What follows belongs to an exercise in optimizing a design on an open flow for small area; a production flow would make more cautious choices.
At most, simulation tests tie the RTL to the original design; equivalence was not proved.
Not every run is shown, and edits may drop behaviour that the tests do not exercise.
The RTL of run 2 was laid out without a check of its function.
Power figures rest on the tool's default switching activity, not on a simulated workload.

**flow/design.v**
```verilog
module ShiftRightJam(
  input  [13:0] io_in,  
  input  [3:0]  io_shamt,  
  output [13:0] io_out,  
  output        io_sticky  
);
  wire  exceed_max_shift = io_shamt > 4'he;  
  wire [15:0] _sticky_mask_T = 16'h1 << io_shamt;  
  wire [15:0] _sticky_mask_T_2 = _sticky_mask_T - 16'h1;  
  wire [13:0] _sticky_mask_T_5 = exceed_max_shift ? 14'h3fff : 14'h0;  
  wire [13:0] sticky_mask = _sticky_mask_T_2[13:0] | _sticky_mask_T_5;  
  wire [13:0] _io_out_T = io_in >> io_shamt;  
  wire [13:0] _io_sticky_T = io_in & sticky_mask;  
  assign io_out = exceed_max_shift ? 14'h0 : _io_out_T;  
  assign io_sticky = |_io_sticky_T;  
endmodule
module FAdd_extSig(
  input         clock,
  input         reset,
  input         io_valid_in,  
  input         io_is_fp16,  
  input         io_a_sign,  
  input  [7:0]  io_a_exp,  
  input  [13:0] io_a_sig,  
  input         io_b_sign,  
  input  [7:0]  io_b_exp,  
  input  [13:0] io_b_sig,  
  input         io_a_is_posInf,  
  input         io_b_is_posInf,  
  input         io_a_is_negInf,  
  input         io_b_is_negInf,  
  input         io_a_is_nan,  
  input         io_b_is_nan,  
  output        io_res_sign,  
  output [7:0]  io_res_exp,  
  output [14:0] io_res_sig,  
  output        io_res_is_posInf,  
  output        io_res_is_negInf,  
  output        io_res_is_nan,  
  output        io_valid_out  
);
  wire [13:0] shiftRight_out_shiftRightJam_io_in;  
  wire [3:0] shiftRight_out_shiftRightJam_io_shamt;  
  wire [13:0] shiftRight_out_shiftRightJam_io_out;  
  wire  shiftRight_out_shiftRightJam_io_sticky;  
  wire [8:0] exp_diff_a_minus_b = io_a_exp - io_b_exp;  
  wire [8:0] exp_diff_b_minus_a = io_b_exp - io_a_exp;  
  wire  exp_a_gte_b = ~exp_diff_a_minus_b[8];  
  wire  a_dominates = exp_a_gte_b & |exp_diff_a_minus_b[8:4];  
  wire  b_dominates = ~exp_diff_b_minus_a[8] & |exp_diff_b_minus_a[8:4];  
  wire [3:0] _GEN_0 = exp_a_gte_b ? exp_diff_a_minus_b[3:0] : 4'h0;  
  wire [3:0] _GEN_1 = exp_a_gte_b ? 4'h0 : exp_diff_b_minus_a[3:0];  
  wire [3:0] _GEN_2 = b_dominates ? 4'h0 : _GEN_0;  
  wire [3:0] _GEN_3 = b_dominates ? 4'hf : _GEN_1;  
  wire [3:0] shift_amount_b = a_dominates ? 4'hf : _GEN_2;  
  wire [3:0] shift_amount_a = a_dominates ? 4'h0 : _GEN_3;  
  wire  _shiftRight_out_T_2 = shiftRight_out_shiftRightJam_io_out[0] | shiftRight_out_shiftRightJam_io_sticky;  
  wire [13:0] shiftRight_out = {shiftRight_out_shiftRightJam_io_out[13:1],_shiftRight_out_T_2};  
  wire [10:0] sigPart_a = io_a_sig[13:3];  
  wire [10:0] sigPart_b = io_b_sig[13:3];  
  wire  exp_a_eq_b = exp_diff_a_minus_b == 9'h0;  
  wire  sigPart_a_gt_b = sigPart_a > sigPart_b;  
  wire  abs_expSigPart_a_gt_b = exp_diff_b_minus_a[8] | exp_a_eq_b & sigPart_a_gt_b;  
  wire  res_is_nan_S0 = io_a_is_nan | io_b_is_nan | io_a_is_posInf & io_b_is_negInf | io_a_is_negInf & io_b_is_posInf;  
  wire  _res_is_posInf_S0_T = ~res_is_nan_S0;  
  wire  res_is_posInf_S0 = ~res_is_nan_S0 & (io_a_is_posInf | io_b_is_posInf);  
  wire  res_is_negInf_S0 = _res_is_posInf_S0_T & (io_a_is_negInf | io_b_is_negInf);  
  reg  io_valid_out_REG;  
  reg  is_fp16_S1;  
  reg  sign_a_S1;  
  reg  sign_b_S1;  
  reg [7:0] exp_a_S1;  
  reg [7:0] exp_b_S1;  
  reg  abs_a_gt_b_S1;  
  reg [13:0] adderIn_a_S1_r;  
  wire [14:0] adderIn_a_S1 = {1'h0,adderIn_a_S1_r};  
  reg [13:0] adderIn_b_S1_r;  
  wire [14:0] adderIn_b_S1 = {1'h0,adderIn_b_S1_r};  
  reg  exp_a_gte_b_S1;  
  wire  a_n_b_n = sign_a_S1 & sign_b_S1;  
  wire  a_p_b_n = ~sign_a_S1 & sign_b_S1;  
  wire  a_n_b_p = sign_a_S1 & ~sign_b_S1;  
  wire  a_b_diffSign = a_n_b_p | a_p_b_n;  
  wire [14:0] _adderIn_a_inv_T_2 = ~adderIn_a_S1;  
  wire [14:0] adderIn_a_inv = a_b_diffSign & ~abs_a_gt_b_S1 ? _adderIn_a_inv_T_2 : adderIn_a_S1;  
  wire [14:0] _adderIn_b_inv_T_1 = ~adderIn_b_S1;  
  wire [14:0] adderIn_b_inv = a_b_diffSign & abs_a_gt_b_S1 ? _adderIn_b_inv_T_1 : adderIn_b_S1;  
  wire [15:0] _adderOut_temp_T = {adderIn_a_inv,a_b_diffSign};  
  wire [15:0] _adderOut_temp_T_1 = {adderIn_b_inv,a_b_diffSign};  
  wire [15:0] adderOut_temp = _adderOut_temp_T + _adderOut_temp_T_1;  
  wire [14:0] adderOut = adderOut_temp[15:1];  
  wire  _sign_adderOut_T = abs_a_gt_b_S1 ? sign_a_S1 : sign_b_S1;  
  wire  sign_adderOut = a_b_diffSign ? _sign_adderOut_T : a_n_b_n;  
  wire [7:0] exp_adderOut = exp_a_gte_b_S1 ? exp_a_S1 : exp_b_S1;  
  wire [1:0] adderOut_int_part = adderOut[14:13];  
  wire [7:0] exp_adderOut_over_1 = exp_adderOut - 8'h1;  
  wire [13:0] _lzd_adderOut_T_1 = {adderOut[12:0],1'h1};  
  wire [7:0] _GEN_41 = {{4'd0}, _lzd_adderOut_T_1[7:4]};  
  wire [7:0] _lzd_adderOut_T_6 = _GEN_41 & 8'hf;  
  wire [7:0] _lzd_adderOut_T_8 = {_lzd_adderOut_T_1[3:0], 4'h0};  
  wire [7:0] _lzd_adderOut_T_10 = _lzd_adderOut_T_8 & 8'hf0;  
  wire [7:0] _lzd_adderOut_T_11 = _lzd_adderOut_T_6 | _lzd_adderOut_T_10;  
  wire [7:0] _GEN_42 = {{2'd0}, _lzd_adderOut_T_11[7:2]};  
  wire [7:0] _lzd_adderOut_T_16 = _GEN_42 & 8'h33;  
  wire [7:0] _lzd_adderOut_T_18 = {_lzd_adderOut_T_11[5:0], 2'h0};  
  wire [7:0] _lzd_adderOut_T_20 = _lzd_adderOut_T_18 & 8'hcc;  
  wire [7:0] _lzd_adderOut_T_21 = _lzd_adderOut_T_16 | _lzd_adderOut_T_20;  
  wire [7:0] _GEN_43 = {{1'd0}, _lzd_adderOut_T_21[7:1]};  
  wire [7:0] _lzd_adderOut_T_26 = _GEN_43 & 8'h55;  
  wire [7:0] _lzd_adderOut_T_28 = {_lzd_adderOut_T_21[6:0], 1'h0};  
  wire [7:0] _lzd_adderOut_T_30 = _lzd_adderOut_T_28 & 8'haa;  
  wire [7:0] _lzd_adderOut_T_31 = _lzd_adderOut_T_26 | _lzd_adderOut_T_30;  
  wire [13:0] _lzd_adderOut_T_48 = {_lzd_adderOut_T_31,_lzd_adderOut_T_1[8],_lzd_adderOut_T_1[9],_lzd_adderOut_T_1[10],
    _lzd_adderOut_T_1[11],_lzd_adderOut_T_1[12],_lzd_adderOut_T_1[13]};  
  wire [3:0] _lzd_adderOut_T_63 = _lzd_adderOut_T_48[12] ? 4'hc : 4'hd;  
  wire [3:0] _lzd_adderOut_T_64 = _lzd_adderOut_T_48[11] ? 4'hb : _lzd_adderOut_T_63;  
  wire [3:0] _lzd_adderOut_T_65 = _lzd_adderOut_T_48[10] ? 4'ha : _lzd_adderOut_T_64;  
  wire [3:0] _lzd_adderOut_T_66 = _lzd_adderOut_T_48[9] ? 4'h9 : _lzd_adderOut_T_65;  
  wire [3:0] _lzd_adderOut_T_67 = _lzd_adderOut_T_48[8] ? 4'h8 : _lzd_adderOut_T_66;  
  wire [3:0] _lzd_adderOut_T_68 = _lzd_adderOut_T_48[7] ? 4'h7 : _lzd_adderOut_T_67;  
  wire [3:0] _lzd_adderOut_T_69 = _lzd_adderOut_T_48[6] ? 4'h6 : _lzd_adderOut_T_68;  
  wire [3:0] _lzd_adderOut_T_70 = _lzd_adderOut_T_48[5] ? 4'h5 : _lzd_adderOut_T_69;  
  wire [3:0] _lzd_adderOut_T_71 = _lzd_adderOut_T_48[4] ? 4'h4 : _lzd_adderOut_T_70;  
  wire [3:0] _lzd_adderOut_T_72 = _lzd_adderOut_T_48[3] ? 4'h3 : _lzd_adderOut_T_71;  
  wire [3:0] _lzd_adderOut_T_73 = _lzd_adderOut_T_48[2] ? 4'h2 : _lzd_adderOut_T_72;  
  wire [3:0] _lzd_adderOut_T_74 = _lzd_adderOut_T_48[1] ? 4'h1 : _lzd_adderOut_T_73;  
  wire [3:0] lzd_adderOut = _lzd_adderOut_T_48[0] ? 4'h0 : _lzd_adderOut_T_74;  
  wire [7:0] _adderOut_is_inf_T_1 = is_fp16_S1 ? 8'h1e : 8'hfe;  
  wire [7:0] _GEN_44 = {{4'd0}, lzd_adderOut};  
  wire [7:0] _shiftLeft_amount_T_1 = exp_adderOut_over_1 + 8'h1;  
  wire [3:0] _shiftLeft_amount_T_3 = lzd_adderOut + 4'h2;  
  wire [3:0] _exp_adderOut_tobe_subtracted_T_2 = lzd_adderOut + 4'h1;  
  wire [7:0] _GEN_22 = exp_adderOut_over_1 <= _GEN_44 ? _shiftLeft_amount_T_1 : {{4'd0}, _shiftLeft_amount_T_3};  
  wire [7:0] _GEN_23 = exp_adderOut_over_1 <= _GEN_44 ? exp_adderOut_over_1 : {{4'd0}, _exp_adderOut_tobe_subtracted_T_2
    };  
  wire  _GEN_24 = exp_adderOut_over_1 <= _GEN_44 ? 1'h0 : lzd_adderOut == 4'hd;  
  wire [7:0] _GEN_27 = adderOut_int_part[0] ? 8'h1 : _GEN_22;  
  wire [7:0] _GEN_28 = adderOut_int_part[0] ? 8'h0 : _GEN_23;  
  wire  _GEN_29 = adderOut_int_part[0] ? 1'h0 : _GEN_24;  
  wire  adderOut_is_inf = adderOut_int_part[1] & exp_adderOut == _adderOut_is_inf_T_1;  
  wire [7:0] _GEN_32 = adderOut_int_part[1] ? 8'h0 : _GEN_27;  
  wire [7:0] exp_adderOut_tobe_subtracted = adderOut_int_part[1] ? 8'hff : _GEN_28;  
  wire  adderOut_isZero = adderOut_int_part[1] ? 1'h0 : _GEN_29;  
  wire [3:0] shiftLeft_amount = _GEN_32[3:0];  
  wire [29:0] _GEN_4 = {{15'd0}, adderOut};  
  wire [29:0] _sig_adderOut_shifted_T = _GEN_4 << shiftLeft_amount;  
  wire [14:0] sig_adderOut_shifted = _sig_adderOut_shifted_T[14:0];  
  wire [7:0] exp_adderOut_shifted = exp_adderOut - exp_adderOut_tobe_subtracted;  
  reg  io_res_is_nan_r;  
  reg  io_res_is_posInf_r;  
  reg  io_res_is_negInf_r;  
  ShiftRightJam shiftRight_out_shiftRightJam (  
    .io_in(shiftRight_out_shiftRightJam_io_in),
    .io_shamt(shiftRight_out_shiftRightJam_io_shamt),
    .io_out(shiftRight_out_shiftRightJam_io_out),
    .io_sticky(shiftRight_out_shiftRightJam_io_sticky)
  );
  assign io_res_sign = adderOut_isZero ? 1'h0 : sign_adderOut;  
  assign io_res_exp = adderOut_isZero ? 8'h0 : exp_adderOut_shifted;  
  assign io_res_sig = adderOut_isZero ? 15'h0 : sig_adderOut_shifted;  
  assign io_res_is_posInf = io_res_is_posInf_r | adderOut_is_inf & ~sign_adderOut;  
  assign io_res_is_negInf = io_res_is_negInf_r | adderOut_is_inf & sign_adderOut;  
  assign io_res_is_nan = io_res_is_nan_r;  
  assign io_valid_out = io_valid_out_REG;  
  assign shiftRight_out_shiftRightJam_io_in = exp_a_gte_b ? io_b_sig : io_a_sig;  
  assign shiftRight_out_shiftRightJam_io_shamt = exp_a_gte_b ? shift_amount_b : shift_amount_a;  
  always @(posedge clock) begin
    if (reset) begin  
      io_valid_out_REG <= 1'h0;  
    end else begin
      io_valid_out_REG <= io_valid_in;  
    end
    begin  
      is_fp16_S1 <= io_is_fp16;  
    end
    begin  
      sign_a_S1 <= io_a_sign;  
    end
    begin  
      sign_b_S1 <= io_b_sign;  
    end
    begin  
      exp_a_S1 <= io_a_exp;  
    end
    begin  
      exp_b_S1 <= io_b_exp;  
    end
    begin  
      abs_a_gt_b_S1 <= abs_expSigPart_a_gt_b;  
    end
    begin  
      if (exp_a_gte_b) begin  
        adderIn_a_S1_r <= io_a_sig;
      end else begin
        adderIn_a_S1_r <= shiftRight_out;
      end
    end
    begin  
      if (~exp_a_gte_b) begin  
        adderIn_b_S1_r <= io_b_sig;
      end else begin
        adderIn_b_S1_r <= shiftRight_out;
      end
    end
    begin  
      exp_a_gte_b_S1 <= exp_a_gte_b;  
    end
    begin  
      io_res_is_nan_r <= res_is_nan_S0;  
    end
    begin  
      io_res_is_posInf_r <= res_is_posInf_S0;  
    end
    begin  
      io_res_is_negInf_r <= res_is_negInf_S0;  
    end
  end
endmodule
module ShiftRightJam_1(
  input  [26:0] io_in,  
  input  [4:0]  io_shamt,  
  output [26:0] io_out,  
  output        io_sticky  
);
  wire  exceed_max_shift = io_shamt > 5'h1b;  
  wire [31:0] _sticky_mask_T = 32'h1 << io_shamt;  
  wire [31:0] _sticky_mask_T_2 = _sticky_mask_T - 32'h1;  
  wire [26:0] _sticky_mask_T_5 = exceed_max_shift ? 27'h7ffffff : 27'h0;  
  wire [26:0] sticky_mask = _sticky_mask_T_2[26:0] | _sticky_mask_T_5;  
  wire [26:0] _io_out_T = io_in >> io_shamt;  
  wire [26:0] _io_sticky_T = io_in & sticky_mask;  
  assign io_out = exceed_max_shift ? 27'h0 : _io_out_T;  
  assign io_sticky = |_io_sticky_T;  
endmodule
module FAdd_extSig_1(
  input         clock,
  input         io_valid_in,  
  input         io_is_fp16,  
  input         io_a_sign,  
  input  [7:0]  io_a_exp,  
  input  [26:0] io_a_sig,  
  input         io_b_sign,  
  input  [7:0]  io_b_exp,  
  input  [26:0] io_b_sig,  
  input         io_a_is_posInf,  
  input         io_b_is_posInf,  
  input         io_a_is_negInf,  
  input         io_b_is_negInf,  
  input         io_a_is_nan,  
  input         io_b_is_nan,  
  output        io_res_sign,  
  output [7:0]  io_res_exp,  
  output [27:0] io_res_sig,  
  output        io_res_is_posInf,  
  output        io_res_is_negInf,  
  output        io_res_is_nan  
);
  wire [26:0] shiftRight_out_shiftRightJam_io_in;  
  wire [4:0] shiftRight_out_shiftRightJam_io_shamt;  
  wire [26:0] shiftRight_out_shiftRightJam_io_out;  
  wire  shiftRight_out_shiftRightJam_io_sticky;  
  wire [8:0] exp_diff_a_minus_b = io_a_exp - io_b_exp;  
  wire [8:0] exp_diff_b_minus_a = io_b_exp - io_a_exp;  
  wire  exp_a_gte_b = ~exp_diff_a_minus_b[8];  
  wire  a_dominates = exp_a_gte_b & |exp_diff_a_minus_b[8:5];  
  wire  b_dominates = ~exp_diff_b_minus_a[8] & |exp_diff_b_minus_a[8:5];  
  wire [4:0] _GEN_0 = exp_a_gte_b ? exp_diff_a_minus_b[4:0] : 5'h0;  
  wire [4:0] _GEN_1 = exp_a_gte_b ? 5'h0 : exp_diff_b_minus_a[4:0];  
  wire [4:0] _GEN_2 = b_dominates ? 5'h0 : _GEN_0;  
  wire [4:0] _GEN_3 = b_dominates ? 5'h1f : _GEN_1;  
  wire [4:0] shift_amount_b = a_dominates ? 5'h1f : _GEN_2;  
  wire [4:0] shift_amount_a = a_dominates ? 5'h0 : _GEN_3;  
  wire  _shiftRight_out_T_2 = shiftRight_out_shiftRightJam_io_out[0] | shiftRight_out_shiftRightJam_io_sticky;  
  wire [26:0] shiftRight_out = {shiftRight_out_shiftRightJam_io_out[26:1],_shiftRight_out_T_2};  
  wire [23:0] sigPart_a = io_a_sig[26:3];  
  wire [23:0] sigPart_b = io_b_sig[26:3];  
  wire  exp_a_eq_b = exp_diff_a_minus_b == 9'h0;  
  wire  sigPart_a_gt_b = sigPart_a > sigPart_b;  
  wire  abs_expSigPart_a_gt_b = exp_diff_b_minus_a[8] | exp_a_eq_b & sigPart_a_gt_b;  
  wire  res_is_nan_S0 = io_a_is_nan | io_b_is_nan | io_a_is_posInf & io_b_is_negInf | io_a_is_negInf & io_b_is_posInf;  
  wire  _res_is_posInf_S0_T = ~res_is_nan_S0;  
  wire  res_is_posInf_S0 = ~res_is_nan_S0 & (io_a_is_posInf | io_b_is_posInf);  
  wire  res_is_negInf_S0 = _res_is_posInf_S0_T & (io_a_is_negInf | io_b_is_negInf);  
  reg  is_fp16_S1;  
  reg  sign_a_S1;  
  reg  sign_b_S1;  
  reg [7:0] exp_a_S1;  
  reg [7:0] exp_b_S1;  
  reg  abs_a_gt_b_S1;  
  reg [26:0] adderIn_a_S1_r;  
  wire [27:0] adderIn_a_S1 = {1'h0,adderIn_a_S1_r};  
  reg [26:0] adderIn_b_S1_r;  
  wire [27:0] adderIn_b_S1 = {1'h0,adderIn_b_S1_r};  
  reg  exp_a_gte_b_S1;  
  wire  a_n_b_n = sign_a_S1 & sign_b_S1;  
  wire  a_p_b_n = ~sign_a_S1 & sign_b_S1;  
  wire  a_n_b_p = sign_a_S1 & ~sign_b_S1;  
  wire  a_b_diffSign = a_n_b_p | a_p_b_n;  
  wire [27:0] _adderIn_a_inv_T_2 = ~adderIn_a_S1;  
  wire [27:0] adderIn_a_inv = a_b_diffSign & ~abs_a_gt_b_S1 ? _adderIn_a_inv_T_2 : adderIn_a_S1;  
  wire [27:0] _adderIn_b_inv_T_1 = ~adderIn_b_S1;  
  wire [27:0] adderIn_b_inv = a_b_diffSign & abs_a_gt_b_S1 ? _adderIn_b_inv_T_1 : adderIn_b_S1;  
  wire [28:0] _adderOut_temp_T = {adderIn_a_inv,a_b_diffSign};  
  wire [28:0] _adderOut_temp_T_1 = {adderIn_b_inv,a_b_diffSign};  
  wire [28:0] adderOut_temp = _adderOut_temp_T + _adderOut_temp_T_1;  
  wire [27:0] adderOut = adderOut_temp[28:1];  
  wire  _sign_adderOut_T = abs_a_gt_b_S1 ? sign_a_S1 : sign_b_S1;  
  wire  sign_adderOut = a_b_diffSign ? _sign_adderOut_T : a_n_b_n;  
  wire [7:0] exp_adderOut = exp_a_gte_b_S1 ? exp_a_S1 : exp_b_S1;  
  wire [1:0] adderOut_int_part = adderOut[27:26];  
  wire [7:0] exp_adderOut_over_1 = exp_adderOut - 8'h1;  
  wire [26:0] _lzd_adderOut_T_1 = {adderOut[25:0],1'h1};  
  wire [15:0] _GEN_41 = {{8'd0}, _lzd_adderOut_T_1[15:8]};  
  wire [15:0] _lzd_adderOut_T_6 = _GEN_41 & 16'hff;  
  wire [15:0] _lzd_adderOut_T_8 = {_lzd_adderOut_T_1[7:0], 8'h0};  
  wire [15:0] _lzd_adderOut_T_10 = _lzd_adderOut_T_8 & 16'hff00;  
  wire [15:0] _lzd_adderOut_T_11 = _lzd_adderOut_T_6 | _lzd_adderOut_T_10;  
  wire [15:0] _GEN_42 = {{4'd0}, _lzd_adderOut_T_11[15:4]};  
  wire [15:0] _lzd_adderOut_T_16 = _GEN_42 & 16'hf0f;  
  wire [15:0] _lzd_adderOut_T_18 = {_lzd_adderOut_T_11[11:0], 4'h0};  
  wire [15:0] _lzd_adderOut_T_20 = _lzd_adderOut_T_18 & 16'hf0f0;  
  wire [15:0] _lzd_adderOut_T_21 = _lzd_adderOut_T_16 | _lzd_adderOut_T_20;  
  wire [15:0] _GEN_43 = {{2'd0}, _lzd_adderOut_T_21[15:2]};  
  wire [15:0] _lzd_adderOut_T_26 = _GEN_43 & 16'h3333;  
  wire [15:0] _lzd_adderOut_T_28 = {_lzd_adderOut_T_21[13:0], 2'h0};  
  wire [15:0] _lzd_adderOut_T_30 = _lzd_adderOut_T_28 & 16'hcccc;  
  wire [15:0] _lzd_adderOut_T_31 = _lzd_adderOut_T_26 | _lzd_adderOut_T_30;  
  wire [15:0] _GEN_44 = {{1'd0}, _lzd_adderOut_T_31[15:1]};  
  wire [15:0] _lzd_adderOut_T_36 = _GEN_44 & 16'h5555;  
  wire [15:0] _lzd_adderOut_T_38 = {_lzd_adderOut_T_31[14:0], 1'h0};  
  wire [15:0] _lzd_adderOut_T_40 = _lzd_adderOut_T_38 & 16'haaaa;  
  wire [15:0] _lzd_adderOut_T_41 = _lzd_adderOut_T_36 | _lzd_adderOut_T_40;  
  wire [7:0] _GEN_45 = {{4'd0}, _lzd_adderOut_T_1[23:20]};  
  wire [7:0] _lzd_adderOut_T_47 = _GEN_45 & 8'hf;  
  wire [7:0] _lzd_adderOut_T_49 = {_lzd_adderOut_T_1[19:16], 4'h0};  
  wire [7:0] _lzd_adderOut_T_51 = _lzd_adderOut_T_49 & 8'hf0;  
  wire [7:0] _lzd_adderOut_T_52 = _lzd_adderOut_T_47 | _lzd_adderOut_T_51;  
  wire [7:0] _GEN_46 = {{2'd0}, _lzd_adderOut_T_52[7:2]};  
  wire [7:0] _lzd_adderOut_T_57 = _GEN_46 & 8'h33;  
  wire [7:0] _lzd_adderOut_T_59 = {_lzd_adderOut_T_52[5:0], 2'h0};  
  wire [7:0] _lzd_adderOut_T_61 = _lzd_adderOut_T_59 & 8'hcc;  
  wire [7:0] _lzd_adderOut_T_62 = _lzd_adderOut_T_57 | _lzd_adderOut_T_61;  
  wire [7:0] _GEN_47 = {{1'd0}, _lzd_adderOut_T_62[7:1]};  
  wire [7:0] _lzd_adderOut_T_67 = _GEN_47 & 8'h55;  
  wire [7:0] _lzd_adderOut_T_69 = {_lzd_adderOut_T_62[6:0], 1'h0};  
  wire [7:0] _lzd_adderOut_T_71 = _lzd_adderOut_T_69 & 8'haa;  
  wire [7:0] _lzd_adderOut_T_72 = _lzd_adderOut_T_67 | _lzd_adderOut_T_71;  
  wire [26:0] _lzd_adderOut_T_81 = {_lzd_adderOut_T_41,_lzd_adderOut_T_72,_lzd_adderOut_T_1[24],_lzd_adderOut_T_1[25],
    _lzd_adderOut_T_1[26]};  
  wire [4:0] _lzd_adderOut_T_109 = _lzd_adderOut_T_81[25] ? 5'h19 : 5'h1a;  
  wire [4:0] _lzd_adderOut_T_110 = _lzd_adderOut_T_81[24] ? 5'h18 : _lzd_adderOut_T_109;  
  wire [4:0] _lzd_adderOut_T_111 = _lzd_adderOut_T_81[23] ? 5'h17 : _lzd_adderOut_T_110;  
  wire [4:0] _lzd_adderOut_T_112 = _lzd_adderOut_T_81[22] ? 5'h16 : _lzd_adderOut_T_111;  
  wire [4:0] _lzd_adderOut_T_113 = _lzd_adderOut_T_81[21] ? 5'h15 : _lzd_adderOut_T_112;  
  wire [4:0] _lzd_adderOut_T_114 = _lzd_adderOut_T_81[20] ? 5'h14 : _lzd_adderOut_T_113;  
  wire [4:0] _lzd_adderOut_T_115 = _lzd_adderOut_T_81[19] ? 5'h13 : _lzd_adderOut_T_114;  
  wire [4:0] _lzd_adderOut_T_116 = _lzd_adderOut_T_81[18] ? 5'h12 : _lzd_adderOut_T_115;  
  wire [4:0] _lzd_adderOut_T_117 = _lzd_adderOut_T_81[17] ? 5'h11 : _lzd_adderOut_T_116;  
  wire [4:0] _lzd_adderOut_T_118 = _lzd_adderOut_T_81[16] ? 5'h10 : _lzd_adderOut_T_117;  
  wire [4:0] _lzd_adderOut_T_119 = _lzd_adderOut_T_81[15] ? 5'hf : _lzd_adderOut_T_118;  
  wire [4:0] _lzd_adderOut_T_120 = _lzd_adderOut_T_81[14] ? 5'he : _lzd_adderOut_T_119;  
  wire [4:0] _lzd_adderOut_T_121 = _lzd_adderOut_T_81[13] ? 5'hd : _lzd_adderOut_T_120;  
  wire [4:0] _lzd_adderOut_T_122 = _lzd_adderOut_T_81[12] ? 5'hc : _lzd_adderOut_T_121;  
  wire [4:0] _lzd_adderOut_T_123 = _lzd_adderOut_T_81[11] ? 5'hb : _lzd_adderOut_T_122;  
  wire [4:0] _lzd_adderOut_T_124 = _lzd_adderOut_T_81[10] ? 5'ha : _lzd_adderOut_T_123;  
  wire [4:0] _lzd_adderOut_T_125 = _lzd_adderOut_T_81[9] ? 5'h9 : _lzd_adderOut_T_124;  
  wire [4:0] _lzd_adderOut_T_126 = _lzd_adderOut_T_81[8] ? 5'h8 : _lzd_adderOut_T_125;  
  wire [4:0] _lzd_adderOut_T_127 = _lzd_adderOut_T_81[7] ? 5'h7 : _lzd_adderOut_T_126;  
  wire [4:0] _lzd_adderOut_T_128 = _lzd_adderOut_T_81[6] ? 5'h6 : _lzd_adderOut_T_127;  
  wire [4:0] _lzd_adderOut_T_129 = _lzd_adderOut_T_81[5] ? 5'h5 : _lzd_adderOut_T_128;  
  wire [4:0] _lzd_adderOut_T_130 = _lzd_adderOut_T_81[4] ? 5'h4 : _lzd_adderOut_T_129;  
  wire [4:0] _lzd_adderOut_T_131 = _lzd_adderOut_T_81[3] ? 5'h3 : _lzd_adderOut_T_130;  
  wire [4:0] _lzd_adderOut_T_132 = _lzd_adderOut_T_81[2] ? 5'h2 : _lzd_adderOut_T_131;  
  wire [4:0] _lzd_adderOut_T_133 = _lzd_adderOut_T_81[1] ? 5'h1 : _lzd_adderOut_T_132;  
  wire [4:0] lzd_adderOut = _lzd_adderOut_T_81[0] ? 5'h0 : _lzd_adderOut_T_133;  
  wire [7:0] _adderOut_is_inf_T_1 = is_fp16_S1 ? 8'h1e : 8'hfe;  
  wire [7:0] _GEN_48 = {{3'd0}, lzd_adderOut};  
  wire [7:0] _shiftLeft_amount_T_1 = exp_adderOut_over_1 + 8'h1;  
  wire [4:0] _shiftLeft_amount_T_3 = lzd_adderOut + 5'h2;  
  wire [4:0] _exp_adderOut_tobe_subtracted_T_2 = lzd_adderOut + 5'h1;  
  wire [7:0] _GEN_22 = exp_adderOut_over_1 <= _GEN_48 ? _shiftLeft_amount_T_1 : {{3'd0}, _shiftLeft_amount_T_3};  
  wire [7:0] _GEN_23 = exp_adderOut_over_1 <= _GEN_48 ? exp_adderOut_over_1 : {{3'd0}, _exp_adderOut_tobe_subtracted_T_2
    };  
  wire  _GEN_24 = exp_adderOut_over_1 <= _GEN_48 ? 1'h0 : lzd_adderOut == 5'h1a;  
  wire [7:0] _GEN_27 = adderOut_int_part[0] ? 8'h1 : _GEN_22;  
  wire [7:0] _GEN_28 = adderOut_int_part[0] ? 8'h0 : _GEN_23;  
  wire  _GEN_29 = adderOut_int_part[0] ? 1'h0 : _GEN_24;  
  wire  adderOut_is_inf = adderOut_int_part[1] & exp_adderOut == _adderOut_is_inf_T_1;  
  wire [7:0] _GEN_32 = adderOut_int_part[1] ? 8'h0 : _GEN_27;  
  wire [7:0] exp_adderOut_tobe_subtracted = adderOut_int_part[1] ? 8'hff : _GEN_28;  
  wire  adderOut_isZero = adderOut_int_part[1] ? 1'h0 : _GEN_29;  
  wire [4:0] shiftLeft_amount = _GEN_32[4:0];  
  wire [58:0] _GEN_4 = {{31'd0}, adderOut};  
  wire [58:0] _sig_adderOut_shifted_T = _GEN_4 << shiftLeft_amount;  
  wire [27:0] sig_adderOut_shifted = _sig_adderOut_shifted_T[27:0];  
  wire [7:0] exp_adderOut_shifted = exp_adderOut - exp_adderOut_tobe_subtracted;  
  reg  io_res_is_nan_r;  
  reg  io_res_is_posInf_r;  
  reg  io_res_is_negInf_r;  
  ShiftRightJam_1 shiftRight_out_shiftRightJam (  
    .io_in(shiftRight_out_shiftRightJam_io_in),
    .io_shamt(shiftRight_out_shiftRightJam_io_shamt),
    .io_out(shiftRight_out_shiftRightJam_io_out),
    .io_sticky(shiftRight_out_shiftRightJam_io_sticky)
  );
  assign io_res_sign = adderOut_isZero ? 1'h0 : sign_adderOut;  
  assign io_res_exp = adderOut_isZero ? 8'h0 : exp_adderOut_shifted;  
  assign io_res_sig = adderOut_isZero ? 28'h0 : sig_adderOut_shifted;  
  assign io_res_is_posInf = io_res_is_posInf_r | adderOut_is_inf & ~sign_adderOut;  
  assign io_res_is_negInf = io_res_is_negInf_r | adderOut_is_inf & sign_adderOut;  
  assign io_res_is_nan = io_res_is_nan_r;  
  assign shiftRight_out_shiftRightJam_io_in = exp_a_gte_b ? io_b_sig : io_a_sig;  
  assign shiftRight_out_shiftRightJam_io_shamt = exp_a_gte_b ? shift_amount_b : shift_amount_a;  
  always @(posedge clock) begin
    begin  
      is_fp16_S1 <= io_is_fp16;  
    end
    begin  
      sign_a_S1 <= io_a_sign;  
    end
    begin  
      sign_b_S1 <= io_b_sign;  
    end
    begin  
      exp_a_S1 <= io_a_exp;  
    end
    begin  
      exp_b_S1 <= io_b_exp;  
    end
    begin  
      abs_a_gt_b_S1 <= abs_expSigPart_a_gt_b;  
    end
    begin  
      if (exp_a_gte_b) begin  
        adderIn_a_S1_r <= io_a_sig;
      end else begin
        adderIn_a_S1_r <= shiftRight_out;
      end
    end
    begin  
      if (~exp_a_gte_b) begin  
        adderIn_b_S1_r <= io_b_sig;
      end else begin
        adderIn_b_S1_r <= shiftRight_out;
      end
    end
    begin  
      exp_a_gte_b_S1 <= exp_a_gte_b;  
    end
    begin  
      io_res_is_nan_r <= res_is_nan_S0;  
    end
    begin  
      io_res_is_posInf_r <= res_is_posInf_S0;  
    end
    begin  
      io_res_is_negInf_r <= res_is_negInf_S0;  
    end
  end
endmodule
module FAdd_16_32(
  input         clock,
  input         reset,
  input         io_valid_in,  
  input         io_is_bf16,  
  input         io_is_fp16,  
  input         io_is_fp32,  
  input         io_is_widen,  
  input         io_a_already_widen,  
  input  [31:0] io_a,  
  input  [31:0] io_b,  
  output [31:0] io_res,  
  output        io_valid_out,  
  output        io_valid_S1  
);
  wire  fadd_extSig_fp19_clock;  
  wire  fadd_extSig_fp19_reset;  
  wire  fadd_extSig_fp19_io_valid_in;  
  wire  fadd_extSig_fp19_io_is_fp16;  
  wire  fadd_extSig_fp19_io_a_sign;  
  wire [7:0] fadd_extSig_fp19_io_a_exp;  
  wire [13:0] fadd_extSig_fp19_io_a_sig;  
  wire  fadd_extSig_fp19_io_b_sign;  
  wire [7:0] fadd_extSig_fp19_io_b_exp;  
  wire [13:0] fadd_extSig_fp19_io_b_sig;  
  wire  fadd_extSig_fp19_io_a_is_posInf;  
  wire  fadd_extSig_fp19_io_b_is_posInf;  
  wire  fadd_extSig_fp19_io_a_is_negInf;  
  wire  fadd_extSig_fp19_io_b_is_negInf;  
  wire  fadd_extSig_fp19_io_a_is_nan;  
  wire  fadd_extSig_fp19_io_b_is_nan;  
  wire  fadd_extSig_fp19_io_res_sign;  
  wire [7:0] fadd_extSig_fp19_io_res_exp;  
  wire [14:0] fadd_extSig_fp19_io_res_sig;  
  wire  fadd_extSig_fp19_io_res_is_posInf;  
  wire  fadd_extSig_fp19_io_res_is_negInf;  
  wire  fadd_extSig_fp19_io_res_is_nan;  
  wire  fadd_extSig_fp19_io_valid_out;  
  wire  fadd_extSig_fp32_clock;  
  wire  fadd_extSig_fp32_io_valid_in;  
  wire  fadd_extSig_fp32_io_is_fp16;  
  wire  fadd_extSig_fp32_io_a_sign;  
  wire [7:0] fadd_extSig_fp32_io_a_exp;  
  wire [26:0] fadd_extSig_fp32_io_a_sig;  
  wire  fadd_extSig_fp32_io_b_sign;  
  wire [7:0] fadd_extSig_fp32_io_b_exp;  
  wire [26:0] fadd_extSig_fp32_io_b_sig;  
  wire  fadd_extSig_fp32_io_a_is_posInf;  
  wire  fadd_extSig_fp32_io_b_is_posInf;  
  wire  fadd_extSig_fp32_io_a_is_negInf;  
  wire  fadd_extSig_fp32_io_b_is_negInf;  
  wire  fadd_extSig_fp32_io_a_is_nan;  
  wire  fadd_extSig_fp32_io_b_is_nan;  
  wire  fadd_extSig_fp32_io_res_sign;  
  wire [7:0] fadd_extSig_fp32_io_res_exp;  
  wire [27:0] fadd_extSig_fp32_io_res_sig;  
  wire  fadd_extSig_fp32_io_res_is_posInf;  
  wire  fadd_extSig_fp32_io_res_is_negInf;  
  wire  fadd_extSig_fp32_io_res_is_nan;  
  wire  is_16 = io_is_fp16 | io_is_bf16;  
  wire  res_is_32 = io_is_widen | io_is_fp32;  
  wire  _res_is_bf16_T = ~io_is_widen;  
  wire  res_is_fp16 = io_is_fp16 & _res_is_bf16_T;  
  wire  sign_low_a = io_a[15];  
  wire  sign_low_b = io_b[15];  
  wire  sign_high_a = io_a[31];  
  wire  sign_high_b = io_b[31];  
  wire [7:0] exp_high_a = io_is_fp16 & ~io_a_already_widen ? {{3'd0}, io_a[30:26]} : io_a[30:23];  
  wire [7:0] exp_low_a = io_is_fp16 ? {{3'd0}, io_a[14:10]} : io_a[14:7];  
  wire [7:0] exp_high_b = io_is_fp16 ? {{3'd0}, io_b[30:26]} : io_b[30:23];  
  wire [7:0] exp_low_b = io_is_fp16 ? {{3'd0}, io_b[14:10]} : io_b[14:7];  
  wire [9:0] _frac_high_a_16_T_2 = {io_a[22:16],3'h0};  
  wire [9:0] frac_high_a_16 = io_is_fp16 ? io_a[25:16] : _frac_high_a_16_T_2;  
  wire [9:0] _frac_low_a_16_T_2 = {io_a[6:0],3'h0};  
  wire [9:0] frac_low_a_16 = io_is_fp16 ? io_a[9:0] : _frac_low_a_16_T_2;  
  wire [9:0] _frac_high_b_16_T_2 = {io_b[22:16],3'h0};  
  wire [9:0] frac_high_b_16 = io_is_fp16 ? io_b[25:16] : _frac_high_b_16_T_2;  
  wire [9:0] _frac_low_b_16_T_2 = {io_b[6:0],3'h0};  
  wire [9:0] frac_low_b_16 = io_is_fp16 ? io_b[9:0] : _frac_low_b_16_T_2;  
  wire [22:0] frac_a_32 = io_a[22:0];  
  wire [22:0] frac_b_32 = io_b[22:0];  
  wire  exp_is_0_0 = exp_low_a == 8'h0;  
  wire  exp_is_0_1 = exp_low_b == 8'h0;  
  wire  exp_is_0_2 = exp_high_a == 8'h0;  
  wire  exp_is_0_3 = exp_high_b == 8'h0;  
  wire  frac_is_0_16_0 = frac_low_a_16 == 10'h0;  
  wire  frac_is_0_16_1 = frac_low_b_16 == 10'h0;  
  wire  frac_is_0_16_2 = frac_high_a_16 == 10'h0;  
  wire  frac_is_0_16_3 = frac_high_b_16 == 10'h0;  
  wire [7:0] _exp_is_all1s_0_T = io_is_fp16 ? 8'h1f : 8'hff;  
  wire  exp_is_all1s_0 = exp_low_a == _exp_is_all1s_0_T;  
  wire  exp_is_all1s_1 = exp_low_b == _exp_is_all1s_0_T;  
  wire  exp_is_all1s_2 = exp_high_a == (io_is_fp16 & ~io_a_already_widen ? 8'h1f : 8'hff);  
  wire  exp_is_all1s_3 = exp_high_b == _exp_is_all1s_0_T;  
  wire  frac_is_0_32_0 = frac_a_32 == 23'h0;  
  wire  frac_is_0_32_1 = frac_b_32 == 23'h0;  
  wire  is_inf_16_0 = exp_is_all1s_0 & frac_is_0_16_0;  
  wire  is_inf_16_1 = exp_is_all1s_1 & frac_is_0_16_1;  
  wire  is_inf_16_2 = exp_is_all1s_2 & frac_is_0_16_2;  
  wire  is_inf_16_3 = exp_is_all1s_3 & frac_is_0_16_3;  
  wire  is_inf_32_0 = exp_is_all1s_2 & frac_is_0_32_0;  
  wire  is_inf_32_1 = exp_is_all1s_3 & frac_is_0_32_1;  
  wire  is_nan_16_2 = exp_is_all1s_2 & ~frac_is_0_16_2;  
  wire  is_nan_16_3 = exp_is_all1s_3 & ~frac_is_0_16_3;  
  wire  is_nan_32_0 = exp_is_all1s_2 & ~frac_is_0_32_0;  
  wire  is_nan_32_1 = exp_is_all1s_3 & ~frac_is_0_32_1;  
  wire  is_subnorm_0 = is_16 & exp_is_0_0;  
  wire  is_subnorm_1 = is_16 & exp_is_0_1;  
  wire  is_fp16_widen = io_is_fp16 & io_is_widen;  
  wire [7:0] _exp_adjust_subnorm_2_T = exp_is_0_2 ? 8'h1 : exp_high_a;  
  wire  _exp_adjust_subnorm_2_T_1 = ~io_a_already_widen;  
  wire [6:0] _exp_adjust_subnorm_2_T_3 = is_fp16_widen & ~io_a_already_widen ? 7'h70 : 7'h0;  
  wire [7:0] _GEN_18 = {{1'd0}, _exp_adjust_subnorm_2_T_3};  
  wire [7:0] _exp_adjust_subnorm_3_T = exp_is_0_3 ? 8'h1 : exp_high_b;  
  wire [6:0] _exp_adjust_subnorm_3_T_1 = is_fp16_widen ? 7'h70 : 7'h0;  
  wire [7:0] _GEN_19 = {{1'd0}, _exp_adjust_subnorm_3_T_1};  
  wire  _sig_adjust_subnorm_16_0_T = is_subnorm_0 ? 1'h0 : 1'h1;  
  wire [10:0] sig_adjust_subnorm_16_0 = {_sig_adjust_subnorm_16_0_T,frac_low_a_16};  
  wire  _sig_adjust_subnorm_16_1_T = is_subnorm_1 ? 1'h0 : 1'h1;  
  wire [10:0] sig_adjust_subnorm_16_1 = {_sig_adjust_subnorm_16_1_T,frac_low_b_16};  
  wire  _sig_adjust_subnorm_16_2_T = exp_is_0_2 ? 1'h0 : 1'h1;  
  wire  _sig_adjust_subnorm_16_3_T = exp_is_0_3 ? 1'h0 : 1'h1;  
  wire [23:0] sig_adjust_subnorm_32_0 = {_sig_adjust_subnorm_16_2_T,frac_a_32};  
  wire [23:0] sig_adjust_subnorm_32_1 = {_sig_adjust_subnorm_16_3_T,frac_b_32};  
  wire [23:0] _sig_adjust_subnorm_high_a_T_2 = {_sig_adjust_subnorm_16_2_T,frac_high_a_16,13'h0};  
  wire [23:0] sig_adjust_subnorm_high_a = is_16 & _exp_adjust_subnorm_2_T_1 ? _sig_adjust_subnorm_high_a_T_2 :
    sig_adjust_subnorm_32_0;  
  wire [23:0] _sig_adjust_subnorm_high_b_T = {_sig_adjust_subnorm_16_3_T,frac_high_b_16,13'h0};  
  wire [23:0] sig_adjust_subnorm_high_b = is_16 ? _sig_adjust_subnorm_high_b_T : sig_adjust_subnorm_32_1;  
  wire [3:0] lz_high_a_16 = frac_high_a_16[9] ? 4'd0 : frac_high_a_16[8] ? 4'd1 : frac_high_a_16[7] ? 4'd2 :
    frac_high_a_16[6] ? 4'd3 : frac_high_a_16[5] ? 4'd4 : frac_high_a_16[4] ? 4'd5 : frac_high_a_16[3] ? 4'd6 :
    frac_high_a_16[2] ? 4'd7 : frac_high_a_16[1] ? 4'd8 : 4'd9;
  wire [3:0] lz_high_b_16 = frac_high_b_16[9] ? 4'd0 : frac_high_b_16[8] ? 4'd1 : frac_high_b_16[7] ? 4'd2 :
    frac_high_b_16[6] ? 4'd3 : frac_high_b_16[5] ? 4'd4 : frac_high_b_16[4] ? 4'd5 : frac_high_b_16[3] ? 4'd6 :
    frac_high_b_16[2] ? 4'd7 : frac_high_b_16[1] ? 4'd8 : 4'd9;
  wire [10:0] norm_frac_high_a_16 = {1'h0, frac_high_a_16} << (lz_high_a_16 + 4'd1);
  wire [10:0] norm_frac_high_b_16 = {1'h0, frac_high_b_16} << (lz_high_b_16 + 4'd1);
  wire  norm_a_16 = is_fp16_widen & ~io_a_already_widen & exp_is_0_2;
  wire  norm_b_16 = is_fp16_widen & exp_is_0_3;
  wire [7:0] norm_exp_a_16 = frac_is_0_16_2 ? 8'h1 : 8'd112 - {4'd0, lz_high_a_16};
  wire [7:0] norm_exp_b_16 = frac_is_0_16_3 ? 8'h1 : 8'd112 - {4'd0, lz_high_b_16};
  wire  _fadd_extSig_fp32_io_a_is_posInf_T = is_16 & ~io_a_already_widen ? is_inf_16_2 : is_inf_32_0;  
  wire  _fadd_extSig_fp32_io_b_is_posInf_T = is_16 ? is_inf_16_3 : is_inf_32_1;  
  reg  res_is_32_S1;  
  reg  res_is_fp16_S1;  
  reg  valid_S2;  
  reg  res_extSig_fp19_S2_sign;  
  reg [7:0] res_extSig_fp19_S2_exp;  
  reg [14:0] res_extSig_fp19_S2_sig;  
  reg  res_extSig_fp32_S2_sign;  
  reg [7:0] res_extSig_fp32_S2_exp;  
  reg [27:0] res_extSig_fp32_S2_sig;  
  reg  res_is_32_S2;  
  reg  res_is_fp16_S2;  
  reg  res_is_posInf_high_S2;  
  reg  res_is_negInf_high_S2;  
  reg  res_is_nan_high_S2;  
  reg  res_is_posInf_low_S2;  
  reg  res_is_negInf_low_S2;  
  reg  res_is_nan_low_S2;  
  wire  lsb_adderOut_low_fp16 = res_extSig_fp19_S2_sig[4];  
  wire  g_adderOut_low_fp16 = res_extSig_fp19_S2_sig[3];  
  wire  s_adderOut_low_fp16 = |res_extSig_fp19_S2_sig[2:0];  
  wire [10:0] sig_adderOut_low_fp16 = res_extSig_fp19_S2_sig[14:4];  
  wire  lsb_adderOut_low_bf16 = res_extSig_fp19_S2_sig[7];  
  wire  g_adderOut_low_bf16 = res_extSig_fp19_S2_sig[6];  
  wire  s_adderOut_low_bf16 = |res_extSig_fp19_S2_sig[5:3] | s_adderOut_low_fp16;  
  wire  lsb_adderOut_high_fp32 = res_extSig_fp32_S2_sig[4];  
  wire  g_adderOut_high_fp32 = res_extSig_fp32_S2_sig[3];  
  wire  s_adderOut_high_fp32 = |res_extSig_fp32_S2_sig[2:0];  
  wire [23:0] sig_adderOut_high_fp32 = res_extSig_fp32_S2_sig[27:4];  
  wire  lsb_adderOut_high_fp16 = res_extSig_fp32_S2_sig[17];  
  wire  g_adderOut_high_fp16 = res_extSig_fp32_S2_sig[16];  
  wire  s_adderOut_high_fp16 = |res_extSig_fp32_S2_sig[15:3] | s_adderOut_high_fp32;  
  wire  lsb_adderOut_high_bf16 = res_extSig_fp32_S2_sig[20];  
  wire  g_adderOut_high_bf16 = res_extSig_fp32_S2_sig[19];  
  wire  s_adderOut_high_bf16 = |res_extSig_fp32_S2_sig[18:16] | s_adderOut_high_fp16;  
  wire  _rnd_cin_low_fp16_T_1 = s_adderOut_low_fp16 | lsb_adderOut_low_fp16;  
  wire  rnd_cin_low_fp16 = ~g_adderOut_low_fp16 ? 1'h0 : _rnd_cin_low_fp16_T_1;  
  wire  _rnd_cin_low_bf16_T_1 = s_adderOut_low_bf16 | lsb_adderOut_low_bf16;  
  wire  rnd_cin_low_bf16 = ~g_adderOut_low_bf16 ? 1'h0 : _rnd_cin_low_bf16_T_1;  
  wire [3:0] _sig_res_low_tmp_T = {rnd_cin_low_bf16, 3'h0};  
  wire [3:0] _sig_res_low_tmp_T_1 = res_is_fp16_S2 ? {{3'd0}, rnd_cin_low_fp16} : _sig_res_low_tmp_T;  
  wire [10:0] _GEN_20 = {{7'd0}, _sig_res_low_tmp_T_1};  
  wire [11:0] sig_res_low_tmp = sig_adderOut_low_fp16 + _GEN_20;  
  wire [10:0] sig_res_low = sig_res_low_tmp[11] ? sig_res_low_tmp[11:1] : sig_res_low_tmp[10:0];  
  wire [7:0] _GEN_21 = {{7'd0}, sig_res_low_tmp[11]};  
  wire [7:0] exp_adjust_res_low = res_extSig_fp19_S2_exp + _GEN_21;  
  wire  _isInf_res_low_T_1 = ~res_is_fp16_S2;  
  wire  _isInf_res_low_T_4 = ~res_is_fp16_S2 ? res_extSig_fp19_S2_exp == 8'hfe : res_extSig_fp19_S2_exp == 8'h1e;  
  wire  isInf_res_low = sig_res_low_tmp[11] & _isInf_res_low_T_4;  
  wire [7:0] exp_res_low = exp_adjust_res_low == 8'h1 & ~sig_res_low[10] ? 8'h0 : exp_adjust_res_low;  
  wire  _rnd_cin_high_fp32_T_1 = s_adderOut_high_fp32 | lsb_adderOut_high_fp32;  
  wire  rnd_cin_high_fp32 = ~g_adderOut_high_fp32 ? 1'h0 : _rnd_cin_high_fp32_T_1;  
  wire  _rnd_cin_high_fp16_T_1 = s_adderOut_high_fp16 | lsb_adderOut_high_fp16;  
  wire  rnd_cin_high_fp16 = ~g_adderOut_high_fp16 ? 1'h0 : _rnd_cin_high_fp16_T_1;  
  wire  _rnd_cin_high_bf16_T_1 = s_adderOut_high_bf16 | lsb_adderOut_high_bf16;  
  wire  rnd_cin_high_bf16 = ~g_adderOut_high_bf16 ? 1'h0 : _rnd_cin_high_bf16_T_1;  
  wire [13:0] _sig_res_high_tmp_T = {rnd_cin_high_fp16, 13'h0};  
  wire [16:0] _sig_res_high_tmp_T_1 = {rnd_cin_high_bf16, 16'h0};  
  wire [16:0] _sig_res_high_tmp_T_2 = res_is_fp16_S2 ? {{3'd0}, _sig_res_high_tmp_T} : _sig_res_high_tmp_T_1;  
  wire [16:0] _sig_res_high_tmp_T_3 = res_is_32_S2 ? {{16'd0}, rnd_cin_high_fp32} : _sig_res_high_tmp_T_2;  
  wire [23:0] _GEN_22 = {{7'd0}, _sig_res_high_tmp_T_3};  
  wire [24:0] sig_res_high_tmp = sig_adderOut_high_fp32 + _GEN_22;  
  wire [23:0] sig_res_high = sig_res_high_tmp[24] ? sig_res_high_tmp[24:1] : sig_res_high_tmp[23:0];  
  wire [7:0] _GEN_23 = {{7'd0}, sig_res_high_tmp[24]};  
  wire [7:0] exp_adjust_res_high = res_extSig_fp32_S2_exp + _GEN_23;  
  wire  _isInf_res_high_T_4 = _isInf_res_low_T_1 ? res_extSig_fp32_S2_exp == 8'hfe : res_extSig_fp32_S2_exp == 8'h1e;  
  wire  isInf_res_high = sig_res_high_tmp[24] & _isInf_res_high_T_4;  
  wire [7:0] exp_res_high = exp_adjust_res_high == 8'h1 & ~sig_res_high[23] ? 8'h0 : exp_adjust_res_high;  
  wire [15:0] resFinal_fp16_low_tmp = {res_extSig_fp19_S2_sign,exp_res_low[4:0],sig_res_low[9:0]};  
  wire [15:0] resFinal_bf16_low_tmp = {res_extSig_fp19_S2_sign,exp_res_low,sig_res_low[9:3]};  
  wire [31:0] resFinal_32_high_tmp = {res_extSig_fp32_S2_sign,exp_res_high,sig_res_high[22:0]};  
  wire [15:0] resFinal_fp16_high_tmp = {res_extSig_fp32_S2_sign,exp_res_high[4:0],sig_res_high[22:13]};  
  wire [15:0] resFinal_bf16_high_tmp = {res_extSig_fp32_S2_sign,exp_res_high,sig_res_high[22:16]};  
  wire [31:0] _resFinal_32_high_T_2 = {res_extSig_fp32_S2_sign,8'hff,23'h0};  
  wire [31:0] _resFinal_32_high_T_3 = isInf_res_high ? _resFinal_32_high_T_2 : resFinal_32_high_tmp;  
  wire [31:0] _resFinal_32_high_T_4 = res_is_negInf_high_S2 ? 32'hff800000 : _resFinal_32_high_T_3;  
  wire [31:0] _resFinal_32_high_T_5 = res_is_posInf_high_S2 ? 32'h7f800000 : _resFinal_32_high_T_4;  
  wire [31:0] resFinal_32_high = res_is_nan_high_S2 ? 32'h7fc00000 : _resFinal_32_high_T_5;  
  wire [15:0] _resFinal_bf16_high_T_2 = {res_extSig_fp32_S2_sign,8'hff,7'h0};  
  wire [15:0] _resFinal_bf16_high_T_3 = isInf_res_high ? _resFinal_bf16_high_T_2 : resFinal_bf16_high_tmp;  
  wire [15:0] _resFinal_bf16_high_T_4 = res_is_negInf_high_S2 ? 16'hff80 : _resFinal_bf16_high_T_3;  
  wire [15:0] _resFinal_bf16_high_T_5 = res_is_posInf_high_S2 ? 16'h7f80 : _resFinal_bf16_high_T_4;  
  wire [15:0] resFinal_bf16_high = res_is_nan_high_S2 ? 16'h7fc0 : _resFinal_bf16_high_T_5;  
  wire [15:0] _resFinal_fp16_high_T_2 = {res_extSig_fp32_S2_sign,5'h1f,10'h0};  
  wire [15:0] _resFinal_fp16_high_T_3 = isInf_res_high ? _resFinal_fp16_high_T_2 : resFinal_fp16_high_tmp;  
  wire [15:0] _resFinal_fp16_high_T_4 = res_is_negInf_high_S2 ? 16'hfc00 : _resFinal_fp16_high_T_3;  
  wire [15:0] _resFinal_fp16_high_T_5 = res_is_posInf_high_S2 ? 16'h7c00 : _resFinal_fp16_high_T_4;  
  wire [15:0] resFinal_fp16_high = res_is_nan_high_S2 ? 16'h7e00 : _resFinal_fp16_high_T_5;  
  wire [15:0] _resFinal_bf16_low_T_2 = {res_extSig_fp19_S2_sign,8'hff,7'h0};  
  wire [15:0] _resFinal_bf16_low_T_3 = isInf_res_low ? _resFinal_bf16_low_T_2 : resFinal_bf16_low_tmp;  
  wire [15:0] _resFinal_bf16_low_T_4 = res_is_negInf_low_S2 ? 16'hff80 : _resFinal_bf16_low_T_3;  
  wire [15:0] _resFinal_bf16_low_T_5 = res_is_posInf_low_S2 ? 16'h7f80 : _resFinal_bf16_low_T_4;  
  wire [15:0] resFinal_bf16_low = res_is_nan_low_S2 ? 16'h7fc0 : _resFinal_bf16_low_T_5;  
  wire [15:0] _resFinal_fp16_low_T_2 = {res_extSig_fp19_S2_sign,5'h1f,10'h0};  
  wire [15:0] _resFinal_fp16_low_T_3 = isInf_res_low ? _resFinal_fp16_low_T_2 : resFinal_fp16_low_tmp;  
  wire [15:0] _resFinal_fp16_low_T_4 = res_is_negInf_low_S2 ? 16'hfc00 : _resFinal_fp16_low_T_3;  
  wire [15:0] _resFinal_fp16_low_T_5 = res_is_posInf_low_S2 ? 16'h7c00 : _resFinal_fp16_low_T_4;  
  wire [15:0] resFinal_fp16_low = res_is_nan_low_S2 ? 16'h7e00 : _resFinal_fp16_low_T_5;  
  wire [31:0] _io_res_T = {resFinal_fp16_high,resFinal_fp16_low};  
  wire [31:0] _io_res_T_1 = {resFinal_bf16_high,resFinal_bf16_low};  
  wire [31:0] _io_res_T_2 = res_is_fp16_S2 ? _io_res_T : _io_res_T_1;  
  FAdd_extSig fadd_extSig_fp19 (  
    .clock(fadd_extSig_fp19_clock),
    .reset(fadd_extSig_fp19_reset),
    .io_valid_in(fadd_extSig_fp19_io_valid_in),
    .io_is_fp16(fadd_extSig_fp19_io_is_fp16),
    .io_a_sign(fadd_extSig_fp19_io_a_sign),
    .io_a_exp(fadd_extSig_fp19_io_a_exp),
    .io_a_sig(fadd_extSig_fp19_io_a_sig),
    .io_b_sign(fadd_extSig_fp19_io_b_sign),
    .io_b_exp(fadd_extSig_fp19_io_b_exp),
    .io_b_sig(fadd_extSig_fp19_io_b_sig),
    .io_a_is_posInf(fadd_extSig_fp19_io_a_is_posInf),
    .io_b_is_posInf(fadd_extSig_fp19_io_b_is_posInf),
    .io_a_is_negInf(fadd_extSig_fp19_io_a_is_negInf),
    .io_b_is_negInf(fadd_extSig_fp19_io_b_is_negInf),
    .io_a_is_nan(fadd_extSig_fp19_io_a_is_nan),
    .io_b_is_nan(fadd_extSig_fp19_io_b_is_nan),
    .io_res_sign(fadd_extSig_fp19_io_res_sign),
    .io_res_exp(fadd_extSig_fp19_io_res_exp),
    .io_res_sig(fadd_extSig_fp19_io_res_sig),
    .io_res_is_posInf(fadd_extSig_fp19_io_res_is_posInf),
    .io_res_is_negInf(fadd_extSig_fp19_io_res_is_negInf),
    .io_res_is_nan(fadd_extSig_fp19_io_res_is_nan),
    .io_valid_out(fadd_extSig_fp19_io_valid_out)
  );
  FAdd_extSig_1 fadd_extSig_fp32 (  
    .clock(fadd_extSig_fp32_clock),
    .io_valid_in(fadd_extSig_fp32_io_valid_in),
    .io_is_fp16(fadd_extSig_fp32_io_is_fp16),
    .io_a_sign(fadd_extSig_fp32_io_a_sign),
    .io_a_exp(fadd_extSig_fp32_io_a_exp),
    .io_a_sig(fadd_extSig_fp32_io_a_sig),
    .io_b_sign(fadd_extSig_fp32_io_b_sign),
    .io_b_exp(fadd_extSig_fp32_io_b_exp),
    .io_b_sig(fadd_extSig_fp32_io_b_sig),
    .io_a_is_posInf(fadd_extSig_fp32_io_a_is_posInf),
    .io_b_is_posInf(fadd_extSig_fp32_io_b_is_posInf),
    .io_a_is_negInf(fadd_extSig_fp32_io_a_is_negInf),
    .io_b_is_negInf(fadd_extSig_fp32_io_b_is_negInf),
    .io_a_is_nan(fadd_extSig_fp32_io_a_is_nan),
    .io_b_is_nan(fadd_extSig_fp32_io_b_is_nan),
    .io_res_sign(fadd_extSig_fp32_io_res_sign),
    .io_res_exp(fadd_extSig_fp32_io_res_exp),
    .io_res_sig(fadd_extSig_fp32_io_res_sig),
    .io_res_is_posInf(fadd_extSig_fp32_io_res_is_posInf),
    .io_res_is_negInf(fadd_extSig_fp32_io_res_is_negInf),
    .io_res_is_nan(fadd_extSig_fp32_io_res_is_nan)
  );
  assign io_res = res_is_32_S2 ? resFinal_32_high : _io_res_T_2;  
  assign io_valid_out = valid_S2;  
  assign io_valid_S1 = fadd_extSig_fp19_io_valid_out;  
  assign fadd_extSig_fp19_clock = clock;
  assign fadd_extSig_fp19_reset = reset;
  assign fadd_extSig_fp19_io_valid_in = io_valid_in;  
  assign fadd_extSig_fp19_io_is_fp16 = io_is_fp16;  
  assign fadd_extSig_fp19_io_a_sign = io_a[15];  
  assign fadd_extSig_fp19_io_a_exp = is_subnorm_0 ? 8'h1 : exp_low_a;  
  assign fadd_extSig_fp19_io_a_sig = {sig_adjust_subnorm_16_0,3'h0};  
  assign fadd_extSig_fp19_io_b_sign = io_b[15];  
  assign fadd_extSig_fp19_io_b_exp = is_subnorm_1 ? 8'h1 : exp_low_b;  
  assign fadd_extSig_fp19_io_b_sig = {sig_adjust_subnorm_16_1,3'h0};  
  assign fadd_extSig_fp19_io_a_is_posInf = is_inf_16_0 & ~sign_low_a;  
  assign fadd_extSig_fp19_io_b_is_posInf = is_inf_16_1 & ~sign_low_b;  
  assign fadd_extSig_fp19_io_a_is_negInf = is_inf_16_0 & sign_low_a;  
  assign fadd_extSig_fp19_io_b_is_negInf = is_inf_16_1 & sign_low_b;  
  assign fadd_extSig_fp19_io_a_is_nan = exp_is_all1s_0 & ~frac_is_0_16_0;  
  assign fadd_extSig_fp19_io_b_is_nan = exp_is_all1s_1 & ~frac_is_0_16_1;  
  assign fadd_extSig_fp32_clock = clock;
  assign fadd_extSig_fp32_io_valid_in = io_valid_in;  
  assign fadd_extSig_fp32_io_is_fp16 = io_is_fp16 & _res_is_bf16_T;  
  assign fadd_extSig_fp32_io_a_sign = io_a[31];  
  assign fadd_extSig_fp32_io_a_exp = norm_a_16 ? norm_exp_a_16 : _exp_adjust_subnorm_2_T + _GEN_18;  
  assign fadd_extSig_fp32_io_a_sig = norm_a_16 ? {~frac_is_0_16_2,norm_frac_high_a_16[9:0],16'h0} : {sig_adjust_subnorm_high_a,3'h0};  
  assign fadd_extSig_fp32_io_b_sign = io_b[31];  
  assign fadd_extSig_fp32_io_b_exp = norm_b_16 ? norm_exp_b_16 : _exp_adjust_subnorm_3_T + _GEN_19;  
  assign fadd_extSig_fp32_io_b_sig = norm_b_16 ? {~frac_is_0_16_3,norm_frac_high_b_16[9:0],16'h0} : {sig_adjust_subnorm_high_b,3'h0};  
  assign fadd_extSig_fp32_io_a_is_posInf = _fadd_extSig_fp32_io_a_is_posInf_T & ~sign_high_a;  
  assign fadd_extSig_fp32_io_b_is_posInf = _fadd_extSig_fp32_io_b_is_posInf_T & ~sign_high_b;  
  assign fadd_extSig_fp32_io_a_is_negInf = _fadd_extSig_fp32_io_a_is_posInf_T & sign_high_a;  
  assign fadd_extSig_fp32_io_b_is_negInf = _fadd_extSig_fp32_io_b_is_posInf_T & sign_high_b;  
  assign fadd_extSig_fp32_io_a_is_nan = is_16 & ~io_a_already_widen ? is_nan_16_2 : is_nan_32_0;  
  assign fadd_extSig_fp32_io_b_is_nan = is_16 ? is_nan_16_3 : is_nan_32_1;  
  always @(posedge clock) begin
    begin  
      res_is_32_S1 <= res_is_32;  
    end
    begin  
      res_is_fp16_S1 <= res_is_fp16;  
    end
    if (reset) begin  
      valid_S2 <= 1'h0;  
    end else begin
      valid_S2 <= fadd_extSig_fp19_io_valid_out;  
    end
    begin  
      res_extSig_fp19_S2_sign <= fadd_extSig_fp19_io_res_sign;  
    end
    begin  
      res_extSig_fp19_S2_exp <= fadd_extSig_fp19_io_res_exp;  
    end
    begin  
      res_extSig_fp19_S2_sig <= fadd_extSig_fp19_io_res_sig;  
    end
    begin  
      res_extSig_fp32_S2_sign <= fadd_extSig_fp32_io_res_sign;  
    end
    begin  
      res_extSig_fp32_S2_exp <= fadd_extSig_fp32_io_res_exp;  
    end
    begin  
      res_extSig_fp32_S2_sig <= fadd_extSig_fp32_io_res_sig;  
    end
    begin  
      res_is_32_S2 <= res_is_32_S1;  
    end
    begin  
      res_is_fp16_S2 <= res_is_fp16_S1;  
    end
    begin  
      res_is_posInf_high_S2 <= fadd_extSig_fp32_io_res_is_posInf;  
    end
    begin  
      res_is_negInf_high_S2 <= fadd_extSig_fp32_io_res_is_negInf;  
    end
    begin  
      res_is_nan_high_S2 <= fadd_extSig_fp32_io_res_is_nan;  
    end
    begin  
      res_is_posInf_low_S2 <= fadd_extSig_fp19_io_res_is_posInf;  
    end
    begin  
      res_is_negInf_low_S2 <= fadd_extSig_fp19_io_res_is_negInf;  
    end
    begin  
      res_is_nan_low_S2 <= fadd_extSig_fp19_io_res_is_nan;  
    end
  end
endmodule
module LaneFAdd(
  input         clock,
  input         reset,
  input         io_in_valid,  
  input  [4:0]  io_in_bits_uop_ctrl_lsrc_0,  
  input  [4:0]  io_in_bits_uop_ctrl_lsrc_1,  
  input  [4:0]  io_in_bits_uop_ctrl_ldest,  
  input         io_in_bits_uop_ctrl_vm,  
  input  [5:0]  io_in_bits_uop_ctrl_funct6,  
  input  [2:0]  io_in_bits_uop_ctrl_funct3,  
  input         io_in_bits_uop_ctrl_illegal,  
  input         io_in_bits_uop_ctrl_lsrcVal_0,  
  input         io_in_bits_uop_ctrl_lsrcVal_1,  
  input         io_in_bits_uop_ctrl_lsrcVal_2,  
  input         io_in_bits_uop_ctrl_ldestVal,  
  input         io_in_bits_uop_ctrl_rdVal,  
  input         io_in_bits_uop_ctrl_load,  
  input         io_in_bits_uop_ctrl_store,  
  input         io_in_bits_uop_ctrl_arith,  
  input         io_in_bits_uop_ctrl_crossLane,  
  input         io_in_bits_uop_ctrl_alu,  
  input         io_in_bits_uop_ctrl_mul,  
  input         io_in_bits_uop_ctrl_fp,  
  input         io_in_bits_uop_ctrl_div,  
  input         io_in_bits_uop_ctrl_fixP,  
  input         io_in_bits_uop_ctrl_redu,  
  input         io_in_bits_uop_ctrl_mask,  
  input         io_in_bits_uop_ctrl_perm,  
  input         io_in_bits_uop_ctrl_vfadd,  
  input         io_in_bits_uop_ctrl_vfma,  
  input         io_in_bits_uop_ctrl_vfcvt,  
  input         io_in_bits_uop_ctrl_widen,  
  input         io_in_bits_uop_ctrl_widen2,  
  input         io_in_bits_uop_ctrl_narrow,  
  input         io_in_bits_uop_ctrl_narrow_to_1,  
  input  [8:0]  io_in_bits_uop_csr_vstart,  
  input  [9:0]  io_in_bits_uop_csr_vl,  
  input  [1:0]  io_in_bits_uop_csr_vxrm,  
  input  [2:0]  io_in_bits_uop_csr_frm,  
  input  [2:0]  io_in_bits_uop_csr_vlmul,  
  input  [2:0]  io_in_bits_uop_csr_vsew,  
  input         io_in_bits_uop_csr_vill,  
  input         io_in_bits_uop_csr_ma,  
  input         io_in_bits_uop_csr_ta,  
  input         io_in_bits_uop_robIdx_flag,  
  input  [7:0]  io_in_bits_uop_robIdx_value,  
  input  [2:0]  io_in_bits_uop_veewVd,  
  input  [2:0]  io_in_bits_uop_uopIdx,  
  input         io_in_bits_uop_uopEnd,  
  input  [4:0]  io_in_bits_uop_lsrcUop_0,  
  input  [4:0]  io_in_bits_uop_lsrcUop_1,  
  input  [4:0]  io_in_bits_uop_ldestUop,  
  input         io_in_bits_uop_lsrcValUop_0,  
  input         io_in_bits_uop_lsrcValUop_1,  
  input         io_in_bits_uop_lsrcValUop_2,  
  input         io_in_bits_uop_lmaskValUop,  
  input         io_in_bits_uop_ldestValUop,  
  input  [63:0] io_in_bits_vs1,  
  input  [63:0] io_in_bits_vs2,  
  input  [63:0] io_in_bits_vs3,  
  input  [63:0] io_in_bits_rs1,  
  input         io_sewIn_oneHot_0,  
  input         io_sewIn_oneHot_1,  
  input         io_sewIn_oneHot_2,  
  input         io_sewIn_oneHot_3,  
  output        io_out_valid,  
  output [4:0]  io_out_bits_uop_ctrl_lsrc_0,  
  output [4:0]  io_out_bits_uop_ctrl_lsrc_1,  
  output [4:0]  io_out_bits_uop_ctrl_ldest,  
  output        io_out_bits_uop_ctrl_vm,  
  output [5:0]  io_out_bits_uop_ctrl_funct6,  
  output [2:0]  io_out_bits_uop_ctrl_funct3,  
  output        io_out_bits_uop_ctrl_illegal,  
  output        io_out_bits_uop_ctrl_lsrcVal_0,  
  output        io_out_bits_uop_ctrl_lsrcVal_1,  
  output        io_out_bits_uop_ctrl_lsrcVal_2,  
  output        io_out_bits_uop_ctrl_ldestVal,  
  output        io_out_bits_uop_ctrl_rdVal,  
  output        io_out_bits_uop_ctrl_load,  
  output        io_out_bits_uop_ctrl_store,  
  output        io_out_bits_uop_ctrl_arith,  
  output        io_out_bits_uop_ctrl_crossLane,  
  output        io_out_bits_uop_ctrl_alu,  
  output        io_out_bits_uop_ctrl_mul,  
  output        io_out_bits_uop_ctrl_fp,  
  output        io_out_bits_uop_ctrl_div,  
  output        io_out_bits_uop_ctrl_fixP,  
  output        io_out_bits_uop_ctrl_redu,  
  output        io_out_bits_uop_ctrl_mask,  
  output        io_out_bits_uop_ctrl_perm,  
  output        io_out_bits_uop_ctrl_vfadd,  
  output        io_out_bits_uop_ctrl_vfma,  
  output        io_out_bits_uop_ctrl_vfcvt,  
  output        io_out_bits_uop_ctrl_widen,  
  output        io_out_bits_uop_ctrl_widen2,  
  output        io_out_bits_uop_ctrl_narrow,  
  output        io_out_bits_uop_ctrl_narrow_to_1,  
  output [8:0]  io_out_bits_uop_csr_vstart,  
  output [9:0]  io_out_bits_uop_csr_vl,  
  output [1:0]  io_out_bits_uop_csr_vxrm,  
  output [2:0]  io_out_bits_uop_csr_frm,  
  output [2:0]  io_out_bits_uop_csr_vlmul,  
  output [2:0]  io_out_bits_uop_csr_vsew,  
  output        io_out_bits_uop_csr_vill,  
  output        io_out_bits_uop_csr_ma,  
  output        io_out_bits_uop_csr_ta,  
  output        io_out_bits_uop_robIdx_flag,  
  output [7:0]  io_out_bits_uop_robIdx_value,  
  output [2:0]  io_out_bits_uop_veewVd,  
  output [2:0]  io_out_bits_uop_uopIdx,  
  output        io_out_bits_uop_uopEnd,  
  output [4:0]  io_out_bits_uop_lsrcUop_0,  
  output [4:0]  io_out_bits_uop_lsrcUop_1,  
  output [4:0]  io_out_bits_uop_ldestUop,  
  output        io_out_bits_uop_lsrcValUop_0,  
  output        io_out_bits_uop_lsrcValUop_1,  
  output        io_out_bits_uop_lsrcValUop_2,  
  output        io_out_bits_uop_lmaskValUop,  
  output        io_out_bits_uop_ldestValUop,  
  output [63:0] io_out_bits_vd,  
  output [4:0]  io_out_bits_fflags_0,  
  output [4:0]  io_out_bits_fflags_1,  
  output [4:0]  io_out_bits_fflags_2,  
  output [4:0]  io_out_bits_fflags_3,  
  output        io_rd_valid,  
  output [63:0] io_rd_bits  
);
  wire  vfadd0_clock;  
  wire  vfadd0_reset;  
  wire  vfadd0_io_valid_in;  
  wire  vfadd0_io_is_bf16;  
  wire  vfadd0_io_is_fp16;  
  wire  vfadd0_io_is_fp32;  
  wire  vfadd0_io_is_widen;  
  wire  vfadd0_io_a_already_widen;  
  wire [31:0] vfadd0_io_a;  
  wire [31:0] vfadd0_io_b;  
  wire [31:0] vfadd0_io_res;  
  wire  vfadd0_io_valid_out;  
  wire  vfadd0_io_valid_S1;  
  wire  vfadd1_clock;  
  wire  vfadd1_reset;  
  wire  vfadd1_io_valid_in;  
  wire  vfadd1_io_is_bf16;  
  wire  vfadd1_io_is_fp16;  
  wire  vfadd1_io_is_fp32;  
  wire  vfadd1_io_is_widen;  
  wire  vfadd1_io_a_already_widen;  
  wire [31:0] vfadd1_io_a;  
  wire [31:0] vfadd1_io_b;  
  wire [31:0] vfadd1_io_res;  
  wire  vfadd1_io_valid_out;  
  wire  vfadd1_io_valid_S1;  
  wire  _rs1_T = io_sewIn_oneHot_1 | io_sewIn_oneHot_0;  
  wire [63:0] _rs1_T_3 = {io_in_bits_rs1[15:0],io_in_bits_rs1[15:0],io_in_bits_rs1[15:0],io_in_bits_rs1[15:0]};  
  wire [63:0] _rs1_T_5 = {io_in_bits_rs1[31:0],io_in_bits_rs1[31:0]};  
  wire [63:0] rs1 = _rs1_T ? _rs1_T_3 : _rs1_T_5;  
  wire  res_is_16b = _rs1_T & ~io_in_bits_uop_ctrl_widen2 & ~io_in_bits_uop_ctrl_widen;  
  wire [15:0] vs2_32b_0_fadd1_low = io_in_bits_vs2[47:32];  
  wire [15:0] vs2_32b_0_fadd0_low = io_in_bits_vs2[15:0];  
  wire [31:0] vs2_32b_0_vs_32b = io_in_bits_uop_uopIdx[0] ? io_in_bits_vs2[63:32] : io_in_bits_vs2[31:0];  
  wire [15:0] vs2_32b_0_fadd0_high = io_in_bits_uop_ctrl_widen ? vs2_32b_0_vs_32b[15:0] : io_in_bits_vs2[31:16];  
  wire [15:0] vs2_32b_0_fadd1_high = io_in_bits_uop_ctrl_widen ? vs2_32b_0_vs_32b[31:16] : io_in_bits_vs2[63:48];  
  wire [63:0] _vs2_32b_0_T_3 = {vs2_32b_0_fadd1_high,vs2_32b_0_fadd1_low,vs2_32b_0_fadd0_high,vs2_32b_0_fadd0_low};  
  wire [31:0] vs2_32b_0 = io_in_bits_uop_ctrl_widen2 ? io_in_bits_vs2[31:0] : _vs2_32b_0_T_3[31:0];  
  wire [15:0] vs1_32b_0_fadd1_low = io_in_bits_vs1[47:32];  
  wire [15:0] vs1_32b_0_fadd0_low = io_in_bits_vs1[15:0];  
  wire [31:0] vs1_32b_0_vs_32b = io_in_bits_uop_uopIdx[0] ? io_in_bits_vs1[63:32] : io_in_bits_vs1[31:0];  
  wire [15:0] vs1_32b_0_fadd0_high = (io_in_bits_uop_ctrl_widen | io_in_bits_uop_ctrl_widen2) ? vs1_32b_0_vs_32b[15:0] : io_in_bits_vs1[31:16];  
  wire [15:0] vs1_32b_0_fadd1_high = (io_in_bits_uop_ctrl_widen | io_in_bits_uop_ctrl_widen2) ? vs1_32b_0_vs_32b[31:16] : io_in_bits_vs1[63:48];  
  wire [63:0] _vs1_32b_0_T_3 = {vs1_32b_0_fadd1_high,vs1_32b_0_fadd1_low,vs1_32b_0_fadd0_high,vs1_32b_0_fadd0_low};  
  wire [63:0] _vs1_32b_0_T_5 = io_in_bits_uop_ctrl_funct3[2] ? rs1 : {{32'd0}, _vs1_32b_0_T_3[31:0]};  
  wire [31:0] vs2_32b_1 = io_in_bits_uop_ctrl_widen2 ? io_in_bits_vs2[63:32] : _vs2_32b_0_T_3[63:32];  
  wire [63:0] _vs1_32b_1_T_5 = io_in_bits_uop_ctrl_funct3[2] ? rs1 : {{32'd0}, _vs1_32b_0_T_3[63:32]};  
  wire  _isAdd_T_2 = io_in_bits_uop_ctrl_funct6[5:4] == 2'h3;  
  wire  isMinMax = io_in_bits_uop_ctrl_funct6[5:2] == 4'h1;  
  wire  isCmp = io_in_bits_uop_ctrl_funct6[5:3] == 3'h3;  
  wire  _isSub_T_4 = io_in_bits_uop_ctrl_funct6[5:4] == 2'h0 & io_in_bits_uop_ctrl_funct6[1];  
  wire  _isSub_T_5 = isMinMax | isCmp | _isSub_T_4;  
  wire  isSub = _isSub_T_5 | _isAdd_T_2 & io_in_bits_uop_ctrl_funct6[1];  
  wire  isRSub = io_in_bits_uop_ctrl_funct6 == 6'h27;  
  wire  isSgn = io_in_bits_uop_ctrl_funct6[5:3] == 3'h1;  
  wire  isMove = io_in_bits_uop_ctrl_funct6[5:2] == 4'h5 & io_in_bits_uop_ctrl_vm;  
  wire  _isVfmv_f_s_T = io_in_bits_uop_ctrl_funct6 == 6'h10;  
  wire  isVfmv_s_f = _isVfmv_f_s_T & io_in_bits_uop_ctrl_funct3[2];  
  wire [31:0] vs1_32b_0 = _vs1_32b_0_T_5[31:0];  
  wire  vs1_isNaN_32b_0 = vs1_32b_0[30:23] == 8'hff & vs1_32b_0[22:0] != 23'h0;  
  wire [31:0] vs1_32b_1 = _vs1_32b_1_T_5[31:0];  
  wire  vs1_isNaN_32b_1 = vs1_32b_1[30:23] == 8'hff & vs1_32b_1[22:0] != 23'h0;  
  wire  vs2_isNaN_32b_0 = vs2_32b_0[30:23] == 8'hff & vs2_32b_0[22:0] != 23'h0;  
  wire  vs2_isNaN_32b_1 = vs2_32b_1[30:23] == 8'hff & vs2_32b_1[22:0] != 23'h0;  
  wire  _vs1_isNaN_16b_T_13 = vs1_32b_0[14:10] == 5'h1f & vs1_32b_0[9:0] != 10'h0;  
  wire  vs1_isNaN_16b_0 = io_sewIn_oneHot_0 ? vs1_32b_0[14:7] == 8'hff & vs1_32b_0[6:0] != 7'h0 : _vs1_isNaN_16b_T_13;  
  wire  _vs1_isNaN_16b_T_23 = vs1_32b_0[30:26] == 5'h1f & vs1_32b_0[25:16] != 10'h0;  
  wire  vs1_isNaN_16b_1 = io_sewIn_oneHot_0 ? vs1_32b_0[30:23] == 8'hff & vs1_32b_0[22:16] != 7'h0 : _vs1_isNaN_16b_T_23
    ;  
  wire  _vs1_isNaN_16b_T_33 = vs1_32b_1[14:10] == 5'h1f & vs1_32b_1[9:0] != 10'h0;  
  wire  vs1_isNaN_16b_2 = io_sewIn_oneHot_0 ? vs1_32b_1[14:7] == 8'hff & vs1_32b_1[6:0] != 7'h0 : _vs1_isNaN_16b_T_33;  
  wire  _vs1_isNaN_16b_T_43 = vs1_32b_1[30:26] == 5'h1f & vs1_32b_1[25:16] != 10'h0;  
  wire  vs1_isNaN_16b_3 = io_sewIn_oneHot_0 ? vs1_32b_1[30:23] == 8'hff & vs1_32b_1[22:16] != 7'h0 : _vs1_isNaN_16b_T_43
    ;  
  wire  _vs2_isNaN_16b_T_13 = vs2_32b_0[14:10] == 5'h1f & vs2_32b_0[9:0] != 10'h0;  
  wire  vs2_isNaN_16b_0 = io_sewIn_oneHot_0 ? vs2_32b_0[14:7] == 8'hff & vs2_32b_0[6:0] != 7'h0 : _vs2_isNaN_16b_T_13;  
  wire  _vs2_isNaN_16b_T_23 = vs2_32b_0[30:26] == 5'h1f & vs2_32b_0[25:16] != 10'h0;  
  wire  vs2_isNaN_16b_1 = io_sewIn_oneHot_0 ? vs2_32b_0[30:23] == 8'hff & vs2_32b_0[22:16] != 7'h0 : _vs2_isNaN_16b_T_23
    ;  
  wire  _vs2_isNaN_16b_T_33 = vs2_32b_1[14:10] == 5'h1f & vs2_32b_1[9:0] != 10'h0;  
  wire  vs2_isNaN_16b_2 = io_sewIn_oneHot_0 ? vs2_32b_1[14:7] == 8'hff & vs2_32b_1[6:0] != 7'h0 : _vs2_isNaN_16b_T_33;  
  wire  _vs2_isNaN_16b_T_43 = vs2_32b_1[30:26] == 5'h1f & vs2_32b_1[25:16] != 10'h0;  
  wire  vs2_isNaN_16b_3 = io_sewIn_oneHot_0 ? vs2_32b_1[30:23] == 8'hff & vs2_32b_1[22:16] != 7'h0 : _vs2_isNaN_16b_T_43
    ;  
  wire  input_has_NaN_32b_0 = vs1_isNaN_32b_0 | vs2_isNaN_32b_0;  
  wire  input_has_NaN_32b_1 = vs1_isNaN_32b_1 | vs2_isNaN_32b_1;  
  wire  input_has_NaN_16b_0 = vs1_isNaN_16b_0 | vs2_isNaN_16b_0;  
  wire  input_has_NaN_16b_1 = vs1_isNaN_16b_1 | vs2_isNaN_16b_1;  
  wire  input_has_NaN_16b_2 = vs1_isNaN_16b_2 | vs2_isNaN_16b_2;  
  wire  input_has_NaN_16b_3 = vs1_isNaN_16b_3 | vs2_isNaN_16b_3;  
  wire  both_inf_32b_0 = vs1_32b_0 == vs2_32b_0 & vs1_32b_0[30:0] == 31'h7f800000;
  wire  both_inf_32b_1 = vs1_32b_1 == vs2_32b_1 & vs1_32b_1[30:0] == 31'h7f800000;
  wire [14:0] inf_16b = io_sewIn_oneHot_0 ? 15'h7f80 : 15'h7c00;
  wire  both_inf_16b_0 = vs1_32b_0[15:0] == vs2_32b_0[15:0] & vs1_32b_0[14:0] == inf_16b;
  wire  both_inf_16b_1 = vs1_32b_0[31:16] == vs2_32b_0[31:16] & vs1_32b_0[30:16] == inf_16b;
  wire  both_inf_16b_2 = vs1_32b_1[15:0] == vs2_32b_1[15:0] & vs1_32b_1[14:0] == inf_16b;
  wire  both_inf_16b_3 = vs1_32b_1[31:16] == vs2_32b_1[31:16] & vs1_32b_1[30:16] == inf_16b;
  reg [1:0] both_inf_32b_S2_r;
  reg [1:0] both_inf_32b_S2;
  reg [3:0] both_inf_16b_S2_r;
  reg [3:0] both_inf_16b_S2;
  wire  both_inf_32b_S2_0 = both_inf_32b_S2[0];
  wire  both_inf_32b_S2_1 = both_inf_32b_S2[1];
  wire  both_inf_16b_S2_0 = both_inf_16b_S2[0];
  wire  both_inf_16b_S2_1 = both_inf_16b_S2[1];
  wire  both_inf_16b_S2_2 = both_inf_16b_S2[2];
  wire  both_inf_16b_S2_3 = both_inf_16b_S2[3];
  always @(posedge clock) begin
    begin
      both_inf_32b_S2_r <= {both_inf_32b_1,both_inf_32b_0};
      both_inf_16b_S2_r <= {both_inf_16b_3,both_inf_16b_2,both_inf_16b_1,both_inf_16b_0};
    end
    begin
      both_inf_32b_S2 <= both_inf_32b_S2_r;
      both_inf_16b_S2 <= both_inf_16b_S2_r;
    end
  end
  wire  _vfadd0_io_b_T_3 = isSub ^ vs1_32b_0[31];  
  wire  _vfadd0_io_b_T_8 = isSub ^ vs1_32b_0[15];  
  wire [31:0] _vfadd0_io_b_T_11 = {_vfadd0_io_b_T_3,vs1_32b_0[30:16],_vfadd0_io_b_T_8,vs1_32b_0[14:0]};  
  wire  _vfadd0_io_b_T_13 = isSub ^ vs1_32b_0[31];  
  wire [31:0] _vfadd0_io_b_T_15 = {_vfadd0_io_b_T_13,vs1_32b_0[30:0]};  
  wire  _vfadd0_io_a_T_3 = isRSub ^ vs2_32b_0[31];  
  wire  _vfadd0_io_a_T_8 = isRSub ^ vs2_32b_0[15];  
  wire [31:0] _vfadd0_io_a_T_11 = {_vfadd0_io_a_T_3,vs2_32b_0[30:16],_vfadd0_io_a_T_8,vs2_32b_0[14:0]};  
  wire  _vfadd0_io_a_T_13 = isRSub ^ vs2_32b_0[31];  
  wire [31:0] _vfadd0_io_a_T_15 = {_vfadd0_io_a_T_13,vs2_32b_0[30:0]};  
  wire  _vfadd1_io_b_T_3 = isSub ^ vs1_32b_1[31];  
  wire  _vfadd1_io_b_T_8 = isSub ^ vs1_32b_1[15];  
  wire [31:0] _vfadd1_io_b_T_11 = {_vfadd1_io_b_T_3,vs1_32b_1[30:16],_vfadd1_io_b_T_8,vs1_32b_1[14:0]};  
  wire  _vfadd1_io_b_T_13 = isSub ^ vs1_32b_1[31];  
  wire [31:0] _vfadd1_io_b_T_15 = {_vfadd1_io_b_T_13,vs1_32b_1[30:0]};  
  wire  _vfadd1_io_a_T_3 = isRSub ^ vs2_32b_1[31];  
  wire  _vfadd1_io_a_T_8 = isRSub ^ vs2_32b_1[15];  
  wire [31:0] _vfadd1_io_a_T_11 = {_vfadd1_io_a_T_3,vs2_32b_1[30:16],_vfadd1_io_a_T_8,vs2_32b_1[14:0]};  
  wire  _vfadd1_io_a_T_13 = isRSub ^ vs2_32b_1[31];  
  wire [31:0] _vfadd1_io_a_T_15 = {_vfadd1_io_a_T_13,vs2_32b_1[30:0]};  
  wire [15:0] faddOut_16b_0 = vfadd0_io_res[15:0];  
  wire [15:0] faddOut_16b_1 = vfadd0_io_res[31:16];  
  wire [15:0] faddOut_16b_2 = vfadd1_io_res[15:0];  
  wire [15:0] faddOut_16b_3 = vfadd1_io_res[31:16];  
  wire  cmp_gte_0 = ~faddOut_16b_0[15];  
  wire  cmp_gte_1 = ~faddOut_16b_1[15];  
  wire  cmp_gte_2 = ~faddOut_16b_2[15];  
  wire  cmp_gte_3 = ~faddOut_16b_3[15];  
  reg [4:0] out_bits_uop_r_ctrl_lsrc_0;  
  reg [4:0] out_bits_uop_r_ctrl_lsrc_1;  
  reg [4:0] out_bits_uop_r_ctrl_ldest;  
  reg  out_bits_uop_r_ctrl_vm;  
  reg [5:0] out_bits_uop_r_ctrl_funct6;  
  reg [2:0] out_bits_uop_r_ctrl_funct3;  
  reg  out_bits_uop_r_ctrl_illegal;  
  reg  out_bits_uop_r_ctrl_lsrcVal_0;  
  reg  out_bits_uop_r_ctrl_lsrcVal_1;  
  reg  out_bits_uop_r_ctrl_lsrcVal_2;  
  reg  out_bits_uop_r_ctrl_ldestVal;  
  reg  out_bits_uop_r_ctrl_rdVal;  
  reg  out_bits_uop_r_ctrl_load;  
  reg  out_bits_uop_r_ctrl_store;  
  reg  out_bits_uop_r_ctrl_arith;  
  reg  out_bits_uop_r_ctrl_crossLane;  
  reg  out_bits_uop_r_ctrl_alu;  
  reg  out_bits_uop_r_ctrl_mul;  
  reg  out_bits_uop_r_ctrl_fp;  
  reg  out_bits_uop_r_ctrl_div;  
  reg  out_bits_uop_r_ctrl_fixP;  
  reg  out_bits_uop_r_ctrl_redu;  
  reg  out_bits_uop_r_ctrl_mask;  
  reg  out_bits_uop_r_ctrl_perm;  
  reg  out_bits_uop_r_ctrl_vfadd;  
  reg  out_bits_uop_r_ctrl_vfma;  
  reg  out_bits_uop_r_ctrl_vfcvt;  
  reg  out_bits_uop_r_ctrl_widen;  
  reg  out_bits_uop_r_ctrl_widen2;  
  reg  out_bits_uop_r_ctrl_narrow;  
  reg  out_bits_uop_r_ctrl_narrow_to_1;  
  reg [8:0] out_bits_uop_r_csr_vstart;  
  reg [9:0] out_bits_uop_r_csr_vl;  
  reg [1:0] out_bits_uop_r_csr_vxrm;  
  reg [2:0] out_bits_uop_r_csr_frm;  
  reg [2:0] out_bits_uop_r_csr_vlmul;  
  reg [2:0] out_bits_uop_r_csr_vsew;  
  reg  out_bits_uop_r_csr_vill;  
  reg  out_bits_uop_r_csr_ma;  
  reg  out_bits_uop_r_csr_ta;  
  reg  out_bits_uop_r_robIdx_flag;  
  reg [7:0] out_bits_uop_r_robIdx_value;  
  reg [2:0] out_bits_uop_r_veewVd;  
  reg [2:0] out_bits_uop_r_uopIdx;  
  reg  out_bits_uop_r_uopEnd;  
  reg [4:0] out_bits_uop_r_lsrcUop_0;  
  reg [4:0] out_bits_uop_r_lsrcUop_1;  
  reg [4:0] out_bits_uop_r_ldestUop;  
  reg  out_bits_uop_r_lsrcValUop_0;  
  reg  out_bits_uop_r_lsrcValUop_1;  
  reg  out_bits_uop_r_lsrcValUop_2;  
  reg  out_bits_uop_r_lmaskValUop;  
  reg  out_bits_uop_r_ldestValUop;  
  reg [4:0] out_bits_uop_r_1_ctrl_lsrc_0;  
  reg [4:0] out_bits_uop_r_1_ctrl_lsrc_1;  
  reg [4:0] out_bits_uop_r_1_ctrl_ldest;  
  reg  out_bits_uop_r_1_ctrl_vm;  
  reg [5:0] out_bits_uop_r_1_ctrl_funct6;  
  reg [2:0] out_bits_uop_r_1_ctrl_funct3;  
  reg  out_bits_uop_r_1_ctrl_illegal;  
  reg  out_bits_uop_r_1_ctrl_lsrcVal_0;  
  reg  out_bits_uop_r_1_ctrl_lsrcVal_1;  
  reg  out_bits_uop_r_1_ctrl_lsrcVal_2;  
  reg  out_bits_uop_r_1_ctrl_ldestVal;  
  reg  out_bits_uop_r_1_ctrl_rdVal;  
  reg  out_bits_uop_r_1_ctrl_load;  
  reg  out_bits_uop_r_1_ctrl_store;  
  reg  out_bits_uop_r_1_ctrl_arith;  
  reg  out_bits_uop_r_1_ctrl_crossLane;  
  reg  out_bits_uop_r_1_ctrl_alu;  
  reg  out_bits_uop_r_1_ctrl_mul;  
  reg  out_bits_uop_r_1_ctrl_fp;  
  reg  out_bits_uop_r_1_ctrl_div;  
  reg  out_bits_uop_r_1_ctrl_fixP;  
  reg  out_bits_uop_r_1_ctrl_redu;  
  reg  out_bits_uop_r_1_ctrl_mask;  
  reg  out_bits_uop_r_1_ctrl_perm;  
  reg  out_bits_uop_r_1_ctrl_vfadd;  
  reg  out_bits_uop_r_1_ctrl_vfma;  
  reg  out_bits_uop_r_1_ctrl_vfcvt;  
  reg  out_bits_uop_r_1_ctrl_widen;  
  reg  out_bits_uop_r_1_ctrl_widen2;  
  reg  out_bits_uop_r_1_ctrl_narrow;  
  reg  out_bits_uop_r_1_ctrl_narrow_to_1;  
  reg [8:0] out_bits_uop_r_1_csr_vstart;  
  reg [9:0] out_bits_uop_r_1_csr_vl;  
  reg [1:0] out_bits_uop_r_1_csr_vxrm;  
  reg [2:0] out_bits_uop_r_1_csr_frm;  
  reg [2:0] out_bits_uop_r_1_csr_vlmul;  
  reg [2:0] out_bits_uop_r_1_csr_vsew;  
  reg  out_bits_uop_r_1_csr_vill;  
  reg  out_bits_uop_r_1_csr_ma;  
  reg  out_bits_uop_r_1_csr_ta;  
  reg  out_bits_uop_r_1_robIdx_flag;  
  reg [7:0] out_bits_uop_r_1_robIdx_value;  
  reg [2:0] out_bits_uop_r_1_veewVd;  
  reg [2:0] out_bits_uop_r_1_uopIdx;  
  reg  out_bits_uop_r_1_uopEnd;  
  reg [4:0] out_bits_uop_r_1_lsrcUop_0;  
  reg [4:0] out_bits_uop_r_1_lsrcUop_1;  
  reg [4:0] out_bits_uop_r_1_ldestUop;  
  reg  out_bits_uop_r_1_lsrcValUop_0;  
  reg  out_bits_uop_r_1_lsrcValUop_1;  
  reg  out_bits_uop_r_1_lsrcValUop_2;  
  reg  out_bits_uop_r_1_lmaskValUop;  
  reg  out_bits_uop_r_1_ldestValUop;  
  reg [63:0] vs1_S2_r;  
  reg [63:0] vs1_S2;  
  reg [63:0] vs2_S2_r;  
  reg [63:0] vs2_S2;  
  reg [63:0] rs1_S2_r;  
  reg [63:0] rs1_S2;  
  wire [15:0] vs1_S2_16b_0 = vs1_S2[15:0];  
  wire [15:0] vs1_S2_16b_1 = vs1_S2[31:16];  
  wire [15:0] vs1_S2_16b_2 = vs1_S2[47:32];  
  wire [15:0] vs1_S2_16b_3 = vs1_S2[63:48];  
  wire [15:0] vs2_S2_16b_0 = vs2_S2[15:0];  
  wire [15:0] vs2_S2_16b_1 = vs2_S2[31:16];  
  wire [15:0] vs2_S2_16b_2 = vs2_S2[47:32];  
  wire [15:0] vs2_S2_16b_3 = vs2_S2[63:48];  
  reg  res_is_16b_S2_r;  
  reg  res_is_16b_S2;  
  reg  isMinMax_S2_r;  
  reg  isMinMax_S2;  
  reg  isSgn_S2_r;  
  reg  isSgn_S2;  
  reg  isCmp_S2_r;  
  reg  isCmp_S2;  
  reg  isMove_S2_r;  
  reg  isMove_S2;  
  reg  isVfmv_s_f_S2_r;  
  reg  isVfmv_s_f_S2;  
  wire  isMax_S2 = isMinMax_S2 & out_bits_uop_r_1_ctrl_funct6[1];  
  wire  isMin_S2 = isMinMax_S2 & ~out_bits_uop_r_1_ctrl_funct6[1];  
  wire [15:0] _vd_minmax_0_T_4 = cmp_gte_0 & isMax_S2 | ~cmp_gte_0 & isMin_S2 ? vs2_S2_16b_0 : vs1_S2_16b_0;  
  wire  _vd_sgn_0_T_1 = out_bits_uop_r_1_ctrl_funct6[1:0] == 2'h0;  
  wire  _vd_sgn_0_T_4 = out_bits_uop_r_1_ctrl_funct6[1:0] == 2'h1;  
  wire  _vd_sgn_0_T_9 = vs2_S2_16b_0[15] ^ vs1_S2_16b_0[15];  
  wire  _vd_sgn_0_T_10 = out_bits_uop_r_1_ctrl_funct6[1:0] == 2'h1 ? ~vs1_S2_16b_0[15] : _vd_sgn_0_T_9;  
  wire  _vd_sgn_0_T_11 = out_bits_uop_r_1_ctrl_funct6[1:0] == 2'h0 ? vs1_S2_16b_0[15] : _vd_sgn_0_T_10;  
  wire [15:0] _vd_sgn_0_T_13 = {_vd_sgn_0_T_11,vs2_S2_16b_0[14:0]};  
  wire  _vd_minmax_0_T_8 = cmp_gte_1 & isMax_S2 | ~cmp_gte_1 & isMin_S2;  
  wire [15:0] _vd_minmax_0_T_9 = cmp_gte_1 & isMax_S2 | ~cmp_gte_1 & isMin_S2 ? vs2_S2_16b_0 : vs1_S2_16b_0;  
  wire [15:0] vd_minmax_0 = res_is_16b_S2 ? _vd_minmax_0_T_4 : _vd_minmax_0_T_9;  
  wire [15:0] vd_sgn_0 = res_is_16b_S2 ? _vd_sgn_0_T_13 : vs2_S2_16b_0;  
  wire [15:0] vd_minmax_1 = _vd_minmax_0_T_8 ? vs2_S2_16b_1 : vs1_S2_16b_1;  
  wire  _vd_sgn_1_T_9 = vs2_S2_16b_1[15] ^ vs1_S2_16b_1[15];  
  wire  _vd_sgn_1_T_10 = _vd_sgn_0_T_4 ? ~vs1_S2_16b_1[15] : _vd_sgn_1_T_9;  
  wire  _vd_sgn_1_T_11 = _vd_sgn_0_T_1 ? vs1_S2_16b_1[15] : _vd_sgn_1_T_10;  
  wire [15:0] _vd_minmax_2_T_4 = cmp_gte_2 & isMax_S2 | ~cmp_gte_2 & isMin_S2 ? vs2_S2_16b_2 : vs1_S2_16b_2;  
  wire  _vd_sgn_2_T_9 = vs2_S2_16b_2[15] ^ vs1_S2_16b_2[15];  
  wire  _vd_sgn_2_T_10 = out_bits_uop_r_1_ctrl_funct6[1:0] == 2'h1 ? ~vs1_S2_16b_2[15] : _vd_sgn_2_T_9;  
  wire  _vd_sgn_2_T_11 = out_bits_uop_r_1_ctrl_funct6[1:0] == 2'h0 ? vs1_S2_16b_2[15] : _vd_sgn_2_T_10;  
  wire [15:0] _vd_sgn_2_T_13 = {_vd_sgn_2_T_11,vs2_S2_16b_2[14:0]};  
  wire  _vd_minmax_2_T_8 = cmp_gte_3 & isMax_S2 | ~cmp_gte_3 & isMin_S2;  
  wire [15:0] _vd_minmax_2_T_9 = cmp_gte_3 & isMax_S2 | ~cmp_gte_3 & isMin_S2 ? vs2_S2_16b_2 : vs1_S2_16b_2;  
  wire [15:0] vd_minmax_2 = res_is_16b_S2 ? _vd_minmax_2_T_4 : _vd_minmax_2_T_9;  
  wire [15:0] vd_sgn_2 = res_is_16b_S2 ? _vd_sgn_2_T_13 : vs2_S2_16b_2;  
  wire [15:0] vd_minmax_3 = _vd_minmax_2_T_8 ? vs2_S2_16b_3 : vs1_S2_16b_3;  
  wire  _vd_sgn_3_T_9 = vs2_S2_16b_3[15] ^ vs1_S2_16b_3[15];  
  wire  _vd_sgn_3_T_10 = _vd_sgn_0_T_4 ? ~vs1_S2_16b_3[15] : _vd_sgn_3_T_9;  
  wire  _vd_sgn_3_T_11 = _vd_sgn_0_T_1 ? vs1_S2_16b_3[15] : _vd_sgn_3_T_10;  
  reg  input_has_NaN_32b_S2_r_0;  
  reg  input_has_NaN_32b_S2_r_1;  
  reg  input_has_NaN_32b_S2_0;  
  reg  input_has_NaN_32b_S2_1;  
  reg  input_has_NaN_16b_S2_r_0;  
  reg  input_has_NaN_16b_S2_r_1;  
  reg  input_has_NaN_16b_S2_r_2;  
  reg  input_has_NaN_16b_S2_r_3;  
  reg  input_has_NaN_16b_S2_0;  
  reg  input_has_NaN_16b_S2_1;  
  reg  input_has_NaN_16b_S2_2;  
  reg  input_has_NaN_16b_S2_3;  
  wire  _cmp_eq_32b_T_2 = ~input_has_NaN_32b_S2_0;  
  wire  cmp_eq_32b_0 = (vfadd0_io_res[30:0] == 31'h0 | both_inf_32b_S2_0) & ~input_has_NaN_32b_S2_0;  
  wire  _cmp_eq_32b_T_5 = ~input_has_NaN_32b_S2_1;  
  wire  cmp_eq_32b_1 = (vfadd1_io_res[30:0] == 31'h0 | both_inf_32b_S2_1) & ~input_has_NaN_32b_S2_1;  
  wire  _cmp_eq_16b_T_2 = ~input_has_NaN_16b_S2_0;  
  wire  cmp_eq_16b_0 = (faddOut_16b_0[14:0] == 15'h0 | both_inf_16b_S2_0) & ~input_has_NaN_16b_S2_0;  
  wire  _cmp_eq_16b_T_5 = ~input_has_NaN_16b_S2_1;  
  wire  cmp_eq_16b_1 = (faddOut_16b_1[14:0] == 15'h0 | both_inf_16b_S2_1) & ~input_has_NaN_16b_S2_1;  
  wire  _cmp_eq_16b_T_8 = ~input_has_NaN_16b_S2_2;  
  wire  cmp_eq_16b_2 = (faddOut_16b_2[14:0] == 15'h0 | both_inf_16b_S2_2) & ~input_has_NaN_16b_S2_2;  
  wire  _cmp_eq_16b_T_11 = ~input_has_NaN_16b_S2_3;  
  wire  cmp_eq_16b_3 = (faddOut_16b_3[14:0] == 15'h0 | both_inf_16b_S2_3) & ~input_has_NaN_16b_S2_3;  
  wire  cmp_ge_32b_0 = (cmp_gte_1 | cmp_eq_32b_0) & _cmp_eq_32b_T_2;  
  wire  cmp_ge_32b_1 = (cmp_gte_3 | cmp_eq_32b_1) & _cmp_eq_32b_T_5;  
  wire  cmp_ge_16b_0 = (cmp_gte_0 | cmp_eq_16b_0) & _cmp_eq_16b_T_2;  
  wire  cmp_ge_16b_1 = (cmp_gte_1 | cmp_eq_16b_1) & _cmp_eq_16b_T_5;  
  wire  cmp_ge_16b_2 = (cmp_gte_2 | cmp_eq_16b_2) & _cmp_eq_16b_T_8;  
  wire  cmp_ge_16b_3 = (cmp_gte_3 | cmp_eq_16b_3) & _cmp_eq_16b_T_11;  
  wire  cmp_ne_32b_0 = ~cmp_eq_32b_0 | input_has_NaN_32b_S2_0;  
  wire  cmp_ne_32b_1 = ~cmp_eq_32b_1 | input_has_NaN_32b_S2_1;  
  wire  cmp_ne_16b_0 = ~cmp_eq_16b_0 | input_has_NaN_16b_S2_0;  
  wire  cmp_ne_16b_1 = ~cmp_eq_16b_1 | input_has_NaN_16b_S2_1;  
  wire  cmp_ne_16b_2 = ~cmp_eq_16b_2 | input_has_NaN_16b_S2_2;  
  wire  cmp_ne_16b_3 = ~cmp_eq_16b_3 | input_has_NaN_16b_S2_3;  
  wire  _cmp_lt_32b_T = ~cmp_ge_32b_0;  
  wire  cmp_lt_32b_0 = ~cmp_ge_32b_0 & cmp_ne_32b_0 & _cmp_eq_32b_T_2;  
  wire  _cmp_lt_32b_T_3 = ~cmp_ge_32b_1;  
  wire  cmp_lt_32b_1 = ~cmp_ge_32b_1 & cmp_ne_32b_1 & _cmp_eq_32b_T_5;  
  wire  _cmp_lt_16b_T = ~cmp_ge_16b_0;  
  wire  cmp_lt_16b_0 = ~cmp_ge_16b_0 & cmp_ne_16b_0 & _cmp_eq_16b_T_2;  
  wire  _cmp_lt_16b_T_3 = ~cmp_ge_16b_1;  
  wire  cmp_lt_16b_1 = ~cmp_ge_16b_1 & cmp_ne_16b_1 & _cmp_eq_16b_T_5;  
  wire  _cmp_lt_16b_T_6 = ~cmp_ge_16b_2;  
  wire  cmp_lt_16b_2 = ~cmp_ge_16b_2 & cmp_ne_16b_2 & _cmp_eq_16b_T_8;  
  wire  _cmp_lt_16b_T_9 = ~cmp_ge_16b_3;  
  wire  cmp_lt_16b_3 = ~cmp_ge_16b_3 & cmp_ne_16b_3 & _cmp_eq_16b_T_11;  
  wire  cmp_le_32b_0 = (_cmp_lt_32b_T | cmp_eq_32b_0) & _cmp_eq_32b_T_2;  
  wire  cmp_le_32b_1 = (_cmp_lt_32b_T_3 | cmp_eq_32b_1) & _cmp_eq_32b_T_5;  
  wire  cmp_le_16b_0 = (_cmp_lt_16b_T | cmp_eq_16b_0) & _cmp_eq_16b_T_2;  
  wire  cmp_le_16b_1 = (_cmp_lt_16b_T_3 | cmp_eq_16b_1) & _cmp_eq_16b_T_5;  
  wire  cmp_le_16b_2 = (_cmp_lt_16b_T_6 | cmp_eq_16b_2) & _cmp_eq_16b_T_8;  
  wire  cmp_le_16b_3 = (_cmp_lt_16b_T_9 | cmp_eq_16b_3) & _cmp_eq_16b_T_11;  
  wire  cmp_gt_32b_0 = cmp_ge_32b_0 & cmp_ne_32b_0 & _cmp_eq_32b_T_2;  
  wire  cmp_gt_32b_1 = cmp_ge_32b_1 & cmp_ne_32b_1 & _cmp_eq_32b_T_5;  
  wire  cmp_gt_16b_0 = cmp_ge_16b_0 & cmp_ne_16b_0 & _cmp_eq_16b_T_2;  
  wire  cmp_gt_16b_1 = cmp_ge_16b_1 & cmp_ne_16b_1 & _cmp_eq_16b_T_5;  
  wire  cmp_gt_16b_2 = cmp_ge_16b_2 & cmp_ne_16b_2 & _cmp_eq_16b_T_8;  
  wire  cmp_gt_16b_3 = cmp_ge_16b_3 & cmp_ne_16b_3 & _cmp_eq_16b_T_11;  
  wire  eq = out_bits_uop_r_1_ctrl_funct6[2:0] == 3'h0;  
  wire  le = out_bits_uop_r_1_ctrl_funct6[2:0] == 3'h1;  
  wire  lt = out_bits_uop_r_1_ctrl_funct6[2:0] == 3'h3;  
  wire  ne = out_bits_uop_r_1_ctrl_funct6[2:0] == 3'h4;  
  wire  gt = out_bits_uop_r_1_ctrl_funct6[2:0] == 3'h5;  
  wire  ge = out_bits_uop_r_1_ctrl_funct6[2:0] == 3'h7;  
  wire [1:0] _vd_cmp_32b_T = {cmp_eq_32b_1,cmp_eq_32b_0};  
  wire [1:0] _vd_cmp_32b_T_1 = {cmp_le_32b_1,cmp_le_32b_0};  
  wire [1:0] _vd_cmp_32b_T_2 = {cmp_lt_32b_1,cmp_lt_32b_0};  
  wire [1:0] _vd_cmp_32b_T_3 = {cmp_ne_32b_1,cmp_ne_32b_0};  
  wire [1:0] _vd_cmp_32b_T_4 = {cmp_gt_32b_1,cmp_gt_32b_0};  
  wire [1:0] _vd_cmp_32b_T_5 = {cmp_ge_32b_1,cmp_ge_32b_0};  
  wire [1:0] _vd_cmp_32b_T_6 = eq ? _vd_cmp_32b_T : 2'h0;  
  wire [1:0] _vd_cmp_32b_T_7 = le ? _vd_cmp_32b_T_1 : 2'h0;  
  wire [1:0] _vd_cmp_32b_T_8 = lt ? _vd_cmp_32b_T_2 : 2'h0;  
  wire [1:0] _vd_cmp_32b_T_9 = ne ? _vd_cmp_32b_T_3 : 2'h0;  
  wire [1:0] _vd_cmp_32b_T_10 = gt ? _vd_cmp_32b_T_4 : 2'h0;  
  wire [1:0] _vd_cmp_32b_T_11 = ge ? _vd_cmp_32b_T_5 : 2'h0;  
  wire [1:0] _vd_cmp_32b_T_12 = _vd_cmp_32b_T_6 | _vd_cmp_32b_T_7;  
  wire [1:0] _vd_cmp_32b_T_13 = _vd_cmp_32b_T_12 | _vd_cmp_32b_T_8;  
  wire [1:0] _vd_cmp_32b_T_14 = _vd_cmp_32b_T_13 | _vd_cmp_32b_T_9;  
  wire [1:0] _vd_cmp_32b_T_15 = _vd_cmp_32b_T_14 | _vd_cmp_32b_T_10;  
  wire [1:0] vd_cmp_32b = _vd_cmp_32b_T_15 | _vd_cmp_32b_T_11;  
  wire [3:0] _vd_cmp_16b_T = {cmp_eq_16b_3,cmp_eq_16b_2,cmp_eq_16b_1,cmp_eq_16b_0};  
  wire [3:0] _vd_cmp_16b_T_1 = {cmp_le_16b_3,cmp_le_16b_2,cmp_le_16b_1,cmp_le_16b_0};  
  wire [3:0] _vd_cmp_16b_T_2 = {cmp_lt_16b_3,cmp_lt_16b_2,cmp_lt_16b_1,cmp_lt_16b_0};  
  wire [3:0] _vd_cmp_16b_T_3 = {cmp_ne_16b_3,cmp_ne_16b_2,cmp_ne_16b_1,cmp_ne_16b_0};  
  wire [3:0] _vd_cmp_16b_T_4 = {cmp_gt_16b_3,cmp_gt_16b_2,cmp_gt_16b_1,cmp_gt_16b_0};  
  wire [3:0] _vd_cmp_16b_T_5 = {cmp_ge_16b_3,cmp_ge_16b_2,cmp_ge_16b_1,cmp_ge_16b_0};  
  wire [3:0] _vd_cmp_16b_T_6 = eq ? _vd_cmp_16b_T : 4'h0;  
  wire [3:0] _vd_cmp_16b_T_7 = le ? _vd_cmp_16b_T_1 : 4'h0;  
  wire [3:0] _vd_cmp_16b_T_8 = lt ? _vd_cmp_16b_T_2 : 4'h0;  
  wire [3:0] _vd_cmp_16b_T_9 = ne ? _vd_cmp_16b_T_3 : 4'h0;  
  wire [3:0] _vd_cmp_16b_T_10 = gt ? _vd_cmp_16b_T_4 : 4'h0;  
  wire [3:0] _vd_cmp_16b_T_11 = ge ? _vd_cmp_16b_T_5 : 4'h0;  
  wire [3:0] _vd_cmp_16b_T_12 = _vd_cmp_16b_T_6 | _vd_cmp_16b_T_7;  
  wire [3:0] _vd_cmp_16b_T_13 = _vd_cmp_16b_T_12 | _vd_cmp_16b_T_8;  
  wire [3:0] _vd_cmp_16b_T_14 = _vd_cmp_16b_T_13 | _vd_cmp_16b_T_9;  
  wire [3:0] _vd_cmp_16b_T_15 = _vd_cmp_16b_T_14 | _vd_cmp_16b_T_10;  
  wire [3:0] vd_cmp_16b = _vd_cmp_16b_T_15 | _vd_cmp_16b_T_11;  
  wire [63:0] _vd_cmp_T = {{60'd0}, vd_cmp_16b};  
  wire [63:0] _vd_cmp_T_1 = {{62'd0}, vd_cmp_32b};  
  wire [63:0] vd_cmp = res_is_16b_S2 ? _vd_cmp_T : _vd_cmp_T_1;  
  wire [63:0] _out_bits_vd_T = {vfadd1_io_res,vfadd0_io_res};  
  wire [63:0] _out_bits_vd_T_1 = {vd_minmax_3,vd_minmax_2,vd_minmax_1,vd_minmax_0};  
  wire [63:0] _out_bits_vd_T_2 = {_vd_sgn_3_T_11,vs2_S2_16b_3[14:0],vd_sgn_2,_vd_sgn_1_T_11,vs2_S2_16b_1[14:0],vd_sgn_0}
    ;  
  wire  _out_bits_vd_T_3 = isMove_S2 | isVfmv_s_f_S2;  
  wire [63:0] _out_bits_vd_T_4 = isCmp_S2 ? vd_cmp : _out_bits_vd_T;  
  reg  io_out_valid_REG;  
  reg [4:0] io_out_bits_r_uop_ctrl_lsrc_0;  
  reg [4:0] io_out_bits_r_uop_ctrl_lsrc_1;  
  reg [4:0] io_out_bits_r_uop_ctrl_ldest;  
  reg  io_out_bits_r_uop_ctrl_vm;  
  reg [5:0] io_out_bits_r_uop_ctrl_funct6;  
  reg [2:0] io_out_bits_r_uop_ctrl_funct3;  
  reg  io_out_bits_r_uop_ctrl_illegal;  
  reg  io_out_bits_r_uop_ctrl_lsrcVal_0;  
  reg  io_out_bits_r_uop_ctrl_lsrcVal_1;  
  reg  io_out_bits_r_uop_ctrl_lsrcVal_2;  
  reg  io_out_bits_r_uop_ctrl_ldestVal;  
  reg  io_out_bits_r_uop_ctrl_rdVal;  
  reg  io_out_bits_r_uop_ctrl_load;  
  reg  io_out_bits_r_uop_ctrl_store;  
  reg  io_out_bits_r_uop_ctrl_arith;  
  reg  io_out_bits_r_uop_ctrl_crossLane;  
  reg  io_out_bits_r_uop_ctrl_alu;  
  reg  io_out_bits_r_uop_ctrl_mul;  
  reg  io_out_bits_r_uop_ctrl_fp;  
  reg  io_out_bits_r_uop_ctrl_div;  
  reg  io_out_bits_r_uop_ctrl_fixP;  
  reg  io_out_bits_r_uop_ctrl_redu;  
  reg  io_out_bits_r_uop_ctrl_mask;  
  reg  io_out_bits_r_uop_ctrl_perm;  
  reg  io_out_bits_r_uop_ctrl_vfadd;  
  reg  io_out_bits_r_uop_ctrl_vfma;  
  reg  io_out_bits_r_uop_ctrl_vfcvt;  
  reg  io_out_bits_r_uop_ctrl_widen;  
  reg  io_out_bits_r_uop_ctrl_widen2;  
  reg  io_out_bits_r_uop_ctrl_narrow;  
  reg  io_out_bits_r_uop_ctrl_narrow_to_1;  
  reg [8:0] io_out_bits_r_uop_csr_vstart;  
  reg [9:0] io_out_bits_r_uop_csr_vl;  
  reg [1:0] io_out_bits_r_uop_csr_vxrm;  
  reg [2:0] io_out_bits_r_uop_csr_frm;  
  reg [2:0] io_out_bits_r_uop_csr_vlmul;  
  reg [2:0] io_out_bits_r_uop_csr_vsew;  
  reg  io_out_bits_r_uop_csr_vill;  
  reg  io_out_bits_r_uop_csr_ma;  
  reg  io_out_bits_r_uop_csr_ta;  
  reg  io_out_bits_r_uop_robIdx_flag;  
  reg [7:0] io_out_bits_r_uop_robIdx_value;  
  reg [2:0] io_out_bits_r_uop_veewVd;  
  reg [2:0] io_out_bits_r_uop_uopIdx;  
  reg  io_out_bits_r_uop_uopEnd;  
  reg [4:0] io_out_bits_r_uop_lsrcUop_0;  
  reg [4:0] io_out_bits_r_uop_lsrcUop_1;  
  reg [4:0] io_out_bits_r_uop_ldestUop;  
  reg  io_out_bits_r_uop_lsrcValUop_0;  
  reg  io_out_bits_r_uop_lsrcValUop_1;  
  reg  io_out_bits_r_uop_lsrcValUop_2;  
  reg  io_out_bits_r_uop_lmaskValUop;  
  reg  io_out_bits_r_uop_ldestValUop;  
  reg [63:0] io_out_bits_r_vd;  
  FAdd_16_32 vfadd0 (  
    .clock(vfadd0_clock),
    .reset(vfadd0_reset),
    .io_valid_in(vfadd0_io_valid_in),
    .io_is_bf16(vfadd0_io_is_bf16),
    .io_is_fp16(vfadd0_io_is_fp16),
    .io_is_fp32(vfadd0_io_is_fp32),
    .io_is_widen(vfadd0_io_is_widen),
    .io_a_already_widen(vfadd0_io_a_already_widen),
    .io_a(vfadd0_io_a),
    .io_b(vfadd0_io_b),
    .io_res(vfadd0_io_res),
    .io_valid_out(vfadd0_io_valid_out),
    .io_valid_S1(vfadd0_io_valid_S1)
  );
  FAdd_16_32 vfadd1 (  
    .clock(vfadd1_clock),
    .reset(vfadd1_reset),
    .io_valid_in(vfadd1_io_valid_in),
    .io_is_bf16(vfadd1_io_is_bf16),
    .io_is_fp16(vfadd1_io_is_fp16),
    .io_is_fp32(vfadd1_io_is_fp32),
    .io_is_widen(vfadd1_io_is_widen),
    .io_a_already_widen(vfadd1_io_a_already_widen),
    .io_a(vfadd1_io_a),
    .io_b(vfadd1_io_b),
    .io_res(vfadd1_io_res),
    .io_valid_out(vfadd1_io_valid_out),
    .io_valid_S1(vfadd1_io_valid_S1)
  );
  assign io_out_valid = io_out_valid_REG;  
  assign io_out_bits_uop_ctrl_lsrc_0 = io_out_bits_r_uop_ctrl_lsrc_0;  
  assign io_out_bits_uop_ctrl_lsrc_1 = io_out_bits_r_uop_ctrl_lsrc_1;  
  assign io_out_bits_uop_ctrl_ldest = io_out_bits_r_uop_ctrl_ldest;  
  assign io_out_bits_uop_ctrl_vm = io_out_bits_r_uop_ctrl_vm;  
  assign io_out_bits_uop_ctrl_funct6 = io_out_bits_r_uop_ctrl_funct6;  
  assign io_out_bits_uop_ctrl_funct3 = io_out_bits_r_uop_ctrl_funct3;  
  assign io_out_bits_uop_ctrl_illegal = io_out_bits_r_uop_ctrl_illegal;  
  assign io_out_bits_uop_ctrl_lsrcVal_0 = io_out_bits_r_uop_ctrl_lsrcVal_0;  
  assign io_out_bits_uop_ctrl_lsrcVal_1 = io_out_bits_r_uop_ctrl_lsrcVal_1;  
  assign io_out_bits_uop_ctrl_lsrcVal_2 = io_out_bits_r_uop_ctrl_lsrcVal_2;  
  assign io_out_bits_uop_ctrl_ldestVal = io_out_bits_r_uop_ctrl_ldestVal;  
  assign io_out_bits_uop_ctrl_rdVal = io_out_bits_r_uop_ctrl_rdVal;  
  assign io_out_bits_uop_ctrl_load = io_out_bits_r_uop_ctrl_load;  
  assign io_out_bits_uop_ctrl_store = io_out_bits_r_uop_ctrl_store;  
  assign io_out_bits_uop_ctrl_arith = io_out_bits_r_uop_ctrl_arith;  
  assign io_out_bits_uop_ctrl_crossLane = io_out_bits_r_uop_ctrl_crossLane;  
  assign io_out_bits_uop_ctrl_alu = io_out_bits_r_uop_ctrl_alu;  
  assign io_out_bits_uop_ctrl_mul = io_out_bits_r_uop_ctrl_mul;  
  assign io_out_bits_uop_ctrl_fp = io_out_bits_r_uop_ctrl_fp;  
  assign io_out_bits_uop_ctrl_div = io_out_bits_r_uop_ctrl_div;  
  assign io_out_bits_uop_ctrl_fixP = io_out_bits_r_uop_ctrl_fixP;  
  assign io_out_bits_uop_ctrl_redu = io_out_bits_r_uop_ctrl_redu;  
  assign io_out_bits_uop_ctrl_mask = io_out_bits_r_uop_ctrl_mask;  
  assign io_out_bits_uop_ctrl_perm = io_out_bits_r_uop_ctrl_perm;  
  assign io_out_bits_uop_ctrl_vfadd = io_out_bits_r_uop_ctrl_vfadd;  
  assign io_out_bits_uop_ctrl_vfma = io_out_bits_r_uop_ctrl_vfma;  
  assign io_out_bits_uop_ctrl_vfcvt = io_out_bits_r_uop_ctrl_vfcvt;  
  assign io_out_bits_uop_ctrl_widen = io_out_bits_r_uop_ctrl_widen;  
  assign io_out_bits_uop_ctrl_widen2 = io_out_bits_r_uop_ctrl_widen2;  
  assign io_out_bits_uop_ctrl_narrow = io_out_bits_r_uop_ctrl_narrow;  
  assign io_out_bits_uop_ctrl_narrow_to_1 = io_out_bits_r_uop_ctrl_narrow_to_1;  
  assign io_out_bits_uop_csr_vstart = io_out_bits_r_uop_csr_vstart;  
  assign io_out_bits_uop_csr_vl = io_out_bits_r_uop_csr_vl;  
  assign io_out_bits_uop_csr_vxrm = io_out_bits_r_uop_csr_vxrm;  
  assign io_out_bits_uop_csr_frm = io_out_bits_r_uop_csr_frm;  
  assign io_out_bits_uop_csr_vlmul = io_out_bits_r_uop_csr_vlmul;  
  assign io_out_bits_uop_csr_vsew = io_out_bits_r_uop_csr_vsew;  
  assign io_out_bits_uop_csr_vill = io_out_bits_r_uop_csr_vill;  
  assign io_out_bits_uop_csr_ma = io_out_bits_r_uop_csr_ma;  
  assign io_out_bits_uop_csr_ta = io_out_bits_r_uop_csr_ta;  
  assign io_out_bits_uop_robIdx_flag = io_out_bits_r_uop_robIdx_flag;  
  assign io_out_bits_uop_robIdx_value = io_out_bits_r_uop_robIdx_value;  
  assign io_out_bits_uop_veewVd = io_out_bits_r_uop_veewVd;  
  assign io_out_bits_uop_uopIdx = io_out_bits_r_uop_uopIdx;  
  assign io_out_bits_uop_uopEnd = io_out_bits_r_uop_uopEnd;  
  assign io_out_bits_uop_lsrcUop_0 = io_out_bits_r_uop_lsrcUop_0;  
  assign io_out_bits_uop_lsrcUop_1 = io_out_bits_r_uop_lsrcUop_1;  
  assign io_out_bits_uop_ldestUop = io_out_bits_r_uop_ldestUop;  
  assign io_out_bits_uop_lsrcValUop_0 = io_out_bits_r_uop_lsrcValUop_0;  
  assign io_out_bits_uop_lsrcValUop_1 = io_out_bits_r_uop_lsrcValUop_1;  
  assign io_out_bits_uop_lsrcValUop_2 = io_out_bits_r_uop_lsrcValUop_2;  
  assign io_out_bits_uop_lmaskValUop = io_out_bits_r_uop_lmaskValUop;  
  assign io_out_bits_uop_ldestValUop = io_out_bits_r_uop_ldestValUop;  
  assign io_out_bits_vd = io_out_bits_r_vd;  
  assign io_out_bits_fflags_0 = 5'h0;  
  assign io_out_bits_fflags_1 = 5'h0;  
  assign io_out_bits_fflags_2 = 5'h0;  
  assign io_out_bits_fflags_3 = 5'h0;  
  assign io_rd_valid = io_in_bits_uop_ctrl_funct6 == 6'h10 & ~io_in_bits_uop_ctrl_funct3[2];  
  assign io_rd_bits = io_in_bits_vs2;  
  assign vfadd0_clock = clock;
  assign vfadd0_reset = reset;
  assign vfadd0_io_valid_in = io_in_valid;  
  assign vfadd0_io_is_bf16 = io_sewIn_oneHot_0;  
  assign vfadd0_io_is_fp16 = io_sewIn_oneHot_1;  
  assign vfadd0_io_is_fp32 = io_sewIn_oneHot_2;  
  assign vfadd0_io_is_widen = io_in_bits_uop_ctrl_widen | io_in_bits_uop_ctrl_widen2;  
  assign vfadd0_io_a_already_widen = io_in_bits_uop_ctrl_widen2;  
  assign vfadd0_io_a = _rs1_T ? _vfadd0_io_a_T_11 : _vfadd0_io_a_T_15;  
  assign vfadd0_io_b = _rs1_T ? _vfadd0_io_b_T_11 : _vfadd0_io_b_T_15;  
  assign vfadd1_clock = clock;
  assign vfadd1_reset = reset;
  assign vfadd1_io_valid_in = io_in_valid;  
  assign vfadd1_io_is_bf16 = io_sewIn_oneHot_0;  
  assign vfadd1_io_is_fp16 = io_sewIn_oneHot_1;  
  assign vfadd1_io_is_fp32 = io_sewIn_oneHot_2;  
  assign vfadd1_io_is_widen = io_in_bits_uop_ctrl_widen | io_in_bits_uop_ctrl_widen2;  
  assign vfadd1_io_a_already_widen = io_in_bits_uop_ctrl_widen2;  
  assign vfadd1_io_a = _rs1_T ? _vfadd1_io_a_T_11 : _vfadd1_io_a_T_15;  
  assign vfadd1_io_b = _rs1_T ? _vfadd1_io_b_T_11 : _vfadd1_io_b_T_15;  
  always @(posedge clock) begin
    begin  
      out_bits_uop_r_ctrl_lsrc_0 <= io_in_bits_uop_ctrl_lsrc_0;  
    end
    begin  
      out_bits_uop_r_ctrl_lsrc_1 <= io_in_bits_uop_ctrl_lsrc_1;  
    end
    begin  
      out_bits_uop_r_ctrl_ldest <= io_in_bits_uop_ctrl_ldest;  
    end
    begin  
      out_bits_uop_r_ctrl_vm <= io_in_bits_uop_ctrl_vm;  
    end
    begin  
      out_bits_uop_r_ctrl_funct6 <= io_in_bits_uop_ctrl_funct6;  
    end
    begin  
      out_bits_uop_r_ctrl_funct3 <= io_in_bits_uop_ctrl_funct3;  
    end
    begin  
      out_bits_uop_r_ctrl_illegal <= io_in_bits_uop_ctrl_illegal;  
    end
    begin  
      out_bits_uop_r_ctrl_lsrcVal_0 <= io_in_bits_uop_ctrl_lsrcVal_0;  
    end
    begin  
      out_bits_uop_r_ctrl_lsrcVal_1 <= io_in_bits_uop_ctrl_lsrcVal_1;  
    end
    begin  
      out_bits_uop_r_ctrl_lsrcVal_2 <= io_in_bits_uop_ctrl_lsrcVal_2;  
    end
    begin  
      out_bits_uop_r_ctrl_ldestVal <= io_in_bits_uop_ctrl_ldestVal;  
    end
    begin  
      out_bits_uop_r_ctrl_rdVal <= io_in_bits_uop_ctrl_rdVal;  
    end
    begin  
      out_bits_uop_r_ctrl_load <= io_in_bits_uop_ctrl_load;  
    end
    begin  
      out_bits_uop_r_ctrl_store <= io_in_bits_uop_ctrl_store;  
    end
    begin  
      out_bits_uop_r_ctrl_arith <= io_in_bits_uop_ctrl_arith;  
    end
    begin  
      out_bits_uop_r_ctrl_crossLane <= io_in_bits_uop_ctrl_crossLane;  
    end
    begin  
      out_bits_uop_r_ctrl_alu <= io_in_bits_uop_ctrl_alu;  
    end
    begin  
      out_bits_uop_r_ctrl_mul <= io_in_bits_uop_ctrl_mul;  
    end
    begin  
      out_bits_uop_r_ctrl_fp <= io_in_bits_uop_ctrl_fp;  
    end
    begin  
      out_bits_uop_r_ctrl_div <= io_in_bits_uop_ctrl_div;  
    end
    begin  
      out_bits_uop_r_ctrl_fixP <= io_in_bits_uop_ctrl_fixP;  
    end
    begin  
      out_bits_uop_r_ctrl_redu <= io_in_bits_uop_ctrl_redu;  
    end
    begin  
      out_bits_uop_r_ctrl_mask <= io_in_bits_uop_ctrl_mask;  
    end
    begin  
      out_bits_uop_r_ctrl_perm <= io_in_bits_uop_ctrl_perm;  
    end
    begin  
      out_bits_uop_r_ctrl_vfadd <= io_in_bits_uop_ctrl_vfadd;  
    end
    begin  
      out_bits_uop_r_ctrl_vfma <= io_in_bits_uop_ctrl_vfma;  
    end
    begin  
      out_bits_uop_r_ctrl_vfcvt <= io_in_bits_uop_ctrl_vfcvt;  
    end
    begin  
      out_bits_uop_r_ctrl_widen <= io_in_bits_uop_ctrl_widen;  
    end
    begin  
      out_bits_uop_r_ctrl_widen2 <= io_in_bits_uop_ctrl_widen2;  
    end
    begin  
      out_bits_uop_r_ctrl_narrow <= io_in_bits_uop_ctrl_narrow;  
    end
    begin  
      out_bits_uop_r_ctrl_narrow_to_1 <= io_in_bits_uop_ctrl_narrow_to_1;  
    end
    begin  
      out_bits_uop_r_csr_vstart <= io_in_bits_uop_csr_vstart;  
    end
    begin  
      out_bits_uop_r_csr_vl <= io_in_bits_uop_csr_vl;  
    end
    begin  
      out_bits_uop_r_csr_vxrm <= io_in_bits_uop_csr_vxrm;  
    end
    begin  
      out_bits_uop_r_csr_frm <= io_in_bits_uop_csr_frm;  
    end
    begin  
      out_bits_uop_r_csr_vlmul <= io_in_bits_uop_csr_vlmul;  
    end
    begin  
      out_bits_uop_r_csr_vsew <= io_in_bits_uop_csr_vsew;  
    end
    begin  
      out_bits_uop_r_csr_vill <= io_in_bits_uop_csr_vill;  
    end
    begin  
      out_bits_uop_r_csr_ma <= io_in_bits_uop_csr_ma;  
    end
    begin  
      out_bits_uop_r_csr_ta <= io_in_bits_uop_csr_ta;  
    end
    begin  
      out_bits_uop_r_robIdx_flag <= io_in_bits_uop_robIdx_flag;  
    end
    begin  
      out_bits_uop_r_robIdx_value <= io_in_bits_uop_robIdx_value;  
    end
    begin  
      out_bits_uop_r_veewVd <= io_in_bits_uop_veewVd;  
    end
    begin  
      out_bits_uop_r_uopIdx <= io_in_bits_uop_uopIdx;  
    end
    begin  
      out_bits_uop_r_uopEnd <= io_in_bits_uop_uopEnd;  
    end
    begin  
      out_bits_uop_r_lsrcUop_0 <= io_in_bits_uop_lsrcUop_0;  
    end
    begin  
      out_bits_uop_r_lsrcUop_1 <= io_in_bits_uop_lsrcUop_1;  
    end
    begin  
      out_bits_uop_r_ldestUop <= io_in_bits_uop_ldestUop;  
    end
    begin  
      out_bits_uop_r_lsrcValUop_0 <= io_in_bits_uop_lsrcValUop_0;  
    end
    begin  
      out_bits_uop_r_lsrcValUop_1 <= io_in_bits_uop_lsrcValUop_1;  
    end
    begin  
      out_bits_uop_r_lsrcValUop_2 <= io_in_bits_uop_lsrcValUop_2;  
    end
    begin  
      out_bits_uop_r_lmaskValUop <= io_in_bits_uop_lmaskValUop;  
    end
    begin  
      out_bits_uop_r_ldestValUop <= io_in_bits_uop_ldestValUop;  
    end
    begin  
      out_bits_uop_r_1_ctrl_lsrc_0 <= out_bits_uop_r_ctrl_lsrc_0;  
    end
    begin  
      out_bits_uop_r_1_ctrl_lsrc_1 <= out_bits_uop_r_ctrl_lsrc_1;  
    end
    begin  
      out_bits_uop_r_1_ctrl_ldest <= out_bits_uop_r_ctrl_ldest;  
    end
    begin  
      out_bits_uop_r_1_ctrl_vm <= out_bits_uop_r_ctrl_vm;  
    end
    begin  
      out_bits_uop_r_1_ctrl_funct6 <= out_bits_uop_r_ctrl_funct6;  
    end
    begin  
      out_bits_uop_r_1_ctrl_funct3 <= out_bits_uop_r_ctrl_funct3;  
    end
    begin  
      out_bits_uop_r_1_ctrl_illegal <= out_bits_uop_r_ctrl_illegal;  
    end
    begin  
      out_bits_uop_r_1_ctrl_lsrcVal_0 <= out_bits_uop_r_ctrl_lsrcVal_0;  
    end
    begin  
      out_bits_uop_r_1_ctrl_lsrcVal_1 <= out_bits_uop_r_ctrl_lsrcVal_1;  
    end
    begin  
      out_bits_uop_r_1_ctrl_lsrcVal_2 <= out_bits_uop_r_ctrl_lsrcVal_2;  
    end
    begin  
      out_bits_uop_r_1_ctrl_ldestVal <= out_bits_uop_r_ctrl_ldestVal;  
    end
    begin  
      out_bits_uop_r_1_ctrl_rdVal <= out_bits_uop_r_ctrl_rdVal;  
    end
    begin  
      out_bits_uop_r_1_ctrl_load <= out_bits_uop_r_ctrl_load;  
    end
    begin  
      out_bits_uop_r_1_ctrl_store <= out_bits_uop_r_ctrl_store;  
    end
    begin  
      out_bits_uop_r_1_ctrl_arith <= out_bits_uop_r_ctrl_arith;  
    end
    begin  
      out_bits_uop_r_1_ctrl_crossLane <= out_bits_uop_r_ctrl_crossLane;  
    end
    begin  
      out_bits_uop_r_1_ctrl_alu <= out_bits_uop_r_ctrl_alu;  
    end
    begin  
      out_bits_uop_r_1_ctrl_mul <= out_bits_uop_r_ctrl_mul;  
    end
    begin  
      out_bits_uop_r_1_ctrl_fp <= out_bits_uop_r_ctrl_fp;  
    end
    begin  
      out_bits_uop_r_1_ctrl_div <= out_bits_uop_r_ctrl_div;  
    end
    begin  
      out_bits_uop_r_1_ctrl_fixP <= out_bits_uop_r_ctrl_fixP;  
    end
    begin  
      out_bits_uop_r_1_ctrl_redu <= out_bits_uop_r_ctrl_redu;  
    end
    begin  
      out_bits_uop_r_1_ctrl_mask <= out_bits_uop_r_ctrl_mask;  
    end
    begin  
      out_bits_uop_r_1_ctrl_perm <= out_bits_uop_r_ctrl_perm;  
    end
    begin  
      out_bits_uop_r_1_ctrl_vfadd <= out_bits_uop_r_ctrl_vfadd;  
    end
    begin  
      out_bits_uop_r_1_ctrl_vfma <= out_bits_uop_r_ctrl_vfma;  
    end
    begin  
      out_bits_uop_r_1_ctrl_vfcvt <= out_bits_uop_r_ctrl_vfcvt;  
    end
    begin  
      out_bits_uop_r_1_ctrl_widen <= out_bits_uop_r_ctrl_widen;  
    end
    begin  
      out_bits_uop_r_1_ctrl_widen2 <= out_bits_uop_r_ctrl_widen2;  
    end
    begin  
      out_bits_uop_r_1_ctrl_narrow <= out_bits_uop_r_ctrl_narrow;  
    end
    begin  
      out_bits_uop_r_1_ctrl_narrow_to_1 <= out_bits_uop_r_ctrl_narrow_to_1;  
    end
    begin  
      out_bits_uop_r_1_csr_vstart <= out_bits_uop_r_csr_vstart;  
    end
    begin  
      out_bits_uop_r_1_csr_vl <= out_bits_uop_r_csr_vl;  
    end
    begin  
      out_bits_uop_r_1_csr_vxrm <= out_bits_uop_r_csr_vxrm;  
    end
    begin  
      out_bits_uop_r_1_csr_frm <= out_bits_uop_r_csr_frm;  
    end
    begin  
      out_bits_uop_r_1_csr_vlmul <= out_bits_uop_r_csr_vlmul;  
    end
    begin  
      out_bits_uop_r_1_csr_vsew <= out_bits_uop_r_csr_vsew;  
    end
    begin  
      out_bits_uop_r_1_csr_vill <= out_bits_uop_r_csr_vill;  
    end
    begin  
      out_bits_uop_r_1_csr_ma <= out_bits_uop_r_csr_ma;  
    end
    begin  
      out_bits_uop_r_1_csr_ta <= out_bits_uop_r_csr_ta;  
    end
    begin  
      out_bits_uop_r_1_robIdx_flag <= out_bits_uop_r_robIdx_flag;  
    end
    begin  
      out_bits_uop_r_1_robIdx_value <= out_bits_uop_r_robIdx_value;  
    end
    begin  
      out_bits_uop_r_1_veewVd <= out_bits_uop_r_veewVd;  
    end
    begin  
      out_bits_uop_r_1_uopIdx <= out_bits_uop_r_uopIdx;  
    end
    begin  
      out_bits_uop_r_1_uopEnd <= out_bits_uop_r_uopEnd;  
    end
    begin  
      out_bits_uop_r_1_lsrcUop_0 <= out_bits_uop_r_lsrcUop_0;  
    end
    begin  
      out_bits_uop_r_1_lsrcUop_1 <= out_bits_uop_r_lsrcUop_1;  
    end
    begin  
      out_bits_uop_r_1_ldestUop <= out_bits_uop_r_ldestUop;  
    end
    begin  
      out_bits_uop_r_1_lsrcValUop_0 <= out_bits_uop_r_lsrcValUop_0;  
    end
    begin  
      out_bits_uop_r_1_lsrcValUop_1 <= out_bits_uop_r_lsrcValUop_1;  
    end
    begin  
      out_bits_uop_r_1_lsrcValUop_2 <= out_bits_uop_r_lsrcValUop_2;  
    end
    begin  
      out_bits_uop_r_1_lmaskValUop <= out_bits_uop_r_lmaskValUop;  
    end
    begin  
      out_bits_uop_r_1_ldestValUop <= out_bits_uop_r_ldestValUop;  
    end
    begin  
      vs1_S2_r <= io_in_bits_uop_ctrl_funct3[2] ? rs1 : io_in_bits_vs1;  
    end
    begin  
      vs1_S2 <= vs1_S2_r;  
    end
    begin  
      vs2_S2_r <= io_in_bits_vs2;  
    end
    begin  
      vs2_S2 <= vs2_S2_r;  
    end
    begin  
      if (_rs1_T) begin  
        rs1_S2_r <= _rs1_T_3;
      end else begin
        rs1_S2_r <= _rs1_T_5;
      end
    end
    begin  
      rs1_S2 <= rs1_S2_r;  
    end
    begin  
      res_is_16b_S2_r <= res_is_16b;  
    end
    begin  
      res_is_16b_S2 <= res_is_16b_S2_r;  
    end
    begin  
      isMinMax_S2_r <= isMinMax;  
    end
    begin  
      isMinMax_S2 <= isMinMax_S2_r;  
    end
    begin  
      isSgn_S2_r <= isSgn;  
    end
    begin  
      isSgn_S2 <= isSgn_S2_r;  
    end
    begin  
      isCmp_S2_r <= isCmp;  
    end
    begin  
      isCmp_S2 <= isCmp_S2_r;  
    end
    begin  
      isMove_S2_r <= isMove;  
    end
    begin  
      isMove_S2 <= isMove_S2_r;  
    end
    begin  
      isVfmv_s_f_S2_r <= isVfmv_s_f;  
    end
    begin  
      isVfmv_s_f_S2 <= isVfmv_s_f_S2_r;  
    end
    begin  
      input_has_NaN_32b_S2_r_0 <= input_has_NaN_32b_0;  
    end
    begin  
      input_has_NaN_32b_S2_r_1 <= input_has_NaN_32b_1;  
    end
    begin  
      input_has_NaN_32b_S2_0 <= input_has_NaN_32b_S2_r_0;  
    end
    begin  
      input_has_NaN_32b_S2_1 <= input_has_NaN_32b_S2_r_1;  
    end
    begin  
      input_has_NaN_16b_S2_r_0 <= input_has_NaN_16b_0;  
    end
    begin  
      input_has_NaN_16b_S2_r_1 <= input_has_NaN_16b_1;  
    end
    begin  
      input_has_NaN_16b_S2_r_2 <= input_has_NaN_16b_2;  
    end
    begin  
      input_has_NaN_16b_S2_r_3 <= input_has_NaN_16b_3;  
    end
    begin  
      input_has_NaN_16b_S2_0 <= input_has_NaN_16b_S2_r_0;  
    end
    begin  
      input_has_NaN_16b_S2_1 <= input_has_NaN_16b_S2_r_1;  
    end
    begin  
      input_has_NaN_16b_S2_2 <= input_has_NaN_16b_S2_r_2;  
    end
    begin  
      input_has_NaN_16b_S2_3 <= input_has_NaN_16b_S2_r_3;  
    end
    if (reset) begin  
      io_out_valid_REG <= 1'h0;  
    end else begin
      io_out_valid_REG <= vfadd0_io_valid_out;  
    end
    begin  
      io_out_bits_r_uop_ctrl_lsrc_0 <= out_bits_uop_r_1_ctrl_lsrc_0;  
    end
    begin  
      io_out_bits_r_uop_ctrl_lsrc_1 <= out_bits_uop_r_1_ctrl_lsrc_1;  
    end
    begin  
      io_out_bits_r_uop_ctrl_ldest <= out_bits_uop_r_1_ctrl_ldest;  
    end
    begin  
      io_out_bits_r_uop_ctrl_vm <= out_bits_uop_r_1_ctrl_vm;  
    end
    begin  
      io_out_bits_r_uop_ctrl_funct6 <= out_bits_uop_r_1_ctrl_funct6;  
    end
    begin  
      io_out_bits_r_uop_ctrl_funct3 <= out_bits_uop_r_1_ctrl_funct3;  
    end
    begin  
      io_out_bits_r_uop_ctrl_illegal <= out_bits_uop_r_1_ctrl_illegal;  
    end
    begin  
      io_out_bits_r_uop_ctrl_lsrcVal_0 <= out_bits_uop_r_1_ctrl_lsrcVal_0;  
    end
    begin  
      io_out_bits_r_uop_ctrl_lsrcVal_1 <= out_bits_uop_r_1_ctrl_lsrcVal_1;  
    end
    begin  
      io_out_bits_r_uop_ctrl_lsrcVal_2 <= out_bits_uop_r_1_ctrl_lsrcVal_2;  
    end
    begin  
      io_out_bits_r_uop_ctrl_ldestVal <= out_bits_uop_r_1_ctrl_ldestVal;  
    end
    begin  
      io_out_bits_r_uop_ctrl_rdVal <= out_bits_uop_r_1_ctrl_rdVal;  
    end
    begin  
      io_out_bits_r_uop_ctrl_load <= out_bits_uop_r_1_ctrl_load;  
    end
    begin  
      io_out_bits_r_uop_ctrl_store <= out_bits_uop_r_1_ctrl_store;  
    end
    begin  
      io_out_bits_r_uop_ctrl_arith <= out_bits_uop_r_1_ctrl_arith;  
    end
    begin  
      io_out_bits_r_uop_ctrl_crossLane <= out_bits_uop_r_1_ctrl_crossLane;  
    end
    begin  
      io_out_bits_r_uop_ctrl_alu <= out_bits_uop_r_1_ctrl_alu;  
    end
    begin  
      io_out_bits_r_uop_ctrl_mul <= out_bits_uop_r_1_ctrl_mul;  
    end
    begin  
      io_out_bits_r_uop_ctrl_fp <= out_bits_uop_r_1_ctrl_fp;  
    end
    begin  
      io_out_bits_r_uop_ctrl_div <= out_bits_uop_r_1_ctrl_div;  
    end
    begin  
      io_out_bits_r_uop_ctrl_fixP <= out_bits_uop_r_1_ctrl_fixP;  
    end
    begin  
      io_out_bits_r_uop_ctrl_redu <= out_bits_uop_r_1_ctrl_redu;  
    end
    begin  
      io_out_bits_r_uop_ctrl_mask <= out_bits_uop_r_1_ctrl_mask;  
    end
    begin  
      io_out_bits_r_uop_ctrl_perm <= out_bits_uop_r_1_ctrl_perm;  
    end
    begin  
      io_out_bits_r_uop_ctrl_vfadd <= out_bits_uop_r_1_ctrl_vfadd;  
    end
    begin  
      io_out_bits_r_uop_ctrl_vfma <= out_bits_uop_r_1_ctrl_vfma;  
    end
    begin  
      io_out_bits_r_uop_ctrl_vfcvt <= out_bits_uop_r_1_ctrl_vfcvt;  
    end
    begin  
      io_out_bits_r_uop_ctrl_widen <= out_bits_uop_r_1_ctrl_widen;  
    end
    begin  
      io_out_bits_r_uop_ctrl_widen2 <= out_bits_uop_r_1_ctrl_widen2;  
    end
    begin  
      io_out_bits_r_uop_ctrl_narrow <= out_bits_uop_r_1_ctrl_narrow;  
    end
    begin  
      io_out_bits_r_uop_ctrl_narrow_to_1 <= out_bits_uop_r_1_ctrl_narrow_to_1;  
    end
    begin  
      io_out_bits_r_uop_csr_vstart <= out_bits_uop_r_1_csr_vstart;  
    end
    begin  
      io_out_bits_r_uop_csr_vl <= out_bits_uop_r_1_csr_vl;  
    end
    begin  
      io_out_bits_r_uop_csr_vxrm <= out_bits_uop_r_1_csr_vxrm;  
    end
    begin  
      io_out_bits_r_uop_csr_frm <= out_bits_uop_r_1_csr_frm;  
    end
    begin  
      io_out_bits_r_uop_csr_vlmul <= out_bits_uop_r_1_csr_vlmul;  
    end
    begin  
      io_out_bits_r_uop_csr_vsew <= out_bits_uop_r_1_csr_vsew;  
    end
    begin  
      io_out_bits_r_uop_csr_vill <= out_bits_uop_r_1_csr_vill;  
    end
    begin  
      io_out_bits_r_uop_csr_ma <= out_bits_uop_r_1_csr_ma;  
    end
    begin  
      io_out_bits_r_uop_csr_ta <= out_bits_uop_r_1_csr_ta;  
    end
    begin  
      io_out_bits_r_uop_robIdx_flag <= out_bits_uop_r_1_robIdx_flag;  
    end
    begin  
      io_out_bits_r_uop_robIdx_value <= out_bits_uop_r_1_robIdx_value;  
    end
    begin  
      io_out_bits_r_uop_veewVd <= out_bits_uop_r_1_veewVd;  
    end
    begin  
      io_out_bits_r_uop_uopIdx <= out_bits_uop_r_1_uopIdx;  
    end
    begin  
      io_out_bits_r_uop_uopEnd <= out_bits_uop_r_1_uopEnd;  
    end
    begin  
      io_out_bits_r_uop_lsrcUop_0 <= out_bits_uop_r_1_lsrcUop_0;  
    end
    begin  
      io_out_bits_r_uop_lsrcUop_1 <= out_bits_uop_r_1_lsrcUop_1;  
    end
    begin  
      io_out_bits_r_uop_ldestUop <= out_bits_uop_r_1_ldestUop;  
    end
    begin  
      io_out_bits_r_uop_lsrcValUop_0 <= out_bits_uop_r_1_lsrcValUop_0;  
    end
    begin  
      io_out_bits_r_uop_lsrcValUop_1 <= out_bits_uop_r_1_lsrcValUop_1;  
    end
    begin  
      io_out_bits_r_uop_lsrcValUop_2 <= out_bits_uop_r_1_lsrcValUop_2;  
    end
    begin  
      io_out_bits_r_uop_lmaskValUop <= out_bits_uop_r_1_lmaskValUop;  
    end
    begin  
      io_out_bits_r_uop_ldestValUop <= out_bits_uop_r_1_ldestValUop;  
    end
    begin  
      if (isMinMax_S2) begin  
        io_out_bits_r_vd <= _out_bits_vd_T_1;
      end else if (isSgn_S2) begin  
        io_out_bits_r_vd <= _out_bits_vd_T_2;
      end else if (_out_bits_vd_T_3) begin  
        io_out_bits_r_vd <= vs1_S2;
      end else begin
        io_out_bits_r_vd <= _out_bits_vd_T_4;
      end
    end
  end
endmodule
```
**flow/run.sh**
```bash
#!/bin/bash
# synth_recipe.tcl (not shown) runs the flow's synth.tcl, then flattens the netlist and writes it again
# the make line also repeats each setting of config.mk as NAME=value (left out here)
make -C /OpenROAD-flow-scripts/flow DESIGN_CONFIG=/design/flow/config.mk WORK_HOME=/design/flow/orfs CLKGATE_MAP_FILE= SYNTH_SCRIPT=/design/flow/synth_recipe.tcl finish
```
**flow/config.mk**
```make
export PLATFORM = sky130hd
export DESIGN_NAME = LaneFAdd
export DESIGN_NICKNAME = LaneFAdd
export VERILOG_FILES = /design/flow/design.v
export SDC_FILE = /design/flow/constraint.sdc
export NUM_CORES = 8
export LEC_CHECK = 0
export CAP_MARGIN = 20
export CORE_MARGIN = 2
export CORE_UTILIZATION = 40
export SLEW_MARGIN = 20
```
**flow/constraint.sdc**
```tcl
create_clock -name core_clock -period 9.0 [get_ports {clock}]
set_input_delay 1.8000 -clock core_clock [delete_from_list [all_inputs] [get_ports {clock}]]
set_output_delay 1.8000 -clock core_clock [all_outputs]
set_load 0.01 [all_outputs]
```
==> results.txt, run 1 <==
Setup path
In this run the critical register-to-register path is launched from vfadd1.fadd_extSig_fp32.sign_b_S1. Measured in cells, the most critical reg-to-reg path has a length of 36. The source of the critical timing path is io_in_bits_uop_ctrl_widen. The delay contributed by the slowest stage of the critical path is 0.65 ns. STA classifies the critical path endpoint as a flip-flop.

In this run the worst setup path terminates at vfadd0.fadd_extSig_fp32.adderIn_b_S1_r[19]. STA puts the critical path data required time at 9.74 ns. The sum of buffers and inverters on the critical path is 8.

Layout
The total inserted antenna cells is 16. The final layout net count is 10148. The sequential standard cell area is 22200 um^2.

The number of non-clock buffers in the layout is 1320. Measured on the final layout, the clock distribution area share stands at 4.65%. The fill cell instance count of the final layout is 17190.

The largest contributor to cell area by class is multi-input gates. Cells fill 49.4% of the core in the end. The proportion of layout cells with a drive suffix above 1 is 14.7%. The layout has 309 inverters outside the clock class. The share of the final layout cell area in multi-input gates is 51.7%. Across the whole layout, storage elements make up 25.7% of the cell area.

The post-route standard cell area excluding fillers is 86700 um^2. The multi-input logic area is 44800 um^2. The count of clock buffers in the final design is 150. The library cells used most frequently in the layout, excluding fill and tap cells, are sky130_fd_sc_hd__dfxtp_1 (1107), sky130_fd_sc_hd__buf_4 (766), sky130_fd_sc_hd__nor2_1 (761).

Power and ir drop
The switching portion of total power is 50.2%. The power density over the cells is 476 nW/um^2. Per report_power, the Combinational row totals 29.5 mW. Total power for the finished layout comes to 41.3 mW. The clock network power consumption is 5.03 mW. The worst-case IR drop observed on VDD is 0.506 mV. The sequential fraction of design power is 16.3%. The static leakage power is 36.5 nW. Ranked by power, first place goes to combinational logic.

Combinational logic burns 71.5% of the power. Per report_power, the clock group accounts for 12.2% of the total.

Routing
The met3 wirelength from detailed routing is 21600 um. The number of remaining DRC errors is 0. The uppermost layer routed is met5. The amount of wire on met2 after detailed routing is 147000 um. In this run, the number of DRC markers left after iteration 0 of detailed routing was 6218. The routed layout has 69682 vias.

Yosys
After synthesis, the largest area contributor takes up 31.6% of total cell area. Summing the areas of all and, or, nand and nor instances in the mapped netlist gives 18.3% of the synthesized area. The portion of synthesized area spent on multiplexers is 9.27%. The biggest area contributor in the post-synthesis netlist is sky130_fd_sc_hd__dfxtp_1.

The adder-cell share of the synthesized area is 6.27%. The combinational family with the most area after synthesis is compound AO/OA/AOI/OAI gates. The Yosys step of the flow raised 4 warnings.

Counting every instance in the synthesized netlist gives 8512. sky130_fd_sc_hd__dfxtp_1 is the most common cell in the netlist. Summing the sequential cell areas from Yosys gives 31.6% of the chip area. Summing the areas of all compound-gate instances in the mapped netlist gives 23.0% of the synthesized area. The number of enable flip-flop cells after synthesis is 0.

The post-synthesis xor/xnor area fraction is 6.35%. Counting flops and latches in the post-synthesis netlist gives 1111. Dividing the synthesized area by the synthesized cell count gives 8.28 um^2. After synthesis, the cell types taking the most area are sky130_fd_sc_hd__dfxtp_1 (32%), sky130_fd_sc_hd__ha_1 (5.8%), sky130_fd_sc_hd__mux2i_1 (5.8%).

Timing
The clock arrives with 0.0842 ns of skew. The number of max-slew violations in the final report is 0. The actual slew at the worst max-slew pin is 1.14 ns. The total count of hold-check failures in the final report came to 0. Setup violations remaining at the end of the flow were counted as 0.

The aggregate negative setup slack is 0 ns. Across all hold checks on the routed design, the worst slack comes to 0.309 ns.

Floorplanning
The number of core rows is 154. The die outline area is 180000 um^2. The number of top-level pins is 651. The flow inserted 2340 tap cells. The die is 424 um wide.

Global routing
The first global-routing pass estimated 461000 um of wire. In this run the most used layer during global routing was met2. The fraction of met2 tracks used by global routing is 56.6%. Global routing finished with a remaining overflow of 0.

The initial antenna violation count is 30.

Place
Timing analysis after detailed placement gives a worst setup slack of -0.616 ns. The weighted congestion at the end of routability-driven global placement is 1.03. The count of input and output buffers is 533. Once detailed placement completed, the half-perimeter wirelength came to 264000 um.

Once placement finished, the instance area stood at 82500 um^2.

Clocking
Counting the buffers created by CTS gives 116. TritonCTS built the clock tree. In this run the clock root is driven by a sky130_fd_sc_hd__clkbuf_16. The tree built by TritonCTS fans out to 1111 sinks.

After clock tree synthesis, the clock-pin slew on the worst setup and hold paths is 0.07 ns. Buffers inserted to repair hold after CTS numbered 0. The number of setup buffers added after CTS is 0. The number of H-tree branching levels is 3. The clock reaches the later pin of the worst-skew pair after 0.82 ns.

Outcome
The flow ran to the end and the layout has no timing, DRC or antenna violations.

Min path
For hold timing, the worst endpoint is io_out_bits_r_uop_ctrl_arith. The worst hold path passes through 0 cells.

Flow run
The total of max-cap violations is 0.
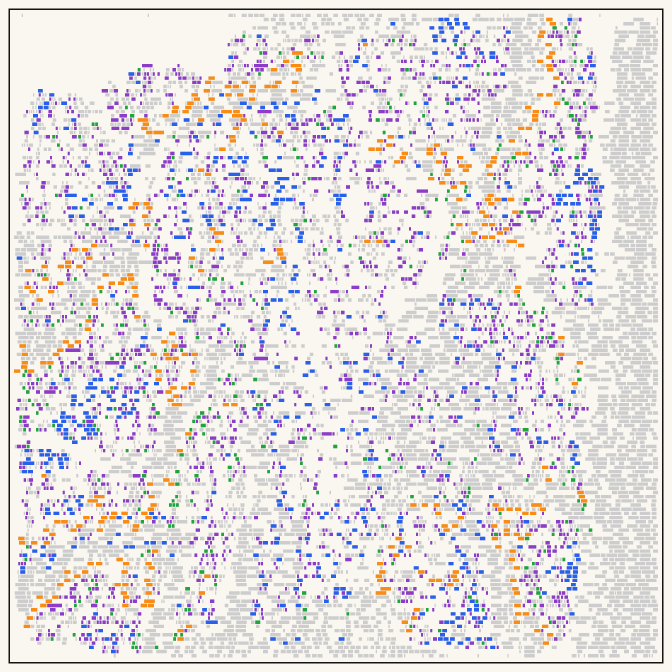
Fig. 1. Gate families picked out (run 1).
legend:
  fa/ha/maj cells:
    color: orange
    cells: 344
    most_used: ha_1
    where: widely spread
  mux cells:
    color: blue
    cells: 610
    most_used: mux2i_1
    where: widely spread
  and/or cells:
    color: green
    cells: 347
    most_used: and2_1
    where: widely spread
  aoi and oai cells:
    color: purple
    cells: 1945
    most_used: a21oi_1
    where: widely spread

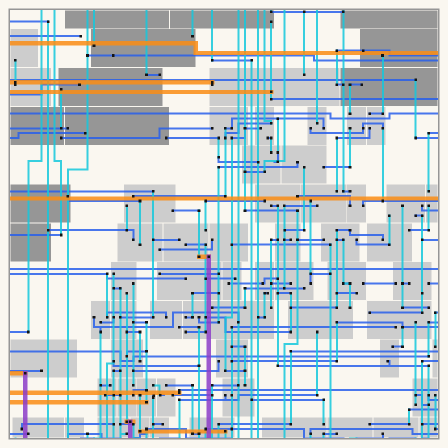
Fig. 2. A small window of the routed layout (run 1).
Window x 303 to 333, y 91 to 121 um. Cells in gray, sequential cells in the stronger gray; small squares are vias.
legend:
  M2:
    color: cyan
  M4:
    color: purple
  M3:
    color: orange
  M1:
    color: blue
netlist names of flops here include: vfadd0.res_extSig_fp19_S2_exp (2)
cells with their middle in the window: 61
sequential cells in the window: 7
most frequent: nor2_1 (8), dfxtp_1 (7)

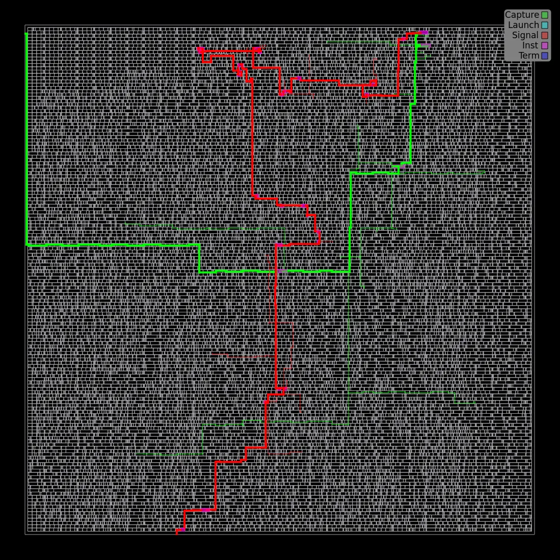
Fig. 3. Worst path highlighted (run 1).
final critical-path setup slack: 0.318 ns
shortest clock period the worst path allows after layout: 8.68 ns

Fig. 4: run 1, cells colored by class
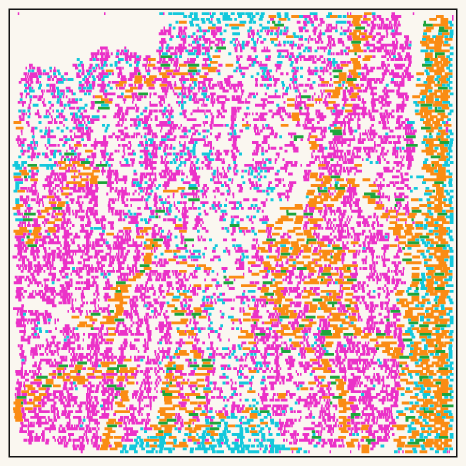

## Run 2: what changed since run 1
--- a/flow/design.v
+++ b/flow/design.v
@@ -171,23 +171,23 @@
       io_valid_out_REG <= io_valid_in;  
     end
-    begin  
+    if (io_valid_in) begin  
       is_fp16_S1 <= io_is_fp16;  
     end
-    begin  
+    if (io_valid_in) begin  
       sign_a_S1 <= io_a_sign;  
     end
-    begin  
+    if (io_valid_in) begin  
       sign_b_S1 <= io_b_sign;  
     end
-    begin  
+    if (io_valid_in) begin  
       exp_a_S1 <= io_a_exp;  
     end
-    begin  
+    if (io_valid_in) begin  
       exp_b_S1 <= io_b_exp;  
     end
-    begin  
+    if (io_valid_in) begin  
       abs_a_gt_b_S1 <= abs_expSigPart_a_gt_b;  
     end
-    begin  
+    if (io_valid_in) begin  
       if (exp_a_gte_b) begin  
         adderIn_a_S1_r <= io_a_sig;
@@ -196,5 +196,5 @@
       end
     end
-    begin  
+    if (io_valid_in) begin  
       if (~exp_a_gte_b) begin  
         adderIn_b_S1_r <= io_b_sig;
@@ -203,14 +203,14 @@
       end
     end
-    begin  
+    if (io_valid_in) begin  
       exp_a_gte_b_S1 <= exp_a_gte_b;  
     end
-    begin  
+    if (io_valid_in) begin  
       io_res_is_nan_r <= res_is_nan_S0;  
     end
-    begin  
+    if (io_valid_in) begin  
       io_res_is_posInf_r <= res_is_posInf_S0;  
     end
-    begin  
+    if (io_valid_in) begin  
       io_res_is_negInf_r <= res_is_negInf_S0;  
     end
@@ -413,23 +413,23 @@
   assign shiftRight_out_shiftRightJam_io_shamt = exp_a_gte_b ? shift_amount_b : shift_amount_a;  
   always @(posedge clock) begin
-    begin  
+    if (io_valid_in) begin  
       is_fp16_S1 <= io_is_fp16;  
     end
-    begin  
+    if (io_valid_in) begin  
       sign_a_S1 <= io_a_sign;  
     end
-    begin  
+    if (io_valid_in) begin  
       sign_b_S1 <= io_b_sign;  
     end
-    begin  
+    if (io_valid_in) begin  
       exp_a_S1 <= io_a_exp;  
     end
-    begin  
+    if (io_valid_in) begin  
       exp_b_S1 <= io_b_exp;  
     end
-    begin  
+    if (io_valid_in) begin  
       abs_a_gt_b_S1 <= abs_expSigPart_a_gt_b;  
     end
-    begin  
+    if (io_valid_in) begin  
       if (exp_a_gte_b) begin  
         adderIn_a_S1_r <= io_a_sig;
@@ -438,5 +438,5 @@
       end
     end
-    begin  
+    if (io_valid_in) begin  
       if (~exp_a_gte_b) begin  
         adderIn_b_S1_r <= io_b_sig;
@@ -445,14 +445,14 @@
       end
     end
-    begin  
+    if (io_valid_in) begin  
       exp_a_gte_b_S1 <= exp_a_gte_b;  
     end
-    begin  
+    if (io_valid_in) begin  
       io_res_is_nan_r <= res_is_nan_S0;  
     end
-    begin  
+    if (io_valid_in) begin  
       io_res_is_posInf_r <= res_is_posInf_S0;  
     end
-    begin  
+    if (io_valid_in) begin  
       io_res_is_negInf_r <= res_is_negInf_S0;  
     end
@@ -785,8 +785,8 @@
   assign fadd_extSig_fp32_io_b_is_nan = is_16 ? is_nan_16_3 : is_nan_32_1;  
   always @(posedge clock) begin
-    begin  
+    if (io_valid_in) begin  
       res_is_32_S1 <= res_is_32;  
     end
-    begin  
+    if (io_valid_in) begin  
       res_is_fp16_S1 <= res_is_fp16;  
     end
@@ -796,44 +796,44 @@
       valid_S2 <= fadd_extSig_fp19_io_valid_out;  
     end
-    begin  
+    if (fadd_extSig_fp19_io_valid_out) begin  
       res_extSig_fp19_S2_sign <= fadd_extSig_fp19_io_res_sign;  
     end
-    begin  
+    if (fadd_extSig_fp19_io_valid_out) begin  
       res_extSig_fp19_S2_exp <= fadd_extSig_fp19_io_res_exp;  
     end
-    begin  
+    if (fadd_extSig_fp19_io_valid_out) begin  
       res_extSig_fp19_S2_sig <= fadd_extSig_fp19_io_res_sig;  
     end
-    begin  
+    if (fadd_extSig_fp19_io_valid_out) begin  
       res_extSig_fp32_S2_sign <= fadd_extSig_fp32_io_res_sign;  
     end
-    begin  
+    if (fadd_extSig_fp19_io_valid_out) begin  
       res_extSig_fp32_S2_exp <= fadd_extSig_fp32_io_res_exp;  
     end
-    begin  
+    if (fadd_extSig_fp19_io_valid_out) begin  
       res_extSig_fp32_S2_sig <= fadd_extSig_fp32_io_res_sig;  
     end
-    begin  
+    if (fadd_extSig_fp19_io_valid_out) begin  
       res_is_32_S2 <= res_is_32_S1;  
     end
-    begin  
+    if (fadd_extSig_fp19_io_valid_out) begin  
       res_is_fp16_S2 <= res_is_fp16_S1;  
     end
-    begin  
+    if (fadd_extSig_fp19_io_valid_out) begin  
       res_is_posInf_high_S2 <= fadd_extSig_fp32_io_res_is_posInf;  
     end
-    begin  
+    if (fadd_extSig_fp19_io_valid_out) begin  
       res_is_negInf_high_S2 <= fadd_extSig_fp32_io_res_is_negInf;  
     end
-    begin  
+    if (fadd_extSig_fp19_io_valid_out) begin  
       res_is_nan_high_S2 <= fadd_extSig_fp32_io_res_is_nan;  
     end
-    begin  
+    if (fadd_extSig_fp19_io_valid_out) begin  
       res_is_posInf_low_S2 <= fadd_extSig_fp19_io_res_is_posInf;  
     end
-    begin  
+    if (fadd_extSig_fp19_io_valid_out) begin  
       res_is_negInf_low_S2 <= fadd_extSig_fp19_io_res_is_negInf;  
     end
-    begin  
+    if (fadd_extSig_fp19_io_valid_out) begin  
       res_is_nan_low_S2 <= fadd_extSig_fp19_io_res_is_nan;  
     end
@@ -1075,9 +1075,9 @@
   wire  both_inf_16b_S2_3 = both_inf_16b_S2[3];
   always @(posedge clock) begin
-    begin
+    if (io_in_valid) begin
       both_inf_32b_S2_r <= {both_inf_32b_1,both_inf_32b_0};
       both_inf_16b_S2_r <= {both_inf_16b_3,both_inf_16b_2,both_inf_16b_1,both_inf_16b_0};
     end
-    begin
+    if (vfadd0_io_valid_S1) begin
       both_inf_32b_S2 <= both_inf_32b_S2_r;
       both_inf_16b_S2 <= both_inf_16b_S2_r;
@@ -1550,335 +1550,335 @@
   assign vfadd1_io_b = _rs1_T ? _vfadd1_io_b_T_11 : _vfadd1_io_b_T_15;  
   always @(posedge clock) begin
-    begin  
+    if (io_in_valid) begin  
       out_bits_uop_r_ctrl_lsrc_0 <= io_in_bits_uop_ctrl_lsrc_0;  
     end
-    begin  
+    if (io_in_valid) begin  
       out_bits_uop_r_ctrl_lsrc_1 <= io_in_bits_uop_ctrl_lsrc_1;  
     end
-    begin  
+    if (io_in_valid) begin  
       out_bits_uop_r_ctrl_ldest <= io_in_bits_uop_ctrl_ldest;  
     end
-    begin  
+    if (io_in_valid) begin  
       out_bits_uop_r_ctrl_vm <= io_in_bits_uop_ctrl_vm;  
     end
-    begin  
+    if (io_in_valid) begin  
       out_bits_uop_r_ctrl_funct6 <= io_in_bits_uop_ctrl_funct6;  
     end
-    begin  
+    if (io_in_valid) begin  
       out_bits_uop_r_ctrl_funct3 <= io_in_bits_uop_ctrl_funct3;  
     end
-    begin  
+    if (io_in_valid) begin  
       out_bits_uop_r_ctrl_illegal <= io_in_bits_uop_ctrl_illegal;  
     end
-    begin  
+    if (io_in_valid) begin  
       out_bits_uop_r_ctrl_lsrcVal_0 <= io_in_bits_uop_ctrl_lsrcVal_0;  
     end
-    begin  
+    if (io_in_valid) begin  
       out_bits_uop_r_ctrl_lsrcVal_1 <= io_in_bits_uop_ctrl_lsrcVal_1;  
     end
-    begin  
+    if (io_in_valid) begin  
       out_bits_uop_r_ctrl_lsrcVal_2 <= io_in_bits_uop_ctrl_lsrcVal_2;  
     end
-    begin  
+    if (io_in_valid) begin  
       out_bits_uop_r_ctrl_ldestVal <= io_in_bits_uop_ctrl_ldestVal;  
     end
-    begin  
+    if (io_in_valid) begin  
       out_bits_uop_r_ctrl_rdVal <= io_in_bits_uop_ctrl_rdVal;  
     end
-    begin  
+    if (io_in_valid) begin  
       out_bits_uop_r_ctrl_load <= io_in_bits_uop_ctrl_load;  
     end
-    begin  
+    if (io_in_valid) begin  
       out_bits_uop_r_ctrl_store <= io_in_bits_uop_ctrl_store;  
     end
-    begin  
+    if (io_in_valid) begin  
       out_bits_uop_r_ctrl_arith <= io_in_bits_uop_ctrl_arith;  
     end
-    begin  
+    if (io_in_valid) begin  
       out_bits_uop_r_ctrl_crossLane <= io_in_bits_uop_ctrl_crossLane;  
     end
-    begin  
+    if (io_in_valid) begin  
       out_bits_uop_r_ctrl_alu <= io_in_bits_uop_ctrl_alu;  
     end
-    begin  
+    if (io_in_valid) begin  
       out_bits_uop_r_ctrl_mul <= io_in_bits_uop_ctrl_mul;  
     end
-    begin  
+    if (io_in_valid) begin  
       out_bits_uop_r_ctrl_fp <= io_in_bits_uop_ctrl_fp;  
     end
-    begin  
+    if (io_in_valid) begin  
       out_bits_uop_r_ctrl_div <= io_in_bits_uop_ctrl_div;  
     end
-    begin  
+    if (io_in_valid) begin  
       out_bits_uop_r_ctrl_fixP <= io_in_bits_uop_ctrl_fixP;  
     end
-    begin  
+    if (io_in_valid) begin  
       out_bits_uop_r_ctrl_redu <= io_in_bits_uop_ctrl_redu;  
     end
-    begin  
+    if (io_in_valid) begin  
       out_bits_uop_r_ctrl_mask <= io_in_bits_uop_ctrl_mask;  
     end
-    begin  
+    if (io_in_valid) begin  
       out_bits_uop_r_ctrl_perm <= io_in_bits_uop_ctrl_perm;  
     end
-    begin  
+    if (io_in_valid) begin  
       out_bits_uop_r_ctrl_vfadd <= io_in_bits_uop_ctrl_vfadd;  
     end
-    begin  
+    if (io_in_valid) begin  
       out_bits_uop_r_ctrl_vfma <= io_in_bits_uop_ctrl_vfma;  
     end
-    begin  
+    if (io_in_valid) begin  
       out_bits_uop_r_ctrl_vfcvt <= io_in_bits_uop_ctrl_vfcvt;  
     end
-    begin  
+    if (io_in_valid) begin  
       out_bits_uop_r_ctrl_widen <= io_in_bits_uop_ctrl_widen;  
     end
-    begin  
+    if (io_in_valid) begin  
       out_bits_uop_r_ctrl_widen2 <= io_in_bits_uop_ctrl_widen2;  
     end
-    begin  
+    if (io_in_valid) begin  
       out_bits_uop_r_ctrl_narrow <= io_in_bits_uop_ctrl_narrow;  
     end
-    begin  
+    if (io_in_valid) begin  
       out_bits_uop_r_ctrl_narrow_to_1 <= io_in_bits_uop_ctrl_narrow_to_1;  
     end
-    begin  
+    if (io_in_valid) begin  
       out_bits_uop_r_csr_vstart <= io_in_bits_uop_csr_vstart;  
     end
-    begin  
+    if (io_in_valid) begin  
       out_bits_uop_r_csr_vl <= io_in_bits_uop_csr_vl;  
     end
-    begin  
+    if (io_in_valid) begin  
       out_bits_uop_r_csr_vxrm <= io_in_bits_uop_csr_vxrm;  
     end
-    begin  
+    if (io_in_valid) begin  
       out_bits_uop_r_csr_frm <= io_in_bits_uop_csr_frm;  
     end
-    begin  
+    if (io_in_valid) begin  
       out_bits_uop_r_csr_vlmul <= io_in_bits_uop_csr_vlmul;  
     end
-    begin  
+    if (io_in_valid) begin  
       out_bits_uop_r_csr_vsew <= io_in_bits_uop_csr_vsew;  
     end
-    begin  
+    if (io_in_valid) begin  
       out_bits_uop_r_csr_vill <= io_in_bits_uop_csr_vill;  
     end
-    begin  
+    if (io_in_valid) begin  
       out_bits_uop_r_csr_ma <= io_in_bits_uop_csr_ma;  
     end
-    begin  
+    if (io_in_valid) begin  
       out_bits_uop_r_csr_ta <= io_in_bits_uop_csr_ta;  
     end
-    begin  
+    if (io_in_valid) begin  
       out_bits_uop_r_robIdx_flag <= io_in_bits_uop_robIdx_flag;  
     end
-    begin  
+    if (io_in_valid) begin  
       out_bits_uop_r_robIdx_value <= io_in_bits_uop_robIdx_value;  
     end
-    begin  
+    if (io_in_valid) begin  
       out_bits_uop_r_veewVd <= io_in_bits_uop_veewVd;  
     end
-    begin  
+    if (io_in_valid) begin  
       out_bits_uop_r_uopIdx <= io_in_bits_uop_uopIdx;  
     end
-    begin  
+    if (io_in_valid) begin  
       out_bits_uop_r_uopEnd <= io_in_bits_uop_uopEnd;  
     end
-    begin  
+    if (io_in_valid) begin  
       out_bits_uop_r_lsrcUop_0 <= io_in_bits_uop_lsrcUop_0;  
     end
-    begin  
+    if (io_in_valid) begin  
       out_bits_uop_r_lsrcUop_1 <= io_in_bits_uop_lsrcUop_1;  
     end
-    begin  
+    if (io_in_valid) begin  
       out_bits_uop_r_ldestUop <= io_in_bits_uop_ldestUop;  
     end
-    begin  
+    if (io_in_valid) begin  
       out_bits_uop_r_lsrcValUop_0 <= io_in_bits_uop_lsrcValUop_0;  
     end
-    begin  
+    if (io_in_valid) begin  
       out_bits_uop_r_lsrcValUop_1 <= io_in_bits_uop_lsrcValUop_1;  
     end
-    begin  
+    if (io_in_valid) begin  
       out_bits_uop_r_lsrcValUop_2 <= io_in_bits_uop_lsrcValUop_2;  
     end
-    begin  
+    if (io_in_valid) begin  
       out_bits_uop_r_lmaskValUop <= io_in_bits_uop_lmaskValUop;  
     end
-    begin  
+    if (io_in_valid) begin  
       out_bits_uop_r_ldestValUop <= io_in_bits_uop_ldestValUop;  
     end
-    begin  
+    if (vfadd0_io_valid_S1) begin  
       out_bits_uop_r_1_ctrl_lsrc_0 <= out_bits_uop_r_ctrl_lsrc_0;  
     end
-    begin  
+    if (vfadd0_io_valid_S1) begin  
       out_bits_uop_r_1_ctrl_lsrc_1 <= out_bits_uop_r_ctrl_lsrc_1;  
     end
-    begin  
+    if (vfadd0_io_valid_S1) begin  
       out_bits_uop_r_1_ctrl_ldest <= out_bits_uop_r_ctrl_ldest;  
     end
-    begin  
+    if (vfadd0_io_valid_S1) begin  
       out_bits_uop_r_1_ctrl_vm <= out_bits_uop_r_ctrl_vm;  
     end
-    begin  
+    if (vfadd0_io_valid_S1) begin  
       out_bits_uop_r_1_ctrl_funct6 <= out_bits_uop_r_ctrl_funct6;  
     end
-    begin  
+    if (vfadd0_io_valid_S1) begin  
       out_bits_uop_r_1_ctrl_funct3 <= out_bits_uop_r_ctrl_funct3;  
     end
-    begin  
+    if (vfadd0_io_valid_S1) begin  
       out_bits_uop_r_1_ctrl_illegal <= out_bits_uop_r_ctrl_illegal;  
     end
-    begin  
+    if (vfadd0_io_valid_S1) begin  
       out_bits_uop_r_1_ctrl_lsrcVal_0 <= out_bits_uop_r_ctrl_lsrcVal_0;  
     end
-    begin  
+    if (vfadd0_io_valid_S1) begin  
       out_bits_uop_r_1_ctrl_lsrcVal_1 <= out_bits_uop_r_ctrl_lsrcVal_1;  
     end
-    begin  
+    if (vfadd0_io_valid_S1) begin  
       out_bits_uop_r_1_ctrl_lsrcVal_2 <= out_bits_uop_r_ctrl_lsrcVal_2;  
     end
-    begin  
+    if (vfadd0_io_valid_S1) begin  
       out_bits_uop_r_1_ctrl_ldestVal <= out_bits_uop_r_ctrl_ldestVal;  
     end
-    begin  
+    if (vfadd0_io_valid_S1) begin  
       out_bits_uop_r_1_ctrl_rdVal <= out_bits_uop_r_ctrl_rdVal;  
     end
-    begin  
+    if (vfadd0_io_valid_S1) begin  
       out_bits_uop_r_1_ctrl_load <= out_bits_uop_r_ctrl_load;  
     end
-    begin  
+    if (vfadd0_io_valid_S1) begin  
       out_bits_uop_r_1_ctrl_store <= out_bits_uop_r_ctrl_store;  
     end
-    begin  
+    if (vfadd0_io_valid_S1) begin  
       out_bits_uop_r_1_ctrl_arith <= out_bits_uop_r_ctrl_arith;  
     end
-    begin  
+    if (vfadd0_io_valid_S1) begin  
       out_bits_uop_r_1_ctrl_crossLane <= out_bits_uop_r_ctrl_crossLane;  
     end
-    begin  
+    if (vfadd0_io_valid_S1) begin  
       out_bits_uop_r_1_ctrl_alu <= out_bits_uop_r_ctrl_alu;  
     end
-    begin  
+    if (vfadd0_io_valid_S1) begin  
       out_bits_uop_r_1_ctrl_mul <= out_bits_uop_r_ctrl_mul;  
     end
-    begin  
+    if (vfadd0_io_valid_S1) begin  
       out_bits_uop_r_1_ctrl_fp <= out_bits_uop_r_ctrl_fp;  
     end
-    begin  
+    if (vfadd0_io_valid_S1) begin  
       out_bits_uop_r_1_ctrl_div <= out_bits_uop_r_ctrl_div;  
     end
-    begin  
+    if (vfadd0_io_valid_S1) begin  
       out_bits_uop_r_1_ctrl_fixP <= out_bits_uop_r_ctrl_fixP;  
     end
-    begin  
+    if (vfadd0_io_valid_S1) begin  
       out_bits_uop_r_1_ctrl_redu <= out_bits_uop_r_ctrl_redu;  
     end
-    begin  
+    if (vfadd0_io_valid_S1) begin  
       out_bits_uop_r_1_ctrl_mask <= out_bits_uop_r_ctrl_mask;  
     end
-    begin  
+    if (vfadd0_io_valid_S1) begin  
       out_bits_uop_r_1_ctrl_perm <= out_bits_uop_r_ctrl_perm;  
     end
-    begin  
+    if (vfadd0_io_valid_S1) begin  
       out_bits_uop_r_1_ctrl_vfadd <= out_bits_uop_r_ctrl_vfadd;  
     end
-    begin  
+    if (vfadd0_io_valid_S1) begin  
       out_bits_uop_r_1_ctrl_vfma <= out_bits_uop_r_ctrl_vfma;  
     end
-    begin  
+    if (vfadd0_io_valid_S1) begin  
       out_bits_uop_r_1_ctrl_vfcvt <= out_bits_uop_r_ctrl_vfcvt;  
     end
-    begin  
+    if (vfadd0_io_valid_S1) begin  
       out_bits_uop_r_1_ctrl_widen <= out_bits_uop_r_ctrl_widen;  
     end
-    begin  
+    if (vfadd0_io_valid_S1) begin  
       out_bits_uop_r_1_ctrl_widen2 <= out_bits_uop_r_ctrl_widen2;  
     end
-    begin  
+    if (vfadd0_io_valid_S1) begin  
       out_bits_uop_r_1_ctrl_narrow <= out_bits_uop_r_ctrl_narrow;  
     end
-    begin  
+    if (vfadd0_io_valid_S1) begin  
       out_bits_uop_r_1_ctrl_narrow_to_1 <= out_bits_uop_r_ctrl_narrow_to_1;  
     end
-    begin  
+    if (vfadd0_io_valid_S1) begin  
       out_bits_uop_r_1_csr_vstart <= out_bits_uop_r_csr_vstart;  
     end
-    begin  
+    if (vfadd0_io_valid_S1) begin  
       out_bits_uop_r_1_csr_vl <= out_bits_uop_r_csr_vl;  
     end
-    begin  
+    if (vfadd0_io_valid_S1) begin  
       out_bits_uop_r_1_csr_vxrm <= out_bits_uop_r_csr_vxrm;  
     end
-    begin  
+    if (vfadd0_io_valid_S1) begin  
       out_bits_uop_r_1_csr_frm <= out_bits_uop_r_csr_frm;  
     end
-    begin  
+    if (vfadd0_io_valid_S1) begin  
       out_bits_uop_r_1_csr_vlmul <= out_bits_uop_r_csr_vlmul;  
     end
-    begin  
+    if (vfadd0_io_valid_S1) begin  
       out_bits_uop_r_1_csr_vsew <= out_bits_uop_r_csr_vsew;  
     end
-    begin  
+    if (vfadd0_io_valid_S1) begin  
       out_bits_uop_r_1_csr_vill <= out_bits_uop_r_csr_vill;  
     end
-    begin  
+    if (vfadd0_io_valid_S1) begin  
       out_bits_uop_r_1_csr_ma <= out_bits_uop_r_csr_ma;  
     end
-    begin  
+    if (vfadd0_io_valid_S1) begin  
       out_bits_uop_r_1_csr_ta <= out_bits_uop_r_csr_ta;  
     end
-    begin  
+    if (vfadd0_io_valid_S1) begin  
       out_bits_uop_r_1_robIdx_flag <= out_bits_uop_r_robIdx_flag;  
     end
-    begin  
+    if (vfadd0_io_valid_S1) begin  
       out_bits_uop_r_1_robIdx_value <= out_bits_uop_r_robIdx_value;  
     end
-    begin  
+    if (vfadd0_io_valid_S1) begin  
       out_bits_uop_r_1_veewVd <= out_bits_uop_r_veewVd;  
     end
-    begin  
+    if (vfadd0_io_valid_S1) begin  
       out_bits_uop_r_1_uopIdx <= out_bits_uop_r_uopIdx;  
     end
-    begin  
+    if (vfadd0_io_valid_S1) begin  
       out_bits_uop_r_1_uopEnd <= out_bits_uop_r_uopEnd;  
     end
-    begin  
+    if (vfadd0_io_valid_S1) begin  
       out_bits_uop_r_1_lsrcUop_0 <= out_bits_uop_r_lsrcUop_0;  
     end
-    begin  
+    if (vfadd0_io_valid_S1) begin  
       out_bits_uop_r_1_lsrcUop_1 <= out_bits_uop_r_lsrcUop_1;  
     end
-    begin  
+    if (vfadd0_io_valid_S1) begin  
       out_bits_uop_r_1_ldestUop <= out_bits_uop_r_ldestUop;  
     end
-    begin  
+    if (vfadd0_io_valid_S1) begin  
       out_bits_uop_r_1_lsrcValUop_0 <= out_bits_uop_r_lsrcValUop_0;  
     end
-    begin  
+    if (vfadd0_io_valid_S1) begin  
       out_bits_uop_r_1_lsrcValUop_1 <= out_bits_uop_r_lsrcValUop_1;  
     end
-    begin  
+    if (vfadd0_io_valid_S1) begin  
       out_bits_uop_r_1_lsrcValUop_2 <= out_bits_uop_r_lsrcValUop_2;  
     end
-    begin  
+    if (vfadd0_io_valid_S1) begin  
       out_bits_uop_r_1_lmaskValUop <= out_bits_uop_r_lmaskValUop;  
     end
-    begin  
+    if (vfadd0_io_valid_S1) begin  
       out_bits_uop_r_1_ldestValUop <= out_bits_uop_r_ldestValUop;  
     end
-    begin  
+    if (io_in_valid) begin  
       vs1_S2_r <= io_in_bits_uop_ctrl_funct3[2] ? rs1 : io_in_bits_vs1;  
     end
-    begin  
+    if (vfadd0_io_valid_S1) begin  
       vs1_S2 <= vs1_S2_r;  
     end
-    begin  
+    if (io_in_valid) begin  
       vs2_S2_r <= io_in_bits_vs2;  
     end
-    begin  
+    if (vfadd0_io_valid_S1) begin  
       vs2_S2 <= vs2_S2_r;  
     end
-    begin  
+    if (io_in_valid) begin  
       if (_rs1_T) begin  
         rs1_S2_r <= _rs1_T_3;
@@ -1887,77 +1887,77 @@
       end
     end
-    begin  
+    if (vfadd0_io_valid_S1) begin  
       rs1_S2 <= rs1_S2_r;  
     end
-    begin  
+    if (io_in_valid) begin  
       res_is_16b_S2_r <= res_is_16b;  
     end
-    begin  
+    if (vfadd0_io_valid_S1) begin  
       res_is_16b_S2 <= res_is_16b_S2_r;  
     end
-    begin  
+    if (io_in_valid) begin  
       isMinMax_S2_r <= isMinMax;  
     end
-    begin  
+    if (vfadd0_io_valid_S1) begin  
       isMinMax_S2 <= isMinMax_S2_r;  
     end
-    begin  
+    if (io_in_valid) begin  
       isSgn_S2_r <= isSgn;  
     end
-    begin  
+    if (vfadd0_io_valid_S1) begin  
       isSgn_S2 <= isSgn_S2_r;  
     end
-    begin  
+    if (io_in_valid) begin  
       isCmp_S2_r <= isCmp;  
     end
-    begin  
+    if (vfadd0_io_valid_S1) begin  
       isCmp_S2 <= isCmp_S2_r;  
     end
-    begin  
+    if (io_in_valid) begin  
       isMove_S2_r <= isMove;  
     end
-    begin  
+    if (vfadd0_io_valid_S1) begin  
       isMove_S2 <= isMove_S2_r;  
     end
-    begin  
+    if (io_in_valid) begin  
       isVfmv_s_f_S2_r <= isVfmv_s_f;  
     end
-    begin  
+    if (vfadd0_io_valid_S1) begin  
       isVfmv_s_f_S2 <= isVfmv_s_f_S2_r;  
     end
-    begin  
+    if (io_in_valid) begin  
       input_has_NaN_32b_S2_r_0 <= input_has_NaN_32b_0;  
     end
-    begin  
+    if (io_in_valid) begin  
       input_has_NaN_32b_S2_r_1 <= input_has_NaN_32b_1;  
     end
-    begin  
+    if (vfadd0_io_valid_S1) begin  
       input_has_NaN_32b_S2_0 <= input_has_NaN_32b_S2_r_0;  
     end
-    begin  
+    if (vfadd0_io_valid_S1) begin  
       input_has_NaN_32b_S2_1 <= input_has_NaN_32b_S2_r_1;  
     end
-    begin  
+    if (io_in_valid) begin  
       input_has_NaN_16b_S2_r_0 <= input_has_NaN_16b_0;  
     end
-    begin  
+    if (io_in_valid) begin  
       input_has_NaN_16b_S2_r_1 <= input_has_NaN_16b_1;  
     end
-    begin  
+    if (io_in_valid) begin  
       input_has_NaN_16b_S2_r_2 <= input_has_NaN_16b_2;  
     end
-    begin  
+    if (io_in_valid) begin  
       input_has_NaN_16b_S2_r_3 <= input_has_NaN_16b_3;  
     end
-    begin  
+    if (vfadd0_io_valid_S1) begin  
       input_has_NaN_16b_S2_0 <= input_has_NaN_16b_S2_r_0;  
     end
-    begin  
+    if (vfadd0_io_valid_S1) begin  
       input_has_NaN_16b_S2_1 <= input_has_NaN_16b_S2_r_1;  
     end
-    begin  
+    if (vfadd0_io_valid_S1) begin  
       input_has_NaN_16b_S2_2 <= input_has_NaN_16b_S2_r_2;  
     end
-    begin  
+    if (vfadd0_io_valid_S1) begin  
       input_has_NaN_16b_S2_3 <= input_has_NaN_16b_S2_r_3;  
     end
@@ -1967,164 +1967,164 @@
       io_out_valid_REG <= vfadd0_io_valid_out;  
     end
-    begin  
+    if (vfadd0_io_valid_out) begin  
       io_out_bits_r_uop_ctrl_lsrc_0 <= out_bits_uop_r_1_ctrl_lsrc_0;  
     end
-    begin  
+    if (vfadd0_io_valid_out) begin  
       io_out_bits_r_uop_ctrl_lsrc_1 <= out_bits_uop_r_1_ctrl_lsrc_1;  
     end
-    begin  
+    if (vfadd0_io_valid_out) begin  
       io_out_bits_r_uop_ctrl_ldest <= out_bits_uop_r_1_ctrl_ldest;  
     end
-    begin  
+    if (vfadd0_io_valid_out) begin  
       io_out_bits_r_uop_ctrl_vm <= out_bits_uop_r_1_ctrl_vm;  
     end
-    begin  
+    if (vfadd0_io_valid_out) begin  
       io_out_bits_r_uop_ctrl_funct6 <= out_bits_uop_r_1_ctrl_funct6;  
     end
-    begin  
+    if (vfadd0_io_valid_out) begin  
       io_out_bits_r_uop_ctrl_funct3 <= out_bits_uop_r_1_ctrl_funct3;  
     end
-    begin  
+    if (vfadd0_io_valid_out) begin  
       io_out_bits_r_uop_ctrl_illegal <= out_bits_uop_r_1_ctrl_illegal;  
     end
-    begin  
+    if (vfadd0_io_valid_out) begin  
       io_out_bits_r_uop_ctrl_lsrcVal_0 <= out_bits_uop_r_1_ctrl_lsrcVal_0;  
     end
-    begin  
+    if (vfadd0_io_valid_out) begin  
       io_out_bits_r_uop_ctrl_lsrcVal_1 <= out_bits_uop_r_1_ctrl_lsrcVal_1;  
     end
-    begin  
+    if (vfadd0_io_valid_out) begin  
       io_out_bits_r_uop_ctrl_lsrcVal_2 <= out_bits_uop_r_1_ctrl_lsrcVal_2;  
     end
-    begin  
+    if (vfadd0_io_valid_out) begin  
       io_out_bits_r_uop_ctrl_ldestVal <= out_bits_uop_r_1_ctrl_ldestVal;  
     end
-    begin  
+    if (vfadd0_io_valid_out) begin  
       io_out_bits_r_uop_ctrl_rdVal <= out_bits_uop_r_1_ctrl_rdVal;  
     end
-    begin  
+    if (vfadd0_io_valid_out) begin  
       io_out_bits_r_uop_ctrl_load <= out_bits_uop_r_1_ctrl_load;  
     end
-    begin  
+    if (vfadd0_io_valid_out) begin  
       io_out_bits_r_uop_ctrl_store <= out_bits_uop_r_1_ctrl_store;  
     end
-    begin  
+    if (vfadd0_io_valid_out) begin  
       io_out_bits_r_uop_ctrl_arith <= out_bits_uop_r_1_ctrl_arith;  
     end
-    begin  
+    if (vfadd0_io_valid_out) begin  
       io_out_bits_r_uop_ctrl_crossLane <= out_bits_uop_r_1_ctrl_crossLane;  
     end
-    begin  
+    if (vfadd0_io_valid_out) begin  
       io_out_bits_r_uop_ctrl_alu <= out_bits_uop_r_1_ctrl_alu;  
     end
-    begin  
+    if (vfadd0_io_valid_out) begin  
       io_out_bits_r_uop_ctrl_mul <= out_bits_uop_r_1_ctrl_mul;  
     end
-    begin  
+    if (vfadd0_io_valid_out) begin  
       io_out_bits_r_uop_ctrl_fp <= out_bits_uop_r_1_ctrl_fp;  
     end
-    begin  
+    if (vfadd0_io_valid_out) begin  
       io_out_bits_r_uop_ctrl_div <= out_bits_uop_r_1_ctrl_div;  
     end
-    begin  
+    if (vfadd0_io_valid_out) begin  
       io_out_bits_r_uop_ctrl_fixP <= out_bits_uop_r_1_ctrl_fixP;  
     end
-    begin  
+    if (vfadd0_io_valid_out) begin  
       io_out_bits_r_uop_ctrl_redu <= out_bits_uop_r_1_ctrl_redu;  
     end
-    begin  
+    if (vfadd0_io_valid_out) begin  
       io_out_bits_r_uop_ctrl_mask <= out_bits_uop_r_1_ctrl_mask;  
     end
-    begin  
+    if (vfadd0_io_valid_out) begin  
       io_out_bits_r_uop_ctrl_perm <= out_bits_uop_r_1_ctrl_perm;  
     end
-    begin  
+    if (vfadd0_io_valid_out) begin  
       io_out_bits_r_uop_ctrl_vfadd <= out_bits_uop_r_1_ctrl_vfadd;  
     end
-    begin  
+    if (vfadd0_io_valid_out) begin  
       io_out_bits_r_uop_ctrl_vfma <= out_bits_uop_r_1_ctrl_vfma;  
     end
-    begin  
+    if (vfadd0_io_valid_out) begin  
       io_out_bits_r_uop_ctrl_vfcvt <= out_bits_uop_r_1_ctrl_vfcvt;  
     end
-    begin  
+    if (vfadd0_io_valid_out) begin  
       io_out_bits_r_uop_ctrl_widen <= out_bits_uop_r_1_ctrl_widen;  
     end
-    begin  
+    if (vfadd0_io_valid_out) begin  
       io_out_bits_r_uop_ctrl_widen2 <= out_bits_uop_r_1_ctrl_widen2;  
     end
-    begin  
+    if (vfadd0_io_valid_out) begin  
       io_out_bits_r_uop_ctrl_narrow <= out_bits_uop_r_1_ctrl_narrow;  
     end
-    begin  
+    if (vfadd0_io_valid_out) begin  
       io_out_bits_r_uop_ctrl_narrow_to_1 <= out_bits_uop_r_1_ctrl_narrow_to_1;  
     end
-    begin  
+    if (vfadd0_io_valid_out) begin  
       io_out_bits_r_uop_csr_vstart <= out_bits_uop_r_1_csr_vstart;  
     end
-    begin  
+    if (vfadd0_io_valid_out) begin  
       io_out_bits_r_uop_csr_vl <= out_bits_uop_r_1_csr_vl;  
     end
-    begin  
+    if (vfadd0_io_valid_out) begin  
       io_out_bits_r_uop_csr_vxrm <= out_bits_uop_r_1_csr_vxrm;  
     end
-    begin  
+    if (vfadd0_io_valid_out) begin  
       io_out_bits_r_uop_csr_frm <= out_bits_uop_r_1_csr_frm;  
     end
-    begin  
+    if (vfadd0_io_valid_out) begin  
       io_out_bits_r_uop_csr_vlmul <= out_bits_uop_r_1_csr_vlmul;  
     end
-    begin  
+    if (vfadd0_io_valid_out) begin  
       io_out_bits_r_uop_csr_vsew <= out_bits_uop_r_1_csr_vsew;  
     end
-    begin  
+    if (vfadd0_io_valid_out) begin  
       io_out_bits_r_uop_csr_vill <= out_bits_uop_r_1_csr_vill;  
     end
-    begin  
+    if (vfadd0_io_valid_out) begin  
       io_out_bits_r_uop_csr_ma <= out_bits_uop_r_1_csr_ma;  
     end
-    begin  
+    if (vfadd0_io_valid_out) begin  
       io_out_bits_r_uop_csr_ta <= out_bits_uop_r_1_csr_ta;  
     end
-    begin  
+    if (vfadd0_io_valid_out) begin  
       io_out_bits_r_uop_robIdx_flag <= out_bits_uop_r_1_robIdx_flag;  
     end
-    begin  
+    if (vfadd0_io_valid_out) begin  
       io_out_bits_r_uop_robIdx_value <= out_bits_uop_r_1_robIdx_value;  
     end
-    begin  
+    if (vfadd0_io_valid_out) begin  
       io_out_bits_r_uop_veewVd <= out_bits_uop_r_1_veewVd;  
     end
-    begin  
+    if (vfadd0_io_valid_out) begin  
       io_out_bits_r_uop_uopIdx <= out_bits_uop_r_1_uopIdx;  
     end
-    begin  
+    if (vfadd0_io_valid_out) begin  
       io_out_bits_r_uop_uopEnd <= out_bits_uop_r_1_uopEnd;  
     end
-    begin  
+    if (vfadd0_io_valid_out) begin  
       io_out_bits_r_uop_lsrcUop_0 <= out_bits_uop_r_1_lsrcUop_0;  
     end
-    begin  
+    if (vfadd0_io_valid_out) begin  
       io_out_bits_r_uop_lsrcUop_1 <= out_bits_uop_r_1_lsrcUop_1;  
     end
-    begin  
+    if (vfadd0_io_valid_out) begin  
       io_out_bits_r_uop_ldestUop <= out_bits_uop_r_1_ldestUop;  
     end
-    begin  
+    if (vfadd0_io_valid_out) begin  
       io_out_bits_r_uop_lsrcValUop_0 <= out_bits_uop_r_1_lsrcValUop_0;  
     end
-    begin  
+    if (vfadd0_io_valid_out) begin  
       io_out_bits_r_uop_lsrcValUop_1 <= out_bits_uop_r_1_lsrcValUop_1;  
     end
-    begin  
+    if (vfadd0_io_valid_out) begin  
       io_out_bits_r_uop_lsrcValUop_2 <= out_bits_uop_r_1_lsrcValUop_2;  
     end
-    begin  
+    if (vfadd0_io_valid_out) begin  
       io_out_bits_r_uop_lmaskValUop <= out_bits_uop_r_1_lmaskValUop;  
     end
-    begin  
+    if (vfadd0_io_valid_out) begin  
       io_out_bits_r_uop_ldestValUop <= out_bits_uop_r_1_ldestValUop;  
     end
-    begin  
+    if (vfadd0_io_valid_out) begin  
       if (isMinMax_S2) begin  
         io_out_bits_r_vd <= _out_bits_vd_T_1;
@@ -2132,5 +2132,5 @@
         io_out_bits_r_vd <= _out_bits_vd_T_2;
       end else if (_out_bits_vd_T_3) begin  
-        io_out_bits_r_vd <= vs1_S2;
+        io_out_bits_r_vd <= rs1_S2;
       end else begin
         io_out_bits_r_vd <= _out_bits_vd_T_4;
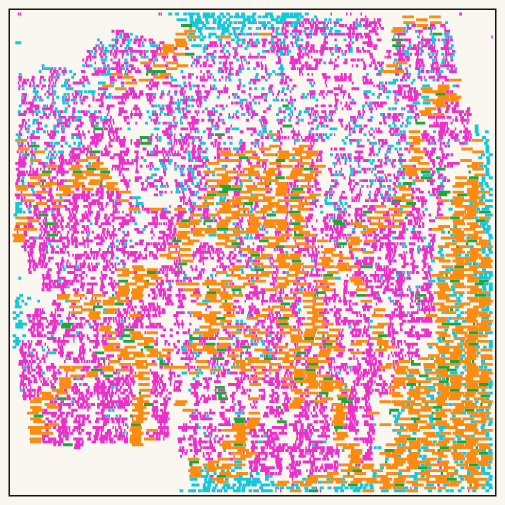
Fig. 5. Cells colored by class (run 2).
legend:
  remaining logic cells:
    color: magenta
    cells: 6930
    share_of_their_area: 46%
  remaining buffers and delay cells:
    color: cyan
    cells: 1483
    share_of_their_area: 13%
  registers:
    color: orange
    cells: 1175
    share_of_their_area: 36%
  clock drivers and dummy loads:
    color: green
    cells: 240
    share_of_their_area: 4.7%

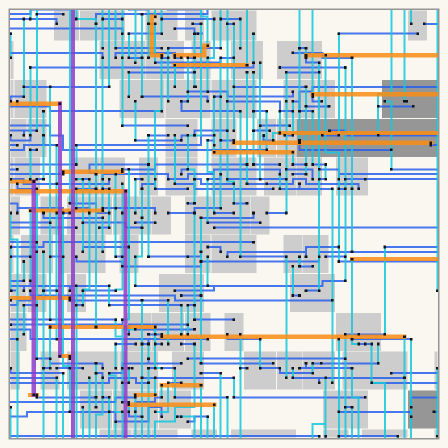
Fig. 6. A small window of the routed layout (run 2).
Window x 330 to 360, y 100 to 130 um. Cells in gray, sequential cells in the stronger gray; small squares are vias.
legend:
  M3:
    color: orange
  M2:
    color: cyan
  M1:
    color: blue
  M4:
    color: purple
most frequent: nand2_1 (10), xnor2_1 (6), nor2_1 (5)
sequential cells in the window: 1
cells with their middle in the window: 68
netlist names of flops here include: vfadd1.res_extSig_fp32_S2_sig (1)

==> results.txt, run 2 <==
Routing
The amount of wire on met2 after detailed routing was 160000 um (was 147000 um). The routed via count was 75474 (was 69682). The wire length the detailed router placed on met1 is 139000 um (was 128000 um). The number of remaining DRC errors is 0 (unchanged). The post-detailed-routing wire length is 357000 um (was 325000 um). The initial detailed-routing violation count is 8626 (was 6218).

The count of TritonRoute iterations in the first routing pass came to 6 (was 8). The residual antenna-violating net count after detailed routing is 0 (unchanged). The detailed-route wire length per cell is 28.4 um (was 27.4 um). The met3 wirelength from detailed routing is 29900 um (was 21600 um). The via count normalized by instance count was 6.01 (was 5.87). The uppermost layer routed was met5 (unchanged).

Timing
The maximum frequency from static timing analysis is 0.117 GHz (was 0.115 GHz). The period utilization is 95.1% (was 96.5%). The total count of hold-check failures in the final report came to 0 (unchanged). The worst clock skew on the final layout is 0.0834 ns (was 0.0842 ns). The aggregate negative setup slack is 0 ns (unchanged).

The number of setup violations in the final report came to 0 (unchanged). The number of max-slew violations in the final report is 0 (unchanged). Setup repair after global routing left no endpoint under its margin. The worst-case hold slack is 0.358 ns (was 0.309 ns). The worst slew margin relative to its limit came to 14.3% (was 21.6%). The shortest period the worst path allows is 8.56 ns (was 8.68 ns). The post-layout worst setup margin came to 0.438 ns (was 0.318 ns). The actual slew at the worst max-slew pin is 1.27 ns (was 1.14 ns).

Place
The count of input and output buffers is 533 (unchanged). The post-place instance area is 96900 um^2 (was 82500 um^2). The estimated wirelength of the detail-placed design is 283000 um (was 264000 um).

The weighted congestion at the end of routability-driven global placement is 1.01 (was 1.03). The setup slack at placement is -0.490 ns (was -0.616 ns). The count of placed standard cells including taps is 12289 (was 11642).

Yosys
The per-instance average area after synthesis is 9.61 um^2 (was 8.28 um^2). The number of library cell types mapped by synthesis came to 124 (was 140). The number of enable flip-flop cells after synthesis is 1172 (was 0). The number of cells produced by synthesis is 8632 (was 8512).

The total of warnings raised by yosys is 4 (unchanged). The compound-gate portion of the synthesized area is 19.1% (was 23.0%). The mux share of post-synthesis cell area is 7.21% (was 9.27%).

Synth top cells by count: sky130_fd_sc_hd__edfxtp_1 (1172), sky130_fd_sc_hd__nand2_1 (790), sky130_fd_sc_hd__nor2_1 (750), sky130_fd_sc_hd__a21oi_1 (559), sky130_fd_sc_hd__o21ai_0 (556) (was sky130_fd_sc_hd__dfxtp_1 (1111), sky130_fd_sc_hd__nor2_1 (765), sky130_fd_sc_hd__nand2_1 (748), sky130_fd_sc_hd__a21oi_1 (561), sky130_fd_sc_hd__o21ai_0 (531)). The fraction of synthesized cell area taken by the top area cell type was 42.4% (was 31.6%). The count of state elements after synthesis is 1175 (was 1111). The library cell with the largest summed area after synthesis is sky130_fd_sc_hd__edfxtp_1 (was sky130_fd_sc_hd__dfxtp_1).

The cell area after technology mapping is 83000 um^2 (was 70500 um^2). The dominant register cell in the synthesized netlist is sky130_fd_sc_hd__edfxtp_1 (was sky130_fd_sc_hd__dfxtp_1). Ranking of synthesized cells by area: sky130_fd_sc_hd__edfxtp_1 (42%), sky130_fd_sc_hd__ha_1 (4.9%), sky130_fd_sc_hd__mux2i_1 (4.4%) (was sky130_fd_sc_hd__dfxtp_1 (32%), sky130_fd_sc_hd__ha_1 (5.8%), sky130_fd_sc_hd__mux2i_1 (5.8%)). The adder-cell share of the synthesized area is 5.34% (was 6.27%).

The post-synthesis xor/xnor area fraction came to 5.26% (was 6.35%). The share of synthesized cell area in and, or, nand and nor gates is 16.0% (was 18.3%). The most frequent cell after synthesis is sky130_fd_sc_hd__edfxtp_1 (was sky130_fd_sc_hd__dfxtp_1). The combinational family with the most area after synthesis is compound AO/OA/AOI/OAI gates (unchanged). The share of the yosys chip area belonging to registers was 42.5% (was 31.6%). The async set-reset flop share out of synthesis was 0% (unchanged).

Power and ir drop
The sequential fraction of design power is 20.5% (was 16.3%). The switching portion of total power is 47.2% (was 50.2%). The static leakage power is 39.0 nW (was 36.5 nW).

The switching power of the nets is 19.1 mW (was 20.7 mW). The worst ir drop on vdd was 0.415 mV (was 0.506 mV). The clock share of power is 13.9% (was 12.2%). The power group with the highest consumption is combinational logic (unchanged). The clock network power consumption is 5.64 mW (was 5.03 mW). The cell-internal power was 21.4 mW (was 20.6 mW). The overall power after layout is 40.5 mW (was 41.3 mW).

The combinational gate power was 26.6 mW (was 29.5 mW). The power density over the cells is 399 nW/um^2 (was 476 nW/um^2). The power of the sequential group is 8.30 mW (was 6.73 mW).

The part of the power in combinational logic is 65.6% (was 71.5%).

Layout
The non-clock buffer contribution to total cell area is 12.7% (was 13.2%). The clock distribution area overhead in the final layout is 4.51% (was 4.65%). The proportion of cell area occupied by registers is 34.7% (was 25.7%). The largest contributor to cell area by class is multi-input gates (unchanged). The final sequential cell count came to 1175 (was 1111). The count of clock buffers in the final design is 160 (was 150). The count of inverters not on the clock network in the layout is 338 (was 309). The fill cell instance count of the final layout is 19145 (was 17190). The total inserted antenna cells is 24 (was 16).

The number of combinational gates with multiple inputs came to 6592 (was 6566). The number of non-clock buffers in the layout came to 1483 (was 1320). The proportion of layout cells with a drive suffix above 1 was 15.2% (was 14.7%). The most frequent standard cell in the layout excluding fill and tap cells is sky130_fd_sc_hd__edfxtp_1 (was sky130_fd_sc_hd__dfxtp_1). The share of the final layout cell area in multi-input gates was 43.4% (was 51.7%).

The multi-input logic area came to 44100 um^2 (was 44800 um^2). The utilization of the core after routing is 49.2% (was 49.4%). The post-route standard cell area excluding fillers is 102000 um^2 (was 86700 um^2). Leading cell types in the layout, fill and taps excluded: sky130_fd_sc_hd__edfxtp_1 (1172), sky130_fd_sc_hd__buf_4 (917), sky130_fd_sc_hd__nand2_1 (790) (was sky130_fd_sc_hd__dfxtp_1 (1107), sky130_fd_sc_hd__buf_4 (766), sky130_fd_sc_hd__nor2_1 (761)). The sequential standard cell area is 35300 um^2 (was 22200 um^2). The area growth from synthesis to layout came to 22.4% (was 23.0%).

The final layout net count is 10450 (was 10148).

Setup path
The instance count on the critical path came to 32 (was 28). The delay contributed by the slowest stage of the critical path is 0.49 ns (was 0.65 ns). The startpoint type of the worst setup path is an input port (unchanged).

The source of the critical timing path is io_in_bits_uop_ctrl_widen2 (was io_in_bits_uop_ctrl_widen). The critical-path cell with the highest stage delay is sky130_fd_sc_hd__a22oi_1 (was sky130_fd_sc_hd__a211oi_1). The capturing point of the worst reg2reg path is vfadd1.res_extSig_fp32_S2_exp[7] (unchanged). The worst setup slack for register-to-register paths came to 0.53 ns (was 0.55 ns). The required arrival time at the worst endpoint is 9.52 ns (was 9.74 ns). The worst-case reg-to-reg path depth came to 37 (was 36). The critical path's most frequent cell is sky130_fd_sc_hd__buf_4 (unchanged). The critical setup path kind is in2reg (unchanged).

The sum of buffers and inverters on the critical path was 11 (was 8). The launch instance of the worst register-to-register path is vfadd1.fadd_extSig_fp32.sign_b_S1 (unchanged). The largest driver fanout on the critical path came to 12 (was 13). The signal arrival time at the worst endpoint is 9.08 ns (was 9.42 ns). The kind of end point of the critical path is a flip-flop (unchanged). The dominant delay contributor by cell family on the critical path was compound AO/OA/AOI/OAI gates (unchanged). The termination of the worst setup path is vfadd0.fadd_extSig_fp32.adderIn_b_S1_r[12] (was vfadd0.fadd_extSig_fp32.adderIn_b_S1_r[19]).

Floorplanning
The initial standard-cell utilization of the core came to 40.1% (about the same). The core area is 207000 um^2 (was 176000 um^2). The well-tap cell count is 2704 (was 2340). The number of core rows is 167 (was 154). The x dimension of the die is 459 um (was 424 um). The die outline area is 211000 um^2 (was 180000 um^2). The number of top-level pins is 651 (unchanged). The die height was 459 um (was 424 um).

Clocking
The total CTS buffers is 136 (was 116). The clock latency reported for the late side of the worst-skew pair is 0.84 ns (was 0.82 ns). The TritonCTS clock tree is done (unchanged).

The post-CTS setup-driven buffer insertion count is 0 (unchanged). The cell at the root of the clock tree is sky130_fd_sc_hd__clkbuf_16 (unchanged). The count of hold-fix buffers inserted at cts is 0 (unchanged). The number of H-tree branching levels is 4 (was 3). The clock-pin transition on the worst setup and hold timing paths is 0.06 ns (was 0.07 ns). The number of buffers on the longest clock path is 3 (unchanged). The number of clock sinks came to 1175 (was 1111).

Global routing
The initial antenna violation count is 47 (was 30). The aggregate global routing overflow came to 0 (unchanged). The number of global-route vias before repair was 70430 (was 66511). The all-layer global routing usage is 32.6% (was 34.7%). The pin count of the biggest net entering global routing is 141 (was 97).

The met1 global-route usage came to 40.7% (was 40.8%). The global routing met3 resource utilization is 6.43% (was 5.92%). The fraction of met2 tracks used by global routing is 50.9% (was 56.6%). The global-route wire length before repair is 502000 um (was 461000 um). The most used routing layer is met2 (unchanged).

Min path
The class of the most critical hold timing path is reg2reg (unchanged). The count of cells along the worst hold path came to 0 (unchanged). The critical hold path startpoint is vs2_S2_r[63] (was out_bits_uop_r_1_ctrl_arith). The endpoint of the worst hold-timing path was vs2_S2[63] (was io_out_bits_r_uop_ctrl_arith).

Flow run
The total of max-cap violations is 0 (unchanged).

Outcome
Status: finished clean (unchanged).

[port drivers added, routing unchanged]
No port has a modelled driver above. Below, the same layouts with a new extraction and two added sets of constraints. Step 1 (the two cells are an assumption about what drives the block):
set clk [get_ports {clock}]
set_driving_cell -lib_cell sky130_fd_sc_hd__clkbuf_16 $clk
set_driving_cell -lib_cell sky130_fd_sc_hd__buf_2 [delete_from_list [all_inputs] $clk]
Step 2 times the ports against the registers' clock, not the clock port: input delays grow and output delays shrink by t, the midpoint of the rising clock arrivals with the driver on. Three values: ideal, step 1, step 2; two values: the first two.
run | t, ns | slack for setup (ns) | slew at the worst register clock pin (ns) | worst data-port slew with drivers (ns)
run 1 | 0.863 | 0.318 / 0.380 / -0.483 | 0.07 / 0.07 | 0.14
run 2 | 0.886 | 0.438 / 0.502 / -0.384 | 0.08 / 0.08 | 0.23
Met with ideal ports but missed after step 2: setup timing in run 1 and run 2. The setup slack of run 2, which loses most, moves by +0.064 ns with the drivers and by -0.822 ns with both steps.
